This is an optimization exercise on Yosys and OpenROAD, whose aim is small area, not a production implementation. At most, simulation tests tie the RTL to the original design; equivalence was not proved. The series may have gaps, and a smaller design here may also do less where the tests do not look. The RTL of run 2 was laid out without a check of its function.

[design.v]
module spi_slave(
    input clk,
    input rst,
    input ss,
    input mosi,
    output miso,
    input sck,
    output done,
    input [7:0] din,
    output [7:0] dout
    );
reg mosi_d, mosi_q;
reg ss_d, ss_q;
reg sck_d, sck_q;
reg sck_old_d, sck_old_q;
reg [7:0] data_d, data_q;
reg done_d, done_q;
reg [2:0] bit_ct_d, bit_ct_q;
reg [7:0] dout_d, dout_q;
reg miso_d, miso_q;
assign miso = miso_q;
assign done = done_q;
assign dout = dout_q;
always @(*) begin
    ss_d = ss;
    mosi_d = mosi;
    miso_d = miso_q;
    sck_d = sck;
    sck_old_d = sck_q;
    data_d = data_q;
    done_d = 1'b0;
    bit_ct_d = bit_ct_q;
    dout_d = dout_q;
    if (ss_q) begin
        bit_ct_d = 3'b0;
        data_d = din;
        miso_d = data_q[7];
    end else begin
        if (!sck_old_q && sck_q) begin  
            data_d = {data_q[6:0], mosi_q};
            bit_ct_d = bit_ct_q + 1'b1;
            if (bit_ct_q == 3'b111) begin
                dout_d = {data_q[6:0], mosi_q};
                done_d = 1'b1;
                data_d = din;
            end
        end else if (sck_old_q && !sck_q) begin  
            miso_d = data_q[7];
        end
    end
end
always @(posedge clk) begin
    if (rst) begin
        done_q <= 1'b0;
        bit_ct_q <= 3'b0;
        dout_q <= 8'b0;
        miso_q <= 1'b1;
    end else begin
        done_q <= done_d;
        bit_ct_q <= bit_ct_d;
        dout_q <= dout_d;
        miso_q <= miso_d;
    end
    sck_q <= sck_d;
    mosi_q <= mosi_d;
    ss_q <= ss_d;
    data_q <= data_d;
    sck_old_q <= sck_old_d;
end
endmodule
module FIFO_v #(parameter ADDR_W = 4, DATA_W = 24, BUFF_L = 16, ALMST_F = 3, ALMST_E = 3) 	 
			(
			output reg 		[DATA_W- 1	:	0]				data_out,
			output reg 		[ADDR_W		:	0]				data_count,
			output	reg															empty,
			output	reg															full,
			output	reg															almst_empty,
			output	reg															almst_full,
			output	reg															err,
			input		wire	[DATA_W -1	:	0]				data_in,
			input		wire														wr_en,
			input		wire														rd_en,
			input		wire 														n_reset,
			input		wire														clk
			);
			reg 				[DATA_W-1 : 0] 	mem_array [0 : (2**ADDR_W)-1];
			reg					[ADDR_W-1 : 0]	rd_ptr, wr_ptr;
			reg					[ADDR_W-1 : 0]	rd_ptr_nxt, wr_ptr_nxt;
			reg														full_ff, empty_ff;
			reg														full_ff_nxt, empty_ff_nxt;
			reg														almst_f_ff, almst_e_ff;
			reg														almst_f_ff_nxt, almst_e_ff_nxt;
			reg					[ADDR_W : 0]		q_reg, q_nxt;
			reg														q_add, q_sub;
	always @ (posedge clk)
		begin	:	reg_update
			if(n_reset == 1'b 0)
				begin
					rd_ptr <= {(ADDR_W-1){1'b 0}};
					wr_ptr <= {(ADDR_W-1){1'b 0}};
					full_ff <= 1'b 0;
					empty_ff <= 1'b 1;
					almst_f_ff <= 1'b 0;
					almst_e_ff <= 1'b 1;
					q_reg <= {(ADDR_W){1'b 0}};
				end
			else
				begin
					rd_ptr <= rd_ptr_nxt;
					wr_ptr <= wr_ptr_nxt;
					full_ff <= full_ff_nxt;
					empty_ff <= empty_ff_nxt;
					almst_f_ff <= almst_f_ff_nxt;
					almst_e_ff <= almst_e_ff_nxt;
					q_reg <= q_nxt;
				 end
		end	 
	always @ ( almst_e_ff, almst_f_ff, q_reg)
		begin	:	Wtr_Mrk_Cont
			almst_e_ff_nxt = almst_e_ff;
			almst_f_ff_nxt = almst_f_ff;				
			if(q_reg < ALMST_E)
				almst_e_ff_nxt = 1'b 1;
			else
				almst_e_ff_nxt = 1'b 0;
			if(q_reg > BUFF_L-ALMST_F)
				almst_f_ff_nxt = 1'b 1;
			else
				almst_f_ff_nxt = 1'b 0;
		end	 
	always @ (wr_en, rd_en, wr_ptr, rd_ptr, empty_ff, full_ff, q_reg)
		begin
			wr_ptr_nxt = wr_ptr ;											 
			rd_ptr_nxt = rd_ptr;
			full_ff_nxt = full_ff;
			empty_ff_nxt = empty_ff;
			q_add = 1'b 0;
			q_sub = 1'b 0;
			if(wr_en == 1'b 1 & rd_en == 1'b 0)
				begin
					if(full_ff == 1'b 0)
						begin
							if(wr_ptr < BUFF_L-1)									
								begin
									q_add = 1'b 1;
									wr_ptr_nxt = wr_ptr + 1;
									empty_ff_nxt = 1'b 0;
								end
							else
								begin
									wr_ptr_nxt = {(ADDR_W-1){1'b 0}};
									empty_ff_nxt = 1'b 0;
								end
							if( (wr_ptr+1 == rd_ptr) || ((wr_ptr == BUFF_L-1) && (rd_ptr == 1'b 0)))   
								full_ff_nxt = 1'b 1;
						end
				end
			if( (wr_en == 1'b 0) && (rd_en == 1'b 1))
				begin					
					if(empty_ff == 1'b 0) 
						begin
							if(rd_ptr < BUFF_L-1 )													
								begin
									if(q_reg > 0)
										q_sub = 1'b 1;
									else
										q_sub = 1'b 0;
									rd_ptr_nxt = rd_ptr + 1;
									full_ff_nxt = 1'b 0;
								end
							else	
								begin
									rd_ptr_nxt = {(ADDR_W-1){1'b 0}}; 
									full_ff_nxt = 1'b 0;		
								end
							if( (rd_ptr  + 1 == wr_ptr) || ((rd_ptr == BUFF_L -1) && (wr_ptr == 1'b 0 )))  
								empty_ff_nxt = 1'b 1;
						end
				end
			if( (wr_en == 1'b 1) && (rd_en == 1'b 1) && (full_ff == 1'b 1))
				begin
					if(rd_ptr < BUFF_L -1)
						rd_ptr_nxt = rd_ptr + 1;
					else
						rd_ptr_nxt = {(ADDR_W-1){1'b 0}};
					full_ff_nxt = 1'b 0;
					q_sub = 1'b 1;
				end
			else if( (wr_en == 1'b 1) && (rd_en == 1'b 1)) 
				begin
					if(wr_ptr < BUFF_L -1) 
						wr_ptr_nxt = wr_ptr  + 1;	
					else											
						wr_ptr_nxt =  {(ADDR_W-1){1'b 0}}; 
					if(rd_ptr < BUFF_L -1) 
						rd_ptr_nxt = rd_ptr + 1;		
					else
						rd_ptr_nxt = {(ADDR_W-1){1'b 0}}; 
				end
		end   
	always @ (posedge clk)
		begin		:		mem_cont
			if( n_reset == 1'b 0)
				begin
					mem_array[rd_ptr] <=  {(DATA_W-1){1'b 0}}; 
					data_out <= {(DATA_W-1){1'b 0}}; 
					err <= 1'b 0;
				end
			else
				begin
					if( (wr_en == 1'b 1) && (full_ff == 1'b 0) )
						begin
							mem_array[wr_ptr] <=  data_in;
							err <= 1'b 0;						
						end
					else if( (wr_en == 1'b 1) && (full_ff == 1'b 1))       
						err <= 1'b 1;
					if( (rd_en == 1'b 1) && (empty_ff == 1'b 0))
						begin
							data_out <= mem_array[rd_ptr];
							err <= 1'b 0;
						end
					else if( (rd_en == 1'b 1) && (empty_ff == 1'b 1))
						err <= 1'b 1;
				end	 
		end	 
	always @ ( q_sub, q_add, q_reg)
		begin	:	Counter
			case( {q_sub , q_add} )
				2'b 01 :
						q_nxt = q_reg + 1;
				2'b 10 :
						q_nxt = q_reg - 1;
				default :
						q_nxt = q_reg;
			endcase 	
		end	 
	always @ (full_ff, empty_ff, almst_e_ff, almst_f_ff, q_reg)
		begin
			full = full_ff;
			empty = empty_ff;
			almst_empty = almst_e_ff; 
			almst_full = almst_f_ff;
			data_count = q_reg;
		end
endmodule
module axis_wb_master #
(
    parameter IMPLICIT_FRAMING = 0,                   
    parameter COUNT_SIZE = 16,                        
    parameter AXIS_DATA_WIDTH = 8,                    
    parameter AXIS_KEEP_WIDTH = (AXIS_DATA_WIDTH/8),  
    parameter WB_DATA_WIDTH = 32,                     
    parameter WB_ADDR_WIDTH = 32,                     
    parameter WB_SELECT_WIDTH = (WB_DATA_WIDTH/8),    
    parameter READ_REQ = 8'hA1,                       
    parameter WRITE_REQ = 8'hA2,                      
    parameter READ_RESP = 8'hA3,                      
    parameter WRITE_RESP = 8'hA4                      
)
(
    input  wire                       clk,
    input  wire                       rst,
    input  wire [AXIS_DATA_WIDTH-1:0] input_axis_tdata,
    input  wire [AXIS_KEEP_WIDTH-1:0] input_axis_tkeep,
    input  wire                       input_axis_tvalid,
    output wire                       input_axis_tready,
    input  wire                       input_axis_tlast,
    input  wire                       input_axis_tuser,
    output wire [AXIS_DATA_WIDTH-1:0] output_axis_tdata,
    output wire [AXIS_KEEP_WIDTH-1:0] output_axis_tkeep,
    output wire                       output_axis_tvalid,
    input  wire                       output_axis_tready,
    output wire                       output_axis_tlast,
    output wire                       output_axis_tuser,
    output wire [WB_ADDR_WIDTH-1:0]   wb_adr_o,    
    input  wire [WB_DATA_WIDTH-1:0]   wb_dat_i,    
    output wire [WB_DATA_WIDTH-1:0]   wb_dat_o,    
    output wire                       wb_we_o,     
    output wire [WB_SELECT_WIDTH-1:0] wb_sel_o,    
    output wire                       wb_stb_o,    
    input  wire                       wb_ack_i,    
    input  wire                       wb_err_i,    
    output wire                       wb_cyc_o,    
    output wire                       busy
);
localparam AXIS_DATA_WORD_SIZE = AXIS_DATA_WIDTH / AXIS_KEEP_WIDTH;
parameter WB_VALID_ADDR_WIDTH = WB_ADDR_WIDTH - $clog2(WB_SELECT_WIDTH);
parameter WB_WORD_WIDTH = WB_SELECT_WIDTH;
parameter WB_WORD_SIZE = WB_DATA_WIDTH/WB_WORD_WIDTH;
parameter WORD_PART_ADDR_WIDTH = $clog2(WB_WORD_SIZE/AXIS_DATA_WORD_SIZE);
parameter ADDR_WIDTH_ADJ = WB_ADDR_WIDTH+WORD_PART_ADDR_WIDTH;
parameter COUNT_WORD_WIDTH = (COUNT_SIZE+AXIS_DATA_WORD_SIZE-1)/AXIS_DATA_WORD_SIZE;
parameter ADDR_WORD_WIDTH = (ADDR_WIDTH_ADJ+AXIS_DATA_WORD_SIZE-1)/AXIS_DATA_WORD_SIZE;
localparam [2:0]
    STATE_IDLE = 3'd0,
    STATE_HEADER = 3'd1,
    STATE_READ_1 = 3'd2,
    STATE_READ_2 = 3'd3,
    STATE_WRITE_1 = 3'd4,
    STATE_WRITE_2 = 3'd5,
    STATE_WAIT_LAST = 3'd6;
reg [2:0] state_reg, state_next;
reg [COUNT_SIZE-1:0] ptr_reg, ptr_next;
reg [7:0] count_reg, count_next;
reg last_cycle_reg;
reg [ADDR_WIDTH_ADJ-1:0] addr_reg, addr_next;
reg [WB_DATA_WIDTH-1:0] data_reg, data_next;
reg input_axis_tready_reg, input_axis_tready_next;
reg wb_we_o_reg, wb_we_o_next;
reg [WB_SELECT_WIDTH-1:0] wb_sel_o_reg, wb_sel_o_next;
reg wb_stb_o_reg, wb_stb_o_next;
reg wb_cyc_o_reg, wb_cyc_o_next;
reg busy_reg;
reg [AXIS_DATA_WIDTH-1:0] output_axis_tdata_int;
reg [AXIS_KEEP_WIDTH-1:0] output_axis_tkeep_int;
reg                       output_axis_tvalid_int;
reg                       output_axis_tready_int_reg;
reg                       output_axis_tlast_int;
reg                       output_axis_tuser_int;
wire                      output_axis_tready_int_early;
assign input_axis_tready = input_axis_tready_reg;
assign wb_adr_o = {addr_reg[ADDR_WIDTH_ADJ-1:ADDR_WIDTH_ADJ-WB_VALID_ADDR_WIDTH], {WB_ADDR_WIDTH-WB_VALID_ADDR_WIDTH{1'b0}}};
assign wb_dat_o = data_reg;
assign wb_we_o = wb_we_o_reg;
assign wb_sel_o = wb_sel_o_reg;
assign wb_stb_o = wb_stb_o_reg;
assign wb_cyc_o = wb_cyc_o_reg;
assign busy = busy_reg;
always @* begin
    state_next = STATE_IDLE;
    ptr_next = ptr_reg;
    count_next = count_reg;
    input_axis_tready_next = 1'b0;
    output_axis_tdata_int = {AXIS_DATA_WIDTH{1'b0}};
    output_axis_tkeep_int = {{AXIS_KEEP_WIDTH-1{1'b0}}, 1'b1};
    output_axis_tvalid_int = 1'b0;
    output_axis_tlast_int = 1'b0;
    output_axis_tuser_int = 1'b0;
    addr_next = addr_reg;
    data_next = data_reg;
    wb_we_o_next = wb_we_o_reg;
    wb_sel_o_next = wb_sel_o_reg;
    wb_stb_o_next = 1'b0;
    wb_cyc_o_next = 1'b0;
    case (state_reg)
        STATE_IDLE: begin
            input_axis_tready_next = output_axis_tready_int_early;
            wb_we_o_next = 1'b0;
            if (input_axis_tready & input_axis_tvalid) begin
                if (!IMPLICIT_FRAMING & input_axis_tlast) begin
                    state_next = STATE_IDLE;
                end else if (input_axis_tdata == READ_REQ) begin
                    output_axis_tdata_int = READ_RESP;
                    output_axis_tvalid_int = 1'b1;
                    output_axis_tlast_int = 1'b0;
                    output_axis_tuser_int = 1'b0;
                    wb_we_o_next = 1'b0;
                    count_next = COUNT_WORD_WIDTH+ADDR_WORD_WIDTH-1;
                    state_next = STATE_HEADER;
                end else if (input_axis_tdata == WRITE_REQ) begin
                    output_axis_tdata_int = WRITE_RESP;
                    output_axis_tvalid_int = 1'b1;
                    output_axis_tlast_int = 1'b0;
                    output_axis_tuser_int = 1'b0;
                    wb_we_o_next = 1'b1;
                    count_next = COUNT_WORD_WIDTH+ADDR_WORD_WIDTH-1;
                    state_next = STATE_HEADER;
                end else begin
                    if (IMPLICIT_FRAMING) begin
                        state_next = STATE_IDLE;
                    end else begin
                        state_next = STATE_WAIT_LAST;
                    end
                end
            end else begin
                state_next = STATE_IDLE;
            end
        end
        STATE_HEADER: begin
            input_axis_tready_next = output_axis_tready_int_early;
            if (input_axis_tready & input_axis_tvalid) begin
                output_axis_tdata_int = input_axis_tdata;
                output_axis_tvalid_int = 1'b1;
                output_axis_tlast_int = 1'b0;
                output_axis_tuser_int = 1'b0;
                if (count_reg < COUNT_WORD_WIDTH) begin
                    ptr_next[AXIS_DATA_WORD_SIZE*count_reg +: AXIS_DATA_WORD_SIZE] = input_axis_tdata;
                end else begin
                    addr_next[AXIS_DATA_WORD_SIZE*(count_reg-COUNT_WORD_WIDTH) +: AXIS_DATA_WORD_SIZE] = input_axis_tdata;
                end
                count_next = count_reg - 1;
                if (count_reg == 0) begin
                    if (WB_ADDR_WIDTH == WB_VALID_ADDR_WIDTH && WORD_PART_ADDR_WIDTH == 0) begin
                        count_next = 0;
                    end else begin
                        count_next = addr_reg[ADDR_WIDTH_ADJ-WB_VALID_ADDR_WIDTH-1:0];
                    end
                    wb_sel_o_next = {WB_SELECT_WIDTH{1'b0}};
                    data_next = {WB_DATA_WIDTH{1'b0}};
                    if (wb_we_o_reg) begin
                        if (input_axis_tlast) begin
                            output_axis_tlast_int = 1'b1;
                            output_axis_tuser_int = 1'b1;
                            state_next = STATE_IDLE;
                        end else begin
                            output_axis_tlast_int = 1'b1;
                            state_next = STATE_WRITE_1;
                        end
                    end else begin
                        if (IMPLICIT_FRAMING) begin
                            input_axis_tready_next = 1'b0;
                        end else begin
                            input_axis_tready_next = !(last_cycle_reg || (input_axis_tvalid & input_axis_tlast));
                        end
                        wb_cyc_o_next = 1'b1;
                        wb_stb_o_next = 1'b1;
                        wb_sel_o_next = {WB_SELECT_WIDTH{1'b1}};
                        state_next = STATE_READ_1;
                    end
                end else begin
                    if (IMPLICIT_FRAMING) begin
                        state_next = STATE_HEADER;
                    end else begin
                        if (input_axis_tlast) begin
                            output_axis_tlast_int = 1'b1;
                            output_axis_tuser_int = 1'b1;
                            state_next = STATE_IDLE;
                        end else begin
                            state_next = STATE_HEADER;
                        end
                    end
                end
            end else begin
                state_next = STATE_HEADER;
            end
        end
        STATE_READ_1: begin
            wb_cyc_o_next = 1'b1;
            wb_stb_o_next = 1'b1;
            if (!IMPLICIT_FRAMING) begin
                input_axis_tready_next = !(last_cycle_reg || (input_axis_tvalid & input_axis_tlast));
            end
            if (wb_ack_i || wb_err_i) begin
                data_next = wb_dat_i;
                addr_next = addr_reg + (1 << (WB_ADDR_WIDTH-WB_VALID_ADDR_WIDTH+WORD_PART_ADDR_WIDTH));
                wb_cyc_o_next = 1'b0;
                wb_stb_o_next = 1'b0;
                wb_sel_o_next = {WB_SELECT_WIDTH{1'b0}};
                state_next = STATE_READ_2;
            end else begin
                state_next = STATE_READ_1;
            end
        end
        STATE_READ_2: begin
            if (!IMPLICIT_FRAMING) begin
                input_axis_tready_next = !(last_cycle_reg || (input_axis_tvalid & input_axis_tlast));
            end
            if (output_axis_tready_int_reg) begin
                output_axis_tdata_int = data_reg[AXIS_DATA_WORD_SIZE*count_reg +: AXIS_DATA_WORD_SIZE];
                output_axis_tvalid_int = 1'b1;
                output_axis_tlast_int = 1'b0;
                output_axis_tuser_int = 1'b0;
                count_next = count_reg + 1;
                ptr_next = ptr_reg - 1;
                if (ptr_reg == 1) begin
                    output_axis_tlast_int = 1'b1;
                    if (!IMPLICIT_FRAMING && !(last_cycle_reg || (input_axis_tvalid & input_axis_tlast))) begin
                        state_next = STATE_WAIT_LAST;
                    end else begin
                        input_axis_tready_next = output_axis_tready_int_early;
                        state_next = STATE_IDLE;
                    end
                end else if (count_reg == (WB_SELECT_WIDTH*WB_WORD_SIZE/AXIS_DATA_WORD_SIZE)-1) begin
                    count_next = 0;
                    wb_cyc_o_next = 1'b1;
                    wb_stb_o_next = 1'b1;
                    wb_sel_o_next = {WB_SELECT_WIDTH{1'b1}};
                    state_next = STATE_READ_1;
                end else begin
                    state_next = STATE_READ_2;
                end
            end else begin
                state_next = STATE_READ_2;
            end
        end
        STATE_WRITE_1: begin
            input_axis_tready_next = 1'b1;
            if (input_axis_tready & input_axis_tvalid) begin
                data_next[AXIS_DATA_WORD_SIZE*count_reg +: AXIS_DATA_WORD_SIZE] = input_axis_tdata;
                count_next = count_reg + 1;
                ptr_next = ptr_reg - 1;
                wb_sel_o_next[count_reg >> ((WB_WORD_SIZE/AXIS_DATA_WORD_SIZE)-1)] = 1'b1;
                if (count_reg == (WB_SELECT_WIDTH*WB_WORD_SIZE/AXIS_DATA_WORD_SIZE)-1 || ptr_reg == 1) begin
                    count_next = 0;
                    input_axis_tready_next = 1'b0;
                    wb_cyc_o_next = 1'b1;
                    wb_stb_o_next = 1'b1;
                    state_next = STATE_WRITE_2;
                end else begin
                    state_next = STATE_WRITE_1;
                end
            end else begin
                state_next = STATE_WRITE_1;
            end
        end
        STATE_WRITE_2: begin
            wb_cyc_o_next = 1'b1;
            wb_stb_o_next = 1'b1;
            if (wb_ack_i || wb_err_i) begin
                data_next = {WB_DATA_WIDTH{1'b0}};
                addr_next = addr_reg + (1 << (WB_ADDR_WIDTH-WB_VALID_ADDR_WIDTH+WORD_PART_ADDR_WIDTH));
                wb_cyc_o_next = 1'b0;
                wb_stb_o_next = 1'b0;
                wb_sel_o_next = {WB_SELECT_WIDTH{1'b0}};
                if (ptr_reg == 0) begin
                    if (!IMPLICIT_FRAMING && !last_cycle_reg) begin
                        input_axis_tready_next = 1'b1;
                        state_next = STATE_WAIT_LAST;
                    end else begin
                        input_axis_tready_next = output_axis_tready_int_early;
                        state_next = STATE_IDLE;
                    end
                end else begin
                    state_next = STATE_WRITE_1;
                end
            end else begin
                state_next = STATE_WRITE_2;
            end
        end
        STATE_WAIT_LAST: begin
            input_axis_tready_next = 1'b1;
            if (input_axis_tready & input_axis_tvalid) begin
                if (input_axis_tlast) begin
                    input_axis_tready_next = output_axis_tready_int_early;
                    state_next = STATE_IDLE;
                end else begin
                    state_next = STATE_WAIT_LAST;
                end
            end else begin
                state_next = STATE_WAIT_LAST;
            end
        end
    endcase
end
always @(posedge clk) begin
    if (rst) begin
        state_reg <= STATE_IDLE;
        input_axis_tready_reg <= 1'b0;
        wb_stb_o_reg <= 1'b0;
        wb_cyc_o_reg <= 1'b0;
        busy_reg <= 1'b0;
    end else begin
        state_reg <= state_next;
        input_axis_tready_reg <= input_axis_tready_next;
        wb_stb_o_reg <= wb_stb_o_next;
        wb_cyc_o_reg <= wb_cyc_o_next;
        busy_reg <= state_next != STATE_IDLE;
    end
    ptr_reg <= ptr_next;
    count_reg <= count_next;
    if (input_axis_tready & input_axis_tvalid) begin
        last_cycle_reg <= input_axis_tlast;
    end
    addr_reg <= addr_next;
    data_reg <= data_next;
    wb_we_o_reg <= wb_we_o_next;
    wb_sel_o_reg <= wb_sel_o_next;
end
reg [AXIS_DATA_WIDTH-1:0] output_axis_tdata_reg;
reg [AXIS_KEEP_WIDTH-1:0] output_axis_tkeep_reg;
reg                       output_axis_tvalid_reg, output_axis_tvalid_next;
reg                       output_axis_tlast_reg;
reg                       output_axis_tuser_reg;
reg [AXIS_DATA_WIDTH-1:0] temp_axis_tdata_reg;
reg [AXIS_KEEP_WIDTH-1:0] temp_axis_tkeep_reg;
reg                       temp_axis_tvalid_reg, temp_axis_tvalid_next;
reg                       temp_axis_tlast_reg;
reg                       temp_axis_tuser_reg;
reg store_axis_int_to_output;
reg store_axis_int_to_temp;
reg store_axis_temp_to_output;
assign output_axis_tdata = output_axis_tdata_reg;
assign output_axis_tkeep = output_axis_tkeep_reg;
assign output_axis_tvalid = output_axis_tvalid_reg;
assign output_axis_tlast = output_axis_tlast_reg;
assign output_axis_tuser = output_axis_tuser_reg;
assign output_axis_tready_int_early = output_axis_tready | (~temp_axis_tvalid_reg & (~output_axis_tvalid_reg | ~output_axis_tvalid_int));
always @* begin
    output_axis_tvalid_next = output_axis_tvalid_reg;
    temp_axis_tvalid_next = temp_axis_tvalid_reg;
    store_axis_int_to_output = 1'b0;
    store_axis_int_to_temp = 1'b0;
    store_axis_temp_to_output = 1'b0;
    if (output_axis_tready_int_reg) begin
        if (output_axis_tready | ~output_axis_tvalid_reg) begin
            output_axis_tvalid_next = output_axis_tvalid_int;
            store_axis_int_to_output = 1'b1;
        end else begin
            temp_axis_tvalid_next = output_axis_tvalid_int;
            store_axis_int_to_temp = 1'b1;
        end
    end else if (output_axis_tready) begin
        output_axis_tvalid_next = temp_axis_tvalid_reg;
        temp_axis_tvalid_next = 1'b0;
        store_axis_temp_to_output = 1'b1;
    end
end
always @(posedge clk) begin
    if (rst) begin
        output_axis_tvalid_reg <= 1'b0;
        output_axis_tready_int_reg <= 1'b0;
        temp_axis_tvalid_reg <= 1'b0;
    end else begin
        output_axis_tvalid_reg <= output_axis_tvalid_next;
        output_axis_tready_int_reg <= output_axis_tready_int_early;
        temp_axis_tvalid_reg <= temp_axis_tvalid_next;
    end
    if (store_axis_int_to_output) begin
        output_axis_tdata_reg <= output_axis_tdata_int;
        output_axis_tkeep_reg <= output_axis_tkeep_int;
        output_axis_tlast_reg <= output_axis_tlast_int;
        output_axis_tuser_reg <= output_axis_tuser_int;
    end else if (store_axis_temp_to_output) begin
        output_axis_tdata_reg <= temp_axis_tdata_reg;
        output_axis_tkeep_reg <= temp_axis_tkeep_reg;
        output_axis_tlast_reg <= temp_axis_tlast_reg;
        output_axis_tuser_reg <= temp_axis_tuser_reg;
    end
    if (store_axis_int_to_temp) begin
        temp_axis_tdata_reg <= output_axis_tdata_int;
        temp_axis_tkeep_reg <= output_axis_tkeep_int;
        temp_axis_tlast_reg <= output_axis_tlast_int;
        temp_axis_tuser_reg <= output_axis_tuser_int;
    end
end
endmodule
module spiwishbone
(
input wire          i_clk,
input wire          i_resetn,   
input wire          i_spi_clk,
output wire         o_spi_miso,
input wire          i_spi_mosi,
input wire          i_spi_cs,
output wire [31:0]  m_wb_adr_o,    
input wire [31:0]   m_wb_dat_i,    
output wire [31:0]  m_wb_dat_o,    
output wire         m_wb_we_o,     
output wire [3:0]   m_wb_sel_o,    
output wire         m_wb_stb_o,    
input wire          m_wb_ack_i,    
input wire          m_wb_err_i,    
output wire         m_wb_cyc_o,    
output wire         o_busy);
wire rx_ready_spi;
wire axis_tready;
reg readFifo;
reg readyToReadFifo;
wire [7:0] fifo_rd_byte;
wire fifo_empty;
wire s_axis_tkeep = 1'b1;
wire [7:0]  c_axis_tdata;
wire        c_axis_tvalid;
wire c_axis_tready;
wire [7:0]  s_axis_tdata;
wire        s_axis_tvalid;
wire        s_axis_tready;
assign s_axis_tvalid = rx_ready_spi & s_axis_tready;
always @(posedge i_clk or negedge i_resetn) begin
    if (!i_resetn) begin
         readFifo <= 1'b0;
         readyToReadFifo <= 1'b0;
    end
    else begin
        if ( ~readyToReadFifo  & rx_ready_spi )
            readyToReadFifo <= 1'b1;
        if (~fifo_empty & ~readFifo & readyToReadFifo) begin
            readFifo <= 1'b1;
            readyToReadFifo <= 1'b0;
        end
        else if (readFifo ) begin
                readFifo <= 1'b0;
        end
    end  
end
spi_slave spi(  .clk(i_clk),
                .rst(~i_resetn),
                .ss(i_spi_cs),
                .mosi(i_spi_mosi),
                .miso(o_spi_miso),
                .sck(i_spi_clk),
                .done(rx_ready_spi),
                .din(fifo_rd_byte),
                .dout(s_axis_tdata));
FIFO_v  #(.DATA_W(8))
          axis_fifo  ( .data_out(fifo_rd_byte),
                        .data_count(),
                        .empty(fifo_empty),
                        .full(c_axis_tready),
                        .almst_empty(),
                        .almst_full(),
                        .err(),
                        .data_in(c_axis_tdata),
                        .wr_en(c_axis_tvalid),
                        .rd_en(readFifo),
                        .n_reset(i_resetn),
                        .clk(i_clk));
axis_wb_master #( .IMPLICIT_FRAMING(1) )
                 wb_master (.clk(i_clk),
                            .rst(~i_resetn),
                            .input_axis_tdata(s_axis_tdata),
                            .input_axis_tkeep(s_axis_tkeep),
                            .input_axis_tvalid(s_axis_tvalid),
                            .input_axis_tready(s_axis_tready),
                            .input_axis_tlast(1'b0),
                            .input_axis_tuser(1'b0),
                            .output_axis_tdata(c_axis_tdata),
                            .output_axis_tkeep(),
                            .output_axis_tvalid(c_axis_tvalid),
                            .output_axis_tready(~c_axis_tready),
                            .output_axis_tlast(),
                            .output_axis_tuser(),
                            .wb_adr_o(m_wb_adr_o),
                            .wb_dat_i(m_wb_dat_i),
                            .wb_dat_o(m_wb_dat_o),
                            .wb_we_o(m_wb_we_o), 
                            .wb_sel_o(m_wb_sel_o),
                            .wb_stb_o(m_wb_stb_o),
                            .wb_ack_i(m_wb_ack_i),
                            .wb_err_i(m_wb_err_i),
                            .wb_cyc_o(m_wb_cyc_o),
                          .busy(o_busy));
endmodule
module threeport_mux #
(
    parameter DATA_WIDTH = 32,                     
    parameter ADDR_WIDTH = 32,                     
    parameter SELECT_WIDTH = (DATA_WIDTH/8)        
)
(
    input  wire                    clk,
    input  wire                    rst,
    input  wire [ADDR_WIDTH-1:0]   wbm_adr_i,      
    input  wire [DATA_WIDTH-1:0]   wbm_dat_i,      
    output wire [DATA_WIDTH-1:0]   wbm_dat_o,      
    input  wire                    wbm_we_i,       
    input  wire [SELECT_WIDTH-1:0] wbm_sel_i,      
    input  wire                    wbm_stb_i,      
    output wire                    wbm_ack_o,      
    output wire                    wbm_err_o,      
    output wire                    wbm_rty_o,      
    input  wire                    wbm_cyc_i,      
    output wire [ADDR_WIDTH-1:0]   wbs0_adr_o,     
    input  wire [DATA_WIDTH-1:0]   wbs0_dat_i,     
    output wire [DATA_WIDTH-1:0]   wbs0_dat_o,     
    output wire                    wbs0_we_o,      
    output wire [SELECT_WIDTH-1:0] wbs0_sel_o,     
    output wire                    wbs0_stb_o,     
    input  wire                    wbs0_ack_i,     
    input  wire                    wbs0_err_i,     
    input  wire                    wbs0_rty_i,     
    output wire                    wbs0_cyc_o,     
    input  wire [ADDR_WIDTH-1:0]   wbs0_addr,      
    input  wire [ADDR_WIDTH-1:0]   wbs0_addr_msk,  
    output wire [ADDR_WIDTH-1:0]   wbs1_adr_o,     
    input  wire [DATA_WIDTH-1:0]   wbs1_dat_i,     
    output wire [DATA_WIDTH-1:0]   wbs1_dat_o,     
    output wire                    wbs1_we_o,      
    output wire [SELECT_WIDTH-1:0] wbs1_sel_o,     
    output wire                    wbs1_stb_o,     
    input  wire                    wbs1_ack_i,     
    input  wire                    wbs1_err_i,     
    input  wire                    wbs1_rty_i,     
    output wire                    wbs1_cyc_o,     
    input  wire [ADDR_WIDTH-1:0]   wbs1_addr,      
    input  wire [ADDR_WIDTH-1:0]   wbs1_addr_msk,  
    output wire [ADDR_WIDTH-1:0]   wbs2_adr_o,     
    input  wire [DATA_WIDTH-1:0]   wbs2_dat_i,     
    output wire [DATA_WIDTH-1:0]   wbs2_dat_o,     
    output wire                    wbs2_we_o,      
    output wire [SELECT_WIDTH-1:0] wbs2_sel_o,     
    output wire                    wbs2_stb_o,     
    input  wire                    wbs2_ack_i,     
    input  wire                    wbs2_err_i,     
    input  wire                    wbs2_rty_i,     
    output wire                    wbs2_cyc_o,     
    input  wire [ADDR_WIDTH-1:0]   wbs2_addr,      
    input  wire [ADDR_WIDTH-1:0]   wbs2_addr_msk   
);
wire wbs0_match = ~|((wbm_adr_i ^ wbs0_addr) & wbs0_addr_msk);
wire wbs1_match = ~|((wbm_adr_i ^ wbs1_addr) & wbs1_addr_msk);
wire wbs2_match = ~|((wbm_adr_i ^ wbs2_addr) & wbs2_addr_msk);
wire wbs0_sel = wbs0_match;
wire wbs1_sel = wbs1_match & ~(wbs0_match);
wire wbs2_sel = wbs2_match & ~(wbs0_match | wbs1_match);
wire master_cycle = wbm_cyc_i & wbm_stb_i;
wire select_error = ~(wbs0_sel | wbs1_sel | wbs2_sel) & master_cycle;
assign wbm_dat_o = wbs0_sel ? wbs0_dat_i :
                   wbs1_sel ? wbs1_dat_i :
                   wbs2_sel ? wbs2_dat_i :
                   {DATA_WIDTH{1'b0}};
assign wbm_ack_o = wbs0_ack_i |
                   wbs1_ack_i |
                   wbs2_ack_i;
assign wbm_err_o = wbs0_err_i |
                   wbs1_err_i |
                   wbs2_err_i |
                   select_error;
assign wbm_rty_o = wbs0_rty_i |
                   wbs1_rty_i |
                   wbs2_rty_i;
assign wbs0_adr_o = wbm_adr_i;
assign wbs0_dat_o = wbm_dat_i;
assign wbs0_we_o = wbm_we_i & wbs0_sel;
assign wbs0_sel_o = wbm_sel_i;
assign wbs0_stb_o = wbm_stb_i & wbs0_sel;
assign wbs0_cyc_o = wbm_cyc_i & wbs0_sel;
assign wbs1_adr_o = wbm_adr_i;
assign wbs1_dat_o = wbm_dat_i;
assign wbs1_we_o = wbm_we_i & wbs1_sel;
assign wbs1_sel_o = wbm_sel_i;
assign wbs1_stb_o = wbm_stb_i & wbs1_sel;
assign wbs1_cyc_o = wbm_cyc_i & wbs1_sel;
assign wbs2_adr_o = wbm_adr_i;
assign wbs2_dat_o = wbm_dat_i;
assign wbs2_we_o = wbm_we_i & wbs2_sel;
assign wbs2_sel_o = wbm_sel_i;
assign wbs2_stb_o = wbm_stb_i & wbs2_sel;
assign wbs2_cyc_o = wbm_cyc_i & wbs2_sel;
endmodule
module mux_oneshotpwmled #
(
    parameter DATA_WIDTH = 32,                     
    parameter ADDR_WIDTH = 32,                     
    parameter SELECT_WIDTH = (DATA_WIDTH/8)        
)
(
    input  wire                    clk,
    input  wire                    rstn,
    input  wire [ADDR_WIDTH-1:0]   wbm_adr_i,      
    input  wire [DATA_WIDTH-1:0]   wbm_dat_i,      
    output wire [DATA_WIDTH-1:0]   wbm_dat_o,      
    input  wire                    wbm_we_i,       
    input  wire [SELECT_WIDTH-1:0] wbm_sel_i,      
    input  wire                    wbm_stb_i,      
    output wire                    wbm_ack_o,      
    output wire                    wbm_err_o,      
    output wire                    wbm_rty_o,      
    input  wire                    wbm_cyc_i,      
    output wire [ADDR_WIDTH-1:0]   led_adr_o,     
    input  wire [DATA_WIDTH-1:0]   led_dat_i,     
    output wire [DATA_WIDTH-1:0]   led_dat_o,     
    output wire                    led_we_o,      
    output wire [SELECT_WIDTH-1:0] led_sel_o,     
    output wire                    led_stb_o,     
    input  wire                    led_ack_i,     
    input  wire                    led_err_i,     
    input  wire                    led_rty_i,     
    output wire                    led_cyc_o,     
    output wire [ADDR_WIDTH-1:0]   pwmdecoder_adr_o,     
    input  wire [DATA_WIDTH-1:0]   pwmdecoder_dat_i,     
    output wire [DATA_WIDTH-1:0]   pwmdecoder_dat_o,     
    output wire                    pwmdecoder_we_o,      
    output wire [SELECT_WIDTH-1:0] pwmdecoder_sel_o,     
    output wire                    pwmdecoder_stb_o,     
    input  wire                    pwmdecoder_ack_i,     
    input  wire                    pwmdecoder_err_i,     
    input  wire                    pwmdecoder_rty_i,     
    output wire                    pwmdecoder_cyc_o,     
    output wire [ADDR_WIDTH-1:0]   oneshot_adr_o,     
    input  wire [DATA_WIDTH-1:0]   oneshot_dat_i,     
    output wire [DATA_WIDTH-1:0]   oneshot_dat_o,     
    output wire                    oneshot_we_o,      
    output wire [SELECT_WIDTH-1:0] oneshot_sel_o,     
    output wire                    oneshot_stb_o,     
    input  wire                    oneshot_ack_i,     
    input  wire                    oneshot_err_i,     
    input  wire                    oneshot_rty_i,     
    output wire                    oneshot_cyc_o  
);
threeport_mux mux( .clk(clk),
            .rst(rstn),
            .wbm_adr_i(wbm_adr_i),
            .wbm_dat_i(wbm_dat_i),
            .wbm_dat_o(wbm_dat_o),
            .wbm_we_i(wbm_we_i),
            .wbm_sel_i(wbm_sel_i),
            .wbm_stb_i(wbm_stb_i),
            .wbm_ack_o(wbm_ack_o),
            .wbm_err_o(wbm_err_o),
            .wbm_rty_o(wbm_rty_o),
            .wbm_cyc_i(wbm_cyc_i),
            .wbs0_adr_o(led_adr_o),
            .wbs0_dat_i(led_dat_i),
            .wbs0_dat_o(led_dat_o),
            .wbs0_we_o(led_we_o),
            .wbs0_sel_o(led_sel_o),
            .wbs0_stb_o(led_stb_o),
            .wbs0_ack_i(led_ack_i),
            .wbs0_err_i(led_err_i),
            .wbs0_rty_i(led_rty_i),
            .wbs0_cyc_o(led_cyc_o),
            .wbs0_addr(32'h0000_00FF),
            .wbs0_addr_msk(32'hFFFF_FF00),
            .wbs1_adr_o(pwmdecoder_adr_o),
            .wbs1_dat_i(pwmdecoder_dat_i),
            .wbs1_dat_o(pwmdecoder_dat_o),
            .wbs1_we_o(pwmdecoder_we_o),
            .wbs1_sel_o(pwmdecoder_sel_o),
            .wbs1_stb_o(pwmdecoder_stb_o),
            .wbs1_ack_i(pwmdecoder_ack_i),
            .wbs1_err_i(pwmdecoder_err_i),
            .wbs1_rty_i(pwmdecoder_rty_i),
            .wbs1_cyc_o(pwmdecoder_cyc_o),
            .wbs1_addr(32'h0000_01FF),
            .wbs1_addr_msk(32'hFFFF_FE00),
            .wbs2_adr_o(oneshot_adr_o),
            .wbs2_dat_i(oneshot_dat_i),
            .wbs2_dat_o(oneshot_dat_o),
            .wbs2_we_o(oneshot_we_o),
            .wbs2_sel_o(oneshot_sel_o),
            .wbs2_stb_o(oneshot_stb_o),
            .wbs2_ack_i(oneshot_ack_i),
            .wbs2_err_i(oneshot_err_i),
            .wbs2_rty_i(oneshot_rty_i),
            .wbs2_cyc_o(oneshot_cyc_o),
            .wbs2_addr(32'h0000_03FF),
        .wbs2_addr_msk(32'hFFFF_FC00));
endmodule
module led_wb #
(
    parameter DATA_WIDTH = 32,                   
    parameter ADDR_WIDTH = 32,                   
    parameter SELECT_WIDTH = (DATA_WIDTH/8)      
)
(
    input  wire                    clk,
    input  wire                    rst,
    input  wire [ADDR_WIDTH-1:0]   wb_adr_i,    
    input  wire [DATA_WIDTH-1:0]   wb_dat_i,    
    output wire [DATA_WIDTH-1:0]   wb_dat_o,    
    input  wire                    wb_we_i,     
    input  wire [SELECT_WIDTH-1:0] wb_sel_i,    
    input  wire                    wb_stb_i,    
    output wire                    wb_ack_o,    
    output wire                    wb_err_o,    
    output wire                    wb_rty_o,    
    input  wire                    wb_cyc_i,    
    output wire o_led_0,
    output wire o_led_1,
    output wire o_led_2,
    output wire o_led_3,
    output wire o_led_green,
    output wire o_led_blue,
    output wire o_led_red );
reg [31:0] led;
reg ack;
assign wb_rty_o = 0;
assign wb_err_o = 0;
assign wb_dat_o = led; 
assign o_led_0 = led[0];
assign o_led_1 = led[1];
assign o_led_2 = led[2];
assign o_led_3 = led[3];
assign o_led_green = led[4];
assign o_led_blue = led[5]; 
assign o_led_red = led[6];
always @(posedge clk) begin
    if (~rst) begin
        led <= 0;
        ack <= 1'b0;
    end else begin
        if ((~ack & wb_cyc_i & wb_stb_i)) begin
            if (wb_we_i) begin
                case(wb_adr_i[3:0])
                8'h4 :  led <= led ^ wb_dat_i;
                8'h8 :  led <= led & ~wb_dat_i;
                default:
                    led <= wb_dat_i;
                endcase
            end
            ack <= 1'b1;
        end
        if (ack) begin
            ack <= 1'b0;
        end
    end     
end
assign  wb_ack_o = ack;
endmodule
module oneshot_wb #
(
    parameter DATA_WIDTH = 32,                     
    parameter ADDR_WIDTH = 32,                     
    parameter SELECT_WIDTH = (DATA_WIDTH/8)        
)
(
    input wire i_clk,
    input wire i_rst,
    input  wire [ADDR_WIDTH-1:0]   wbm_adr_i,      
    input  wire [DATA_WIDTH-1:0]   wbm_dat_i,      
    output wire [DATA_WIDTH-1:0]   wbm_dat_o,      
    input  wire                    wbm_we_i,       
    input  wire [SELECT_WIDTH-1:0] wbm_sel_i,      
    input  wire                    wbm_stb_i,      
    output wire                    wbm_ack_o,      
    output wire                    wbm_err_o,      
    output wire                    wbm_rty_o,      
    input  wire                    wbm_cyc_i      
);
reg [DATA_WIDTH-1:0]   lcl_wbm_dat_o;      
reg                    lcl_wbm_ack_o;      
reg                    lcl_wbm_err_o;      
reg                    lcl_wbm_rty_o;      
reg                    lcl_ack;
wire [31:0]  pwm_0 = 32'h0;
wire [31:0]  pwm_1 = 32'h1;
wire [31:0]  pwm_2 = 32'h2;
wire [31:0]  pwm_3 = 32'h13;
wire [31:0]  pwm_4 = 32'h5;
wire [31:0]  pwm_5 = 32'h6;
    always @(posedge i_clk) begin
        if (~i_rst) begin
            lcl_ack <= 1'b0;
            lcl_wbm_dat_o <= {DATA_WIDTH{1'b0}};
        end
        else if ( wbm_stb_i & wbm_cyc_i & ~wbm_we_i & ~lcl_ack)
        begin
            lcl_ack <= 1'b1;
            case (wbm_adr_i & 32'h0FF)
            32'h0: begin
                lcl_wbm_dat_o <= pwm_0;
            end
            32'h4: begin
                lcl_wbm_dat_o <= pwm_1;
            end
            32'h8: begin
                lcl_wbm_dat_o <= pwm_2;
            end
            32'h0C: begin
                lcl_wbm_dat_o <= pwm_3;
            end
            32'h10: begin
                lcl_wbm_dat_o <= pwm_4;
            end   
            32'h14: begin
                lcl_wbm_dat_o <= pwm_5;
            end 
            endcase
        end
        else if (lcl_ack) begin
            lcl_ack <= 1'b0;
        end
end    
assign wbm_dat_o = lcl_wbm_dat_o;
assign wbm_ack_o = lcl_ack;
assign wbm_err_o = 1'b0;
assign wbm_rty_o = 1'b0;
endmodule
`default_nettype none
module pwmdecoder #(
        parameter clockFreq = 50000000)
        (input wire i_clk,
        input wire i_pwm,
        input wire i_resetn,
        output wire  o_pwm_ready,
        output reg [15:0] o_pwm_value);
reg [15:0] pwm_on_count;
reg [15:0] pwm_off_count;
reg pwm_ready;
reg [1:0] state;
reg [15:0] clk_counter;
reg [1:0] pwm_sig;
localparam CLK_DIVIDER = (clockFreq / 1_000_000) -1;
localparam GUARD_ERROR_LOW 	= 16'hC000;
localparam GUARD_ERROR_HIGH = 16'h8000;
localparam MEASURING_ON = 2'b1;
localparam MEASURING_OFF = 2'b0;
localparam MEASURE_COMPLETE = 2'b10;
localparam NO_ERROR = 16'h0;
localparam GUARD_TIME_ON_MAX = 16'd2600; 
localparam GUARD_TIME_ON_MIN = 16'd800;
localparam GUARD_TIME_OFF_MAX = 16'd20000;
assign o_pwm_ready = pwm_ready;
always @(posedge i_clk or negedge i_resetn) begin
    if (!i_resetn) begin
        pwm_ready <= 0;
        state <= MEASURING_OFF;
        clk_counter <= 0; 
        pwm_on_count <= 0;
        pwm_off_count <= 0;
        pwm_sig <= 0;
	    o_pwm_value <= GUARD_ERROR_LOW;
    end
    else begin
        if (clk_counter < CLK_DIVIDER )
            clk_counter <= clk_counter + 1'b1;
        else 
             clk_counter <= 0;
        pwm_sig = {pwm_sig[0], i_pwm};
        case (state)
            MEASURING_OFF: begin 
                if (pwm_sig[1] == 0) 
                begin
                    if (clk_counter == CLK_DIVIDER ) 
                    begin
                        if (pwm_off_count < GUARD_TIME_OFF_MAX)
                            pwm_off_count <= pwm_off_count + 1'b1;
                        else 
                        begin
                            o_pwm_value <= pwm_off_count | GUARD_ERROR_LOW; 
		                    pwm_ready <= 1;
                    	   state <= MEASURE_COMPLETE;
                        end
                    end
                end
                else begin
                    pwm_on_count <= 0;
                    pwm_ready <= 0;
                    state <= MEASURING_ON;
                    clk_counter <= 0;
                end
            end
            MEASURING_ON: begin  
                if (pwm_sig[1]) begin
                    if (clk_counter == CLK_DIVIDER )
                    begin
                        if (pwm_on_count < GUARD_TIME_ON_MAX)                           
                            pwm_on_count <= pwm_on_count + 1'b1;
                        else begin
						    state <= MEASURE_COMPLETE;
							o_pwm_value <= pwm_on_count  | GUARD_ERROR_HIGH;
							pwm_ready <= 1;
						end
                    end
                end
                else 
                begin
                    pwm_ready <= 1;
                    state <= MEASURE_COMPLETE;
		            o_pwm_value <= pwm_on_count;
                end
            end
            MEASURE_COMPLETE: begin  
                clk_counter <= 0;
                pwm_ready <= 0;
                state <= MEASURING_OFF;
                pwm_on_count <=0;
                pwm_off_count <= 0;
            end
        endcase 
    end
end
endmodule
`default_nettype none
module pwmdecoder_wb #
    (
    parameter clockFreq = 100_000_000,
    parameter DATA_WIDTH = 32,                     
    parameter ADDR_WIDTH = 32,                     
    parameter SELECT_WIDTH = (DATA_WIDTH/8)        
)
(
    input wire i_clk,
    input wire i_rstn,
    input  wire [ADDR_WIDTH-1:0]              wb_adr_i,      
    input  wire [DATA_WIDTH-1:0]   wb_dat_i,      
    output wire [DATA_WIDTH-1:0]   wb_dat_o,      
    input  wire                    wb_we_i,       
    input  wire [SELECT_WIDTH-1:0] wb_sel_i,      
    input  wire                    wb_stb_i,      
    output wire                    wb_ack_o,      
    output wire                    wb_err_o,      
    output wire                    wb_rty_o,      
    input  wire                    wb_cyc_i,      
    input wire i_pwm_0,
    input wire i_pwm_1,
    input wire i_pwm_2,
    input wire i_pwm_3,
    input wire i_pwm_4,
    input wire i_pwm_5
);
reg [DATA_WIDTH-1:0]   lcl_wb_dat_o;      
reg                    lcl_wb_ack_o;
wire pwm_ready_0;
wire [15:0] pwm_value_0;
wire [15:0] pwm_value_1;
wire [15:0] pwm_value_2;
wire [15:0] pwm_value_3;
wire [15:0] pwm_value_4;
wire [15:0] pwm_value_5;
always @(posedge i_clk) begin
    if ( wb_stb_i & wb_cyc_i)
        begin
            casez (wb_adr_i)
            5'h0: begin
               lcl_wb_dat_o <= { 16'h0, pwm_value_0};
            end
            5'h4: begin
                lcl_wb_dat_o <= { 16'h0, pwm_value_1};
            end
            5'h8: begin
                lcl_wb_dat_o <= { 16'h0,  pwm_value_2};
            end
            5'h0C: begin
                lcl_wb_dat_o <= { 16'h0, pwm_value_3};
            end
            5'h10: begin
                lcl_wb_dat_o <= { 16'h0, pwm_value_4};
            end   
            5'h14: begin
                lcl_wb_dat_o <= { 16'h0, pwm_value_5};
            end 
            default:
                lcl_wb_dat_o <= 32'hFFFFFFFF;
            endcase
        end
end
pwmdecoder #(.clockFreq(clockFreq)) pwmDecoder_0  (.i_clk(i_clk),
                        .i_pwm(i_pwm_0),
                        .i_resetn(i_rstn),
                        .o_pwm_ready(),
                        .o_pwm_value(pwm_value_0));   
pwmdecoder #(.clockFreq(clockFreq)) pwmDecoder_1 (.i_clk(i_clk),
                        .i_pwm(i_pwm_1),
                        .i_resetn(i_rstn),
                        .o_pwm_ready(),
                        .o_pwm_value(pwm_value_1));   
pwmdecoder #(.clockFreq(clockFreq)) pwmDecoder_2 
                        (.i_clk(i_clk),
                        .i_pwm(i_pwm_2),
                        .i_resetn(i_rstn),
                        .o_pwm_ready(),
                        .o_pwm_value(pwm_value_2));   
pwmdecoder #(.clockFreq(clockFreq)) pwmDecoder_3 
                        (.i_clk(i_clk),
                        .i_pwm(i_pwm_3),
                        .i_resetn(i_rstn),
                        .o_pwm_ready(),
                        .o_pwm_value(pwm_value_3));   
pwmdecoder #(.clockFreq(clockFreq)) pwmDecoder_4 
                        (.i_clk(i_clk),
                        .i_pwm(i_pwm_4),
                        .i_resetn(i_rstn),
                        .o_pwm_ready(),
                        .o_pwm_value(pwm_value_4));   
pwmdecoder #(.clockFreq(clockFreq)) pwmDecoder_5
                        (.i_clk(i_clk),
                        .i_pwm(i_pwm_5),
                        .i_resetn(i_rstn),
                        .o_pwm_ready(),
                        .o_pwm_value(pwm_value_5));   
always @(posedge i_clk) begin
if ( wb_stb_i & wb_cyc_i & ~lcl_wb_ack_o)
    begin
        lcl_wb_ack_o <= 1'b1;
    end
    else begin
        lcl_wb_ack_o <= 1'b0;
    end
end
assign wb_dat_o = lcl_wb_dat_o;
assign wb_ack_o = lcl_wb_ack_o;
assign wb_err_o = 1'b0;
assign wb_rty_o = 1'b0;
endmodule
module copter_soc (
    input  wire       clk,
    input  wire       rstn,          
    input  wire       spi_sck,
    input  wire       spi_mosi,
    input  wire       spi_cs,        
    output wire       spi_miso,
    input  wire [5:0] pwm_in,
    output wire [6:0] led,
    output wire       busy
);
wire [31:0] m_adr;
wire [31:0] m_dat_r;
wire [31:0] m_dat_w;
wire        m_we;
wire [3:0]  m_sel;
wire        m_stb;
wire        m_ack;
wire        m_err;
wire        m_rty;
wire        m_cyc;
wire [31:0] led_adr, led_dat_r, led_dat_w;
wire        led_we, led_stb, led_ack, led_err, led_rty, led_cyc;
wire [3:0]  led_sel;
wire [31:0] pwm_adr, pwm_dat_r, pwm_dat_w;
wire        pwm_we, pwm_stb, pwm_ack, pwm_err, pwm_rty, pwm_cyc;
wire [3:0]  pwm_sel;
wire [31:0] os_adr, os_dat_r, os_dat_w;
wire        os_we, os_stb, os_ack, os_err, os_rty, os_cyc;
wire [3:0]  os_sel;
spiwishbone bridge (
    .i_clk(clk),
    .i_resetn(rstn),
    .i_spi_clk(spi_sck),
    .o_spi_miso(spi_miso),
    .i_spi_mosi(spi_mosi),
    .i_spi_cs(spi_cs),
    .m_wb_adr_o(m_adr),
    .m_wb_dat_i(m_dat_r),
    .m_wb_dat_o(m_dat_w),
    .m_wb_we_o(m_we),
    .m_wb_sel_o(m_sel),
    .m_wb_stb_o(m_stb),
    .m_wb_ack_i(m_ack),
    .m_wb_err_i(m_err),
    .m_wb_cyc_o(m_cyc),
    .o_busy(busy));
mux_oneshotpwmled mux (
    .clk(clk),
    .rstn(rstn),
    .wbm_adr_i(m_adr),
    .wbm_dat_i(m_dat_w),
    .wbm_dat_o(m_dat_r),
    .wbm_we_i(m_we),
    .wbm_sel_i(m_sel),
    .wbm_stb_i(m_stb),
    .wbm_ack_o(m_ack),
    .wbm_err_o(m_err),
    .wbm_rty_o(m_rty),
    .wbm_cyc_i(m_cyc),
    .led_adr_o(led_adr),
    .led_dat_i(led_dat_r),
    .led_dat_o(led_dat_w),
    .led_we_o(led_we),
    .led_sel_o(led_sel),
    .led_stb_o(led_stb),
    .led_ack_i(led_ack),
    .led_err_i(led_err),
    .led_rty_i(led_rty),
    .led_cyc_o(led_cyc),
    .pwmdecoder_adr_o(pwm_adr),
    .pwmdecoder_dat_i(pwm_dat_r),
    .pwmdecoder_dat_o(pwm_dat_w),
    .pwmdecoder_we_o(pwm_we),
    .pwmdecoder_sel_o(pwm_sel),
    .pwmdecoder_stb_o(pwm_stb),
    .pwmdecoder_ack_i(pwm_ack),
    .pwmdecoder_err_i(pwm_err),
    .pwmdecoder_rty_i(pwm_rty),
    .pwmdecoder_cyc_o(pwm_cyc),
    .oneshot_adr_o(os_adr),
    .oneshot_dat_i(os_dat_r),
    .oneshot_dat_o(os_dat_w),
    .oneshot_we_o(os_we),
    .oneshot_sel_o(os_sel),
    .oneshot_stb_o(os_stb),
    .oneshot_ack_i(os_ack),
    .oneshot_err_i(os_err),
    .oneshot_rty_i(os_rty),
    .oneshot_cyc_o(os_cyc));
led_wb leds (
    .clk(clk),
    .rst(rstn),
    .wb_adr_i(led_adr),
    .wb_dat_i(led_dat_w),
    .wb_dat_o(led_dat_r),
    .wb_we_i(led_we),
    .wb_sel_i(led_sel),
    .wb_stb_i(led_stb),
    .wb_ack_o(led_ack),
    .wb_err_o(led_err),
    .wb_rty_o(led_rty),
    .wb_cyc_i(led_cyc),
    .o_led_0(led[0]),
    .o_led_1(led[1]),
    .o_led_2(led[2]),
    .o_led_3(led[3]),
    .o_led_green(led[4]),
    .o_led_blue(led[5]),
    .o_led_red(led[6]));
pwmdecoder_wb #(.clockFreq(16_000_000)) pwm (
    .i_clk(clk),
    .i_rstn(rstn),
    .wb_adr_i({24'h0, pwm_adr[7:0]}),
    .wb_dat_i(pwm_dat_w),
    .wb_dat_o(pwm_dat_r),
    .wb_we_i(pwm_we),
    .wb_sel_i(pwm_sel),
    .wb_stb_i(pwm_stb),
    .wb_ack_o(pwm_ack),
    .wb_err_o(pwm_err),
    .wb_rty_o(pwm_rty),
    .wb_cyc_i(pwm_cyc),
    .i_pwm_0(pwm_in[0]),
    .i_pwm_1(pwm_in[1]),
    .i_pwm_2(pwm_in[2]),
    .i_pwm_3(pwm_in[3]),
    .i_pwm_4(pwm_in[4]),
    .i_pwm_5(pwm_in[5]));
oneshot_wb oneshot (
    .i_clk(clk),
    .i_rst(rstn),
    .wbm_adr_i(os_adr),
    .wbm_dat_i(os_dat_w),
    .wbm_dat_o(os_dat_r),
    .wbm_we_i(os_we),
    .wbm_sel_i(os_sel),
    .wbm_stb_i(os_stb),
    .wbm_ack_o(os_ack),
    .wbm_err_o(os_err),
    .wbm_rty_o(os_rty),
    .wbm_cyc_i(os_cyc));
endmodule
[run.sh]
#!/bin/bash
# synth_recipe.tcl (not shown) runs the flow's synth.tcl, then flattens the netlist and writes it again
# the make line also repeats each setting of config.mk as NAME=value (left out here)
make -C /OpenROAD-flow-scripts/flow DESIGN_CONFIG=/design/flow/config.mk WORK_HOME=/design/flow/orfs CLKGATE_MAP_FILE= SYNTH_SCRIPT=/design/flow/synth_recipe.tcl finish
[config.mk]
export PLATFORM = sky130hd
export DESIGN_NAME = copter_soc
export DESIGN_NICKNAME = copter_soc
export VERILOG_FILES = /design/flow/design.v
export SDC_FILE = /design/flow/constraint.sdc
export NUM_CORES = 4
export LEC_CHECK = 0
export CAP_MARGIN = 20
export CORE_MARGIN = 2
export CORE_UTILIZATION = 40
export SLEW_MARGIN = 20
[constraint.sdc]
create_clock -name core_clock -period 8.0 [get_ports {clk}]
set_input_delay 1.6000 -clock core_clock [delete_from_list [all_inputs] [get_ports {clk}]]
set_output_delay 1.6000 -clock core_clock [all_outputs]
set_load 0.01 [all_outputs]
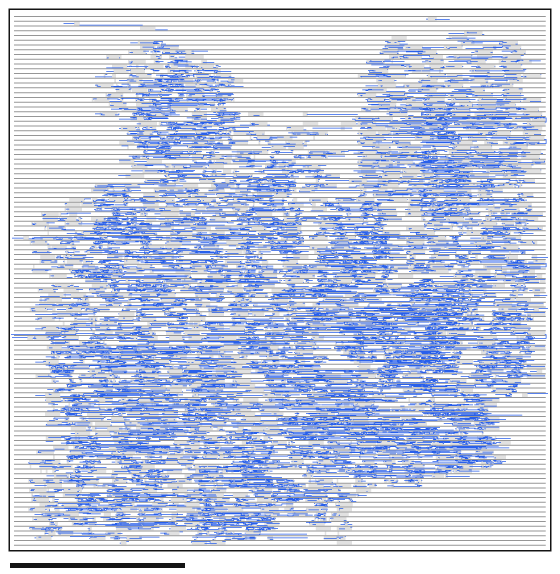
(run_1/met1.png)
Bar = 100 µm. Supply wires on this layer in grey. Cells faint in the background.
nets with wire on the layer	3425
main direction	horizontal
share of all routed wire	47%
longest straight run	59.3 µm
wire length on this layer	41.8 mm
met1 Use GR: 27.22%
vias: 26530
aggregate routed wire length: 89790 µm

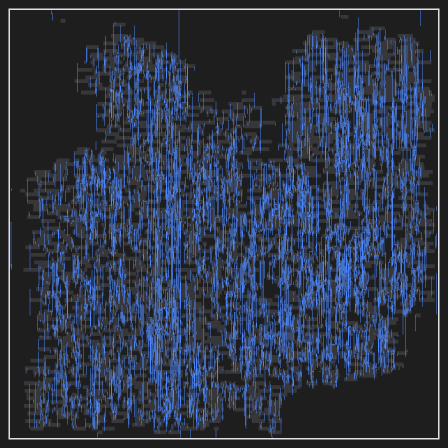
(run_1/met2.png)
Cells faint in the background.
share of all routed wire	46%
longest straight run	86.7 µm
main direction	vertical
nets with wire on the layer	2867
wire length on this layer	41.3 mm
GR Layer Usage met2: 30.01%

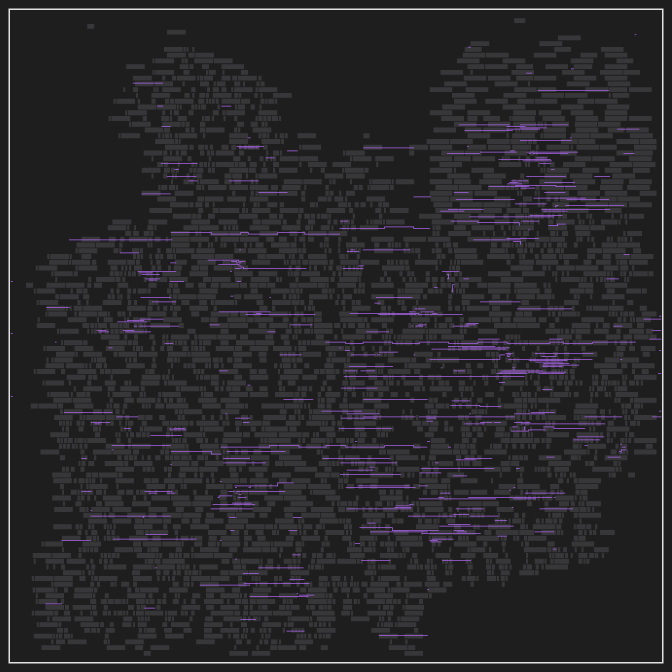
(run_1/met3.png)
Cells faint in the background.
longest straight run	85.1 µm
wire length on this layer	4280 µm
M3 GR Usage: 2.556%

==> notes.md, run 1 <==
status - complete, no violations
FP Rows - 111
Synth top cells by count - 392 x dfrtp_1, 326 x nor2_1, 288 x nand2_1, 258 x edfxtp_1, 220 x a21oi_1
max FFs per register - 128
Remaining DRCs - 0
Setup crit end kind - flip-flop
Post-Synth Adder-Cell Area - 3.412%
critical path class - reg -> reg
Most used DFF post-synth - dfrtp_1
crit-path leading delay family - simple AND/OR/NAND/NOR gates
post-synthesis register bit count - 745
fin crit period - 5.671 ns
count leader, synth - dfrtp_1
synth unique cells - 91
Worst Skew - 0.02420 ns
maximum clock rate - 0.1763 GHz
TNS Setup - 0 ns
Final ANT Viol Nets - 0
Synth top area share - 26.48%
global route total overflow - 0
Seq/Total Area, Yosys - 52.74%
Hold WC Path Type - reg -> reg
hold_buf cts - 0
layout cells sized above 1 - 11.77%
fraction of registers with async set/reset - 54.23%
-- run 1: cell type report --
cell class	count	area share, %
clock buffer	110	5.698
multi-input combinational	2511	39.93
tap	1186	3.560
clock inverter	48	1.642
sequential	745	46.87
inverter	122	1.099
timing repair buffer	58	1.201
-- run 1: worst paths after layout --
check | to | slack, ns | cells after the start
hold / removal | bridge.spi.sck_old_q | 0.36 | 0
min in group asynchronous | bridge.readyToReadFifo | 1.00 | 1
hold reg to reg | bridge.spi.sck_old_q | 0.36 | 0
setup / recovery | bridge.wb_master.addr_reg[24] | 2.33 | 14
max in group asynchronous | pwm.pwmDecoder_2.o_pwm_value[4] | 4.07 | 4
setup reg to reg | bridge.wb_master.addr_reg[24] | 2.33 | 14
-- run 1: cells by family (layout without fill, tap and decap cells) --
family,count (synthesis),in the layout
simple gates,1295,1295
flops,745,745
compound gates,678,678
buf+inv,311,338
mux,254,254
xor+xnor,111,111
fa+ha+maj,101,101
other cells,1,72
-- run 1: metal layers --
metal | vias up | GRT usage, % | wire, µm
met5 | - | 0 | 13
met4 | 2 | 5.491 | 2447
met3 | 143 | 2.556 | 4280
met2 | 642 | 30.01 | 41260
met1 | 12900 | 27.22 | 41790
li1 | 12840 | - | -
==> run_1/final_worst_path.png <==
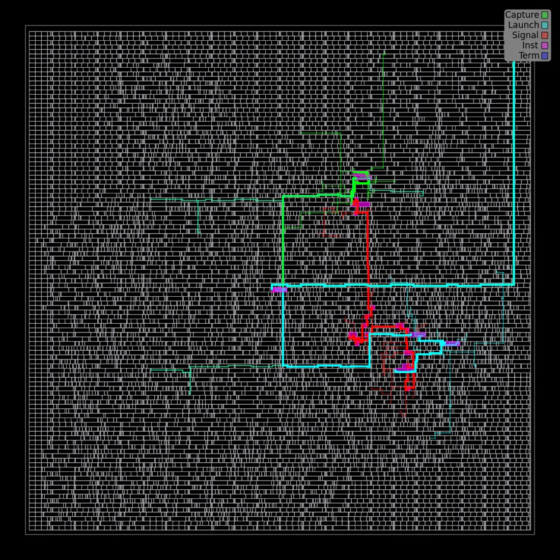

--- run 2 (changed files replaced; the others as in run 1) ---
==> design.v <==
`default_nettype none
module pwmdecoder (
    input  wire        clk,
    input  wire        rstn,
    input  wire        pwm,
    output wire [15:0] value
);
reg        sig;        
reg        on;         
reg        fin;        
reg [18:0] ctr;        
reg [11:0] val;
reg        f15, f14;
wire [14:0] cnt  = ctr[18:4];
wire        tick = &ctr[3:0];
wire        at_on_max  = cnt[11] & cnt[9] & cnt[5] & cnt[3];              
wire        at_off_max = cnt[14] & cnt[11] & cnt[10] & cnt[9] & cnt[5];   
wire        stop = on ? (~sig | (tick & at_on_max)) : (~sig & tick & at_off_max);
reg [18:0] ctr_inc;
reg        c;
integer    i;
always @* begin
    c = 1'b1;
    for (i = 0; i < 19; i = i + 1) begin
        ctr_inc[i] = ctr[i] ^ c;
        c = c & ctr[i];
    end
end
assign value = {f15, f14, 2'b00, val};
always @(posedge clk) begin
    if (!rstn) begin
        sig <= 1'b0;
        on  <= 1'b0;
        fin <= 1'b0;
        ctr <= 19'd0;
        val <= 12'd0;
        f15 <= 1'b1;
        f14 <= 1'b1;
    end else begin
        sig <= pwm;
        if (fin | (~on & sig))
            ctr <= 19'd0;
        else
            ctr <= ctr_inc;
        if (fin) begin
            fin <= 1'b0;
        end else if (stop) begin
            fin <= 1'b1;
            on  <= 1'b0;
            val <= cnt[11:0];
            f15 <= ~on | sig;
            f14 <= ~on;
        end else if (sig) begin
            on  <= 1'b1;
        end
    end
end
endmodule
`default_nettype wire
`default_nettype none
module copter_soc (
    input  wire       clk,
    input  wire       rstn,          
    input  wire       spi_sck,
    input  wire       spi_mosi,
    input  wire       spi_cs,        
    output wire       spi_miso,
    input  wire [5:0] pwm_in,
    output wire [6:0] led,
    output wire       busy
);
function [15:0] inc16(input [15:0] x);
    integer i;
    reg c;
    begin
        c = 1'b1;
        for (i = 0; i < 16; i = i + 1) begin
            inc16[i] = x[i] ^ c;
            c = c & x[i];
        end
    end
endfunction
function [15:0] dec16(input [15:0] x);
    integer i;
    reg b;
    begin
        b = 1'b1;
        for (i = 0; i < 16; i = i + 1) begin
            dec16[i] = x[i] ^ b;
            b = b & ~x[i];
        end
    end
endfunction
reg        sck_q, sck_old_q, mosi_q, ss_q;
reg  [7:0] sh;           
reg        rx_valid;     
reg  [2:0] bit_ct;
reg  [7:0] rx_byte;
reg        miso_q;
wire [7:0] fifo_q;
wire sck_rise = ~ss_q & ~sck_old_q & sck_q;
wire sck_fall = ~ss_q & sck_old_q & ~sck_q;
wire rx_done  = sck_rise & (&bit_ct);
always @(posedge clk) begin
    sck_q     <= spi_sck;
    sck_old_q <= sck_q;
    mosi_q    <= spi_mosi;
    ss_q      <= spi_cs;
    if (ss_q | rx_done)
        sh <= fifo_q;
    else if (sck_rise)
        sh <= {sh[6:0], mosi_q};
    if (rx_done)
        rx_byte <= {sh[6:0], mosi_q};
    if (!rstn) begin
        rx_valid <= 1'b0;
        bit_ct   <= 3'd0;
        miso_q   <= 1'b1;
    end else begin
        rx_valid <= rx_done;
        if (ss_q)
            bit_ct <= 3'd0;
        else if (sck_rise)
            bit_ct <= inc16({13'd0, bit_ct});
        if (ss_q | sck_fall)
            miso_q <= sh[7];
    end
end
assign spi_miso = miso_q;
reg rd_fifo, rd_pend;
reg fifo_empty;
always @(posedge clk) begin
    if (!rstn) begin
        rd_fifo <= 1'b0;
        rd_pend <= 1'b0;
    end else begin
        if (~rd_pend & rx_valid)
            rd_pend <= 1'b1;
        if (~fifo_empty & ~rd_fifo & rd_pend) begin
            rd_fifo <= 1'b1;
            rd_pend <= 1'b0;
        end else begin
            rd_fifo <= 1'b0;
        end
    end
end
reg  [7:0] mem [0:15];
reg  [3:0] rp, wp;
reg        fifo_full;
reg  [7:0] fifo_dout;
reg        ov;           
reg  [7:0] od;
wire       fifo_wr = ov & ~fifo_full;
wire [15:0] wp_inc16 = inc16({12'd0, wp});
wire [15:0] rp_inc16 = inc16({12'd0, rp});
wire [3:0] wp_inc = wp_inc16[3:0];
wire [3:0] rp_inc = rp_inc16[3:0];
assign fifo_q = fifo_dout;
always @(posedge clk) begin
    if (fifo_wr)
        mem[wp] <= od;
    if (!rstn) begin
        rp         <= 4'd0;
        wp         <= 4'd0;
        fifo_full  <= 1'b0;
        fifo_empty <= 1'b1;
        fifo_dout  <= 8'd0;
    end else begin
        if (fifo_wr)
            wp <= wp_inc;
        if (rd_fifo) begin
            rp        <= rp_inc;
            fifo_dout <= mem[rp];
        end
        if (rd_fifo)
            fifo_full <= 1'b0;
        else if (fifo_wr)
            fifo_full <= wp_inc == rp;
        if (rd_fifo & ~ov)
            fifo_empty <= rp_inc == wp;
        else if (fifo_wr)
            fifo_empty <= 1'b0;
    end
end
localparam [2:0] S_IDLE = 3'd0,
                 S_HR   = 3'd1,    
                 S_HW   = 3'd2,    
                 S_R1   = 3'd3,    
                 S_R2   = 3'd4,    
                 S_W1   = 3'd5,    
                 S_W2   = 3'd6;    
localparam [1:0] H_ZERO = 2'd0,    
                 H_ONES = 2'd1,    
                 H_FAR  = 2'd2;    
reg  [2:0]  st;
reg  [15:0] ptr;         
reg  [2:0]  cnt;         
reg  [1:0]  hc;          
reg  [5:0]  u6;          
reg  [7:0]  alo;         
reg  [31:0] data;
reg         tready;      
reg         ack;         
reg         oready;         
reg         tv;          
reg  [7:0]  td;
reg  [31:0] led_r;
reg  [2:0]  os_r;        
wire [15:0] pv0, pv1, pv2, pv3, pv4, pv5;
wire       in_v    = rx_valid & tready;
wire [7:0] in_d    = rx_byte;
wire       out_rdy = ~fifo_full;
wire       is_hdr = (st == S_HR) | (st == S_HW);
wire       stb    = (st == S_R1) | (st == S_W2);
wire       we     = (st == S_W2);
wire       hi_zero = (hc == H_ZERO) & (u6 == 6'd0);
wire       sel_led = hi_zero & (alo[7:6] == 2'b00);
wire       sel_pwm = hi_zero & (alo[7:6] == 2'b01);
wire       sel_os  = hi_zero & alo[7];
wire       bus_err  = stb & ~hi_zero;
wire       bus_done = ack | bus_err;
wire       first    = stb & ~ack;
reg  [2:0] os_new;
always @* begin
    case (alo[5:0])
        6'd0: os_new = 3'd0;
        6'd1: os_new = 3'd1;
        6'd2: os_new = 3'd2;
        6'd3: os_new = 3'd3;
        6'd4: os_new = 3'd5;
        6'd5: os_new = 3'd6;
        default: os_new = os_r;
    endcase
end
reg [31:0] pwm_word;
always @* begin
    case (alo[5:0])
        6'd0: pwm_word = {16'h0, pv0};
        6'd1: pwm_word = {16'h0, pv1};
        6'd2: pwm_word = {16'h0, pv2};
        6'd3: pwm_word = {16'h0, pv3};
        6'd4: pwm_word = {16'h0, pv4};
        6'd5: pwm_word = {16'h0, pv5};
        default: pwm_word = 32'hFFFF_FFFF;
    endcase
end
wire [31:0] rd_val = sel_led ? led_r :
                     sel_pwm ? pwm_word :
                     sel_os  ? {27'd0, os_new == 3'd3, 1'b0, os_new} :
                               32'd0;
reg        tv_int;
reg  [7:0] td_int;
always @* begin
    tv_int = 1'b0;
    td_int = 8'h00;
    case (st)
        S_IDLE: if (in_v & (in_d == 8'hA1)) begin
                    tv_int = 1'b1;
                    td_int = 8'hA3;
                end else if (in_v & (in_d == 8'hA2)) begin
                    tv_int = 1'b1;
                    td_int = 8'hA4;
                end
        S_HR, S_HW: if (in_v) begin
                    tv_int = 1'b1;
                    td_int = in_d;
                end
        S_R2: if (oready) begin
                    tv_int = 1'b1;
                    td_int = data[8*cnt[1:0] +: 8];
                end
        default: ;
    endcase
end
wire [15:0] cnt_inc16 = inc16({13'd0, cnt});
wire [15:0] cnt_dec16 = dec16({13'd0, cnt});
wire [2:0] cnt_inc = cnt_inc16[2:0];
wire [2:0] cnt_dec = cnt_dec16[2:0];
wire early = out_rdy | (~tv & (~ov | ~tv_int));
wire [15:0] a_inc16 = inc16({2'd0, u6, alo});
wire [13:0] a_inc = a_inc16[13:0];
wire        a_cy  = &{u6, alo};
reg  [1:0]  hc_inc;
always @* begin
    case (hc)
        H_ZERO:  hc_inc = H_FAR;
        H_ONES:  hc_inc = H_ZERO;
        default: hc_inc = H_FAR;
    endcase
end
always @(posedge clk) begin
    if (!rstn) begin
        st     <= S_IDLE;
        tready <= 1'b0;
        ack    <= 1'b0;
    end else begin
        ack    <= first & hi_zero & ~(sel_os & we);
        tready <= 1'b0;
        case (st)
            S_IDLE: begin
                tready <= early;
                if (in_v & (in_d == 8'hA1))
                    st <= S_HR;
                else if (in_v & (in_d == 8'hA2))
                    st <= S_HW;
            end
            S_HR, S_HW: begin
                tready <= early;
                if (in_v & (cnt == 3'd0)) begin
                    if (st == S_HW) begin
                        st <= S_W1;
                    end else begin
                        tready <= 1'b0;
                        st <= S_R1;
                    end
                end
            end
            S_R1: if (bus_done) st <= S_R2;
            S_R2: if (oready) begin
                if (ptr == 16'd1) begin
                    tready <= early;
                    st <= S_IDLE;
                end else if (cnt[1:0] == 2'd3) begin
                    st <= S_R1;
                end
            end
            S_W1: begin
                tready <= 1'b1;
                if (in_v & ((cnt[1:0] == 2'd3) | (ptr == 16'd1))) begin
                    tready <= 1'b0;
                    st <= S_W2;
                end
            end
            S_W2: if (bus_done) begin
                if (ptr == 16'd0) begin
                    tready <= early;
                    st <= S_IDLE;
                end else begin
                    st <= S_W1;
                end
            end
            default: st <= S_IDLE;
        endcase
    end
end
always @(posedge clk) begin
    case (st)
        S_IDLE: if (in_v & ((in_d == 8'hA1) | (in_d == 8'hA2)))
            cnt <= 3'd5;
        S_HR, S_HW: if (in_v) begin
            cnt <= cnt_dec;
            case (cnt)
                3'd5: hc <= (in_d == 8'h00) ? H_ZERO : (in_d == 8'hFF) ? H_ONES : H_FAR;
                3'd4: hc <= (hc == H_ZERO && in_d == 8'h00) ? H_ZERO :
                            (hc == H_ONES && in_d == 8'hFF) ? H_ONES : H_FAR;
                3'd3: {u6, alo[7:6]} <= in_d;
                3'd2: {alo[5:0], ptr[1:0]} <= in_d;
                3'd1: ptr[15:8] <= in_d;
                default: begin
                    ptr[7:0] <= in_d;
                    cnt  <= {1'b0, ptr[1:0]};
                    data <= 32'd0;
                end
            endcase
        end
        S_R1: begin
            if (~ack)
                data <= rd_val;
            if (bus_done) begin
                {u6, alo} <= a_inc;
                if (a_cy) hc <= hc_inc;
            end
        end
        S_R2: if (oready) begin
            cnt <= cnt_inc;
            ptr <= dec16(ptr);
            if (cnt[1:0] == 2'd3)
                cnt <= 3'd0;
        end
        S_W1: if (in_v) begin
            data[8*cnt[1:0] +: 8] <= in_d;
            cnt <= cnt_inc;
            ptr <= dec16(ptr);
            if ((cnt[1:0] == 2'd3) | (ptr == 16'd1))
                cnt <= 3'd0;
        end
        S_W2: if (bus_done) begin
            data <= 32'd0;
            {u6, alo} <= a_inc;
            if (a_cy) hc <= hc_inc;
        end
        default: ;
    endcase
end
always @(posedge clk) begin
    if (!rstn) begin
        ov  <= 1'b0;
        oready <= 1'b0;
        tv  <= 1'b0;
    end else begin
        oready <= early;
        if (oready) begin
            if (out_rdy | ~ov)
                ov <= tv_int;
            else
                tv <= tv_int;
        end else if (out_rdy) begin
            ov <= tv;
            tv <= 1'b0;
        end
    end
    if (oready) begin
        if (out_rdy | ~ov)
            od <= td_int;
        else
            td <= td_int;
    end else if (out_rdy) begin
        od <= td;
    end
end
always @(posedge clk) begin
    if (!rstn) begin
        led_r <= 32'd0;
        os_r  <= 3'd0;
    end else begin
        if (first & sel_led & we) begin
            case (alo[1:0])
                2'b01:   led_r <= led_r ^ data;
                2'b10:   led_r <= led_r & ~data;
                default: led_r <= data;
            endcase
        end
        if (first & sel_os & ~we)
            os_r <= os_new;
    end
end
assign led  = led_r[6:0];
assign busy = (st != S_IDLE);
pwmdecoder ch0 (.clk(clk), .rstn(rstn), .pwm(pwm_in[0]), .value(pv0));
pwmdecoder ch1 (.clk(clk), .rstn(rstn), .pwm(pwm_in[1]), .value(pv1));
pwmdecoder ch2 (.clk(clk), .rstn(rstn), .pwm(pwm_in[2]), .value(pv2));
pwmdecoder ch3 (.clk(clk), .rstn(rstn), .pwm(pwm_in[3]), .value(pv3));
pwmdecoder ch4 (.clk(clk), .rstn(rstn), .pwm(pwm_in[4]), .value(pv4));
pwmdecoder ch5 (.clk(clk), .rstn(rstn), .pwm(pwm_in[5]), .value(pv5));
endmodule
`default_nettype wire
==> config.mk <==
export PLATFORM = sky130hd
export DESIGN_NAME = copter_soc
export DESIGN_NICKNAME = copter_soc
export VERILOG_FILES = /design/flow/design.v
export SDC_FILE = /design/flow/constraint.sdc
export NUM_CORES = 4
export LEC_CHECK = 0
export CAP_MARGIN = 20
export CORE_MARGIN = 2
export CORE_UTILIZATION = 75
export SLEW_MARGIN = 20
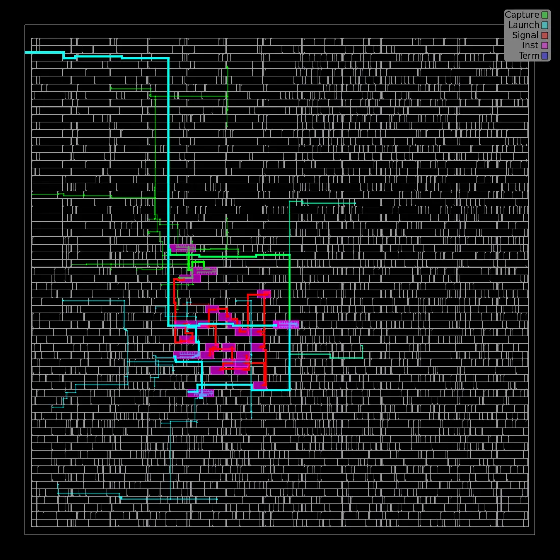
(run_2/final_worst_path.png)
Worst Setup Slack, final: 3.733 ns
TNS Setup: 0 ns
final core occ: 82.87%
fin crit period: 4.267 ns

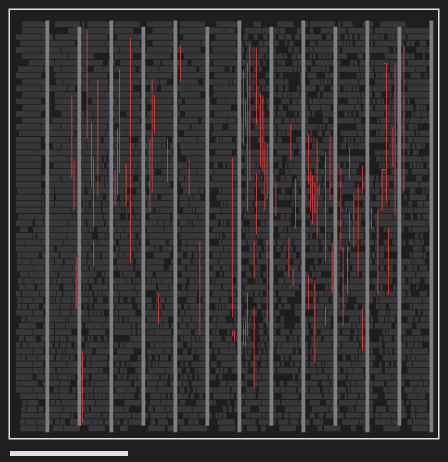
(run_2/met4.png)
Bar = 50 µm. Supply wires on this layer in grey. Cells faint in the background.
nets with wire on the layer	60
share of all routed wire	3.6%
main direction	vertical
wire length on this layer	2030 µm
longest straight run	95.2 µm
aggregate routed wire length: 57200 µm
vias: 17010

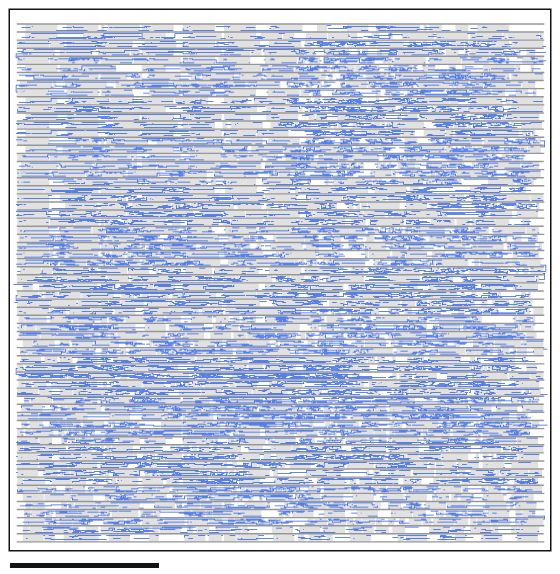
(run_2/met1.png)
Bar = 50 µm. Supply wires on this layer in grey. Cells faint in the background.
longest straight run	48.1 µm
share of all routed wire	39%
met1 Use GR: 46.76%

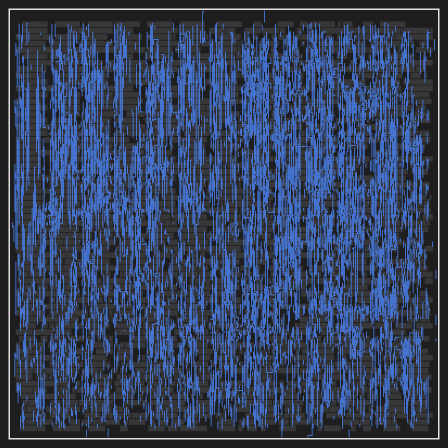
(run_2/met2.png)
Cells faint in the background.
GR Layer Usage met2: 57.12%

==> run 2 against run 1 <==
Still clean. Global-route usage rose by 16 points. Cell area shrank 39%. Utilization increased by 37 points. Sequential cell count is 230 lower. Non-clock buffer count down 12. Via count fell by 36%. Worst hold slack improved by 0.025 ns. Sequential share of layout area grew 2.4 points. Highest routed layer is now met4.
==> notes.md, run 2 <==
RD Place Congestion - 0.8968
Remaining DRCs - 0
IO Port Bufs - 19
M1 wire length - 22580 µm
GRT Total Usage - 34.90%
fraction of registers with async set/reset - 0%
Synth top cells by count - 288 x dfxtp_1, 227 x edfxtp_1, 225 x nand2_1, 182 x ha_1
cells after synthesis - 2143
period utilization - 53.34%
placed cell count - 2440
gr busiest metal - met2
hold_buf cts - 0
Die Span Y - 181.5 µm
maximum clock rate - 0.2343 GHz
initial core utilization - 76.62%
Synth top area share - 28.86%
Area contributors post-synth - edfxtp_1 29%, dfxtp_1 24%, ha_1 9.6%, mux4_2 3.8%, nand2_1 3.6%
Area Growth Syn to Fin - 8.146%
clock buffer depth - 3
Setup crit end kind - flip-flop
Routed met2 length - 27080 µm
DP Area - 0.02392 mm²
post-cts sizing count - 0
DR iter-0 viols - 2093
Seq/Total Area, Yosys - 53.26%
count leader, synth - dfxtp_1
critical path class - reg -> reg
layout cells sized above 1 - 8.789%
routed length on met3 - 5499 µm
highest routed layer - met4
Worst Skew - 0.01630 ns
RSZ-0062 raised after global routing - no
crit-path max cell delay - 0.32 ns
max FFs per register - 128
FP Rows - 64
Routed wire per std cell - 22.56 µm
synth unique cells - 71
Biggest register - mem
post-synthesis register bit count - 515
Most used DFF post-synth - dfxtp_1
status - complete, no violations
Hold WC Path Type - reg -> reg
EDFF count, synth - 227
Yosys warning count - 2
M3 GR Usage - 7.240%
Final ANT Viol Nets - 0
global route total overflow - 0
first-pass GRT wire length - 90610 µm
[run 2: cells by family (layout without fill, tap and decap cells)]
family / count (synthesis) / after routing / synth area share [%]
AOI/OAI and AO/OA: 417 / 417 / 11.71
xor gates and xnor gates: 22 / 22 / 0.8157
adders and majority gates: 182 / 182 / 9.640
buffers and inverters: 215 / 211 / 3.734
DFF: 515 / 515 / 53.26
muxes: 92 / 92 / 6.155
and+or+nand+nor: 700 / 700 / 14.69
[run 2: worst max-delay path, delay by kind of cell (launching register included)]
kind | cells | cell delay [ns]
DFF | 1 | 0.32
and+or+nand+nor | 1 | 0.26
adders and majority gates | 17 | 3.44
xor gates and xnor gates | 1 | 0.12
[run 2: final timing paths]
kind | startpoint | endpoint | slack, ns | cells past startpoint
max | ch1.ctr[0] | ch1.ctr[18] | 3.73 | 19
min | sck_q | sck_old_q | 0.38 | 0
max reg2reg | ch1.ctr[0] | ch1.ctr[18] | 3.73 | 19
min reg2reg | sck_q | sck_old_q | 0.38 | 0
[run 2: cell type report]
cell class                 count  area (µm²)
clock buffer                  82        1493
clock inverter                12       107.6
fill                        1748        5283
inverter                      71       266.5
multi-input combinational   1413       10210
sequential                   515       12580
tap                          396       495.5
timing repair buffer          46       390.4
==> run_2/met3.png <==
Cells faint in the background.
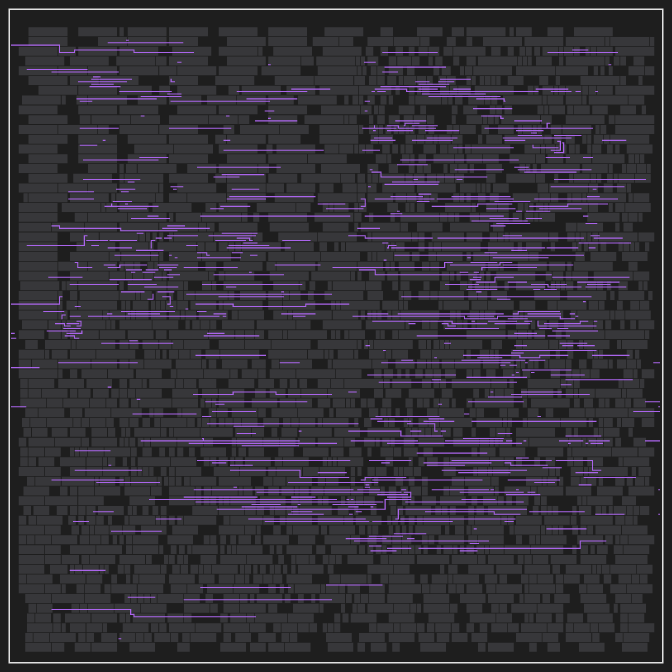

## Run 3: what changed since run 2
--- a/design.v
+++ b/design.v
@@ -16,16 +16,6 @@
 wire        at_on_max  = cnt[11] & cnt[9] & cnt[5] & cnt[3];              
 wire        at_off_max = cnt[14] & cnt[11] & cnt[10] & cnt[9] & cnt[5];   
 wire        stop = on ? (~sig | (tick & at_on_max)) : (~sig & tick & at_off_max);
-reg [18:0] ctr_inc;
-reg        c;
-integer    i;
-always @* begin
-    c = 1'b1;
-    for (i = 0; i < 19; i = i + 1) begin
-        ctr_inc[i] = ctr[i] ^ c;
-        c = c & ctr[i];
-    end
-end
 assign value = {f15, f14, 2'b00, val};
 always @(posedge clk) begin
     if (!rstn) begin
@@ -41,7 +31,7 @@
         if (fin | (~on & sig))
             ctr <= 19'd0;
         else
-            ctr <= ctr_inc;
+            ctr <= ctr + 1'b1;
         if (fin) begin
             fin <= 1'b0;
         end else if (stop) begin
@@ -69,28 +59,6 @@
     output wire [6:0] led,
     output wire       busy
 );
-function [15:0] inc16(input [15:0] x);
-    integer i;
-    reg c;
-    begin
-        c = 1'b1;
-        for (i = 0; i < 16; i = i + 1) begin
-            inc16[i] = x[i] ^ c;
-            c = c & x[i];
-        end
-    end
-endfunction
-function [15:0] dec16(input [15:0] x);
-    integer i;
-    reg b;
-    begin
-        b = 1'b1;
-        for (i = 0; i < 16; i = i + 1) begin
-            dec16[i] = x[i] ^ b;
-            b = b & ~x[i];
-        end
-    end
-endfunction
 reg        sck_q, sck_old_q, mosi_q, ss_q;
 reg  [7:0] sh;           
 reg        rx_valid;     
@@ -121,7 +89,7 @@
         if (ss_q)
             bit_ct <= 3'd0;
         else if (sck_rise)
-            bit_ct <= inc16({13'd0, bit_ct});
+            bit_ct <= bit_ct + 1'b1;
         if (ss_q | sck_fall)
             miso_q <= sh[7];
     end
@@ -151,10 +119,6 @@
 reg        ov;           
 reg  [7:0] od;
 wire       fifo_wr = ov & ~fifo_full;
-wire [15:0] wp_inc16 = inc16({12'd0, wp});
-wire [15:0] rp_inc16 = inc16({12'd0, rp});
-wire [3:0] wp_inc = wp_inc16[3:0];
-wire [3:0] rp_inc = rp_inc16[3:0];
 assign fifo_q = fifo_dout;
 always @(posedge clk) begin
     if (fifo_wr)
@@ -167,17 +131,17 @@
         fifo_dout  <= 8'd0;
     end else begin
         if (fifo_wr)
-            wp <= wp_inc;
+            wp <= wp + 1'b1;
         if (rd_fifo) begin
-            rp        <= rp_inc;
+            rp        <= rp + 1'b1;
             fifo_dout <= mem[rp];
         end
         if (rd_fifo)
             fifo_full <= 1'b0;
         else if (fifo_wr)
-            fifo_full <= wp_inc == rp;
+            fifo_full <= (wp + 1'b1) == rp;
         if (rd_fifo & ~ov)
-            fifo_empty <= rp_inc == wp;
+            fifo_empty <= (rp + 1'b1) == wp;
         else if (fifo_wr)
             fifo_empty <= 1'b0;
     end
@@ -191,7 +155,8 @@
                  S_W2   = 3'd6;    
 localparam [1:0] H_ZERO = 2'd0,    
                  H_ONES = 2'd1,    
-                 H_FAR  = 2'd2;    
+                 H_FFFE = 2'd2,    
+                 H_FAR  = 2'd3;    
 reg  [2:0]  st;
 reg  [15:0] ptr;         
 reg  [2:0]  cnt;         
@@ -272,19 +237,15 @@
         default: ;
     endcase
 end
-wire [15:0] cnt_inc16 = inc16({13'd0, cnt});
-wire [15:0] cnt_dec16 = dec16({13'd0, cnt});
-wire [2:0] cnt_inc = cnt_inc16[2:0];
-wire [2:0] cnt_dec = cnt_dec16[2:0];
 wire early = out_rdy | (~tv & (~ov | ~tv_int));
-wire [15:0] a_inc16 = inc16({2'd0, u6, alo});
-wire [13:0] a_inc = a_inc16[13:0];
+wire [13:0] a_inc = {u6, alo} + 1'b1;
 wire        a_cy  = &{u6, alo};
 reg  [1:0]  hc_inc;
 always @* begin
     case (hc)
         H_ZERO:  hc_inc = H_FAR;
         H_ONES:  hc_inc = H_ZERO;
+        H_FFFE:  hc_inc = H_ONES;
         default: hc_inc = H_FAR;
     endcase
 end
@@ -348,11 +309,12 @@
         S_IDLE: if (in_v & ((in_d == 8'hA1) | (in_d == 8'hA2)))
             cnt <= 3'd5;
         S_HR, S_HW: if (in_v) begin
-            cnt <= cnt_dec;
+            cnt <= cnt - 1'b1;
             case (cnt)
                 3'd5: hc <= (in_d == 8'h00) ? H_ZERO : (in_d == 8'hFF) ? H_ONES : H_FAR;
                 3'd4: hc <= (hc == H_ZERO && in_d == 8'h00) ? H_ZERO :
-                            (hc == H_ONES && in_d == 8'hFF) ? H_ONES : H_FAR;
+                            (hc == H_ONES && in_d == 8'hFF) ? H_ONES :
+                            (hc == H_ONES && in_d == 8'hFE) ? H_FFFE : H_FAR;
                 3'd3: {u6, alo[7:6]} <= in_d;
                 3'd2: {alo[5:0], ptr[1:0]} <= in_d;
                 3'd1: ptr[15:8] <= in_d;
@@ -372,15 +334,15 @@
             end
         end
         S_R2: if (oready) begin
-            cnt <= cnt_inc;
-            ptr <= dec16(ptr);
+            cnt <= cnt + 1'b1;
+            ptr <= ptr - 1'b1;
             if (cnt[1:0] == 2'd3)
                 cnt <= 3'd0;
         end
         S_W1: if (in_v) begin
             data[8*cnt[1:0] +: 8] <= in_d;
-            cnt <= cnt_inc;
-            ptr <= dec16(ptr);
+            cnt <= cnt + 1'b1;
+            ptr <= ptr - 1'b1;
             if ((cnt[1:0] == 2'd3) | (ptr == 16'd1))
                 cnt <= 3'd0;
         end
--- a/config.mk
+++ b/config.mk
@@ -7,5 +7,5 @@
 export LEC_CHECK = 0
 export CAP_MARGIN = 20
 export CORE_MARGIN = 2
-export CORE_UTILIZATION = 75
+export CORE_UTILIZATION = 40
 export SLEW_MARGIN = 20
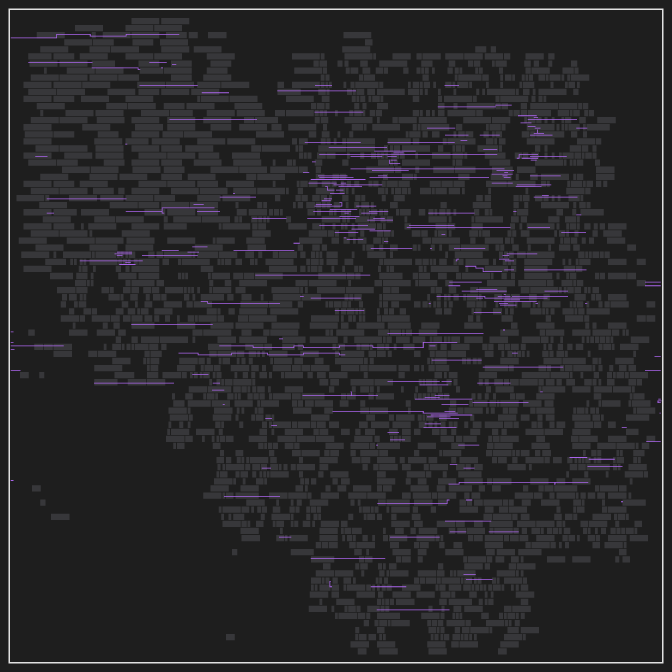
(run_3/met3.png)
Cells faint in the background.
aggregate routed wire length: 56180 µm
vias: 16790
M3 GR Usage: 2.598%

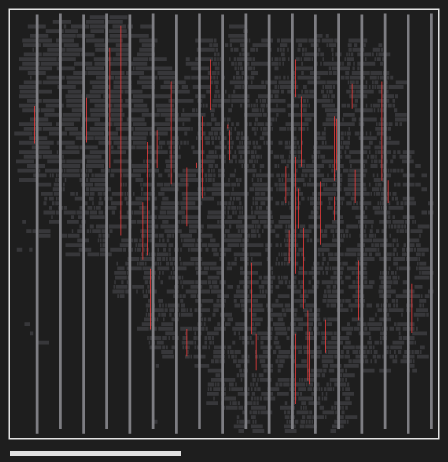
(run_3/met4.png)
Bar = 100 µm. Supply wires on this layer in grey. Cells faint in the background.
share of all routed wire	2.4%
main direction	vertical
nets with wire on the layer	19
longest straight run	122 µm
wire length on this layer	1320 µm

==> run 3 against run 2 <==
Sequential cell count unchanged. First-iteration DRC count down 30%. Register-to-register slack better by 0.57 ns. Setup slack better by 0.39 ns. Clock-buffer cell count down 8. Area after synthesis up 2.8%. Synthesized cell count up 6.3%. Critical endpoint is now busy. Wire length down 1.8%.
==> notes.md, run 3 <==
status - complete, no violations
DP Area - 0.02503 mm²
maximum clock rate - 0.2581 GHz
Synth Area in Compound Gates - 10.72%
CP startpoint - st[1]
highest routed layer - met4
Area Growth Syn to Fin - 11.17%
Most used DFF post-synth - dfxtp_1
Routed met2 length - 25800 µm
FF-to-FF setup slack - 4.30 ns
Synth top cells by count - 288 x dfxtp_1, 258 x nor2_1, 227 x edfxtp_1, 132 x nand2_1, 115 x nor2b_1
post-synthesis xor/xnor area fraction - 4.652%
Yosys warning count - 2
Crit. path cell count - 2
post-synthesis simple-gate area fraction - 16.62%
Biggest register - mem
Die Span Y - 250.4 µm
Remaining DRCs - 0
post-cts sizing count - 0
Final ANT Viol Nets - 0
post-synthesis register bit count - 515
Post-Synth Adder-Cell Area - 3.194%
initial core utilization - 40.38%
RD Place Congestion - 0.8303
synth unique cells - 82
TNS Setup - 0 ns
DR iter-0 viols - 1460
met1 Use GR - 24.78%
placed cell count - 2963
M1 wire length - 26410 µm
first-pass GRT wire length - 89350 µm
routed length on met3 - 2650 µm
Area contributors post-synth - edfxtp_1 28%, dfxtp_1 24%, mux4_2 4.5%, nor2_1 4.0%, mux2i_1 3.6%
Multi-input gate area - 0.01074 mm²
largest family of logic cells by synthesized area - simple AND/OR/NAND/NOR gates
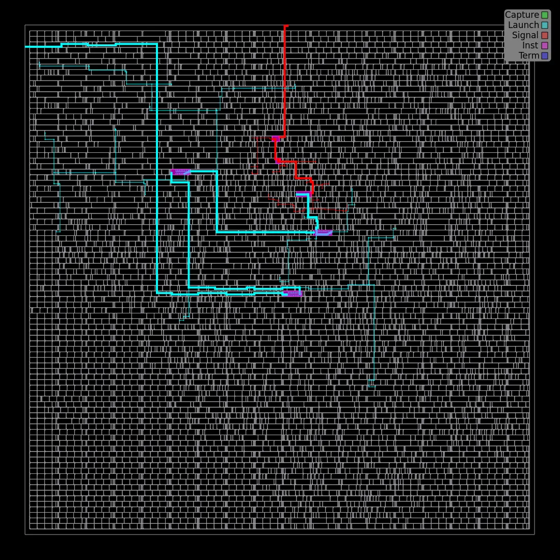
(run_3/final_worst_path.png)
final core occ: 44.90%
fin crit period: 3.874 ns
Final Non-Filler Cells: 3070
Worst Setup Slack, final: 4.126 ns

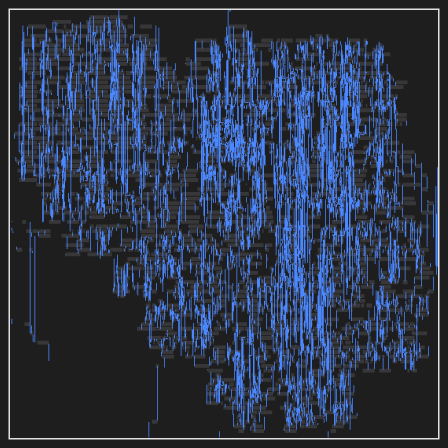
(run_3/met2.png)
Cells faint in the background.
GR Layer Usage met2: 28.27%

==> run 3: worst min path at each step <==
stage,start,endpoint,slack [ns],cells past startpoint
floorplan,sck_q,sck_old_q,0.33,0
global placement,sck_q,sck_old_q,0.36,0
detailed placement,sck_q,sck_old_q,0.36,0
CTS,sck_q,sck_old_q,0.37,0
global route,sck_q,sck_old_q,0.38,0
finish,sck_q,sck_old_q,0.38,0
==> run 3: cell type report <==
type / count / share of cell area, %
sequential: 515 / 46.61
multi-input combinational: 1521 / 39.77
clock buffer: 74 / 5.937
tap: 782 / 3.624
inverter: 106 / 1.474
clock inverter: 33 / 1.330
timing repair buffer: 39 / 1.251
==> run 3: logic make-up (layout without fill, tap and decap cells) <==
family | count (synthesis) | after routing
adders and majority gates | 62 | 62
muxes | 153 | 153
xor gates and xnor gates | 129 | 129
and+or+nand+nor | 801 | 801
AOI/OAI and AO/OA | 376 | 376
DFF | 515 | 515
buffers and inverters | 243 | 252
==> run_3/met1.png <==
Bar = 100 µm. Supply wires on this layer in grey. Cells faint in the background.
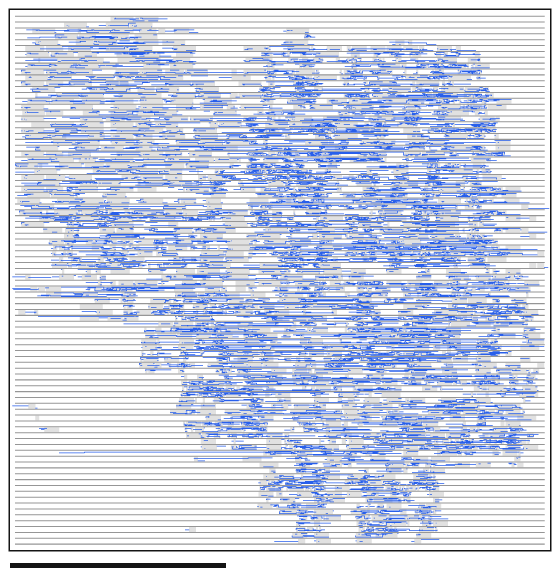

## Run 4: what changed since run 3
--- a/config.mk
+++ b/config.mk
@@ -5,7 +5,8 @@
 export SDC_FILE = /design/flow/constraint.sdc
 export NUM_CORES = 4
 export LEC_CHECK = 0
+export ABC_AREA = 1
 export CAP_MARGIN = 20
 export CORE_MARGIN = 2
-export CORE_UTILIZATION = 40
+export CORE_UTILIZATION = 70
 export SLEW_MARGIN = 20
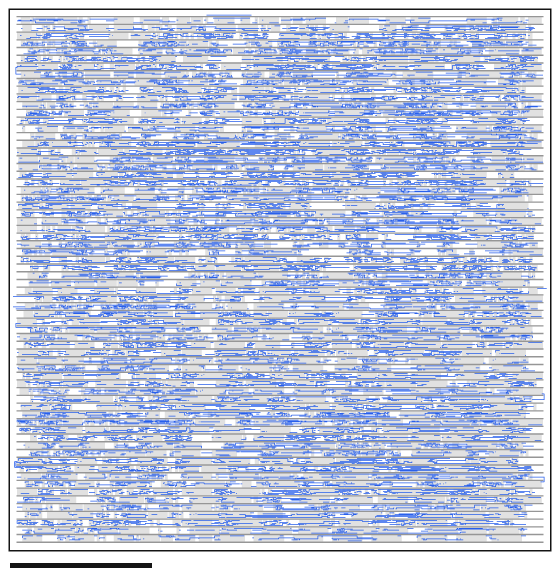
(run_4/met1.png)
Bar = 50 µm. Supply wires on this layer in grey. Cells faint in the background.
main direction	horizontal
wire length on this layer	25.1 mm
longest straight run	68.1 µm
share of all routed wire	41%
vias: 20470
met1 Use GR: 44.22%
aggregate routed wire length: 60700 µm

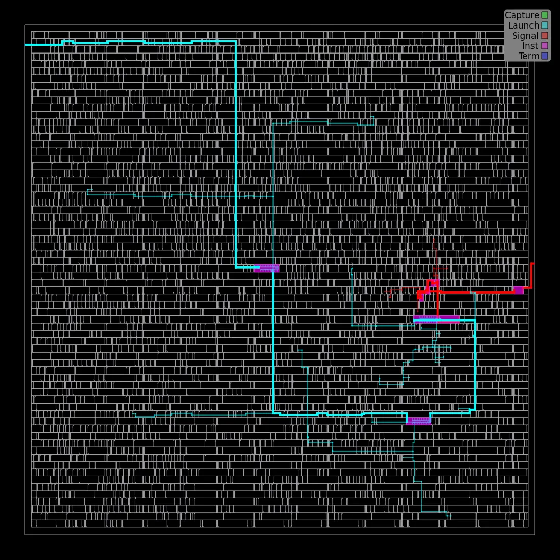
(run_4/final_worst_path.png)
Worst Setup Slack, final: 4.319 ns
Final Non-Filler Cells: 3378
final core occ: 76.34%
fin crit period: 3.681 ns

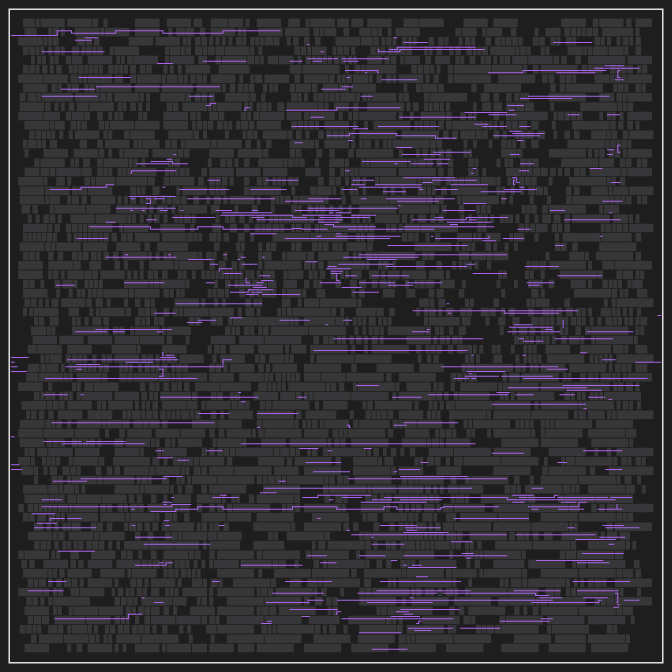
(run_4/met3.png)
Cells faint in the background.
M3 GR Usage: 5.423%

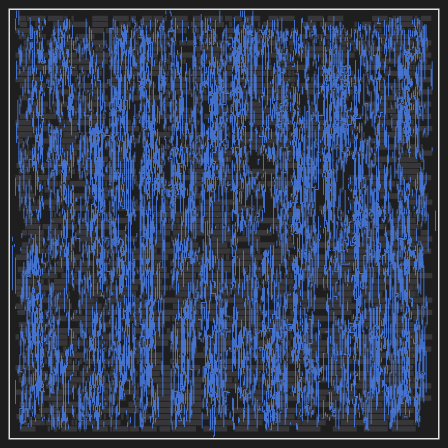
(run_4/met2.png)
Cells faint in the background.
share of all routed wire	47%
main direction	vertical
GR Layer Usage met2: 54.81%

==> run 4 against run 3 <==
Setup slack better by 0.19 ns. Critical path type unchanged. Cell area is 3.0% lower. Fmax is 5.3% higher. Sequential share of layout area is 1.5 points higher. Sequential cell count stayed put. Synthesized cell count is 29% higher.
==> notes.md, run 4 <==
status - complete, no violations
synth unique cells - 50
GRT Total Usage - 33.43%
Reg2Reg Launch Point - cnt[0]
fraction of registers with async set/reset - 0%
reg2reg path depth - 10
FF-to-FF End - data[9]
Area Growth Syn to Fin - 8.075%
Worst Skew - 0.02036 ns
TNS Setup - 0 ns
placed cell count - 3288
DP Area - 0.02451 mm²
count leader, synth - nand2_1
first-pass GRT wire length - 96860 µm
IO Port Bufs - 19
Seq/Total Area, Yosys - 51.95%
max FFs per register - 128
RD Place Congestion - 0.9520
crit-path max cell delay - 0.50 ns
Most used DFF post-synth - dfxtp_1
crit-path leading delay family - buffers and inverters
post-synthesis register bit count - 515
DR iter-0 viols - 2028
cells after synthesis - 2930
Remaining DRCs - 0
Die Span Y - 190.0 µm
layout cells sized above 1 - 4.721%
hold_buf cts - 0
post-cts sizing count - 0
-- run 4: logic make-up after synthesis --
group | after synthesis | synth area share [%]
adders and majority gates | 62 | 3.203
and+or+nand+nor | 1010 | 17.45
buffers and inverters | 479 | 7.765
AOI/OAI and AO/OA | 837 | 18.65
DFF | 515 | 51.95
xor gates and xnor gates | 27 | 0.9764
-- run 4: worst max path at each step --
| stage | slack (ns) | endpoint |
|---|---|---|
| 4_1_cts | 4.33 | busy |
| 3_3_place_gp | 4.62 | ch4.ctr[8] |
| 2_1_floorplan | 3.75 | data[0] |
| 3_5_place_dp | 4.57 | ch4.ctr[9] |
| 5_1_grt | 4.17 | data[18] |
| 6_report | 4.32 | busy |
-- run 4: layer usage --
layer	up-vias	GRT usage [%]	wire, µm
met3	161	5.423	4549
met4	0	14.34	2498
li1	9835	-	-
met2	838	54.81	28580
met1	9637	44.22	25070
met5	-	0	0
-- run 4: layout make-up --
type	instances	area, µm²	share of cell area [%]
inverter	355	1333	5.091
sequential	515	12580	48.07
timing repair buffer	27	247.7	0.9465
multi-input combinational	1936	9773	37.34
clock inverter	21	256.5	0.9799
clock buffer	69	1413	5.397
tap	455	569.3	2.175
==> run_4/met4.png <==
Bar = 50 µm. Supply wires on this layer in grey. Cells faint in the background.
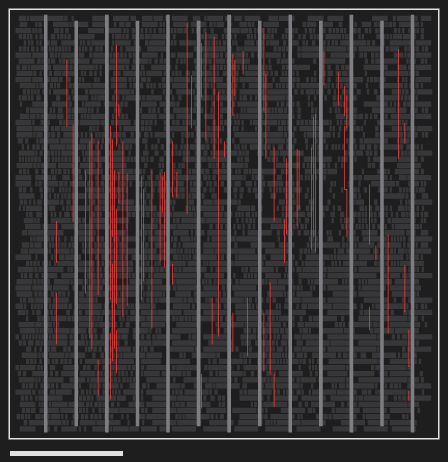

## Run 5: files that changed since run 4, shown whole
==> design.v <==
`default_nettype none
module pwmdecoder (
    input  wire        clk,
    input  wire        rstn,
    input  wire        pwm,
    output wire [15:0] value
);
reg        sig;        
reg        on;         
reg        fin;        
reg [18:0] ctr;        
reg [11:0] val;
reg        f15, f14;
wire [14:0] cnt  = ctr[18:4];
wire        tick = &ctr[3:0];
wire        at_on_max  = cnt[11] & cnt[9] & cnt[5] & cnt[3];              
wire        at_off_max = cnt[14] & cnt[11] & cnt[10] & cnt[9] & cnt[5];   
wire        stop = on ? (~sig | (tick & at_on_max)) : (~sig & tick & at_off_max);
reg [18:0] ctr_inc;
reg        c;
integer    i;
always @* begin
    c = 1'b1;
    for (i = 0; i < 19; i = i + 1) begin
        ctr_inc[i] = ctr[i] ^ c;
        c = c & ctr[i];
    end
end
assign value = {f15, f14, 2'b00, val};
always @(posedge clk) begin
    if (!rstn) begin
        sig <= 1'b0;
        on  <= 1'b0;
        fin <= 1'b0;
        ctr <= 19'd0;
        val <= 12'd0;
        f15 <= 1'b1;
        f14 <= 1'b1;
    end else begin
        sig <= pwm;
        if (fin | (~on & sig))
            ctr <= 19'd0;
        else
            ctr <= ctr_inc;
        if (fin) begin
            fin <= 1'b0;
        end else if (stop) begin
            fin <= 1'b1;
            on  <= 1'b0;
            val <= cnt[11:0];
            f15 <= ~on | sig;
            f14 <= ~on;
        end else if (sig) begin
            on  <= 1'b1;
        end
    end
end
endmodule
`default_nettype wire
`default_nettype none
module copter_soc (
    input  wire       clk,
    input  wire       rstn,          
    input  wire       spi_sck,
    input  wire       spi_mosi,
    input  wire       spi_cs,        
    output wire       spi_miso,
    input  wire [5:0] pwm_in,
    output wire [6:0] led,
    output wire       busy
);
function [15:0] inc16(input [15:0] x);
    integer i;
    reg c;
    begin
        c = 1'b1;
        for (i = 0; i < 16; i = i + 1) begin
            inc16[i] = x[i] ^ c;
            c = c & x[i];
        end
    end
endfunction
function [15:0] dec16(input [15:0] x);
    integer i;
    reg b;
    begin
        b = 1'b1;
        for (i = 0; i < 16; i = i + 1) begin
            dec16[i] = x[i] ^ b;
            b = b & ~x[i];
        end
    end
endfunction
reg        sck_q, sck_old_q, mosi_q, ss_q;
reg  [7:0] sh;           
reg        rx_valid;     
reg  [2:0] bit_ct;
reg  [7:0] rx_byte;
reg        miso_q;
wire [7:0] fifo_q;
wire sck_rise = ~ss_q & ~sck_old_q & sck_q;
wire sck_fall = ~ss_q & sck_old_q & ~sck_q;
wire rx_done  = sck_rise & (&bit_ct);
always @(posedge clk) begin
    sck_q     <= spi_sck;
    sck_old_q <= sck_q;
    mosi_q    <= spi_mosi;
    ss_q      <= spi_cs;
    if (ss_q | rx_done)
        sh <= fifo_q;
    else if (sck_rise)
        sh <= {sh[6:0], mosi_q};
    if (rx_done)
        rx_byte <= {sh[6:0], mosi_q};
    if (!rstn) begin
        rx_valid <= 1'b0;
        bit_ct   <= 3'd0;
        miso_q   <= 1'b1;
    end else begin
        rx_valid <= rx_done;
        if (ss_q)
            bit_ct <= 3'd0;
        else if (sck_rise)
            bit_ct <= inc16({13'd0, bit_ct});
        if (ss_q | sck_fall)
            miso_q <= sh[7];
    end
end
assign spi_miso = miso_q;
reg rd_fifo, rd_pend;
reg fifo_empty;
always @(posedge clk) begin
    if (!rstn) begin
        rd_fifo <= 1'b0;
        rd_pend <= 1'b0;
    end else begin
        if (~rd_pend & rx_valid)
            rd_pend <= 1'b1;
        if (~fifo_empty & ~rd_fifo & rd_pend) begin
            rd_fifo <= 1'b1;
            rd_pend <= 1'b0;
        end else begin
            rd_fifo <= 1'b0;
        end
    end
end
reg  [7:0] mem [0:15];
reg  [3:0] rp, wp;
reg        fifo_full;
reg  [7:0] fifo_dout;
reg        ov;           
reg  [7:0] od;
wire       fifo_wr = ov & ~fifo_full;
wire [15:0] wp_inc16 = inc16({12'd0, wp});
wire [15:0] rp_inc16 = inc16({12'd0, rp});
wire [3:0] wp_inc = wp_inc16[3:0];
wire [3:0] rp_inc = rp_inc16[3:0];
assign fifo_q = fifo_dout;
always @(posedge clk) begin
    if (fifo_wr)
        mem[wp] <= od;
    if (!rstn) begin
        rp         <= 4'd0;
        wp         <= 4'd0;
        fifo_full  <= 1'b0;
        fifo_empty <= 1'b1;
        fifo_dout  <= 8'd0;
    end else begin
        if (fifo_wr)
            wp <= wp_inc;
        if (rd_fifo) begin
            rp        <= rp_inc;
            fifo_dout <= mem[rp];
        end
        if (rd_fifo)
            fifo_full <= 1'b0;
        else if (fifo_wr)
            fifo_full <= wp_inc == rp;
        if (rd_fifo & ~ov)
            fifo_empty <= rp_inc == wp;
        else if (fifo_wr)
            fifo_empty <= 1'b0;
    end
end
localparam [2:0] S_IDLE = 3'd0,
                 S_HR   = 3'd1,    
                 S_HW   = 3'd2,    
                 S_R1   = 3'd3,    
                 S_R2   = 3'd4,    
                 S_W1   = 3'd5,    
                 S_W2   = 3'd6;    
localparam [1:0] H_ZERO = 2'd0,    
                 H_ONES = 2'd1,    
                 H_FAR  = 2'd2;    
reg  [2:0]  st;
reg  [15:0] ptr;         
reg  [2:0]  cnt;         
reg  [1:0]  hc;          
reg  [5:0]  u6;          
reg  [7:0]  alo;         
reg  [13:0] sd;
reg         tready;      
reg         ack;         
reg         oready;         
reg         tv;          
reg  [7:0]  td;
reg  [31:0] led_r;
reg  [2:0]  os_r;        
wire [15:0] pv0, pv1, pv2, pv3, pv4, pv5;
wire       in_v    = rx_valid & tready;
wire [7:0] in_d    = rx_byte;
wire       out_rdy = ~fifo_full;
wire       is_hdr = (st == S_HR) | (st == S_HW);
wire       stb    = (st == S_R1) | (st == S_W2);
wire       we     = (st == S_W2);
wire       hi_zero = (hc == H_ZERO) & (u6 == 6'd0);
wire       sel_led = hi_zero & (alo[7:6] == 2'b00);
wire       sel_pwm = hi_zero & (alo[7:6] == 2'b01);
wire       sel_os  = hi_zero & alo[7];
wire       bus_err  = stb & ~hi_zero;
wire       bus_done = ack | bus_err;
wire       first    = stb & ~ack;
reg  [2:0] os_new;
always @* begin
    case (alo[5:0])
        6'd0: os_new = 3'd0;
        6'd1: os_new = 3'd1;
        6'd2: os_new = 3'd2;
        6'd3: os_new = 3'd3;
        6'd4: os_new = 3'd5;
        6'd5: os_new = 3'd6;
        default: os_new = os_r;
    endcase
end
reg [15:0] pwm_sel;
always @* begin
    case (alo[2:0])
        3'd0:    pwm_sel = pv0;
        3'd1:    pwm_sel = pv1;
        3'd2:    pwm_sel = pv2;
        3'd3:    pwm_sel = pv3;
        3'd4:    pwm_sel = pv4;
        default: pwm_sel = pv5;
    endcase
end
wire pwm_none = (alo[5:0] > 6'd5);    
wire [1:0] lane = cnt[1:0];
reg  [7:0] rd_byte;
always @* begin
    rd_byte = 8'h00;
    if (sel_led)
        rd_byte = led_r[8*lane +: 8];
    else if (sel_pwm) begin
        if (pwm_none)
            rd_byte = 8'hFF;
        else if (lane == 2'd0)
            rd_byte = sd[7:0];
        else if (lane == 2'd1)
            rd_byte = {sd[13:12], 2'b00, sd[11:8]};
    end else if (sel_os) begin
        if (lane == 2'd0)
            rd_byte = {3'd0, os_r == 3'd3, 1'b0, os_r};
    end
end
reg        tv_int;
reg  [7:0] td_int;
always @* begin
    tv_int = 1'b0;
    td_int = 8'h00;
    case (st)
        S_IDLE: if (in_v & (in_d == 8'hA1)) begin
                    tv_int = 1'b1;
                    td_int = 8'hA3;
                end else if (in_v & (in_d == 8'hA2)) begin
                    tv_int = 1'b1;
                    td_int = 8'hA4;
                end
        S_HR, S_HW: if (in_v) begin
                    tv_int = 1'b1;
                    td_int = in_d;
                end
        S_R2: if (oready) begin
                    tv_int = 1'b1;
                    td_int = rd_byte;
                end
        default: ;
    endcase
end
wire [15:0] cnt_inc16 = inc16({13'd0, cnt});
wire [15:0] cnt_dec16 = dec16({13'd0, cnt});
wire [2:0] cnt_inc = cnt_inc16[2:0];
wire [2:0] cnt_dec = cnt_dec16[2:0];
wire early = out_rdy | (~tv & (~ov | ~tv_int));
wire [15:0] a_inc16 = inc16({2'd0, u6, alo});
wire [13:0] a_inc = a_inc16[13:0];
wire        a_cy  = &{u6, alo};
reg  [1:0]  hc_inc;
always @* begin
    case (hc)
        H_ZERO:  hc_inc = H_FAR;
        H_ONES:  hc_inc = H_ZERO;
        default: hc_inc = H_FAR;
    endcase
end
always @(posedge clk) begin
    if (!rstn) begin
        st     <= S_IDLE;
        tready <= 1'b0;
        ack    <= 1'b0;
    end else begin
        ack    <= first & hi_zero & ~(sel_os & we);
        tready <= 1'b0;
        case (st)
            S_IDLE: begin
                tready <= early;
                if (in_v & (in_d == 8'hA1))
                    st <= S_HR;
                else if (in_v & (in_d == 8'hA2))
                    st <= S_HW;
            end
            S_HR, S_HW: begin
                tready <= early;
                if (in_v & (cnt == 3'd0)) begin
                    if (st == S_HW) begin
                        st <= S_W1;
                    end else begin
                        tready <= 1'b0;
                        st <= S_R1;
                    end
                end
            end
            S_R1: if (bus_done) st <= S_R2;
            S_R2: if (oready) begin
                if (ptr == 16'd1) begin
                    tready <= early;
                    st <= S_IDLE;
                end else if (cnt[1:0] == 2'd3) begin
                    st <= S_R1;
                end
            end
            S_W1: begin
                tready <= 1'b1;
                if (in_v & ((cnt[1:0] == 2'd3) | (ptr == 16'd1))) begin
                    tready <= 1'b0;
                    st <= S_W2;
                end
            end
            S_W2: if (bus_done) begin
                if (ptr == 16'd0) begin
                    tready <= early;
                    st <= S_IDLE;
                end else begin
                    st <= S_W1;
                end
            end
            default: st <= S_IDLE;
        endcase
    end
end
always @(posedge clk) begin
    case (st)
        S_IDLE: if (in_v & ((in_d == 8'hA1) | (in_d == 8'hA2)))
            cnt <= 3'd5;
        S_HR, S_HW: if (in_v) begin
            cnt <= cnt_dec;
            case (cnt)
                3'd5: hc <= (in_d == 8'h00) ? H_ZERO : (in_d == 8'hFF) ? H_ONES : H_FAR;
                3'd4: hc <= (hc == H_ZERO && in_d == 8'h00) ? H_ZERO :
                            (hc == H_ONES && in_d == 8'hFF) ? H_ONES : H_FAR;
                3'd3: {u6, alo[7:6]} <= in_d;
                3'd2: {alo[5:0], ptr[1:0]} <= in_d;
                3'd1: ptr[15:8] <= in_d;
                default: begin
                    ptr[7:0] <= in_d;
                    cnt <= {1'b0, ptr[1:0]};
                    sd  <= 14'd0;
                end
            endcase
        end
        S_R1: if (~ack)
            sd <= {pwm_sel[15:14], pwm_sel[11:0]};
        S_R2: if (oready) begin
            cnt <= cnt_inc;
            ptr <= dec16(ptr);
            if (cnt[1:0] == 2'd3) begin
                cnt <= 3'd0;
                {u6, alo} <= a_inc;
                if (a_cy) hc <= hc_inc;
            end
        end
        S_W1: if (in_v) begin
            case (lane)
                2'd0: sd[7:0] <= in_d;
                2'd1: sd[8]   <= 1'b1;
                2'd2: sd[9]   <= 1'b1;
                default: sd[10] <= 1'b1;
            endcase
            cnt <= cnt_inc;
            ptr <= dec16(ptr);
            if ((cnt[1:0] == 2'd3) | (ptr == 16'd1))
                cnt <= 3'd0;
        end
        S_W2: if (bus_done) begin
            sd <= 14'd0;
            {u6, alo} <= a_inc;
            if (a_cy) hc <= hc_inc;
        end
        default: ;
    endcase
end
always @(posedge clk) begin
    if (!rstn) begin
        ov  <= 1'b0;
        oready <= 1'b0;
        tv  <= 1'b0;
    end else begin
        oready <= early;
        if (oready) begin
            if (out_rdy | ~ov)
                ov <= tv_int;
            else
                tv <= tv_int;
        end else if (out_rdy) begin
            ov <= tv;
            tv <= 1'b0;
        end
    end
    if (oready) begin
        if (out_rdy | ~ov)
            od <= td_int;
        else
            td <= td_int;
    end else if (out_rdy) begin
        od <= td;
    end
end
always @(posedge clk) begin
    if (!rstn) begin
        led_r <= 32'd0;
        os_r  <= 3'd0;
    end else begin
        if ((st == S_W1) & in_v & sel_led & (lane != 2'd0)) begin
            case (alo[1:0])
                2'b01:   led_r[8*lane +: 8] <= led_r[8*lane +: 8] ^ in_d;
                2'b10:   led_r[8*lane +: 8] <= led_r[8*lane +: 8] & ~in_d;
                default: led_r[8*lane +: 8] <= in_d;
            endcase
        end
        if (first & sel_led & we) begin
            case (alo[1:0])
                2'b01:   led_r[7:0] <= led_r[7:0] ^ sd[7:0];
                2'b10:   led_r[7:0] <= led_r[7:0] & ~sd[7:0];
                default: begin
                    led_r[7:0] <= sd[7:0];
                    if (~sd[8])  led_r[15:8]  <= 8'd0;
                    if (~sd[9])  led_r[23:16] <= 8'd0;
                    if (~sd[10]) led_r[31:24] <= 8'd0;
                end
            endcase
        end
        if (first & sel_os & ~we)
            os_r <= os_new;
    end
end
assign led  = led_r[6:0];
assign busy = (st != S_IDLE);
pwmdecoder ch0 (.clk(clk), .rstn(rstn), .pwm(pwm_in[0]), .value(pv0));
pwmdecoder ch1 (.clk(clk), .rstn(rstn), .pwm(pwm_in[1]), .value(pv1));
pwmdecoder ch2 (.clk(clk), .rstn(rstn), .pwm(pwm_in[2]), .value(pv2));
pwmdecoder ch3 (.clk(clk), .rstn(rstn), .pwm(pwm_in[3]), .value(pv3));
pwmdecoder ch4 (.clk(clk), .rstn(rstn), .pwm(pwm_in[4]), .value(pv4));
pwmdecoder ch5 (.clk(clk), .rstn(rstn), .pwm(pwm_in[5]), .value(pv5));
endmodule
`default_nettype wire
==> config.mk <==
export PLATFORM = sky130hd
export DESIGN_NAME = copter_soc
export DESIGN_NICKNAME = copter_soc
export VERILOG_FILES = /design/flow/design.v
export SDC_FILE = /design/flow/constraint.sdc
export NUM_CORES = 4
export LEC_CHECK = 0
export CAP_MARGIN = 20
export CORE_MARGIN = 2
export CORE_UTILIZATION = 75
export CTS_BUF_LIST = sky130_fd_sc_hd__clkbuf_4 sky130_fd_sc_hd__clkbuf_8
export CTS_CLUSTER_DIAMETER = 40
export CTS_CLUSTER_SIZE = 16
export SLEW_MARGIN = 20
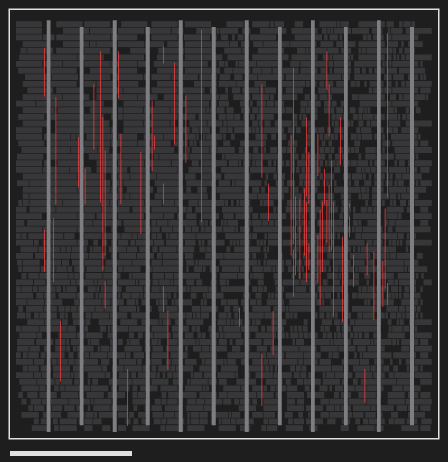
(run_5/met4.png)
Bar = 50 µm. Supply wires on this layer in grey. Cells faint in the background.
nets with wire on the layer	41
wire length on this layer	1660 µm
share of all routed wire	3.3%
main direction	vertical
aggregate routed wire length: 50220 µm
vias: 14850

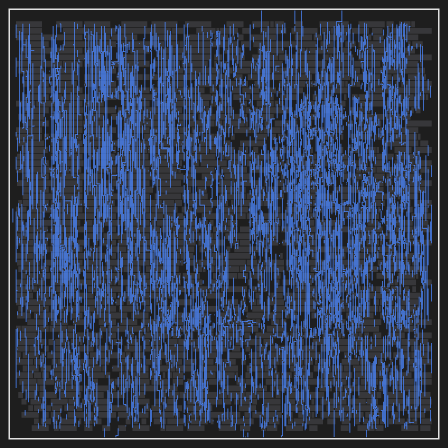
(run_5/met2.png)
Cells faint in the background.
GR Layer Usage met2: 54.59%

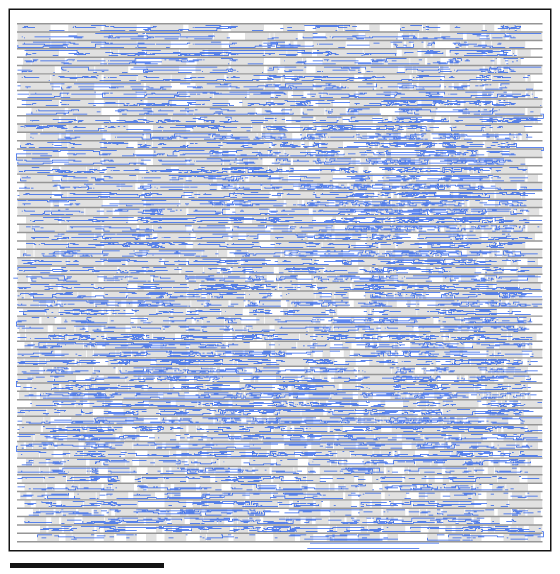
(run_5/met1.png)
Bar = 50 µm. Supply wires on this layer in grey. Cells faint in the background.
wire length on this layer	20.6 mm
nets with wire on the layer	1953
main direction	horizontal
met1 Use GR: 46.04%

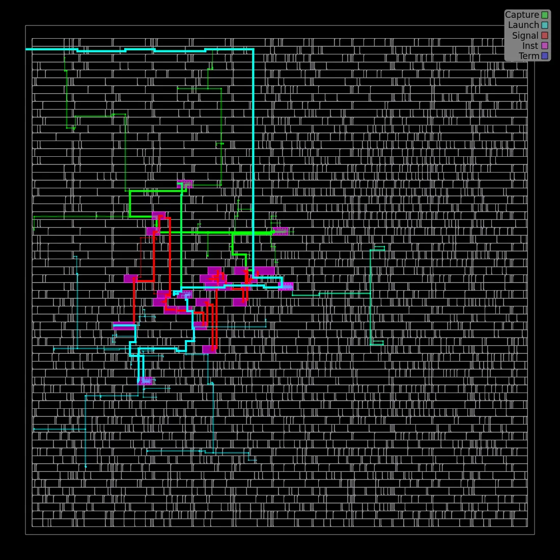
(run_5/final_worst_path.png)
Final Non-Filler Cells: 2274
Worst Setup Slack, final: 3.803 ns
fin crit period: 4.197 ns
final core occ: 81.92%

==> run 5 against run 4 <==
Utilization rose by 5.6 points. Largest cell class unchanged. Sequential share of layout area rose by 2.9 points. First-iteration DRC count fell by 19%. Worst hold slack improved by 0.0075 ns. Setup slack got worse by 0.52 ns. Area after synthesis fell by 8.6%.
==> notes.md, run 5 <==
status - complete, no violations
Area contributors post-synth - edfxtp_1 28%, dfxtp_1 26%, ha_1 9.5%, mux4_2 4.9%, mux2i_1 4.2%
crit-path max cell delay - 0.35 ns
FF-to-FF setup slack - 3.80 ns
Final ANT Viol Nets - 0
Area Growth Syn to Fin - 6.751%
FP Rows - 62
synth unique cells - 70
critical path class - reg -> reg
highest routed layer - met4
global route total overflow - 0
Biggest register - mem
Yosys warning count - 2
RSZ-0062 raised after global routing - no
maximum clock rate - 0.2383 GHz
max-cap check violation count - 0
layout cells sized above 1 - 10.58%
fraction of registers with async set/reset - 0%
count leader, synth - dfxtp_1
DP Area - 0.02251 mm²
DR iter-0 viols - 1637
Seq/Total Area, Yosys - 54.37%
fillers - 1668
slowest CP cell - dfxtp_1
Routed wire per std cell - 22.08 µm
CP Buf/Inv Count - 0
period utilization - 52.46%
Die Span Y - 175.8 µm
EDFF count, synth - 209
Total Nets Final - 2029
GRT Total Usage - 33.29%
max FFs per register - 128
gr busiest metal - met2
Synth top cells by count - 288 x dfxtp_1, 209 x edfxtp_1, 177 x nor2_1, 168 x ha_1, 131 x and2_1
initial core utilization - 76.74%
post-synthesis register bit count - 497
RD Place Congestion - 0.9356
Setup crit end kind - flip-flop
Worst Skew - 0.04207 ns
cells after synthesis - 1871
Remaining DRCs - 0
post-cts sizing count - 0
TNS Setup - 0 ns
TritonCTS clock tree - yes
placed cell count - 2183
clock buffer depth - 3
crit-path leading delay family - adder cells
Hold WC Path Type - reg -> reg
-- run 5: cell types whose count changed after synthesis, sizes merged, moves of 93 or more --
cell and change:
a21oi -176, and2 +131, ha +106, inv -300, mux2i +93, nand2 -386
nor2 -164, o21ai -407
-- run 5: layout make-up --
cell class                 count  area, µm²  share of cell area, %
sequential                   497      12040                  50.94
multi-input combinational   1213       9489                  40.14
clock buffer                  60      775.7                  3.281
tap                          384      480.5                  2.032
clock inverter                31      335.3                  1.418
timing repair buffer          37      320.3                  1.355
inverter                      52      197.7                 0.8362
-- run 5: cell families (layout without fill, tap and decap cells) --
family                   Yosys count  in the layout  share of synthesized area, %
AND/OR/NAND/NOR                  593            593                         13.84
flip-flops                       497            497                         54.37
multiplexers                     160            160                         10.05
XOR/XNOR                          22             22                        0.8700
AO/OA/AOI/OAI                    270            270                         8.424
buffers and inverters            161            180                         2.955
adder cells (fa/ha/maj)          168            168                         9.492
-- run 5: path summary, 6_finish.rpt --
check / from / endpoint / depth (start not counted)
worst max-delay path: ch0.ctr[0] / ch0.ctr[18] / 19
worst min-delay path: sck_q / sck_old_q / 0
worst max register to register: ch0.ctr[0] / ch0.ctr[18] / 19
worst min register to register: sck_q / sck_old_q / 0
==> run_5/met3.png <==
Cells faint in the background.
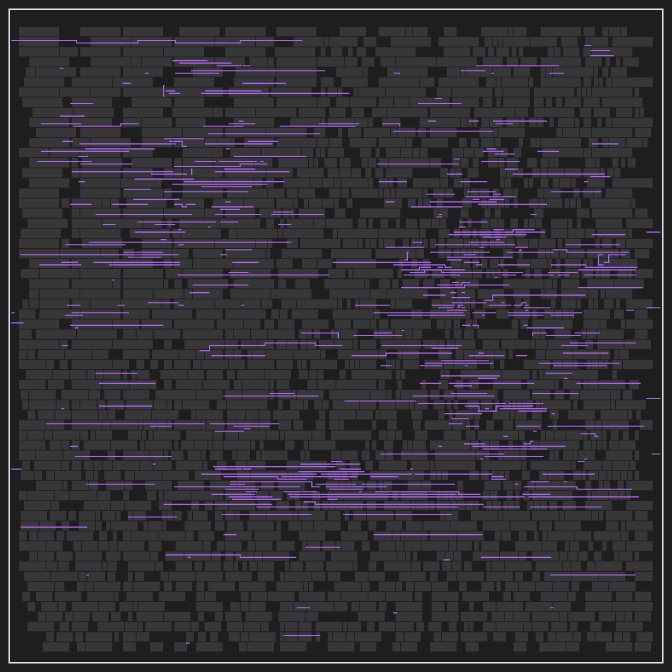

## Run 6: what changed since run 5
--- a/config.mk
+++ b/config.mk
@@ -8,7 +8,7 @@
 export CAP_MARGIN = 20
 export CORE_MARGIN = 2
 export CORE_UTILIZATION = 75
-export CTS_BUF_LIST = sky130_fd_sc_hd__clkbuf_4 sky130_fd_sc_hd__clkbuf_8
-export CTS_CLUSTER_DIAMETER = 40
-export CTS_CLUSTER_SIZE = 16
+export CTS_BUF_LIST = sky130_fd_sc_hd__clkbuf_8
+export CTS_CLUSTER_DIAMETER = 50
+export CTS_CLUSTER_SIZE = 18
 export SLEW_MARGIN = 20
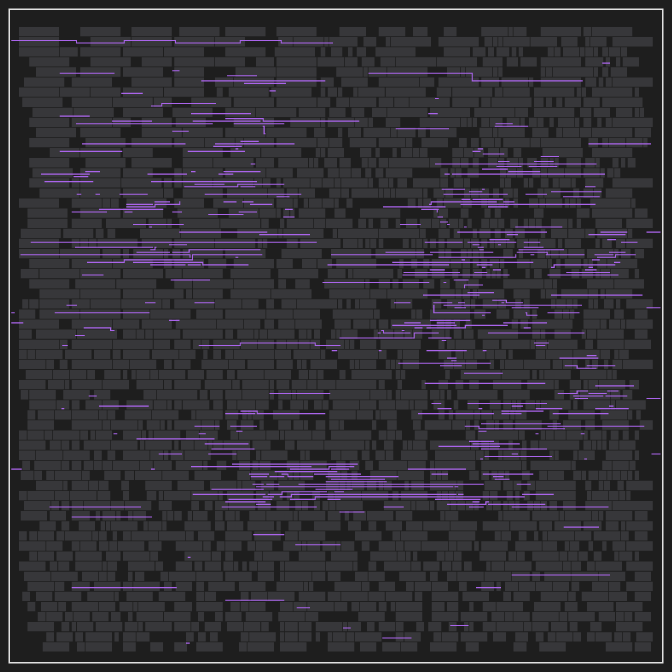
(run_6/met3.png)
Cells faint in the background.
longest straight run	76.8 µm
wire length on this layer	3640 µm
nets with wire on the layer	216
M3 GR Usage: 4.913%
vias: 14690
aggregate routed wire length: 49450 µm

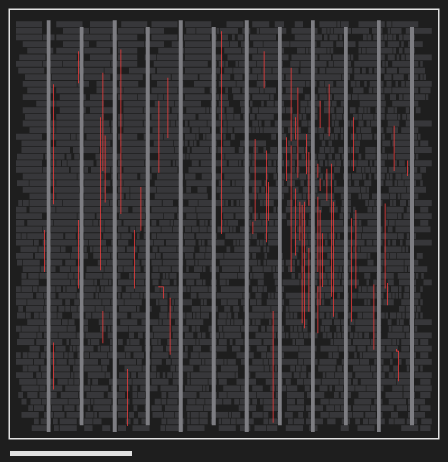
(run_6/met4.png)
Bar = 50 µm. Supply wires on this layer in grey. Cells faint in the background.

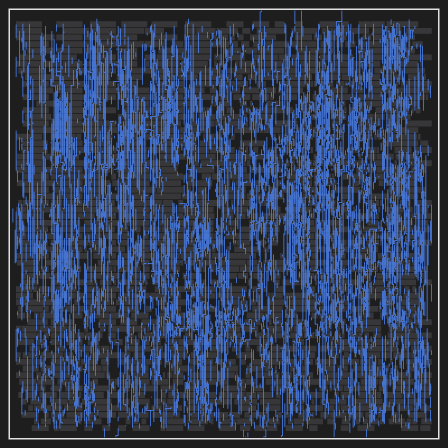
(run_6/met2.png)
Cells faint in the background.
main direction	vertical
wire length on this layer	23.6 mm
share of all routed wire	48%
nets with wire on the layer	1754
longest straight run	54.6 µm
GR Layer Usage met2: 53.85%

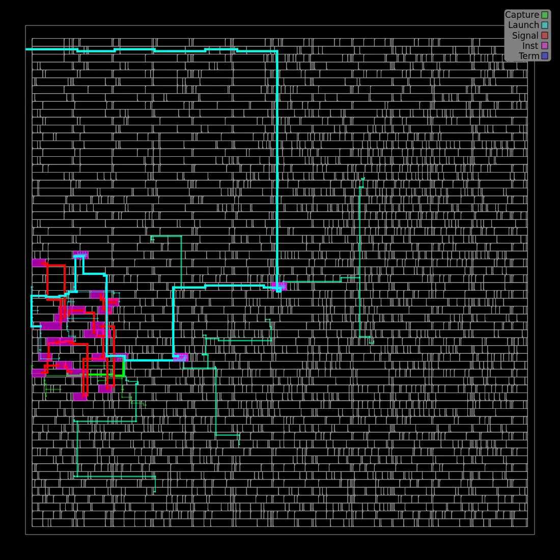
(run_6/final_worst_path.png)
fin crit period: 4.212 ns
Worst Setup Slack, final: 3.788 ns

==> run 6 against run 5 <==
Critical path depth stayed put. Wire length is 1.5% lower. Clock skew is 0.019 ns lower. Global-route usage is 0.47 points lower. First-iteration DRC count is 7.8% lower. Die area stayed put. Register-to-register slack worse by 0.02 ns. Area after synthesis stayed put. Critical path type unchanged. Largest cell class unchanged.
==> notes.md, run 6 <==
crit-path leading delay family - adder cells
RSZ-0062 raised after global routing - no
RD Place Congestion - 0.9356
Final Non-Filler Cells - 2252
largest family of logic cells by synthesized area - simple AND/OR/NAND/NOR gates
global route total overflow - 0
Remaining DRCs - 0
post-cts sizing count - 0
crit-path max cell delay - 0.34 ns
Routed met2 length - 23610 µm
Post-Synth Adder-Cell Area - 9.492%
Most used DFF post-synth - dfxtp_1
TNS Setup - 0 ns
CP startpoint - ch2.ctr[0]
hold_buf cts - 0
initial core utilization - 76.74%
max-cap check violation count - 0
Hold WC Path Type - reg -> reg
maximum clock rate - 0.2374 GHz
post-synthesis simple-gate area fraction - 13.84%
DP Area - 0.02251 mm²
Die Span Y - 175.8 µm
first-pass GRT wire length - 78980 µm
critical path class - reg -> reg
Reg2Reg Launch Point - ch2.ctr[0]
post-synthesis xor/xnor area fraction - 0.8701%
gr busiest metal - met2
FP Rows - 62
Setup crit end kind - flip-flop
Synth top area share - 28.34%
IO Port Bufs - 19
Area contributors post-synth - edfxtp_1 28%, dfxtp_1 26%, ha_1 9.5%, mux4_2 4.9%, mux2i_1 4.2%
slowest CP cell - dfxtp_1
status - complete, no violations
met1 Use GR - 45.56%
run 6: layout make-up:
class / instances / area [µm²]
clock inverter: 29 / 310.3
clock buffer: 40 / 550.5
tap: 384 / 480.5
sequential: 497 / 12040
multi-input combinational: 1213 / 9493
fill: 1715 / 5463
inverter: 52 / 197.7
timing repair buffer: 37 / 320.3
run 6: final timing paths:
| path | slack [ns] | cells past startpoint | endpoint |
|---|---|---|---|
| worst max-delay path | 3.79 | 19 | ch2.ctr[18] |
| worst min-delay path | 0.37 | 0 | sck_old_q |
| worst max register to register | 3.79 | 19 | ch2.ctr[18] |
| worst min register to register | 0.37 | 0 | sck_old_q |
==> run_6/met1.png <==
Bar = 50 µm. Supply wires on this layer in grey. Cells faint in the background.
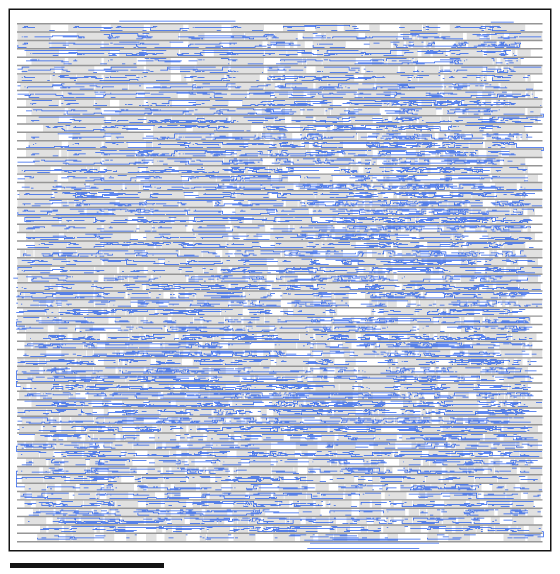

## Run 7: what changed since run 6
--- a/design.v
+++ b/design.v
@@ -3,19 +3,18 @@
     input  wire        clk,
     input  wire        rstn,
     input  wire        pwm,
-    output wire [15:0] value
+    output wire [11:0] code
 );
 reg        sig;        
 reg        on;         
-reg        fin;        
 reg [18:0] ctr;        
 reg [11:0] val;
-reg        f15, f14;
 wire [14:0] cnt  = ctr[18:4];
 wire        tick = &ctr[3:0];
+wire        fin  = cnt[14] & cnt[13];
 wire        at_on_max  = cnt[11] & cnt[9] & cnt[5] & cnt[3];              
 wire        at_off_max = cnt[14] & cnt[11] & cnt[10] & cnt[9] & cnt[5];   
-wire        stop = on ? (~sig | (tick & at_on_max)) : (~sig & tick & at_off_max);
+wire        stop = ~fin & (on ? (~sig | (tick & at_on_max)) : (~sig & tick & at_off_max));
 reg [18:0] ctr_inc;
 reg        c;
 integer    i;
@@ -26,33 +25,24 @@
         c = c & ctr[i];
     end
 end
-assign value = {f15, f14, 2'b00, val};
+assign code = val;
 always @(posedge clk) begin
     if (!rstn) begin
         sig <= 1'b0;
         on  <= 1'b0;
-        fin <= 1'b0;
         ctr <= 19'd0;
-        val <= 12'd0;
-        f15 <= 1'b1;
-        f14 <= 1'b1;
+        val <= 12'hFFF;
     end else begin
         sig <= pwm;
         if (fin | (~on & sig))
             ctr <= 19'd0;
+        else if (stop)
+            ctr <= {2'b11, ctr_inc[16:0]};
         else
             ctr <= ctr_inc;
-        if (fin) begin
-            fin <= 1'b0;
-        end else if (stop) begin
-            fin <= 1'b1;
-            on  <= 1'b0;
-            val <= cnt[11:0];
-            f15 <= ~on | sig;
-            f14 <= ~on;
-        end else if (sig) begin
-            on  <= 1'b1;
-        end
+        on <= ~fin & ~stop & (on | sig);
+        if (stop)
+            val <= {cnt[11], cnt[10] | (on & sig), cnt[9:0]};
     end
 end
 endmodule
@@ -198,7 +188,7 @@
 reg  [1:0]  hc;          
 reg  [5:0]  u6;          
 reg  [7:0]  alo;         
-reg  [13:0] sd;
+reg  [11:0] sd;
 reg         tready;      
 reg         ack;         
 reg         oready;         
@@ -206,7 +196,7 @@
 reg  [7:0]  td;
 reg  [31:0] led_r;
 reg  [2:0]  os_r;        
-wire [15:0] pv0, pv1, pv2, pv3, pv4, pv5;
+wire [11:0] pv0, pv1, pv2, pv3, pv4, pv5;
 wire       in_v    = rx_valid & tready;
 wire [7:0] in_d    = rx_byte;
 wire       out_rdy = ~fifo_full;
@@ -232,7 +222,7 @@
         default: os_new = os_r;
     endcase
 end
-reg [15:0] pwm_sel;
+reg [11:0] pwm_sel;
 always @* begin
     case (alo[2:0])
         3'd0:    pwm_sel = pv0;
@@ -244,6 +234,10 @@
     endcase
 end
 wire pwm_none = (alo[5:0] > 6'd5);    
+wire        sp     = sd[11] & sd[10];
+wire [15:0] pwm_val = ~sp    ? {4'h0, sd} :
+                      sd[8]  ? 16'hC000 :
+                      sd[3]  ? 16'h8A28 : 16'hCE20;
 wire [1:0] lane = cnt[1:0];
 reg  [7:0] rd_byte;
 always @* begin
@@ -254,9 +248,9 @@
         if (pwm_none)
             rd_byte = 8'hFF;
         else if (lane == 2'd0)
-            rd_byte = sd[7:0];
+            rd_byte = pwm_val[7:0];
         else if (lane == 2'd1)
-            rd_byte = {sd[13:12], 2'b00, sd[11:8]};
+            rd_byte = pwm_val[15:8];
     end else if (sel_os) begin
         if (lane == 2'd0)
             rd_byte = {3'd0, os_r == 3'd3, 1'b0, os_r};
@@ -373,12 +367,12 @@
                 default: begin
                     ptr[7:0] <= in_d;
                     cnt <= {1'b0, ptr[1:0]};
-                    sd  <= 14'd0;
+                    sd  <= 12'd0;
                 end
             endcase
         end
         S_R1: if (~ack)
-            sd <= {pwm_sel[15:14], pwm_sel[11:0]};
+            sd <= pwm_sel;
         S_R2: if (oready) begin
             cnt <= cnt_inc;
             ptr <= dec16(ptr);
@@ -401,7 +395,7 @@
                 cnt <= 3'd0;
         end
         S_W2: if (bus_done) begin
-            sd <= 14'd0;
+            sd <= 12'd0;
             {u6, alo} <= a_inc;
             if (a_cy) hc <= hc_inc;
         end
@@ -464,11 +458,11 @@
 end
 assign led  = led_r[6:0];
 assign busy = (st != S_IDLE);
-pwmdecoder ch0 (.clk(clk), .rstn(rstn), .pwm(pwm_in[0]), .value(pv0));
-pwmdecoder ch1 (.clk(clk), .rstn(rstn), .pwm(pwm_in[1]), .value(pv1));
-pwmdecoder ch2 (.clk(clk), .rstn(rstn), .pwm(pwm_in[2]), .value(pv2));
-pwmdecoder ch3 (.clk(clk), .rstn(rstn), .pwm(pwm_in[3]), .value(pv3));
-pwmdecoder ch4 (.clk(clk), .rstn(rstn), .pwm(pwm_in[4]), .value(pv4));
-pwmdecoder ch5 (.clk(clk), .rstn(rstn), .pwm(pwm_in[5]), .value(pv5));
+pwmdecoder ch0 (.clk(clk), .rstn(rstn), .pwm(pwm_in[0]), .code(pv0));
+pwmdecoder ch1 (.clk(clk), .rstn(rstn), .pwm(pwm_in[1]), .code(pv1));
+pwmdecoder ch2 (.clk(clk), .rstn(rstn), .pwm(pwm_in[2]), .code(pv2));
+pwmdecoder ch3 (.clk(clk), .rstn(rstn), .pwm(pwm_in[3]), .code(pv3));
+pwmdecoder ch4 (.clk(clk), .rstn(rstn), .pwm(pwm_in[4]), .code(pv4));
+pwmdecoder ch5 (.clk(clk), .rstn(rstn), .pwm(pwm_in[5]), .code(pv5));
 endmodule
 `default_nettype wire
--- a/config.mk
+++ b/config.mk
@@ -7,8 +7,8 @@
 export LEC_CHECK = 0
 export CAP_MARGIN = 20
 export CORE_MARGIN = 2
-export CORE_UTILIZATION = 75
+export CORE_UTILIZATION = 85
 export CTS_BUF_LIST = sky130_fd_sc_hd__clkbuf_8
-export CTS_CLUSTER_DIAMETER = 50
-export CTS_CLUSTER_SIZE = 18
+export CTS_CLUSTER_DIAMETER = 45
+export CTS_CLUSTER_SIZE = 20
 export SLEW_MARGIN = 20
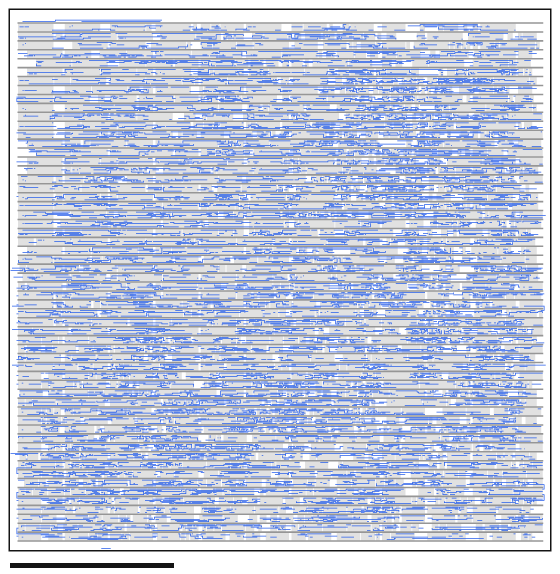
(run_7/met1.png)
Bar = 50 µm. Supply wires on this layer in grey. Cells faint in the background.
longest straight run	36.8 µm
share of all routed wire	36%
nets with wire on the layer	1985
wire length on this layer	19700 µm
aggregate routed wire length: 55080 µm
met1 Use GR: 52.61%
vias: 15950

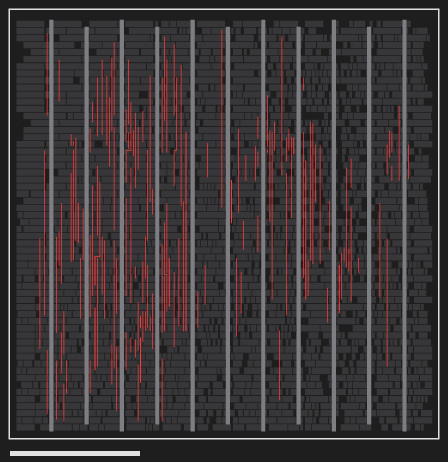
(run_7/met4.png)
Bar = 50 µm. Supply wires on this layer in grey. Cells faint in the background.
main direction	vertical
wire length on this layer	3410 µm
share of all routed wire	6.2%
longest straight run	76.2 µm
nets with wire on the layer	122

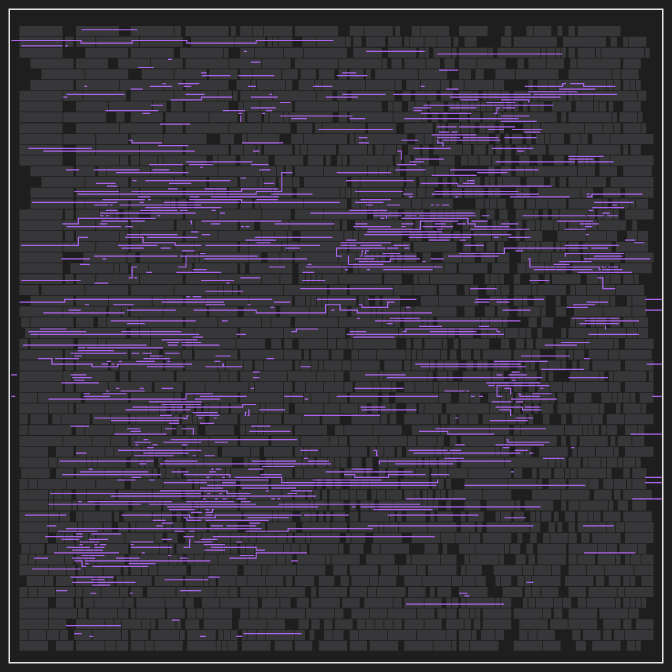
(run_7/met3.png)
Cells faint in the background.
M3 GR Usage: 8.463%

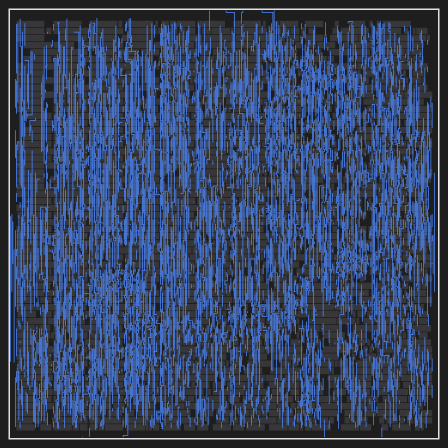
(run_7/met2.png)
Cells faint in the background.
share of all routed wire	47%
main direction	vertical
longest straight run	58.1 µm
wire length on this layer	26.1 mm
nets with wire on the layer	1840
GR Layer Usage met2: 68.37%

==> run 7 against run 6 <==
Sequential cell count shrank 20. Synthesized cell count grew 3.0%. Clock-buffer cell count grew 3. Via count grew 8.6%. Clock skew grew 0.020 ns. Fmax shrank 4.8%. Global-route usage grew 8.8 points. Worst hold slack gained 0.018 ns. Non-clock buffer count shrank 7. Cell count shrank 0.36%. Area after synthesis shrank 1.2%. Die area shrank 13%.
==> notes.md, run 7 <==
Biggest register - mem
Routed met2 length - 26060 µm
DP Area - 0.02203 mm²
Final ANT Viol Nets - 0
max-cap check violation count - 0
TritonCTS clock tree - yes
gr busiest metal - met2
RSZ-0062 raised after global routing - no
post-synthesis register bit count - 477
placed cell count - 2172
count leader, synth - dfxtp_1
Post-Synth Adder-Cell Area - 9.550%
Worst Skew - 0.04324 ns
period utilization - 55.32%
Synth Area in Compound Gates - 10.91%
Hold WC Path Type - reg -> reg
Final Non-Filler Cells - 2244
Seq/Total Area, Yosys - 53.12%
status - complete, no violations
critical path class - reg -> reg
fin crit period - 4.426 ns
hold_buf cts - 0
post-synthesis mux area share - 7.189%
Synth top cells by count - 270 x dfxtp_1, 207 x edfxtp_1, 167 x ha_1, 148 x nand2_1, 128 x and2_1
Area Growth Syn to Fin - 4.506%
-- run 7: area by class of cell --
cell class | instances | area (µm²) | share of cell area, %
Clock buffer | 43 | 591.8 | 2.588
Clock inverter | 29 | 215.2 | 0.9412
Inverter | 123 | 461.7 | 2.019
Multi-Input combinational cell | 1212 | 9290 | 40.63
Sequential cell | 477 | 11620 | 50.83
Tap cell | 330 | 412.9 | 1.806
Timing Repair Buffer | 30 | 270.3 | 1.182
-- run 7: critical path, cell delays in order (launching register included) --
cell and delay, ns:
dfxtp_1 0.36, ha_1 0.25, ha_1 0.22, ha_1 0.21
ha_1 0.20, ha_1 0.21, ha_1 0.21, ha_1 0.20
ha_1 0.20, ha_1 0.20, ha_1 0.20, ha_1 0.24
ha_1 0.26, ha_1 0.21, ha_1 0.21, ha_1 0.20
ha_1 0.19, ha_1 0.22, xor2_1 0.16, o21a_1 0.18
-- run 7: final timing paths --
path,from,end,cells after the start
max,ch1.ctr[0],ch1.ctr[18],19
min,sck_q,sck_old_q,0
max reg2reg,ch1.ctr[0],ch1.ctr[18],19
min reg2reg,sck_q,sck_old_q,0
==> run_7/final_worst_path.png <==
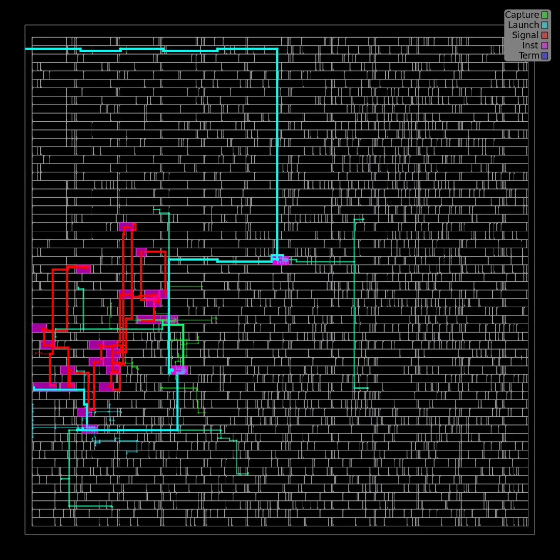

## Run 8: what changed since run 7
--- a/config.mk
+++ b/config.mk
@@ -7,8 +7,8 @@
 export LEC_CHECK = 0
 export CAP_MARGIN = 20
 export CORE_MARGIN = 2
-export CORE_UTILIZATION = 85
+export CORE_UTILIZATION = 75
 export CTS_BUF_LIST = sky130_fd_sc_hd__clkbuf_8
-export CTS_CLUSTER_DIAMETER = 45
-export CTS_CLUSTER_SIZE = 20
+export CTS_CLUSTER_DIAMETER = 50
+export CTS_CLUSTER_SIZE = 18
 export SLEW_MARGIN = 20
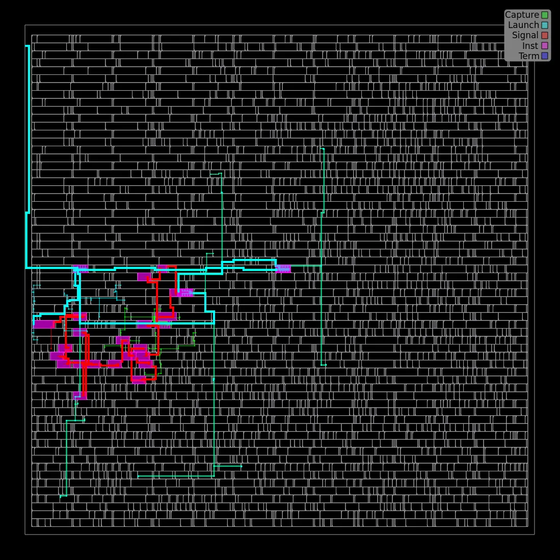
(run_8/final_worst_path.png)
Final Non-Filler Cells: 2295
Worst Setup Slack, final: 3.763 ns

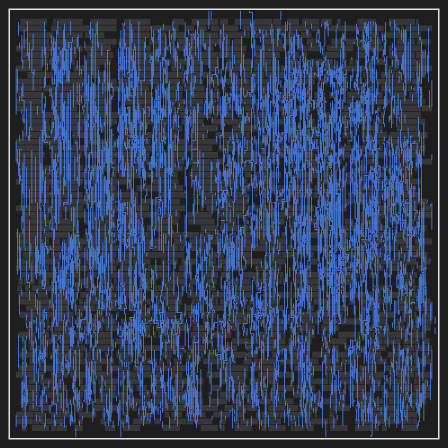
(run_8/met2.png)
Cells faint in the background.
share of all routed wire	46%
main direction	vertical
wire length on this layer	22.2 mm
longest straight run	77.5 µm
GR Layer Usage met2: 51.38%
aggregate routed wire length: 47840 µm
vias: 14940

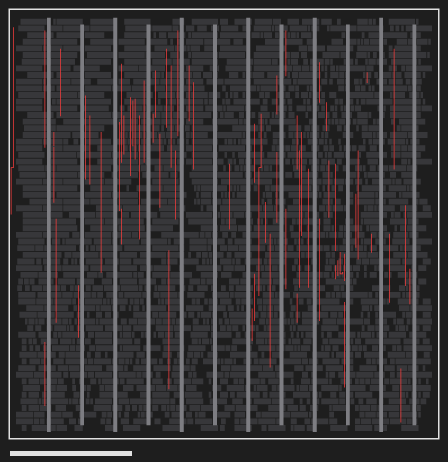
(run_8/met4.png)
Bar = 50 µm. Supply wires on this layer in grey. Cells faint in the background.
nets with wire on the layer	53
main direction	vertical

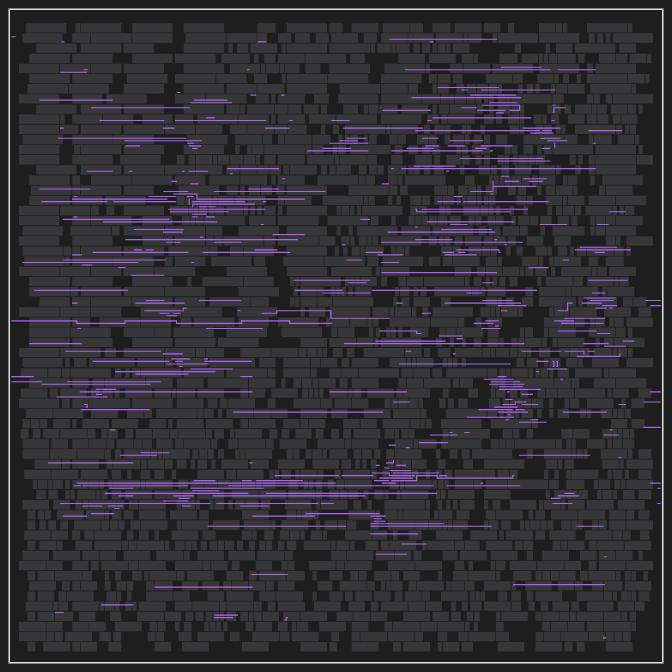
(run_8/met3.png)
Cells faint in the background.
M3 GR Usage: 5.113%

==> run 8 against run 7 <==
Still clean on timing, DRC and antenna. Sequential cell count did not move. First-iteration DRC count fell by 34%. Fmax rose by 4.4%. Area after synthesis did not move. Register-to-register slack improved by 0.19 ns. Clock skew fell by 0.023 ns. Via count fell by 6.3%. Setup slack improved by 0.19 ns. Cell count rose by 2.3%. Sequential share of layout area fell by 0.19 points. Critical endpoint unchanged.
==> notes.md, run 8 <==
status - complete, no violations
HP Start - sck_q
Remaining DRCs - 0
Worst Skew - 0.02014 ns
hold_buf cts - 0
post-cts sizing count - 0
Reg2Reg Launch Point - ch1.ctr[0]
synth unique cells - 74
FP Rows - 62
Yosys warning count - 2
Total Nets Final - 2060
reg2reg path depth - 19
cells after synthesis - 1927
slowest CP cell - dfxtp_1
FF-to-FF End - ch1.ctr[18]
Area contributors post-synth - edfxtp_1 28%, dfxtp_1 25%, ha_1 9.6%, mux4_2 4.9%, and2_1 3.7%
crit-path max cell delay - 0.34 ns
RSZ-0062 raised after global routing - no
Synth top cells by count - 270 x dfxtp_1, 207 x edfxtp_1, 167 x ha_1, 148 x nand2_1, 128 x and2_1
fraction of registers with async set/reset - 0%
Synth top area share - 28.41%
Crit path top cell by count - ha_1
cells along the critical path - ha_1, ha_1, ha_1, ha_1, ha_1, ha_1, ha_1, ha_1, ha_1, ha_1, ha_1, ha_1, ha_1, ha_1, ha_1, ha_1, ha_1, xor2_1, o21a_1
placed cell count - 2225
critical path class - reg -> reg
Seq/Total Area, Yosys - 53.12%
TritonCTS clock tree - yes
period utilization - 52.97%
DP Area - 0.02209 mm²
count leader, synth - dfxtp_1
initial core utilization - 76.22%
IO Port Bufs - 19
max FFs per register - 128
GRT Total Usage - 31.85%
FF-to-FF setup slack - 3.76 ns
Final ANT Viol Nets - 0
post-synthesis register bit count - 477
Hold WC Path Type - reg -> reg
hold path depth - 0
-- run 8: cell counts after synthesis --
No cell type changed its count.
-- run 8: final cells by class --
cell class,count,area (µm²)
sequential,477,11620
multi-input combinational,1212,9286
fill,1754,5751
clock buffer,42,578.1
tap,384,480.5
inverter,123,461.7
timing repair buffer,29,262.8
clock inverter,28,260.3
-- run 8: per-layer routing --
layer  share of wire, %  vias to the layer above  track usage, %
li1                   -                     6909               -
met1                 42                     7217           43.70
met2                 46                      665           51.38
met3                7.8                      148           5.113
met4                4.0                        0           12.67
met5                  0                        -               0
-- run 8: cells by family (layout without fill, tap and decap cells) --
kind of cell | count (synthesis) | count (layout) | share of synthesized area [%]
xor+xnor | 24 | 24 | 0.9608
mux | 95 | 95 | 7.189
compound gates | 347 | 347 | 10.91
buf+inv | 238 | 222 | 4.587
fa+ha+maj | 167 | 167 | 9.550
simple gates | 579 | 579 | 13.69
flops | 477 | 477 | 53.12
-- run 8: critical path, delay by kind of cell, from the launching register on --
| kind | cells | cell delay, ns |
|---|---|---|
| AOI/OAI and AO/OA | 1 | 0.17 |
| DFF | 1 | 0.34 |
| adders and majority gates | 17 | 3.49 |
| xor gates and xnor gates | 1 | 0.15 |
==> run_8/met1.png <==
Bar = 50 µm. Supply wires on this layer in grey. Cells faint in the background.
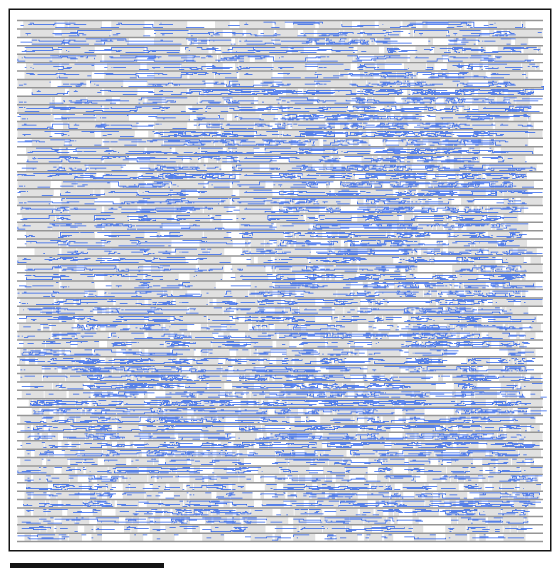

## Run 9: what changed since run 8
==> flow/run.sh (new file) <==
#!/bin/bash
# Layout flow: the standard ORFS flow (standard.sh) with two changes:
#  - clock tree synthesis without dummy loads, clustered onto clkbuf_8 leaves;
#  - input and output ports buffered with the smallest buffer.
# Each tool's output goes to a log of its own in this folder.
set -euo pipefail
export CTS_ARGS="-sink_clustering_enable -repair_clock_nets -sink_clustering_size 18 -sink_clustering_max_diameter 50 -buf_list sky130_fd_sc_hd__clkbuf_8 -dont_use_dummy_load"
export BUFFER_PORTS_ARGS="-buffer_cell sky130_fd_sc_hd__buf_1"
bash standard.sh > orfs_make.log 2>&1
==> standard.sh (new file) <==
#!/bin/bash
# synth_recipe.tcl (not shown) runs the flow's synth.tcl, then flattens the netlist and writes it again
# the make line also repeats each setting of config.mk as NAME=value (left out here)
make -C /OpenROAD-flow-scripts/flow DESIGN_CONFIG=/design/flow/config.mk WORK_HOME=/design/flow/orfs CLKGATE_MAP_FILE= SYNTH_SCRIPT=/design/flow/synth_recipe.tcl "${@:-finish}"
removed: run.sh
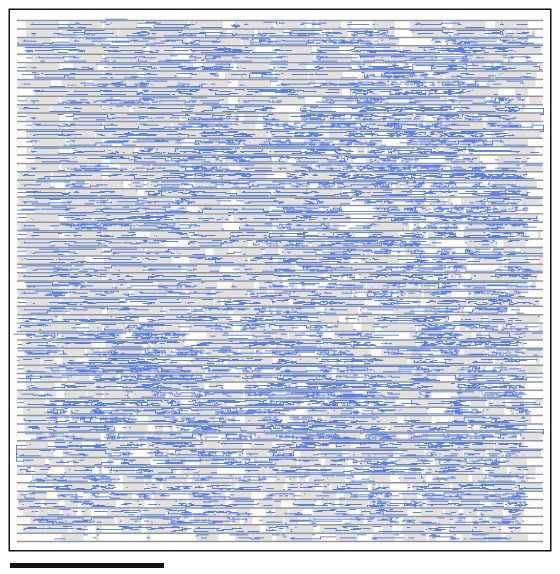
(run_9/met1.png)
Bar = 50 µm. Supply wires on this layer in grey. Cells faint in the background.
nets with wire on the layer	1979
share of all routed wire	43%
main direction	horizontal
wire length on this layer	20.0 mm
longest straight run	49.7 µm
vias: 14700
met1 Use GR: 44.67%
aggregate routed wire length: 46410 µm

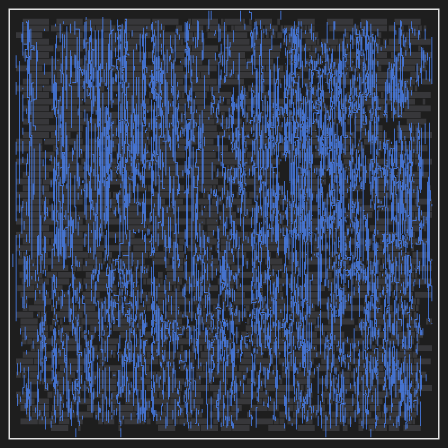
(run_9/met2.png)
Cells faint in the background.
GR Layer Usage met2: 49.54%

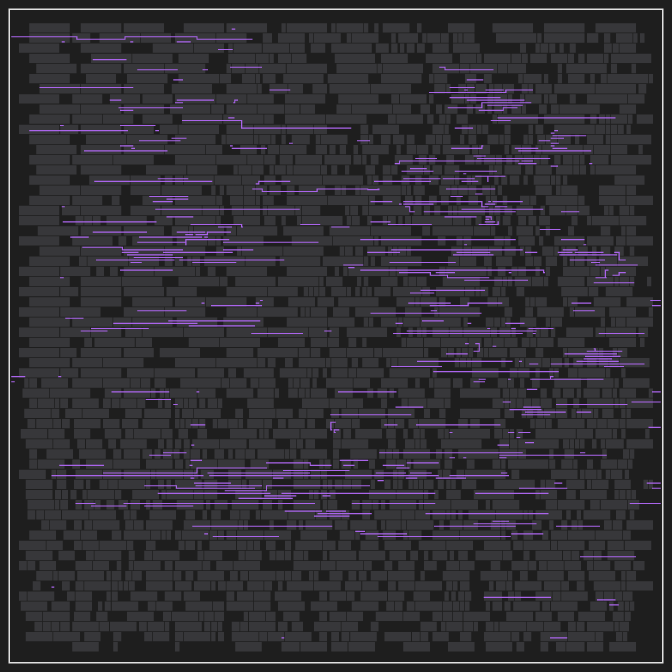
(run_9/met3.png)
Cells faint in the background.
longest straight run	61.2 µm
share of all routed wire	7.2%
wire length on this layer	3340 µm
M3 GR Usage: 3.960%

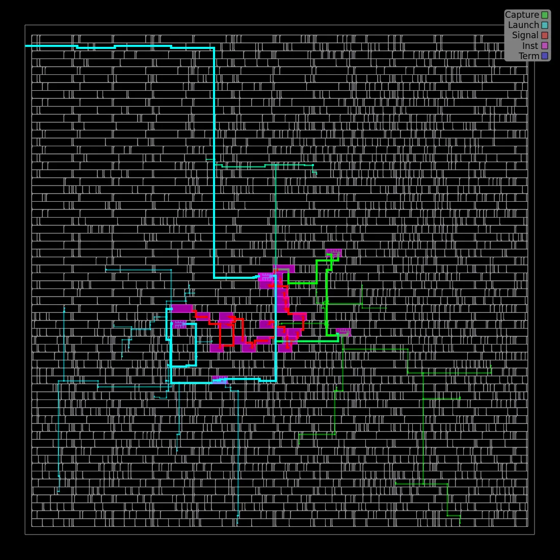
(run_9/final_worst_path.png)
final core occ: 78.51%
fin crit period: 4.141 ns
Final Non-Filler Cells: 2264
Worst Setup Slack, final: 3.859 ns

==> run 9 against run 8 <==
Wire length decreased by 3.0%. Sequential cell count unchanged. Clock-buffer cell count decreased by 3. Highest routed layer unchanged. Worst hold slack improved by 0.0013 ns. Critical path type unchanged.
==> notes.md, run 9 <==
layout cells sized above 1 - 7.340%
slowest CP cell - dfxtp_1
CP startpoint - ch5.ctr[0]
IO Port Bufs - 19
Hold WC Path Type - reg -> reg
max FFs per register - 128
Biggest register - mem
Crit path top cell by count - ha_1
TNS Setup - 0 ns
Die Span Y - 174.8 µm
CP Buf/Inv Count - 0
Total Nets Final - 2060
Final ANT Viol Nets - 0
Synth top cells by count - 270 x dfxtp_1, 207 x edfxtp_1, 167 x ha_1, 148 x nand2_1, 128 x and2_1
DR iter-0 viols - 1612
first-pass GRT wire length - 75540 µm
post-cts sizing count - 0
Crit. path cell count - 19
Worst Skew - 0.06974 ns
status - complete, no violations
CP Launch Type - flip-flop
number of global-route vias before repair - 14150
hold path depth - 0
FF-to-FF setup slack - 3.86 ns
DP Area - 0.02197 mm²
synth unique cells - 74
Area Growth Syn to Fin - 2.997%
Setup crit end kind - flip-flop
Routed wire per std cell - 20.50 µm
clock buffer depth - 3
hold_buf cts - 0
max-cap check violation count - 0
Area contributors post-synth - edfxtp_1 28%, dfxtp_1 25%, ha_1 9.6%, mux4_2 4.9%, and2_1 3.7%
HP Start - sck_q
TritonCTS clock tree - yes
crit-path leading delay family - adder cells
global route total overflow - 0
maximum clock rate - 0.2415 GHz
critical path class - reg -> reg
Remaining DRCs - 0
fraction of registers with async set/reset - 0%
Reg2Reg Launch Point - ch5.ctr[0]
Yosys warning count - 2
Worst Hold Endpoint - sck_old_q
count leader, synth - dfxtp_1
[run 9: cell counts after synthesis]
Identical to the previous run, type by type.
[run 9: routing by layer]
| metal | share of wire [%] | global-route usage (%) | wire length (µm) | vias up |
|---|---|---|---|---|
| li1 | - | - | - | 6867 |
| met1 | 43 | 44.67 | 20020 | 7118 |
| met2 | 46 | 49.54 | 21420 | 601 |
| met3 | 7.2 | 3.960 | 3340 | 113 |
| met4 | 3.5 | 10.38 | 1628 | 0 |
| met5 | 0 | 0 | 0 | - |
[run 9: layout make-up]
| cell class | instances | area (µm²) |
|---|---|---|
| flip-flops and latches | 477 | 11620 |
| multi-input cells | 1212 | 9283 |
| fillers | 1823 | 6168 |
| clock buffers | 39 | 536.8 |
| well taps | 384 | 480.5 |
| inverters | 123 | 461.7 |
| repair buffers | 29 | 150.1 |
[run 9: cell families (layout without fill, tap and decap cells)]
kind of cell             after synthesis  in the layout  share of synthesized area (%)
AND/OR/NAND/NOR                      579            579                          13.69
flip-flops                           477            477                          53.12
AO/OA/AOI/OAI                        347            347                          10.91
buffers and inverters                238            191                          4.587
adder cells (fa/ha/maj)              167            167                          9.550
multiplexers                          95             95                          7.189
XOR/XNOR                              24             24                         0.9608
==> run_9/met4.png <==
Bar = 50 µm. Supply wires on this layer in grey. Cells faint in the background.
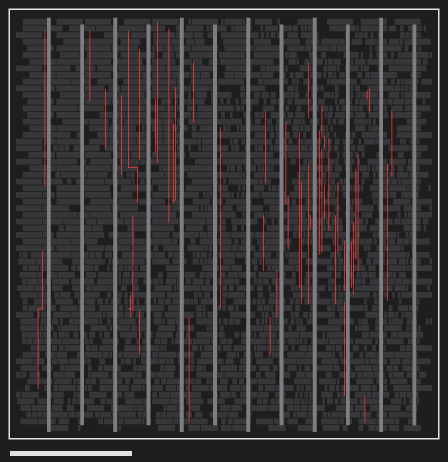

## Run 10: what changed since run 9
--- a/design.v
+++ b/design.v
@@ -383,12 +383,8 @@
             end
         end
         S_W1: if (in_v) begin
-            case (lane)
-                2'd0: sd[7:0] <= in_d;
-                2'd1: sd[8]   <= 1'b1;
-                2'd2: sd[9]   <= 1'b1;
-                default: sd[10] <= 1'b1;
-            endcase
+            if (lane == 2'd0)
+                sd[7:0] <= in_d;
             cnt <= cnt_inc;
             ptr <= dec16(ptr);
             if ((cnt[1:0] == 2'd3) | (ptr == 16'd1))
@@ -428,30 +424,39 @@
         od <= td;
     end
 end
+wire led_set  = (alo[1] == alo[0]);
+wire led_tog  = ~alo[1] & alo[0];
+wire led_clrm = alo[1] & ~alo[0];
+wire led_w0   = first & sel_led & we;
+wire led_w1   = (st == S_W1) & in_v & sel_led;
+wire led_zero = ~rstn | (sel_led & led_set &
+                ((st == S_HW) & in_v & (cnt == 3'd0) | (st == S_W1) & ~tready));
+genvar gk, gj;
+generate
+    for (gj = 0; gj < 8; gj = gj + 1) begin : g_lane0
+        wire q  = led_r[gj];
+        wire en = ~rstn | (led_w0 & (led_set | sd[gj]));
+        wire dv = rstn & (led_set ? sd[gj] : (led_tog & ~q));
+        always @(posedge clk)
+            if (en)
+                led_r[gj] <= dv;
+    end
+    for (gk = 1; gk < 4; gk = gk + 1) begin : g_lane
+        wire put = led_w1 & (lane == gk);
+        for (gj = 0; gj < 8; gj = gj + 1) begin : g_bit
+            wire q  = led_r[8*gk + gj];
+            wire en = led_zero | (put & in_d[gj]);
+            wire dv = ~led_zero & ~led_clrm & ~q;
+            always @(posedge clk)
+                if (en)
+                    led_r[8*gk + gj] <= dv;
+        end
+    end
+endgenerate
 always @(posedge clk) begin
     if (!rstn) begin
-        led_r <= 32'd0;
-        os_r  <= 3'd0;
+        os_r <= 3'd0;
     end else begin
-        if ((st == S_W1) & in_v & sel_led & (lane != 2'd0)) begin
-            case (alo[1:0])
-                2'b01:   led_r[8*lane +: 8] <= led_r[8*lane +: 8] ^ in_d;
-                2'b10:   led_r[8*lane +: 8] <= led_r[8*lane +: 8] & ~in_d;
-                default: led_r[8*lane +: 8] <= in_d;
-            endcase
-        end
-        if (first & sel_led & we) begin
-            case (alo[1:0])
-                2'b01:   led_r[7:0] <= led_r[7:0] ^ sd[7:0];
-                2'b10:   led_r[7:0] <= led_r[7:0] & ~sd[7:0];
-                default: begin
-                    led_r[7:0] <= sd[7:0];
-                    if (~sd[8])  led_r[15:8]  <= 8'd0;
-                    if (~sd[9])  led_r[23:16] <= 8'd0;
-                    if (~sd[10]) led_r[31:24] <= 8'd0;
-                end
-            endcase
-        end
         if (first & sel_os & ~we)
             os_r <= os_new;
     end
==> flow/run.sh (replaced) <==
#!/bin/bash
# Layout flow: the standard ORFS flow (standard.sh) with two changes:
#  - clock tree synthesis without dummy loads, clustered onto clkbuf_16 leaves;
#  - input and output ports buffered with the smallest buffer.
# Each tool's output goes to a log of its own in this folder.
set -euo pipefail
export CTS_ARGS="-sink_clustering_enable -repair_clock_nets -sink_clustering_size 36 -sink_clustering_max_diameter 70 -buf_list sky130_fd_sc_hd__clkbuf_16 -dont_use_dummy_load"
export BUFFER_PORTS_ARGS="-buffer_cell sky130_fd_sc_hd__buf_1"
bash standard.sh > orfs_make.log 2>&1
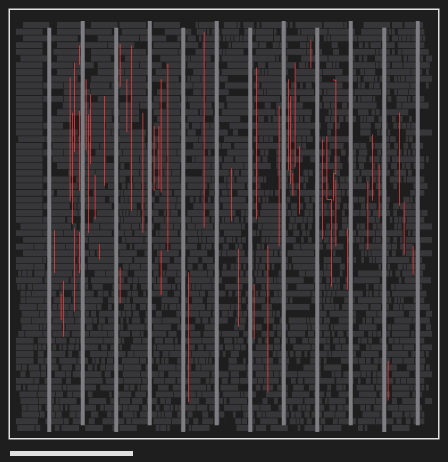
(run_10/met4.png)
Bar = 50 µm. Supply wires on this layer in grey. Cells faint in the background.
nets with wire on the layer	40
longest straight run	78.9 µm
wire length on this layer	1700 µm
share of all routed wire	3.5%
main direction	vertical
vias: 14250
aggregate routed wire length: 47910 µm

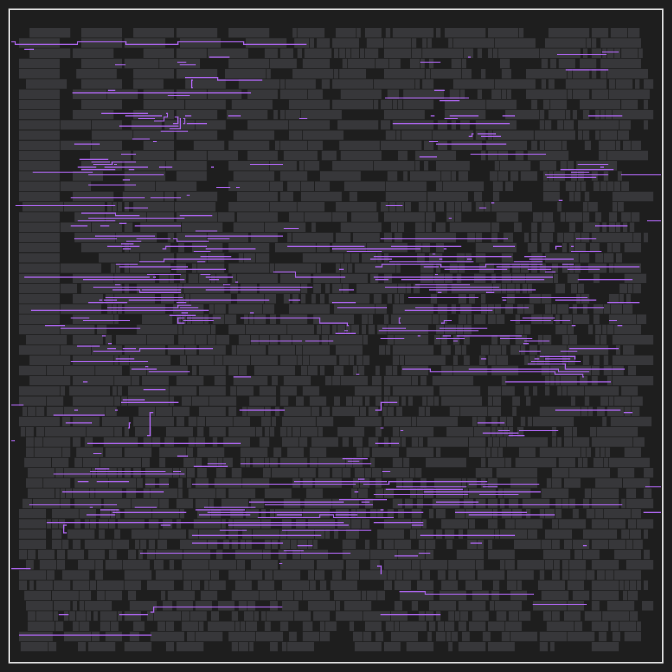
(run_10/met3.png)
Cells faint in the background.
M3 GR Usage: 4.890%

==> run 10 against run 9 <==
Still clean. Setup slack got worse by 0.28 ns. Critical path depth shrank 1. Worst hold slack worse by 0.0091 ns. Die area is 1.7% lower. Clock skew rose by 0.010 ns. Cell count fell by 4.2%. Register-to-register slack worse by 0.28 ns. Critical endpoint is now ch1.ctr[17].
==> notes.md, run 10 <==
status - complete, no violations
placed cell count - 2143
Critical Path Sink - ch1.ctr[17]
number of global-route vias before repair - 14150
post-cts sizing count - 0
Post-Synth Adder-Cell Area - 8.784%
Biggest register - mem
Synth top area share - 33.37%
critical path class - reg -> reg
initial core utilization - 76.79%
CP Launch Type - flip-flop
Routed wire per std cell - 22.09 µm
Crit. path cell count - 18
FF-to-FF setup slack - 3.58 ns
hold path depth - 0
Synth top cells by count - 239 x edfxtp_1, 238 x dfxtp_1, 151 x ha_1, 116 x nor2_1, 115 x and2_1
Hold WC Path Type - reg -> reg
global route total overflow - 0
largest family of logic cells by synthesized area - simple AND/OR/NAND/NOR gates
Seq/Total Area, Yosys - 55.52%
post-synthesis simple-gate area fraction - 13.41%
Total Nets Final - 1955
final core occ - 79.53%
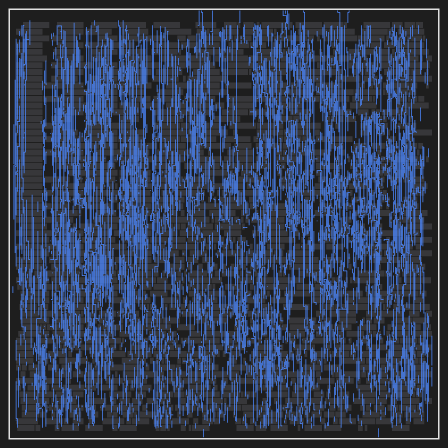
(run_10/met2.png)
Cells faint in the background.
wire length on this layer	23.0 mm
main direction	vertical
longest straight run	60.4 µm
GR Layer Usage met2: 54.00%

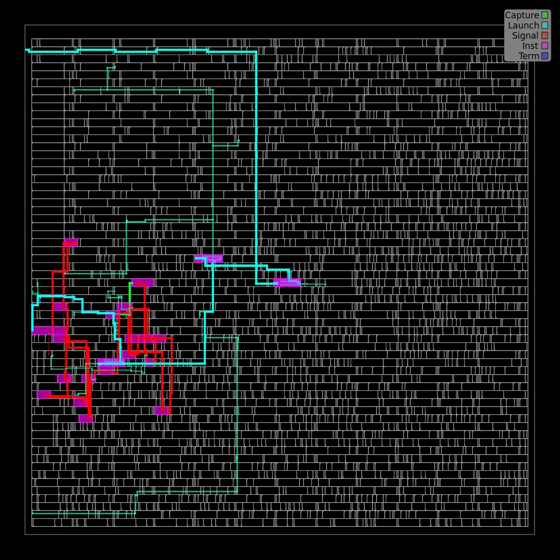
(run_10/final_worst_path.png)
fin crit period: 4.419 ns
Final Non-Filler Cells: 2169
Worst Setup Slack, final: 3.581 ns

[run 10: changes by cell type after synthesis, sizes merged, moves of 12 or more]
cell / before / now
a21o: 6 / 34
mux2i: 30 / 17
a22oi: 37 / 12
ha: 167 / 151
and2: 133 / 116
nand2: 148 / 101
dfxtp: 270 / 238
nand3: 71 / 83
edfxtp: 207 / 239
[run 10: layout make-up]
cell class                 count  area (µm²)
inverter                     113       424.2
timing repair buffer          33       180.2
multi-input combinational   1142        8607
tap                          378       473.0
clock buffer                  26       650.6
fill                        1677        5733
sequential                   477       11940
[run 10: worst reg2reg max path: stages (launching register included)]
cell and delay (ns):
dfxtp_1 0.34, ha_1 0.24, ha_1 0.21, ha_1 0.21
ha_1 0.21, ha_1 0.21, ha_1 0.22, ha_1 0.24
ha_1 0.22, ha_1 0.20, ha_1 0.22, ha_1 0.24
ha_1 0.24, ha_1 0.21, ha_1 0.21, ha_1 0.21
ha_1 0.20, ha_1 0.29, o21a_1 0.20
[run 10: kinds of logic (layout without fill, tap and decap cells)]
group	count (synthesis)	count (layout)
DFF	477	477
muxes	76	76
AOI/OAI and AO/OA	332	332
and+or+nand+nor	560	560
xor gates and xnor gates	23	23
buffers and inverters	228	172
adders and majority gates	151	151
==> run_10/met1.png <==
Bar = 50 µm. Supply wires on this layer in grey. Cells faint in the background.
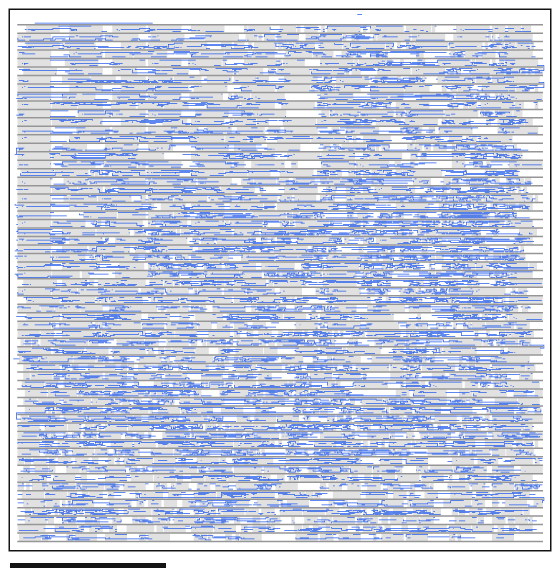

## Run 11: what changed since run 10
==> flow/run.sh (replaced) <==
#!/bin/bash
# Layout flow: the standard ORFS flow (standard.sh) with two changes:
#  - clock tree synthesis without dummy loads, clustered onto clkbuf_16 leaves;
#  - input and output ports buffered with the smallest buffer.
# Each tool's output goes to a log of its own in this folder.
set -euo pipefail
export CTS_ARGS="-sink_clustering_enable -repair_clock_nets -sink_clustering_size 24 -sink_clustering_max_diameter 50 -buf_list sky130_fd_sc_hd__clkbuf_16 -dont_use_dummy_load"
export BUFFER_PORTS_ARGS="-buffer_cell sky130_fd_sc_hd__buf_1"
bash standard.sh > orfs_make.log 2>&1
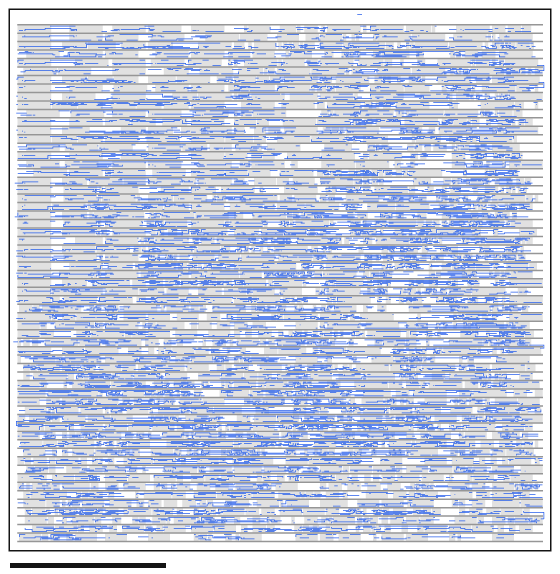
(run_11/met1.png)
Bar = 50 µm. Supply wires on this layer in grey. Cells faint in the background.
share of all routed wire	41%
main direction	horizontal
nets with wire on the layer	1895
met1 Use GR: 44.99%
vias: 14310
aggregate routed wire length: 47680 µm

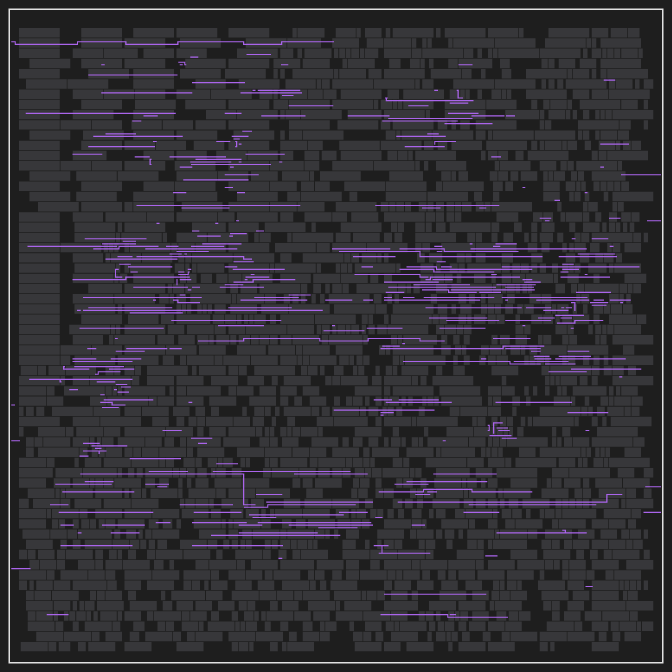
(run_11/met3.png)
Cells faint in the background.
wire length on this layer	3540 µm
share of all routed wire	7.4%
M3 GR Usage: 4.320%

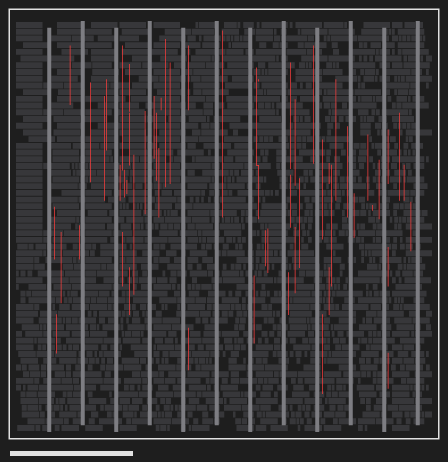
(run_11/met4.png)
Bar = 50 µm. Supply wires on this layer in grey. Cells faint in the background.
nets with wire on the layer	39
longest straight run	75.5 µm
share of all routed wire	3.3%
main direction	vertical
wire length on this layer	1560 µm

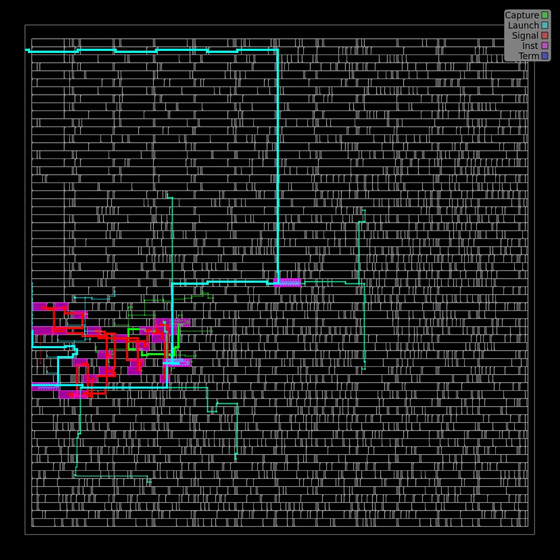
(run_11/final_worst_path.png)
Final Non-Filler Cells: 2180
fin crit period: 4.284 ns

==> run 11 against run 10 <==
Register-to-register slack improved by 0.14 ns. Non-clock buffer count did not move. First-iteration DRC count rose by 7.0%. Sequential cell count did not move. Via count rose by 0.39%. Setup slack improved by 0.14 ns. Clock skew fell by 0.036 ns.
==> notes.md, run 11 <==
CP startpoint - ch1.ctr[0]
Worst Setup Slack, final - 3.716 ns
sequential standard cell area - 0.01194 mm²
Multi-Input Combinational - 1142
DP Area - 0.02161 mm²
initial core utilization - 76.79%
Area Growth Syn to Fin - 4.858%
Critical Path Sink - ch1.ctr[18]
hold_buf cts - 0
first-pass GRT wire length - 76670 µm
Setup crit end kind - flip-flop
EDFF count, synth - 239
final core occ - 80.52%
Non-CTS buffers - 33
GRT Total Usage - 32.42%
TNS Setup - 0 ns
Worst Hold Endpoint - sck_old_q
Synth top cells by count - 239 x edfxtp_1, 238 x dfxtp_1, 151 x ha_1, 116 x nor2_1, 115 x and2_1
crit-path leading delay family - adder cells
count leader, synth - edfxtp_1
max FFs per register - 128
Remaining DRCs - 0
Leading cell kind - sequential cells
CP Launch Type - flip-flop
sequential cell count - 477
period utilization - 53.55%
Crit. path cell count - 19
nonclk inv count - 113
Biggest register - mem
clock buffer depth - 3
Most used DFF post-synth - edfxtp_1
DR iter-0 viols - 1749
ClkCell Share - 4.105%
Seq/Total Area, Yosys - 55.52%
fraction of registers with async set/reset - 0%
cells after synthesis - 1847
reg2reg path depth - 19
post-cts sizing count - 0
status - complete, no violations
max-cap check violation count - 0
run 11: cell counts after synthesis:
Identical to the previous run, type by type.
run 11: kinds of logic (layout without fill, tap and decap cells):
kind of cell             count (synthesis)  in the layout  share of synthesized area (%)
AO/OA/AOI/OAI                          332            332                          10.34
multiplexers                            76             76                          6.393
adder cells (fa/ha/maj)                151            151                          8.784
buffers and inverters                  228            183                          4.613
AND/OR/NAND/NOR                        560            560                          13.41
flip-flops                             477            477                          55.52
XOR/XNOR                                23             23                         0.9366
run 11: per-layer routing:
metal  up-vias  track usage, %  part of all wire, %
met5         -               0                    0
met4         0           11.58                  3.3
li1       6587               -                    -
met3       125           4.320                  7.4
met1      6974           44.99                   41
met2       624           53.17                   48
run 11: per-stage QoR:
step           std cells  hold WS [ns]
2_1_floorplan       1847        0.3308
3_3_place_gp        2143        0.3357
3_5_place_dp        2143        0.3374
4_1_cts             2180        0.3525
5_1_grt             2180        0.3540
6_report            2180        0.3528
run 11: worst register-to-register path: cells and delay by family (launching register included):
kind | cells | cell delay (ns)
XOR/XNOR | 1 | 0.15
flip-flops | 1 | 0.33
adder cells (fa/ha/maj) | 17 | 3.55
AO/OA/AOI/OAI | 1 | 0.17
==> run_11/met2.png <==
Cells faint in the background.
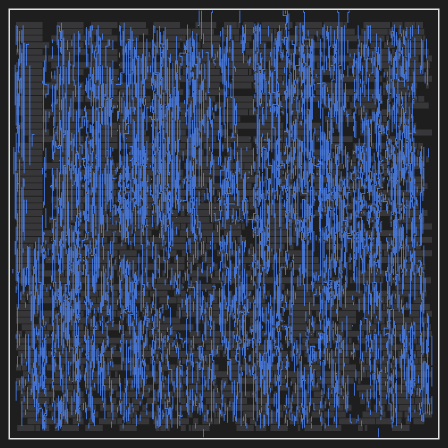

## Run 12: what changed since run 11
==> flow/run.sh (replaced) <==
#!/bin/bash
# Layout flow: the standard ORFS flow (standard.sh) with two changes:
#  - clock tree synthesis without dummy loads, clustered onto clkbuf_8 leaves;
#  - input and output ports buffered with the smallest buffer.
# Each tool's output goes to a log of its own in this folder.
set -euo pipefail
export CTS_ARGS="-sink_clustering_enable -repair_clock_nets -sink_clustering_size 18 -sink_clustering_max_diameter 50 -buf_list sky130_fd_sc_hd__clkbuf_8 -dont_use_dummy_load"
export BUFFER_PORTS_ARGS="-buffer_cell sky130_fd_sc_hd__buf_1"
bash standard.sh > orfs_make.log 2>&1
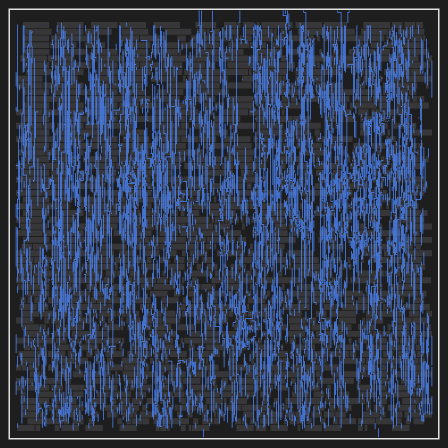
(run_12/met2.png)
Cells faint in the background.
nets with wire on the layer	1687
main direction	vertical
longest straight run	56.4 µm
wire length on this layer	21.5 mm
share of all routed wire	47%
vias: 14060
aggregate routed wire length: 45470 µm

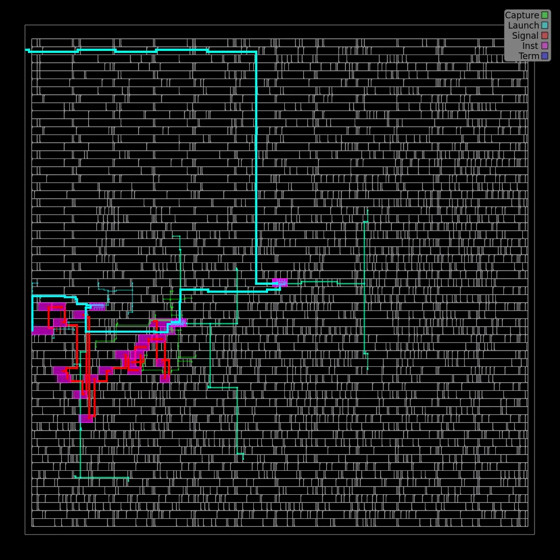
(run_12/final_worst_path.png)
final core occ: 79.13%
Final Non-Filler Cells: 2182
fin crit period: 4.207 ns
Worst Setup Slack, final: 3.793 ns

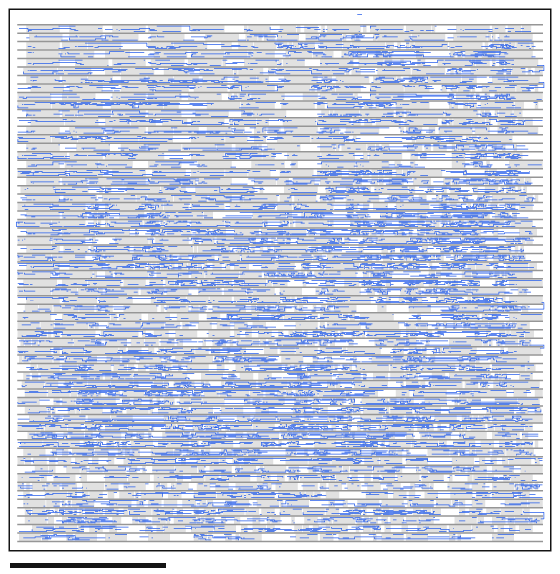
(run_12/met1.png)
Bar = 50 µm. Supply wires on this layer in grey. Cells faint in the background.
longest straight run	38.8 µm
wire length on this layer	19100 µm
nets with wire on the layer	1894
main direction	horizontal
met1 Use GR: 43.18%

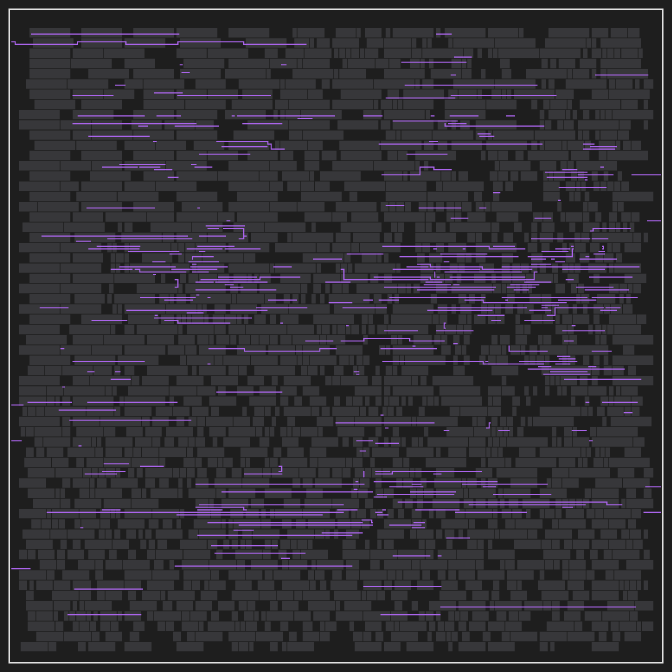
(run_12/met3.png)
Cells faint in the background.
M3 GR Usage: 5.000%

==> run 12 against run 11 <==
Still clean. Via count fell by 1.8%. Synthesized cell count is the same. First-iteration DRC count decreased by 20%. Setup slack improved by 0.077 ns. Critical path type unchanged. Largest cell class unchanged. Highest routed layer unchanged.
==> notes.md, run 12 <==
status - complete, no violations
Crit path top cell by count - ha_1
critical path class - reg -> reg
initial core utilization - 76.79%
maximum clock rate - 0.2377 GHz
IO Port Bufs - 19
largest family of logic cells by synthesized area - simple AND/OR/NAND/NOR gates
period utilization - 52.59%
TNS Setup - 0 ns
clock buffer depth - 3
CP Launch Type - flip-flop
sequential standard cell area - 0.01194 mm²
RSZ-0062 raised after global routing - no
Post-Synth Adder-Cell Area - 8.784%
fillers - 1718
max-cap check violation count - 0
number of global-route vias before repair - 13890
post-synthesis xor/xnor area fraction - 0.9366%
GR Layer Usage met2 - 50.02%
DR iter-0 viols - 1406
crit-path max cell delay - 0.33 ns
I/O pin total - 20
crit-path leading delay family - adder cells
cells after synthesis - 1847
Final ANT Viol Nets - 0
RD Place Congestion - 0.9269
Area contributors post-synth - edfxtp_1 33%, dfxtp_1 22%, ha_1 8.8%, mux4_2 5.0%, and2_1 3.3%
Synth top area share - 33.37%
TritonCTS clock tree - yes
Total Nets Final - 1968
Setup crit end kind - flip-flop
Area Growth Syn to Fin - 3.048%
slowest CP cell - dfxtp_1
Biggest register - mem
post-synthesis simple-gate area fraction - 13.41%
global route total overflow - 0
Multi-input gate area - 0.008607 mm²
first-pass GRT wire length - 73670 µm
gr busiest metal - met2
Hold WC Path Type - reg -> reg
Die Span Y - 173.3 µm
cells along the critical path - ha_1, ha_1, ha_1, ha_1, ha_1, ha_1, ha_1, ha_1, ha_1, ha_1, ha_1, ha_1, ha_1, ha_1, ha_1, ha_1, ha_1, xor2_1, o21a_1
GRT Total Usage - 30.93%
Worst Skew - 0.08402 ns
Remaining DRCs - 0
EDFF count, synth - 239
max FFs per register - 128
fraction of registers with async set/reset - 0%
Synth Area in Compound Gates - 10.34%
post-synthesis mux area share - 6.393%
Yosys warning count - 2
post-synthesis register bit count - 477
synth unique cells - 70
hold_buf cts - 0
Fin Hold WS - 0.3564 ns
Most used DFF post-synth - edfxtp_1
run 12: final timing paths:
check / cells after the start / end / startpoint / slack [ns]
max reg2reg: 19 / ch1.ctr[18] / ch1.ctr[0] / 3.79
min reg2reg: 0 / sck_old_q / sck_q / 0.36
min: 0 / sck_old_q / sck_q / 0.36
max: 19 / ch1.ctr[18] / ch1.ctr[0] / 3.79
run 12: cell type report:
class	count	area share, %
timing repair buffer	33	0.8129
clock buffer	39	2.422
inverter	113	1.914
multi-input combinational	1142	38.83
sequential	477	53.88
tap	378	2.134
run 12: per-layer routing:
layer  routed length (µm)  vias up  share of wire, %
li1                     -     6594                 -
met1                19060     6782                42
met2                21480      566                47
met3                 3470      116               7.6
met4                 1468        0               3.2
met5                    0        -                 0
run 12: per-stage QoR:
stage | util (%) | instance area, µm² | setup WS [ns]
after detailed placement | 77.14 | 21610 | 3.851
final | 79.13 | 22160 | 3.793
after floorplan | - | 21510 | 4.081
after global routing | 79.13 | 22160 | 3.636
after CTS | 79.06 | 22150 | 3.773
after global placement | 77.14 | 21610 | 3.980
==> run_12/met4.png <==
Bar = 50 µm. Supply wires on this layer in grey. Cells faint in the background.
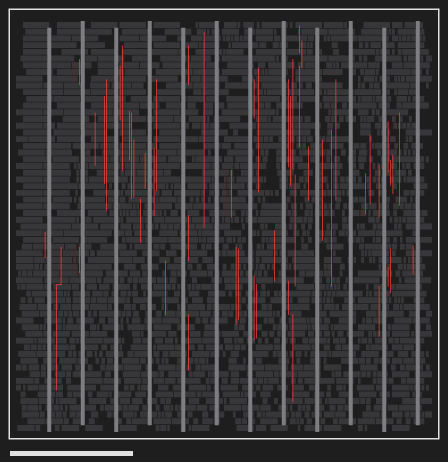

## Run 13: what changed since run 12
--- a/design.v
+++ b/design.v
@@ -179,13 +179,10 @@
                  S_R2   = 3'd4,    
                  S_W1   = 3'd5,    
                  S_W2   = 3'd6;    
-localparam [1:0] H_ZERO = 2'd0,    
-                 H_ONES = 2'd1,    
-                 H_FAR  = 2'd2;    
 reg  [2:0]  st;
 reg  [15:0] ptr;         
 reg  [2:0]  cnt;         
-reg  [1:0]  hc;          
+reg         hz, ho;      
 reg  [5:0]  u6;          
 reg  [7:0]  alo;         
 reg  [11:0] sd;
@@ -203,7 +200,7 @@
 wire       is_hdr = (st == S_HR) | (st == S_HW);
 wire       stb    = (st == S_R1) | (st == S_W2);
 wire       we     = (st == S_W2);
-wire       hi_zero = (hc == H_ZERO) & (u6 == 6'd0);
+wire       hi_zero = hz & (u6 == 6'd0);
 wire       sel_led = hi_zero & (alo[7:6] == 2'b00);
 wire       sel_pwm = hi_zero & (alo[7:6] == 2'b01);
 wire       sel_os  = hi_zero & alo[7];
@@ -288,14 +285,6 @@
 wire [15:0] a_inc16 = inc16({2'd0, u6, alo});
 wire [13:0] a_inc = a_inc16[13:0];
 wire        a_cy  = &{u6, alo};
-reg  [1:0]  hc_inc;
-always @* begin
-    case (hc)
-        H_ZERO:  hc_inc = H_FAR;
-        H_ONES:  hc_inc = H_ZERO;
-        default: hc_inc = H_FAR;
-    endcase
-end
 always @(posedge clk) begin
     if (!rstn) begin
         st     <= S_IDLE;
@@ -358,9 +347,10 @@
         S_HR, S_HW: if (in_v) begin
             cnt <= cnt_dec;
             case (cnt)
-                3'd5: hc <= (in_d == 8'h00) ? H_ZERO : (in_d == 8'hFF) ? H_ONES : H_FAR;
-                3'd4: hc <= (hc == H_ZERO && in_d == 8'h00) ? H_ZERO :
-                            (hc == H_ONES && in_d == 8'hFF) ? H_ONES : H_FAR;
+                3'd5, 3'd4: begin
+                    hz <= (in_d == 8'h00) & (cnt[0] | hz);
+                    ho <= (in_d == 8'hFF) & (cnt[0] | ho);
+                end
                 3'd3: {u6, alo[7:6]} <= in_d;
                 3'd2: {alo[5:0], ptr[1:0]} <= in_d;
                 3'd1: ptr[15:8] <= in_d;
@@ -379,7 +369,10 @@
             if (cnt[1:0] == 2'd3) begin
                 cnt <= 3'd0;
                 {u6, alo} <= a_inc;
-                if (a_cy) hc <= hc_inc;
+                if (a_cy) begin
+                    hz <= ho;
+                    ho <= 1'b0;
+                end
             end
         end
         S_W1: if (in_v) begin
@@ -393,7 +386,10 @@
         S_W2: if (bus_done) begin
             sd <= 12'd0;
             {u6, alo} <= a_inc;
-            if (a_cy) hc <= hc_inc;
+            if (a_cy) begin
+                hz <= ho;
+                ho <= 1'b0;
+            end
         end
         default: ;
     endcase
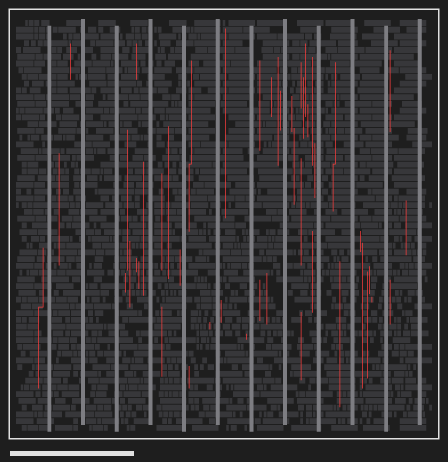
(run_13/met4.png)
Bar = 50 µm. Supply wires on this layer in grey. Cells faint in the background.
main direction	vertical
wire length on this layer	1360 µm
share of all routed wire	2.9%
aggregate routed wire length: 46170 µm
vias: 13900

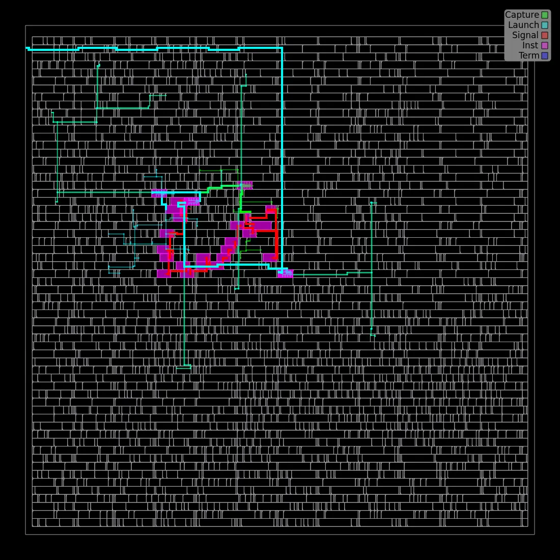
(run_13/final_worst_path.png)
Final Non-Filler Cells: 2131
fin crit period: 4.083 ns

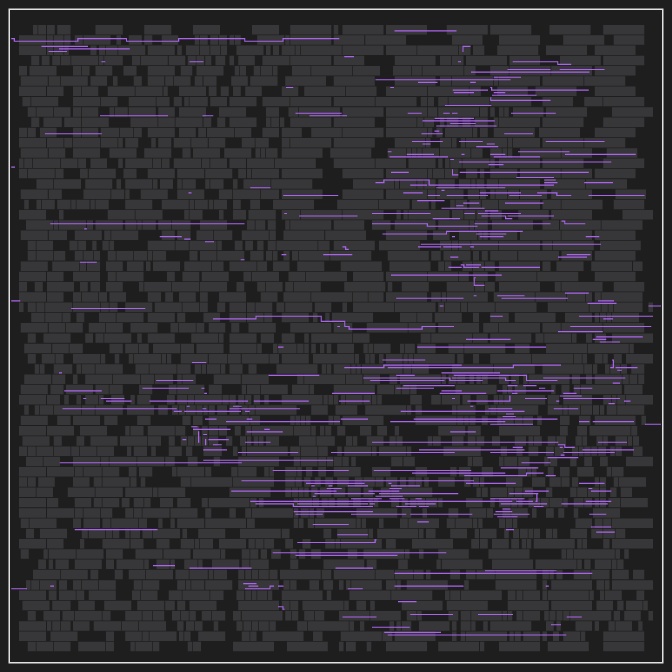
(run_13/met3.png)
Cells faint in the background.
M3 GR Usage: 5.104%

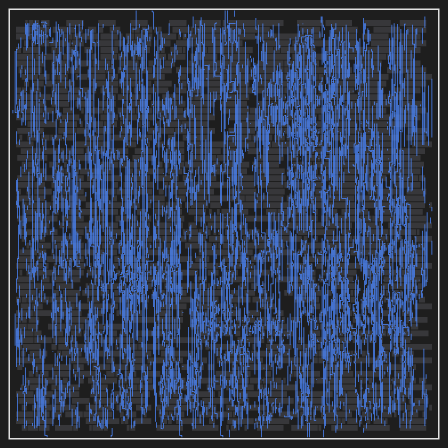
(run_13/met2.png)
Cells faint in the background.
main direction	vertical
share of all routed wire	49%
nets with wire on the layer	1628
wire length on this layer	22.5 mm
longest straight run	86.7 µm
GR Layer Usage met2: 52.85%

==> run 13 against run 12 <==
Area after synthesis decreased by 1.0%. Via count decreased by 1.1%. Highest routed layer unchanged. Synthesized cell count decreased by 3.8%. Cell area decreased by 0.23%.
==> notes.md, run 13 <==
status - complete, no violations
hold_buf cts - 0
hold path depth - 0
initial core utilization - 76.42%
IO Port Bufs - 19
Die Span Y - 172.5 µm
TritonCTS clock tree - yes
met1 Use GR - 43.02%
Area Growth Syn to Fin - 3.873%
Synth top area share - 33.71%
Yosys warning count - 2
CP startpoint - ch5.ctr[0]
Seq/Total Area, Yosys - 56.09%
Area contributors post-synth - edfxtp_1 34%, dfxtp_1 22%, ha_1 8.9%, mux4_2 4.2%, mux2i_1 3.7%
TNS Setup - 0 ns
post-cts sizing count - 0
count leader, synth - edfxtp_1
largest family of logic cells by synthesized area - simple AND/OR/NAND/NOR gates
Fin Hold WS - 0.3678 ns
fin area - 0.02211 mm²
-- run 13: layout make-up --
cell class | count | area [µm²] | area share (%)
Multi-Input combinational cell | 1160 | 8787 | 39.74
Sequential cell | 477 | 11940 | 54.01
Inverter | 38 | 142.6 | 0.6450
Tap cell | 378 | 473.0 | 2.139
Clock buffer | 40 | 550.5 | 2.490
Timing Repair Buffer | 38 | 217.7 | 0.9845
-- run 13: worst max-delay path by stage --
| stage | endpoint | slack, ns |
|---|---|---|
| after floorplan | ch5.ctr[18] | 4.17 |
| after global placement | ch4.ctr[18] | 4.06 |
| after detailed placement | ch0.ctr[18] | 3.93 |
| after CTS | ch5.ctr[18] | 3.91 |
| after global routing | sd[0] | 3.67 |
| final | ch5.ctr[18] | 3.92 |
-- run 13: critical path, stage by stage, from the launching register on --
cell     delay [ns]
dfxtp_1        0.33
ha_1           0.20
ha_1           0.21
ha_1           0.20
ha_1           0.20
ha_1           0.20
ha_1           0.20
ha_1           0.19
ha_1           0.20
ha_1           0.19
ha_1           0.19
ha_1           0.19
ha_1           0.19
ha_1           0.19
ha_1           0.20
ha_1           0.20
ha_1           0.21
ha_1           0.22
xnor2_1        0.15
a21oi_1        0.08
==> run_13/met1.png <==
Bar = 50 µm. Supply wires on this layer in grey. Cells faint in the background.
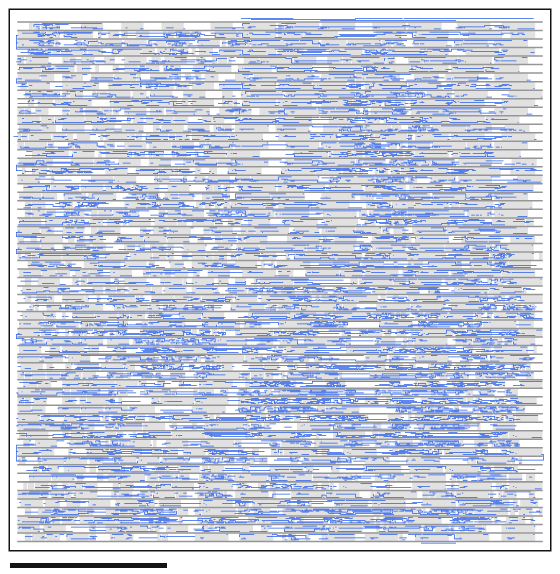

## Run 14: what changed since run 13
==> flow/run.sh (replaced) <==
#!/bin/bash
# Layout flow: the standard ORFS flow (standard.sh) with two changes:
#  - clock tree synthesis without dummy loads, clustered onto clkbuf_8 leaves;
#  - input and output ports buffered with the smallest buffer.
# Each tool's output goes to a log of its own in this folder.
set -euo pipefail
export CTS_ARGS="-sink_clustering_enable -repair_clock_nets -sink_clustering_size 20 -sink_clustering_max_diameter 50 -buf_list sky130_fd_sc_hd__clkbuf_8 -dont_use_dummy_load"
export BUFFER_PORTS_ARGS="-buffer_cell sky130_fd_sc_hd__buf_1"
export RECOVER_POWER=100
bash standard.sh > orfs_make.log 2>&1
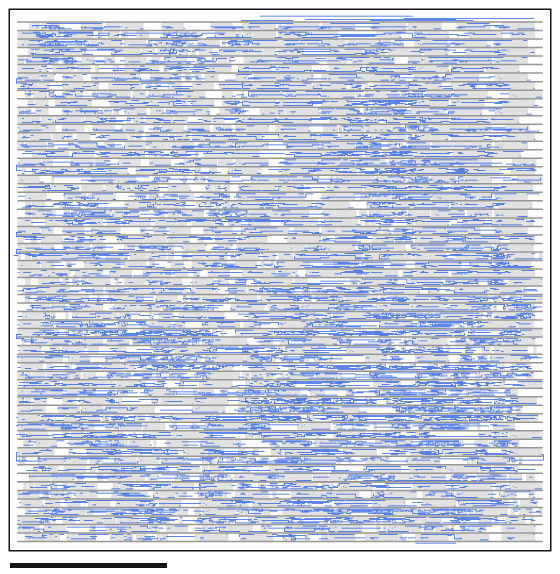
(run_14/met1.png)
Bar = 50 µm. Supply wires on this layer in grey. Cells faint in the background.
longest straight run	48.8 µm
share of all routed wire	40%
wire length on this layer	18600 µm
main direction	horizontal
nets with wire on the layer	1855
vias: 13850
aggregate routed wire length: 46350 µm
met1 Use GR: 42.80%

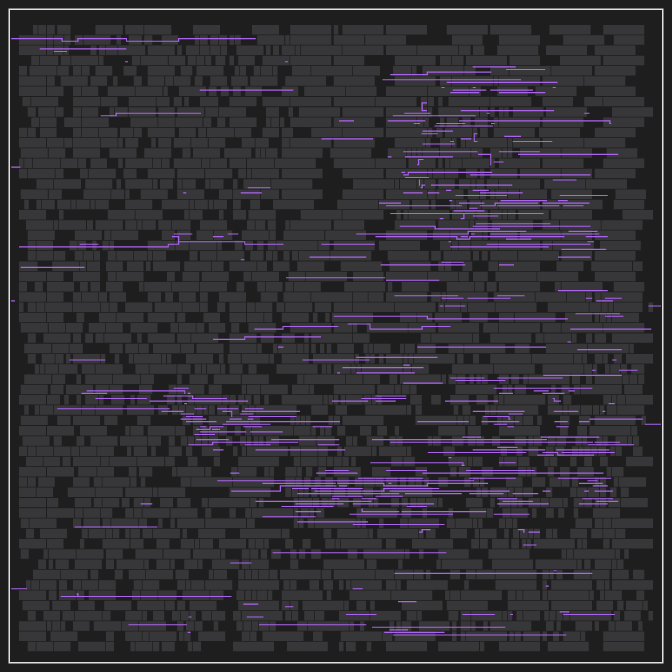
(run_14/met3.png)
Cells faint in the background.
wire length on this layer	3780 µm
main direction	horizontal
M3 GR Usage: 5.768%

==> run 14 against run 13 <==
Now fails the layout checks on capacitance limit, slew limit. Wire length increased by 0.39%. Die area unchanged. Sequential share of layout area increased by 0.31 points. Setup slack got worse by 1.0 ns. Cell area decreased by 0.58%. Critical path depth decreased by 13. Largest cell class unchanged. Highest routed layer unchanged.
==> notes.md, run 14 <==
status - failed layout checks
SO Viols - capacitance limit, slew limit
HP Start - sck_q
placed cell count - 2091
max-cap check violation count - 3
fin area - 0.02199 mm²
DP Area - 0.02156 mm²
period utilization - 63.94%
Synth top cells by count - 239 x edfxtp_1, 238 x dfxtp_1, 162 x nand2_1, 151 x ha_1, 120 x and2_1
CP Launch Type - primary input
DR iter-0 viols - 1700
number of global-route vias before repair - 13210
post-synthesis register bit count - 477
Worst Hold Endpoint - sck_old_q
Synth top area share - 33.71%
CP Buf/Inv Count - 3
max FFs per register - 128
Area contributors post-synth - edfxtp_1 34%, dfxtp_1 22%, ha_1 8.9%, mux4_2 4.2%, mux2i_1 3.7%
FF-to-FF setup slack - 3.05 ns
reg2reg path depth - 9
Seq/Total Area, Yosys - 56.09%
Total Nets Final - 1915
initial core utilization - 76.42%
cells after synthesis - 1776
pre-CTS WS - 3.934 ns
layout cells sized above 1 - 6.054%
Hold WC Path Type - reg -> reg
Max Slew Vio Count - 136
FP Rows - 61
cells along the critical path - clkbuf_1, clkbuf_1, o31ai_1, clkbuf_1, or2_0, nor2_1
crit-path leading delay family - buffers and inverters
Setup crit end kind - flip-flop
synth unique cells - 78
RSZ-0062 raised after global routing - no
Routed wire per std cell - 21.77 µm
slowest CP cell - clkbuf_1
maximum clock rate - 0.1955 GHz
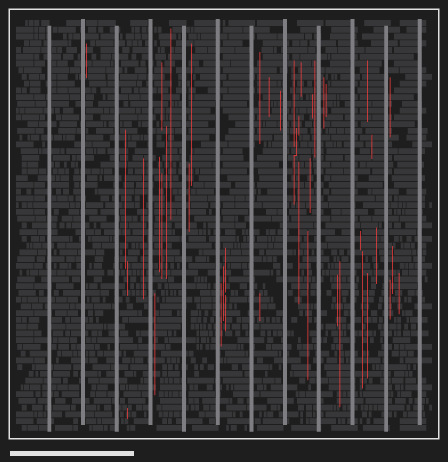
(run_14/met4.png)
Bar = 50 µm. Supply wires on this layer in grey. Cells faint in the background.
nets with wire on the layer	33
share of all routed wire	2.8%
main direction	vertical
longest straight run	76.8 µm

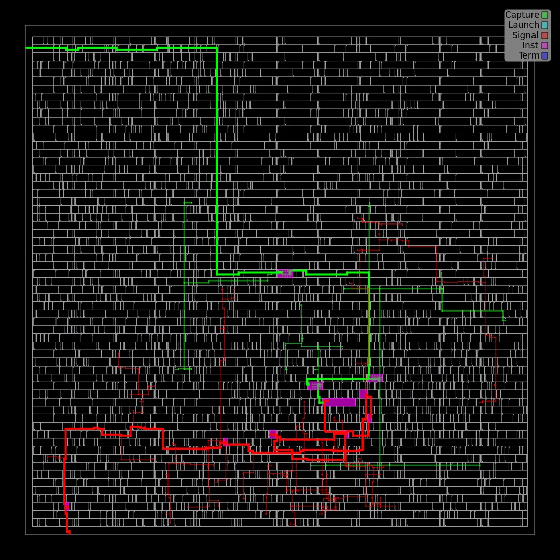
(run_14/final_worst_path.png)
Final Non-Filler Cells: 2129
final core occ: 78.92%
fin crit period: 5.115 ns

-- run 14: cell counts after synthesis --
Identical to the previous run, type by type.
-- run 14: cells by family (layout without fill, tap and decap cells) --
| family | count (synthesis) | after routing | share of synthesized area [%] |
|---|---|---|---|
| AO/OA/AOI/OAI | 295 | 295 | 9.192 |
| buffers and inverters | 139 | 114 | 2.674 |
| XOR/XNOR | 23 | 23 | 0.9462 |
| multiplexers | 128 | 128 | 8.428 |
| flip-flops | 477 | 477 | 56.09 |
| adder cells (fa/ha/maj) | 151 | 151 | 8.875 |
| AND/OR/NAND/NOR | 563 | 563 | 13.79 |
-- run 14: area by class of cell --
type	count	area, µm²
Tap cell	378	473.0
Multi-Input combinational cell	1160	8732
Timing Repair Buffer	38	172.7
Clock buffer	38	523.0
Sequential cell	477	11940
Inverter	38	142.6
Fill cell	1685	5872
-- run 14: metal layers --
layer | wire [µm] | vias to the layer above | global-route usage (%)
met2 | 22710 | 610 | 52.97
met1 | 18550 | 6709 | 42.80
li1 | - | 6433 | -
met5 | 0 | - | 0
met3 | 3779 | 94 | 5.768
met4 | 1302 | 0 | 10.05
==> run_14/met2.png <==
Cells faint in the background.
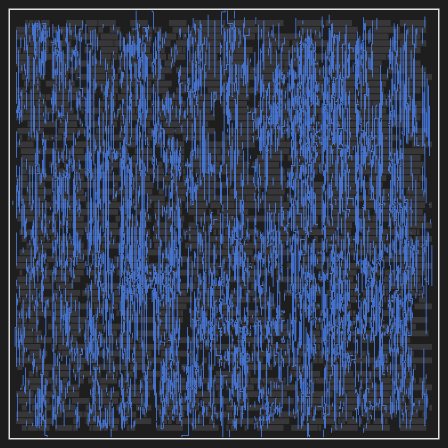

## Run 15: what changed since run 14
--- a/design.v
+++ b/design.v
@@ -26,12 +26,15 @@
     end
 end
 assign code = val;
+always @(posedge clk)
+    if (~rstn | stop)
+        val <= {cnt[11] | ~rstn, cnt[10] | (on & sig) | ~rstn, cnt[9:0]};
+always @(posedge clk)
+    on <= ~fin & ~stop & (on | sig);
 always @(posedge clk) begin
     if (!rstn) begin
         sig <= 1'b0;
-        on  <= 1'b0;
         ctr <= 19'd0;
-        val <= 12'hFFF;
     end else begin
         sig <= pwm;
         if (fin | (~on & sig))
@@ -40,9 +43,6 @@
             ctr <= {2'b11, ctr_inc[16:0]};
         else
             ctr <= ctr_inc;
-        on <= ~fin & ~stop & (on | sig);
-        if (stop)
-            val <= {cnt[11], cnt[10] | (on & sig), cnt[9:0]};
     end
 end
 endmodule
@@ -102,16 +102,14 @@
         sh <= {sh[6:0], mosi_q};
     if (rx_done)
         rx_byte <= {sh[6:0], mosi_q};
+    rx_valid <= rx_done;
+    if (ss_q)
+        bit_ct <= 3'd0;
+    else if (sck_rise)
+        bit_ct <= inc16({13'd0, bit_ct});
     if (!rstn) begin
-        rx_valid <= 1'b0;
-        bit_ct   <= 3'd0;
         miso_q   <= 1'b1;
     end else begin
-        rx_valid <= rx_done;
-        if (ss_q)
-            bit_ct <= 3'd0;
-        else if (sck_rise)
-            bit_ct <= inc16({13'd0, bit_ct});
         if (ss_q | sck_fall)
             miso_q <= sh[7];
     end
@@ -233,7 +231,7 @@
 wire pwm_none = (alo[5:0] > 6'd5);    
 wire        sp     = sd[11] & sd[10];
 wire [15:0] pwm_val = ~sp    ? {4'h0, sd} :
-                      sd[8]  ? 16'hC000 :
+                      ~sd[9] ? 16'hC000 :
                       sd[3]  ? 16'h8A28 : 16'hCE20;
 wire [1:0] lane = cnt[1:0];
 reg  [7:0] rd_byte;
==> flow/run.sh (replaced) <==
#!/bin/bash
# Layout flow: the standard ORFS flow (standard.sh) with two changes:
#  - clock tree synthesis without dummy loads, clustered onto clkbuf_8 leaves;
#  - input and output ports buffered with the smallest buffer.
# Each tool's output goes to a log of its own in this folder.
set -euo pipefail
export CTS_ARGS="-sink_clustering_enable -repair_clock_nets -sink_clustering_size 18 -sink_clustering_max_diameter 50 -buf_list sky130_fd_sc_hd__clkbuf_8 -dont_use_dummy_load"
export BUFFER_PORTS_ARGS="-buffer_cell sky130_fd_sc_hd__buf_1"
bash standard.sh > orfs_make.log 2>&1
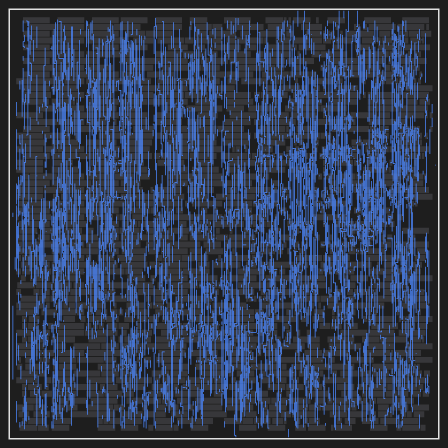
(run_15/met2.png)
Cells faint in the background.
main direction	vertical
nets with wire on the layer	1506
longest straight run	52.4 µm
wire length on this layer	21.0 mm
share of all routed wire	47%
GR Layer Usage met2: 50.79%
vias: 12910
aggregate routed wire length: 44970 µm

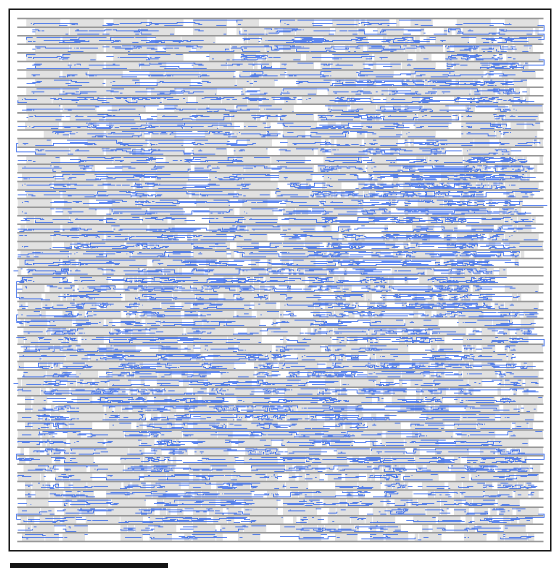
(run_15/met1.png)
Bar = 50 µm. Supply wires on this layer in grey. Cells faint in the background.
nets with wire on the layer	1683
main direction	horizontal
longest straight run	40.2 µm
met1 Use GR: 43.90%

==> run 15 against run 14 <==
Now clean on timing, DRC and antenna. Utilization shrank 0.14 points. Worst hold slack got worse by 0.0072 ns. Sequential cell count stayed put. Critical path type is now reg -> reg. Critical endpoint is now ch0.ctr[18]. Highest routed layer unchanged.
==> notes.md, run 15 <==
first-pass GRT wire length - 70020 µm
Worst Skew - 0.07482 ns
Yosys warning count - 2
Most used DFF post-synth - edfxtp_1
Final ANT Viol Nets - 0
final core occ - 78.78%
cells after synthesis - 1611
CP Launch Type - flip-flop
Die Span Y - 171.4 µm
clkbuf count - 38
post-synthesis register bit count - 477
Worst Hold Endpoint - sck_old_q
status - complete, no violations
Worst Setup Slack, final - 3.743 ns
clock buffer depth - 3
Remaining DRCs - 0
Total Nets Final - 1758
FP Rows - 61
count leader, synth - edfxtp_1
Reg2Reg Launch Point - ch0.ctr[0]
DR iter-0 viols - 1645
Multi-Input Combinational - 997
Seq/Total Area, Yosys - 60.27%
Synth top area share - 44.45%
sequential cell count - 477
I/O pin total - 20
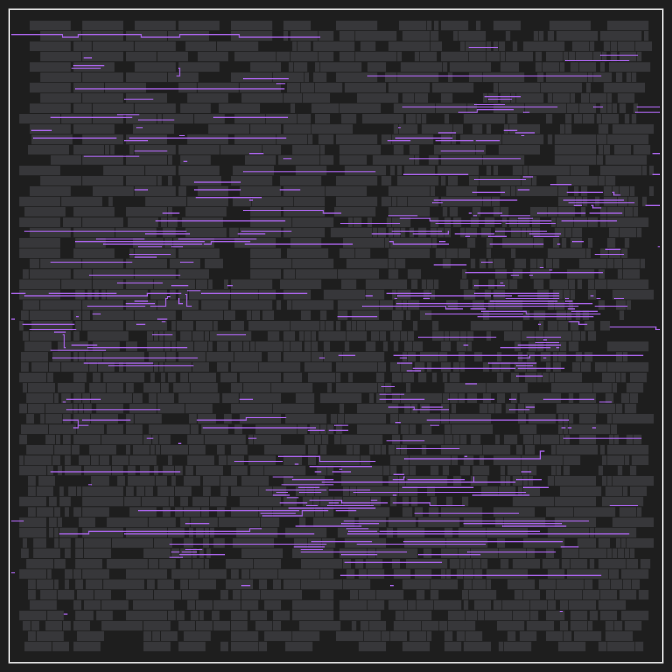
(run_15/met3.png)
Cells faint in the background.
M3 GR Usage: 6.351%

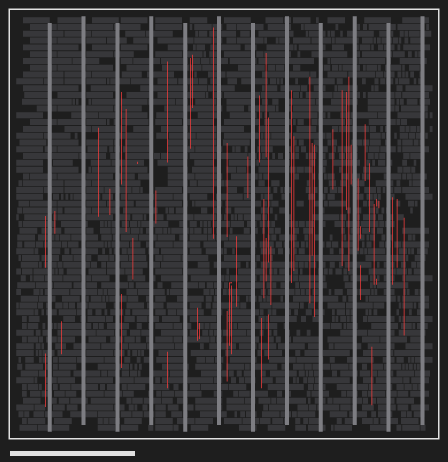
(run_15/met4.png)
Bar = 50 µm. Supply wires on this layer in grey. Cells faint in the background.
share of all routed wire	3.8%
wire length on this layer	1720 µm

==> run 15: critical path: stages (launching register included) <==
cell,delay [ns]
dfxtp_1,0.32
ha_1,0.22
ha_1,0.21
ha_1,0.20
ha_1,0.20
ha_1,0.19
ha_1,0.20
ha_1,0.19
ha_1,0.19
ha_1,0.19
ha_1,0.19
ha_1,0.21
ha_1,0.21
ha_1,0.20
ha_1,0.20
ha_1,0.22
ha_1,0.21
ha_1,0.23
o31ai_1,0.29
a31oi_1,0.06
==> run 15: kinds of logic after synthesis <==
logic type	Yosys count	share of synthesized area (%)
AO/OA/AOI/OAI	273	8.963
XOR/XNOR	20	0.8338
flip-flops	477	60.27
buffers and inverters	137	2.698
multiplexers	76	6.545
AND/OR/NAND/NOR	477	11.70
adder cells (fa/ha/maj)	151	8.993
==> run 15: routing by layer <==
layer  routed length [µm]  global-route usage, %  up-vias
met5                    0                      0        -
met4                 1718                  11.61        0
met3                 3988                  6.351      129
met2                21050                  50.79      600
met1                18210                  43.90     6277
li1                     -                      -     5903
==> run_15/final_worst_path.png <==
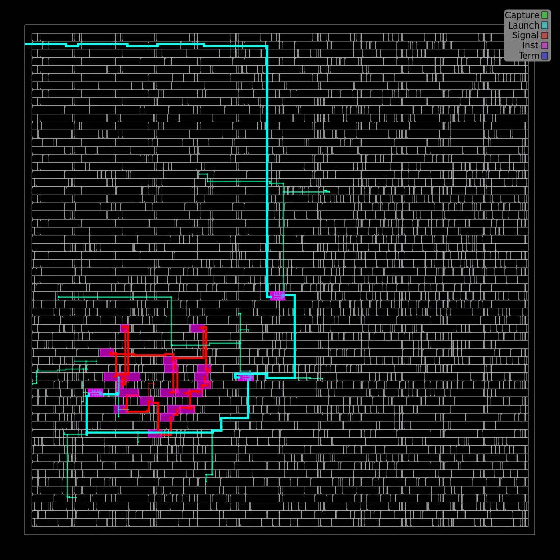

## Run 16: what changed since run 15
==> run.sh (new file) <==
#!/bin/bash
# synth_recipe.tcl (not shown) runs the flow's synth.tcl, then flattens the netlist and writes it again
# the make line also repeats each setting of config.mk as NAME=value (left out here)
make -C /OpenROAD-flow-scripts/flow DESIGN_CONFIG=/design/flow/config.mk WORK_HOME=/design/flow/orfs CLKGATE_MAP_FILE= SYNTH_SCRIPT=/design/flow/synth_recipe.tcl finish
--- a/config.mk
+++ b/config.mk
@@ -8,7 +8,4 @@
 export CAP_MARGIN = 20
 export CORE_MARGIN = 2
 export CORE_UTILIZATION = 75
-export CTS_BUF_LIST = sky130_fd_sc_hd__clkbuf_8
-export CTS_CLUSTER_DIAMETER = 50
-export CTS_CLUSTER_SIZE = 18
 export SLEW_MARGIN = 20
removed: flow/run.sh
removed: standard.sh
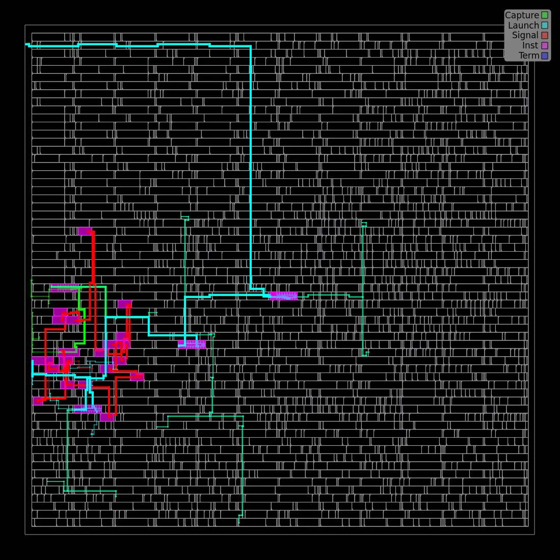
(run_16/final_worst_path.png)
Final Non-Filler Cells: 2019
fin crit period: 4.290 ns
Worst Setup Slack, final: 3.710 ns

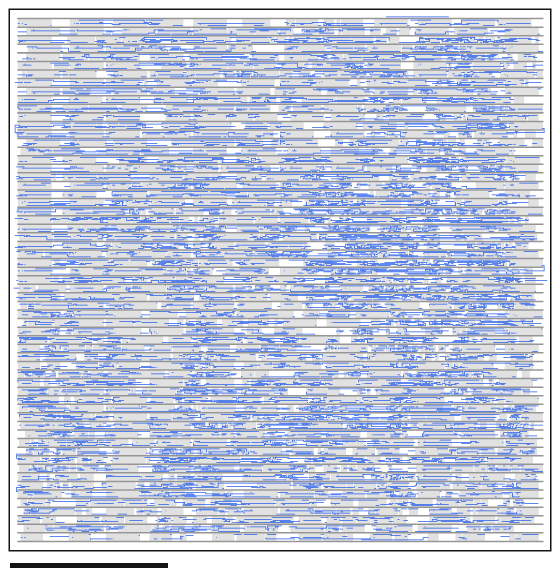
(run_16/met1.png)
Bar = 50 µm. Supply wires on this layer in grey. Cells faint in the background.
aggregate routed wire length: 48540 µm
met1 Use GR: 48.17%
vias: 13490

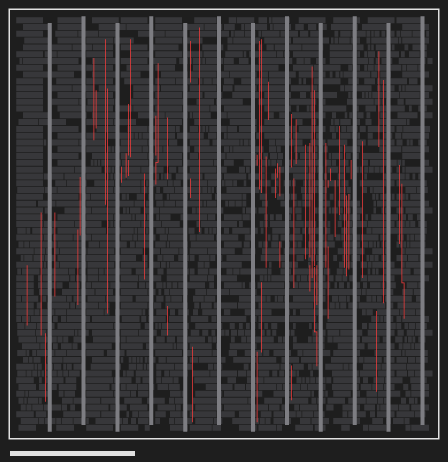
(run_16/met4.png)
Bar = 50 µm. Supply wires on this layer in grey. Cells faint in the background.
longest straight run	89.8 µm
wire length on this layer	2000 µm
nets with wire on the layer	46

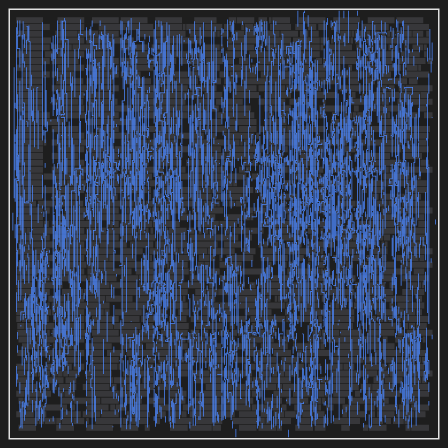
(run_16/met2.png)
Cells faint in the background.
nets with wire on the layer	1553
share of all routed wire	47%
GR Layer Usage met2: 54.01%

==> run 16 against run 15 <==
Synthesized cell count did not move. Setup slack worse by 0.033 ns. Still clean on timing, DRC and antenna. Critical path type unchanged. Worst hold slack lost 0.0048 ns. Via count increased by 4.5%. Non-clock buffer count grew 1. Area after synthesis unchanged. Critical path depth stayed put. Utilization up 3.7 points.
==> notes.md, run 16 <==
status - complete, no violations
max-cap check violation count - 0
EDFF count, synth - 311
GRT Total Usage - 34.23%
Synth top area share - 44.45%
hold_buf cts - 0
post-synthesis mux area share - 6.545%
gr busiest metal - met2
CP startpoint - ch2.ctr[0]
Synth top cells by count - 311 x edfxtp_1, 166 x dfxtp_1, 151 x ha_1, 109 x nor2_1, 106 x and2_1
Setup crit end kind - flip-flop
Routed met2 length - 22740 µm
cells along the critical path - ha_1, ha_1, ha_1, ha_1, ha_1, ha_1, ha_1, ha_1, ha_1, ha_1, ha_1, ha_1, ha_1, ha_1, ha_1, ha_1, ha_1, xnor2_1, a21oi_1
Max Slew Vio Count - 0
RD Place Congestion - 0.9848
Crit. path cell count - 19
FF-to-FF setup slack - 3.71 ns
Area Growth Syn to Fin - 8.737%
Biggest register - mem
Total Nets Final - 1767
DP Area - 0.02143 mm²
Worst Hold Endpoint - sck_old_q
synth unique cells - 74
crit-path max cell delay - 0.32 ns
initial core utilization - 75.83%
Remaining DRCs - 0
RSZ-0062 raised after global routing - no
CP Launch Type - flip-flop
Post-Synth Adder-Cell Area - 8.993%
Critical Path Sink - ch2.ctr[18]
count leader, synth - edfxtp_1
reg2reg path depth - 19
period utilization - 53.63%
Routed wire per std cell - 24.04 µm
FP Rows - 61
Most used DFF post-synth - edfxtp_1
Area contributors post-synth - edfxtp_1 44%, dfxtp_1 16%, ha_1 9.0%, mux4_2 5.1%, and2_1 3.2%
TNS Setup - 0 ns
number of global-route vias before repair - 13150
TritonCTS clock tree - yes
cells after synthesis - 1611
crit-path leading delay family - adder cells
M1 wire length - 19130 µm
largest family of logic cells by synthesized area - simple AND/OR/NAND/NOR gates
-- run 16: changes by cell type in the layout (fill, tap and decap cells not counted), moves of 5 or more --
cell             previous run  this run
buf_1                      18         0
clkbuf_1                    0        17
clkinv_2                    0         5
clkinv_1                    1         6
clkdlybuf4s50_1             0        18
clkbuf_16                   0        46
clkbuf_8                   38         5
-- run 16: logic make-up (layout without fill, tap and decap cells) --
kind of cell    count (synthesis)  count (layout)
simple gates                  477             477
xor+xnor                       20              20
flops                         477             477
buf+inv                       137             167
fa+ha+maj                     151             151
compound gates                273             273
mux                            76              76
-- run 16: metrics by stage --
| stage | util, % | hold WS (ns) |
|---|---|---|
| after floorplan | - | 0.3308 |
| after global placement | 77.33 | 0.3461 |
| after detailed placement | 77.33 | 0.3424 |
| after CTS | 82.46 | 0.3560 |
| after global routing | 82.46 | 0.3673 |
| final | 82.46 | 0.3575 |
-- run 16: area by class of cell --
class | instances | area, µm²
clock buffer | 68 | 1284
clock inverter | 16 | 135.1
fill | 1469 | 4861
inverter | 45 | 168.9
multi-input combinational | 997 | 7792
sequential | 477 | 12660
tap | 378 | 473.0
timing repair buffer | 38 | 327.8
==> run_16/met3.png <==
Cells faint in the background.
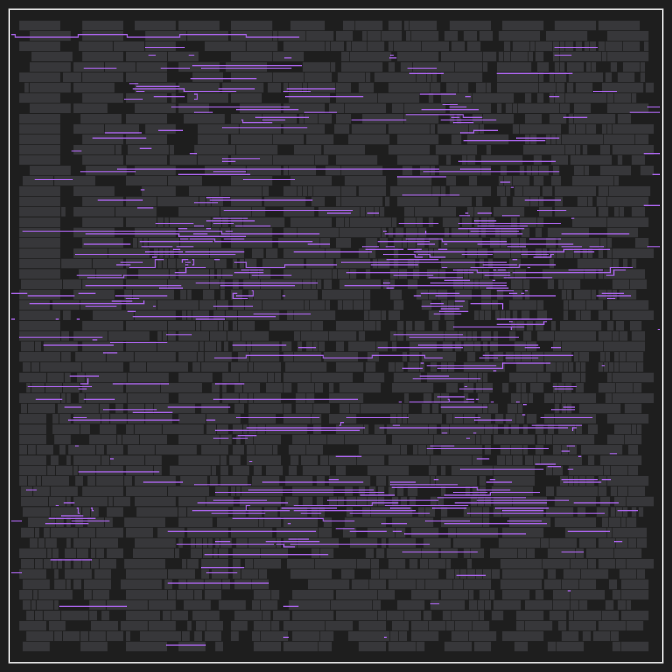

## Run 17: what changed since run 16
--- a/design.v
+++ b/design.v
@@ -184,7 +184,6 @@
 reg  [5:0]  u6;          
 reg  [7:0]  alo;         
 reg  [11:0] sd;
-reg         tready;      
 reg         ack;         
 reg         oready;         
 reg         tv;          
@@ -192,7 +191,7 @@
 reg  [31:0] led_r;
 reg  [2:0]  os_r;        
 wire [11:0] pv0, pv1, pv2, pv3, pv4, pv5;
-wire       in_v    = rx_valid & tready;
+wire       in_v    = rx_valid & (oready | (st == S_W1));
 wire [7:0] in_d    = rx_byte;
 wire       out_rdy = ~fifo_full;
 wire       is_hdr = (st == S_HR) | (st == S_HW);
@@ -286,53 +285,37 @@
 always @(posedge clk) begin
     if (!rstn) begin
         st     <= S_IDLE;
-        tready <= 1'b0;
         ack    <= 1'b0;
     end else begin
         ack    <= first & hi_zero & ~(sel_os & we);
-        tready <= 1'b0;
         case (st)
             S_IDLE: begin
-                tready <= early;
                 if (in_v & (in_d == 8'hA1))
                     st <= S_HR;
                 else if (in_v & (in_d == 8'hA2))
                     st <= S_HW;
             end
             S_HR, S_HW: begin
-                tready <= early;
-                if (in_v & (cnt == 3'd0)) begin
-                    if (st == S_HW) begin
-                        st <= S_W1;
-                    end else begin
-                        tready <= 1'b0;
-                        st <= S_R1;
-                    end
-                end
+                if (in_v & (cnt == 3'd0))
+                    st <= (st == S_HW) ? S_W1 : S_R1;
             end
             S_R1: if (bus_done) st <= S_R2;
             S_R2: if (oready) begin
-                if (ptr == 16'd1) begin
-                    tready <= early;
+                if (ptr == 16'd1)
                     st <= S_IDLE;
-                end else if (cnt[1:0] == 2'd3) begin
+                else if (cnt[1:0] == 2'd3) begin
                     st <= S_R1;
                 end
             end
             S_W1: begin
-                tready <= 1'b1;
-                if (in_v & ((cnt[1:0] == 2'd3) | (ptr == 16'd1))) begin
-                    tready <= 1'b0;
+                if (in_v & ((cnt[1:0] == 2'd3) | (ptr == 16'd1)))
                     st <= S_W2;
-                end
             end
             S_W2: if (bus_done) begin
-                if (ptr == 16'd0) begin
-                    tready <= early;
+                if (ptr == 16'd0)
                     st <= S_IDLE;
-                end else begin
+                else
                     st <= S_W1;
-                end
             end
             default: st <= S_IDLE;
         endcase
@@ -423,8 +406,10 @@
 wire led_clrm = alo[1] & ~alo[0];
 wire led_w0   = first & sel_led & we;
 wire led_w1   = (st == S_W1) & in_v & sel_led;
-wire led_zero = ~rstn | (sel_led & led_set &
-                ((st == S_HW) & in_v & (cnt == 3'd0) | (st == S_W1) & ~tready));
+wire led_zero = ~rstn |
+                (st == S_HW) & in_v & (cnt == 3'd0) & sel_led & led_set |
+                (st == S_W2) & bus_done & (ptr != 16'd0) &
+                ((sel_led & ~(&alo[5:0]) & alo[1]) | (ho & (&u6) & (&alo)));
 genvar gk, gj;
 generate
     for (gj = 0; gj < 8; gj = gj + 1) begin : g_lane0
==> flow/run.sh (new file) <==
#!/bin/bash
# Layout flow: the standard ORFS flow (standard.sh) with two changes:
#  - clock tree synthesis without dummy loads, clustered onto clkbuf_8 leaves;
#  - input and output ports buffered with the smallest buffer.
# Each tool's output goes to a log of its own in this folder.
set -euo pipefail
export CTS_ARGS="-sink_clustering_enable -repair_clock_nets -sink_clustering_size 18 -sink_clustering_max_diameter 50 -buf_list sky130_fd_sc_hd__clkbuf_8 -dont_use_dummy_load"
export BUFFER_PORTS_ARGS="-buffer_cell sky130_fd_sc_hd__buf_1"
bash standard.sh > orfs_make.log 2>&1
==> standard.sh (new file) <==
#!/bin/bash
# synth_recipe.tcl (not shown) runs the flow's synth.tcl, then flattens the netlist and writes it again
# the make line also repeats each setting of config.mk as NAME=value (left out here)
make -C /OpenROAD-flow-scripts/flow DESIGN_CONFIG=/design/flow/config.mk WORK_HOME=/design/flow/orfs CLKGATE_MAP_FILE= SYNTH_SCRIPT=/design/flow/synth_recipe.tcl "${@:-finish}"
--- a/config.mk
+++ b/config.mk
@@ -5,7 +5,8 @@
 export SDC_FILE = /design/flow/constraint.sdc
 export NUM_CORES = 4
 export LEC_CHECK = 0
-export CAP_MARGIN = 20
+export CAP_MARGIN = 5
 export CORE_MARGIN = 2
 export CORE_UTILIZATION = 75
-export SLEW_MARGIN = 20
+export GPL_TIMING_DRIVEN = 0
+export SLEW_MARGIN = 5
removed: run.sh
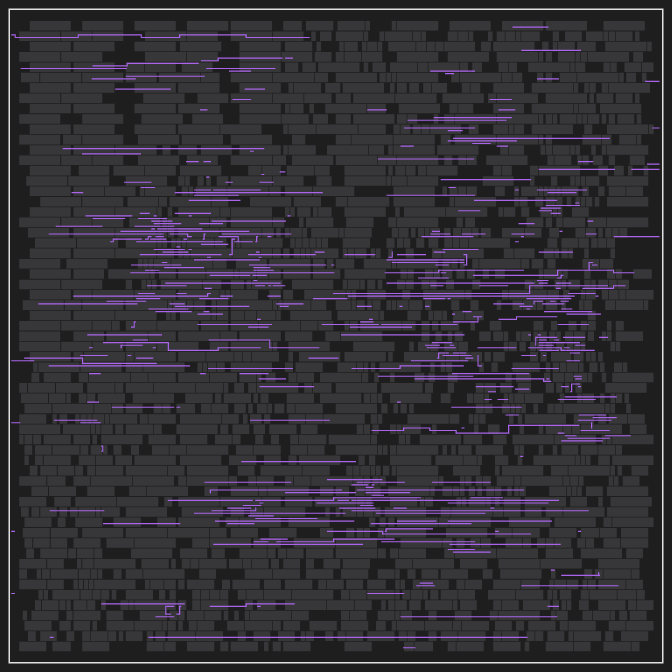
(run_17/met3.png)
Cells faint in the background.
vias: 13340
aggregate routed wire length: 46850 µm
M3 GR Usage: 4.740%

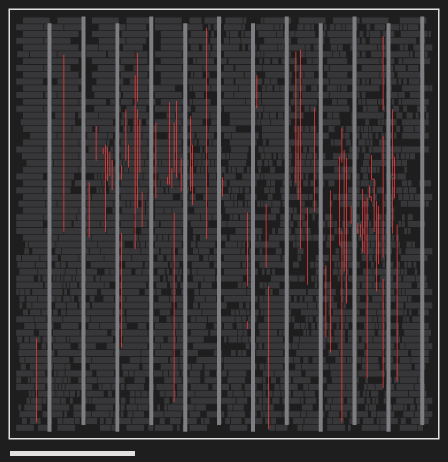
(run_17/met4.png)
Bar = 50 µm. Supply wires on this layer in grey. Cells faint in the background.
main direction	vertical
wire length on this layer	1980 µm
share of all routed wire	4.2%

==> run 17 against run 16 <==
Critical path type unchanged. Die area barely moved. First-iteration DRC count decreased by 7.7%.
==> notes.md, run 17 <==
Most used DFF post-synth - edfxtp_1
Area contributors post-synth - edfxtp_1 44%, dfxtp_1 16%, ha_1 9.0%, mux4_2 5.1%, and2_1 3.3%
slowest CP cell - dfxtp_1
clock buffer depth - 3
GRT Total Usage - 32.55%
post-synthesis register bit count - 476
Fin Hold WS - 0.3609 ns
Crit path top cell by count - ha_1
first-pass GRT wire length - 71770 µm
placed cell count - 1998
FP Rows - 61
hold path depth - 0
layout cells sized above 1 - 9.573%
RD Place Congestion - 0.9865
post-cts sizing count - 0
status - complete, no violations
HP Start - sck_q
fraction of registers with async set/reset - 0%
cells after synthesis - 1599
TNS Setup - 0 ns
FF-to-FF setup slack - 3.74 ns
cells along the critical path - ha_1, ha_1, ha_1, ha_1, ha_1, ha_1, ha_1, ha_1, ha_1, ha_1, ha_1, ha_1, ha_1, ha_1, ha_1, ha_1, ha_1, o31ai_1, a31oi_1
period utilization - 53.22%
EDFF count, synth - 311
count leader, synth - edfxtp_1
DR iter-0 viols - 1599
Yosys warning count - 2
FF-to-FF End - ch2.ctr[18]
Reg2Reg Launch Point - ch2.ctr[0]
DP Area - 0.02160 mm²
pre-CTS WS - 3.739 ns
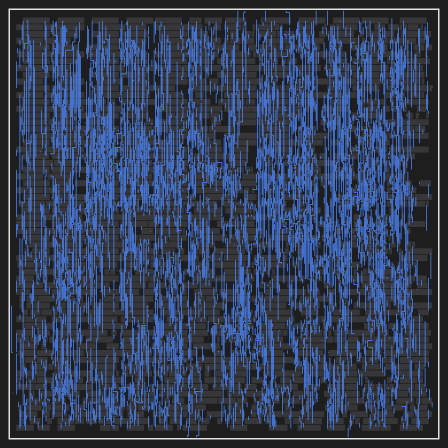
(run_17/met2.png)
Cells faint in the background.
longest straight run	65.6 µm
nets with wire on the layer	1596
main direction	vertical
share of all routed wire	47%
wire length on this layer	22.1 mm
GR Layer Usage met2: 52.47%

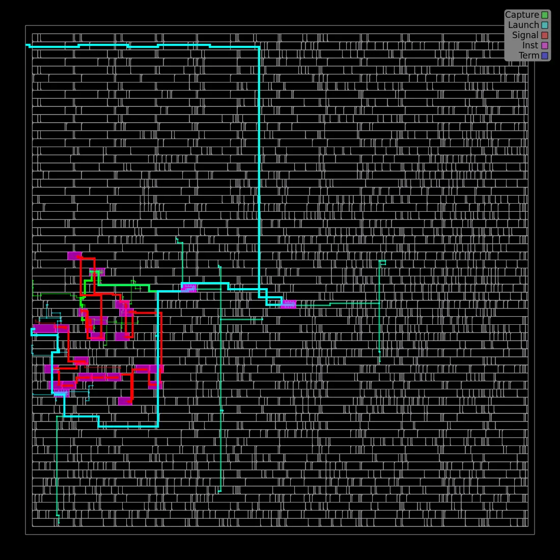
(run_17/final_worst_path.png)
final core occ: 79.98%
Final Non-Filler Cells: 2039
fin crit period: 4.258 ns
Worst Setup Slack, final: 3.742 ns

==> run 17: area by class of cell <==
class                   instances  area, µm²  area share, %
multi-input cells             986       7820          35.29
well taps                     378      473.0          2.134
plain buffers                  89      396.6          1.790
flip-flops and latches        476      12640          57.05
inverters                      48      180.2         0.8131
clock buffers                  40      550.5          2.484
repair buffers                 22      97.59         0.4404
==> run 17: how the worst max path moves through the flow <==
stage,slack (ns),to,depth (start not counted)
2_1_floorplan,4.09,ch0.ctr[18],19
3_3_place_gp,3.74,ch3.val[6],3
3_5_place_dp,3.74,ch2.ctr[18],19
4_1_cts,3.71,ch2.ctr[18],19
5_1_grt,3.51,ch2.ctr[18],19
6_report,3.74,ch2.ctr[18],19
==> run 17: logic make-up after synthesis <==
logic type      after synthesis  synth area share, %
compound gates              276                8.979
xor+xnor                     22               0.9164
fa+ha+maj                   151                8.985
buf+inv                     137                2.743
flops                       476                60.12
mux                          78                6.640
simple gates                459                11.61
==> run 17: layer usage <==
layer	routed length (µm)	GRT usage, %	share of wire, %	up-vias
li1	-	-	-	6029
met1	18650	45.52	40	6492
met2	22120	52.47	47	675
met3	4093	4.740	8.7	145
met4	1975	12.45	4.2	0
met5	0	0	0	-
==> run_17/met1.png <==
Bar = 50 µm. Supply wires on this layer in grey. Cells faint in the background.
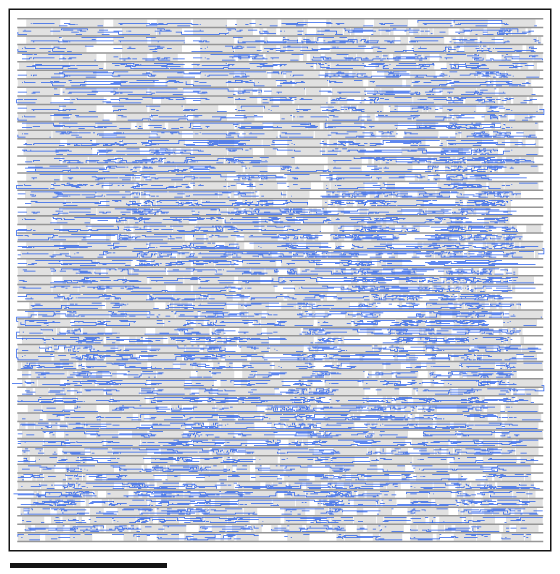

## Run 18: what changed since run 17
--- a/config.mk
+++ b/config.mk
@@ -5,8 +5,10 @@
 export SDC_FILE = /design/flow/constraint.sdc
 export NUM_CORES = 4
 export LEC_CHECK = 0
-export CAP_MARGIN = 5
+export CAP_MARGIN = 20
 export CORE_MARGIN = 2
 export CORE_UTILIZATION = 75
-export GPL_TIMING_DRIVEN = 0
-export SLEW_MARGIN = 5
+export CTS_BUF_LIST = sky130_fd_sc_hd__clkbuf_8
+export CTS_CLUSTER_DIAMETER = 50
+export CTS_CLUSTER_SIZE = 18
+export SLEW_MARGIN = 20
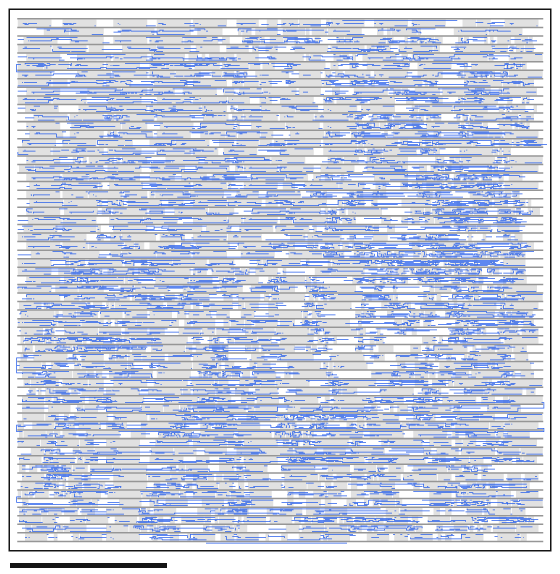
(run_18/met1.png)
Bar = 50 µm. Supply wires on this layer in grey. Cells faint in the background.
longest straight run	48.5 µm
main direction	horizontal
wire length on this layer	17700 µm
nets with wire on the layer	1684
share of all routed wire	40%
aggregate routed wire length: 44330 µm
vias: 12820

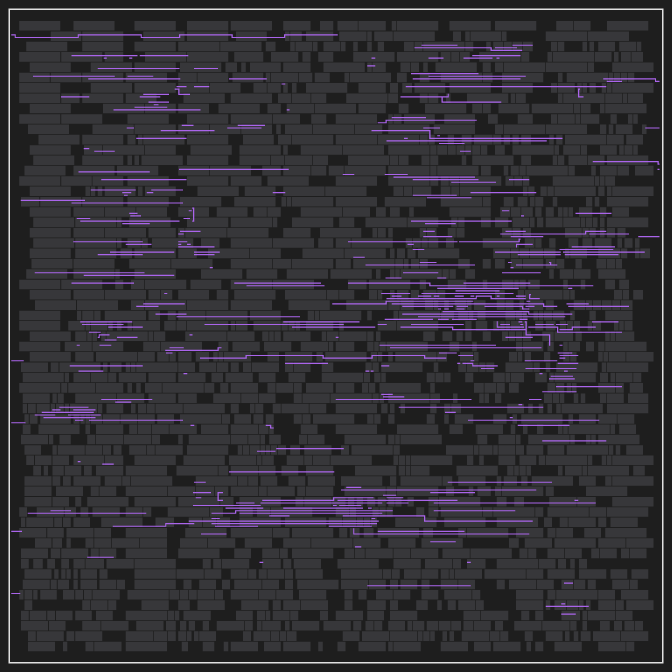
(run_18/met3.png)
Cells faint in the background.
M3 GR Usage: 5.223%

==> run 18 against run 17 <==
Cell count is 3.8% lower. Fmax is 1.8% higher. Sequential share of layout area is 0.81 points higher. Wire length is 5.4% lower. Clock skew is 0.028 ns lower. Critical endpoint is now ch4.ctr[18]. Largest cell class unchanged.
==> notes.md, run 18 <==
count leader, synth - edfxtp_1
CP Buf/Inv Count - 0
RD Place Congestion - 0.9550
FF-to-FF End - ch4.ctr[18]
maximum clock rate - 0.2391 GHz
Crit path top cell by count - ha_1
Total Nets Final - 1747
I/O pin total - 20
Yosys warning count - 2
hold_buf cts - 0
slowest CP cell - dfxtp_1
Reg2Reg Launch Point - ch4.ctr[0]
Most used DFF post-synth - edfxtp_1
fraction of registers with async set/reset - 0%
FF-to-FF setup slack - 3.82 ns
CP Launch Type - flip-flop
Setup crit end kind - flip-flop
Crit. path cell count - 19
Biggest register - mem
crit-path max cell delay - 0.33 ns
crit-path leading delay family - adder cells
placed cell count - 1923
status - complete, no violations
number of global-route vias before repair - 12440
Seq/Total Area, Yosys - 60.12%
first-pass GRT wire length - 68160 µm
Remaining DRCs - 0
FP Rows - 61
cells along the critical path - ha_1, ha_1, ha_1, ha_1, ha_1, ha_1, ha_1, ha_1, ha_1, ha_1, ha_1, ha_1, ha_1, ha_1, ha_1, ha_1, ha_1, xnor2_1, a21oi_1
DR iter-0 viols - 1445
cells after synthesis - 1599
fin area - 0.02185 mm²
Final ANT Viol Nets - 0
synth unique cells - 76
max-cap check violation count - 0
layout cells sized above 1 - 9.918%
Die Span Y - 171.4 µm
GRT Total Usage - 30.83%
hold path depth - 0
Hold WC Path Type - reg -> reg
DP Area - 0.02132 mm²
Max Slew Vio Count - 0
post-synthesis register bit count - 476
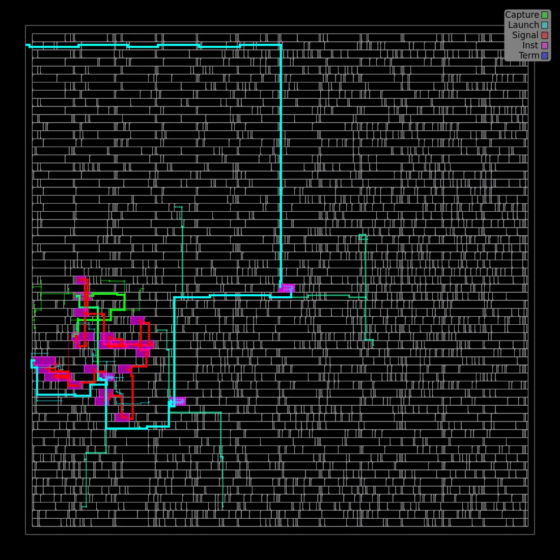
(run_18/final_worst_path.png)
fin crit period: 4.183 ns
Worst Setup Slack, final: 3.817 ns
Final Non-Filler Cells: 1961
final core occ: 78.87%

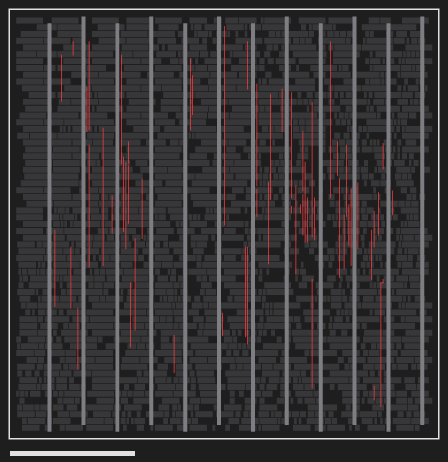
(run_18/met4.png)
Bar = 50 µm. Supply wires on this layer in grey. Cells faint in the background.
share of all routed wire	3.5%
longest straight run	79.6 µm
wire length on this layer	1540 µm

run 18: through the flow:
| step | worst slack (ns) | hold slack [ns] |
|---|---|---|
| 2_1_floorplan | 4.092 | 0.3308 |
| 3_3_place_gp | 3.985 | 0.3431 |
| 3_5_place_dp | 3.846 | 0.3571 |
| 4_1_cts | 3.806 | 0.3734 |
| 5_1_grt | 3.579 | 0.3806 |
| 6_report | 3.817 | 0.3733 |
run 18: cell type report:
type,instances,area (µm²)
inverter,48,180.2
clock buffer,38,523.0
multi-input combinational,986,7840
tap,378,473.0
sequential,476,12640
timing repair buffer,35,192.7
fill,1693,5853
run 18: layer usage:
metal,track usage (%),share of wire (%),vias to the layer above
li1,-,-,5867
met1,41.69,40,6244
met2,50.92,48,576
met3,5.223,8.4,128
met4,11.31,3.5,0
met5,0,0,-
run 18: cells by family after synthesis:
logic type / share of synthesized area (%)
DFF: 60.12
muxes: 6.640
and+or+nand+nor: 11.61
xor gates and xnor gates: 0.9164
adders and majority gates: 8.985
AOI/OAI and AO/OA: 8.979
buffers and inverters: 2.743
==> run_18/met2.png <==
Cells faint in the background.
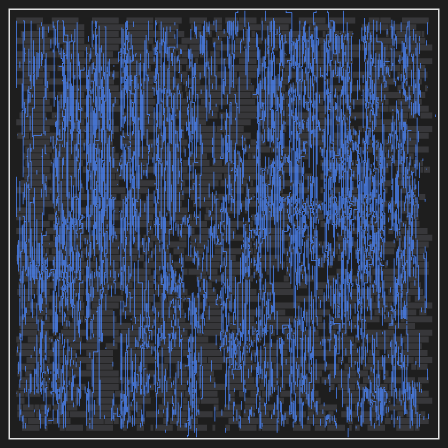

## Run 19: what changed since run 18
--- a/design.v
+++ b/design.v
@@ -144,6 +144,13 @@
 wire [3:0] wp_inc = wp_inc16[3:0];
 wire [3:0] rp_inc = rp_inc16[3:0];
 assign fifo_q = fifo_dout;
+reg [7:0] rd_word;
+integer ri;
+always @* begin
+    rd_word = 8'd0;
+    for (ri = 0; ri < 16; ri = ri + 1)
+        rd_word = rd_word | ({8{rp == ri[3:0]}} & mem[ri]);
+end
 always @(posedge clk) begin
     if (fifo_wr)
         mem[wp] <= od;
@@ -158,7 +165,7 @@
             wp <= wp_inc;
         if (rd_fifo) begin
             rp        <= rp_inc;
-            fifo_dout <= mem[rp];
+            fifo_dout <= rd_word;
         end
         if (rd_fifo)
             fifo_full <= 1'b0;
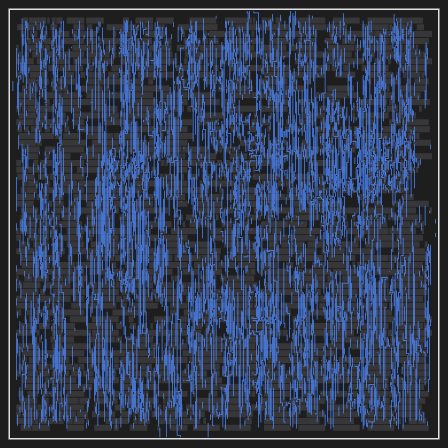
(run_19/met2.png)
Cells faint in the background.
wire length on this layer	21.4 mm
nets with wire on the layer	1580
share of all routed wire	47%
main direction	vertical
longest straight run	60.0 µm
GR Layer Usage met2: 50.83%
vias: 13550
aggregate routed wire length: 45210 µm

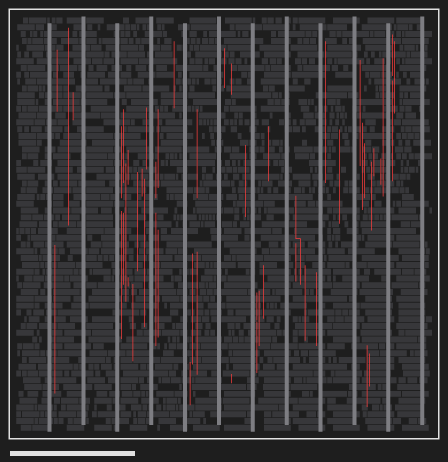
(run_19/met4.png)
Bar = 50 µm. Supply wires on this layer in grey. Cells faint in the background.

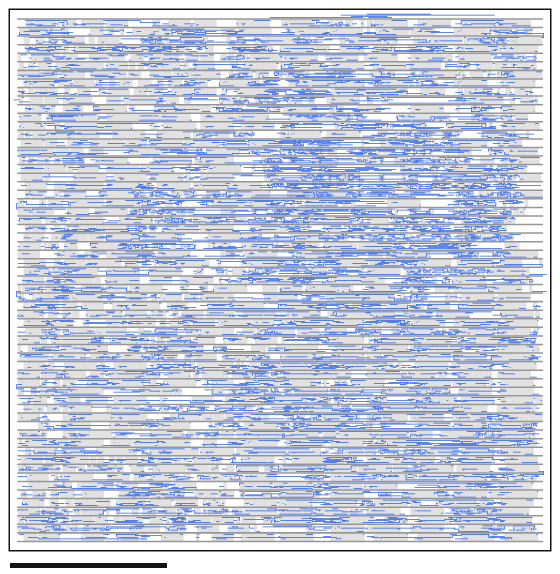
(run_19/met1.png)
Bar = 50 µm. Supply wires on this layer in grey. Cells faint in the background.
share of all routed wire	40%
main direction	horizontal
met1 Use GR: 43.67%

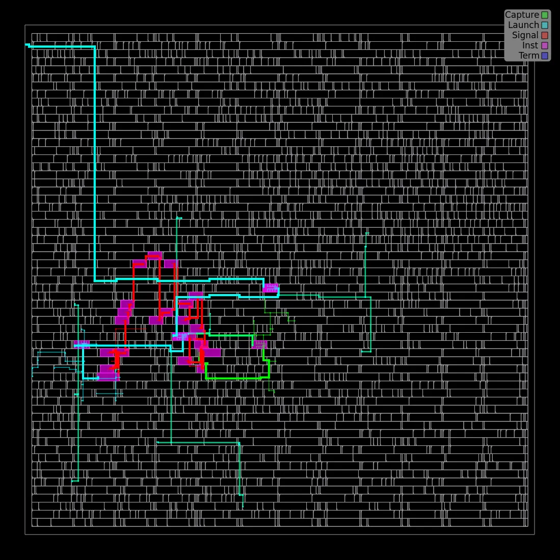
(run_19/final_worst_path.png)
final core occ: 78.87%
fin crit period: 4.254 ns
Worst Setup Slack, final: 3.746 ns
Final Non-Filler Cells: 2053

==> run 19 against run 18 <==
Clock-buffer cell count increased by 1. Area after synthesis about the same. Critical path depth unchanged. Non-clock buffer count increased by 3. Setup slack got worse by 0.071 ns. Cell count increased by 4.7%. Cell area about the same. Register-to-register slack got worse by 0.07 ns. Fmax decreased by 1.7%. Utilization about the same. Critical path type unchanged.
==> notes.md, run 19 <==
status - complete, no violations
Worst Skew - 0.04825 ns
fraction of registers with async set/reset - 0%
Reg2Reg Launch Point - ch1.ctr[0]
crit-path max cell delay - 0.33 ns
Post-Synth Adder-Cell Area - 9.157%
Hold WC Path Type - reg -> reg
count leader, synth - edfxtp_1
Critical Path Sink - ch1.ctr[18]
TNS Setup - 0 ns
Remaining DRCs - 0
RD Place Congestion - 0.9548
RSZ-0062 raised after global routing - no
layout cells sized above 1 - 7.284%
fillers - 1730
critical path class - reg -> reg
maximum clock rate - 0.2351 GHz
Synth top cells by count - 311 x edfxtp_1, 165 x dfxtp_1, 154 x ha_1, 124 x and2_1, 116 x nand2_1
EDFF count, synth - 311
largest family of logic cells by synthesized area - simple AND/OR/NAND/NOR gates
placed cell count - 2014
number of global-route vias before repair - 13190
DP Area - 0.02131 mm²
Max Slew Vio Count - 0
cells along the critical path - ha_1, ha_1, ha_1, ha_1, ha_1, ha_1, ha_1, ha_1, ha_1, ha_1, ha_1, ha_1, ha_1, ha_1, ha_1, ha_1, ha_1, o31ai_1, a31oi_1
Seq/Total Area, Yosys - 60.08%
run 19: cell count changes after synthesis, sizes merged, moves of 9 or more:
cell,before,now
a222oi,12,26
o21ai,61,70
and2,111,124
a21oi,63,86
nand3,11,35
mux4,48,10
a22oi,16,36
nor2,108,95
nand2,105,116
run 19: critical path: cells and delay by family (launching register included):
family,cells,cell delay (ns)
AOI/OAI and AO/OA,2,0.34
adders and majority gates,17,3.45
DFF,1,0.33
run 19: area by class of cell:
class	count	area (µm²)	area share, %
Inverter	51	191.4	0.8761
Multi-Input combinational cell	1071	7792	35.66
Tap cell	378	473.0	2.164
Sequential cell	476	12640	57.86
Clock buffer	39	536.8	2.456
Timing Repair Buffer	38	215.2	0.9849
run 19: layer usage:
layer	track usage, %	part of all wire, %
met1	43.67	40
met2	50.83	47
met3	5.154	8.9
met4	11.75	3.4
met5	0	0.027

==> what the ideal ports hide <==
The results above use ideal ports. As a check the final layouts listed here were re-extracted and re-timed, cells and wires unchanged.
Step 1, drivers: a clkbuf_16 drives clk and a buf_2 each remaining input, both assumed.
Step 2 moves the port delays by t, midway between the first and last clock arrival at a register: inputs arrive t later, outputs are due t later. That takes back most of the time a late clock gives input paths.
Slacks: ideal ports / drivers / drivers and shift; pairs: ideal ports / drivers.
| run | t (ns) | setup slack, ns | worst setup path after step 2 | latest minus earliest clock arrival (ns) | pins driven straight from the clock port |
|---|---|---|---|---|---|
| run 1 | 0.712 | 2.329 / 2.329 / 2.329 | register to register | 0.024 / 0.024 | 1 |
| run 2 | 0.629 | 3.733 / 3.733 / 3.733 | register to register | 0.018 / 0.017 | 1 |
| run 3 | 0.667 | 4.126 / 4.062 / 4.301 | register to register | 0.025 / 0.025 | 1 |
| run 4 | 0.649 | 4.319 / 4.266 / 4.489 | register to register | 0.023 / 0.024 | 1 |
| run 5 | 0.653 | 3.803 / 3.803 / 3.803 | register to register | 0.044 / 0.043 | 1 |
| run 6 | 0.647 | 3.788 / 3.788 / 3.788 | register to register | 0.028 / 0.029 | 1 |
| run 7 | 0.651 | 3.574 / 3.574 / 3.574 | register to register | 0.047 / 0.047 | 1 |
| run 8 | 0.617 | 3.763 / 3.763 / 3.763 | register to register | 0.022 / 0.022 | 1 |
| run 9 | 0.602 | 3.859 / 3.859 / 3.859 | register to register | 0.070 / 0.070 | 1 |
| run 10 | 0.609 | 3.581 / 3.581 / 3.581 | register to register | 0.088 / 0.088 | 1 |
| run 11 | 0.575 | 3.716 / 3.716 / 3.716 | register to register | 0.045 / 0.044 | 1 |
| run 12 | 0.586 | 3.793 / 3.793 / 3.793 | register to register | 0.084 / 0.084 | 1 |
| run 13 | 0.605 | 3.917 / 3.917 / 3.917 | register to register | 0.066 / 0.066 | 1 |
| run 14 | 0.613 | 2.885 / 2.900 / 2.288 | input to register | 0.082 / 0.081 | 1 |
| run 15 | 0.599 | 3.743 / 3.743 / 3.743 | register to register | 0.076 / 0.077 | 1 |
| run 16 | 0.603 | 3.710 / 3.710 / 3.710 | register to register | 0.030 / 0.029 | 1 |
| run 17 | 0.587 | 3.742 / 3.742 / 3.742 | register to register | 0.099 / 0.099 | 1 |
| run 18 | 0.606 | 3.817 / 3.817 / 3.817 | register to register | 0.060 / 0.060 | 1 |
| run 19 | 0.593 | 3.746 / 3.746 / 3.746 | register to register | 0.059 / 0.058 | 1 |
For run 14, which loses most, drivers alone change the setup slack by +0.015 ns; drivers and shift together by -0.597 ns.
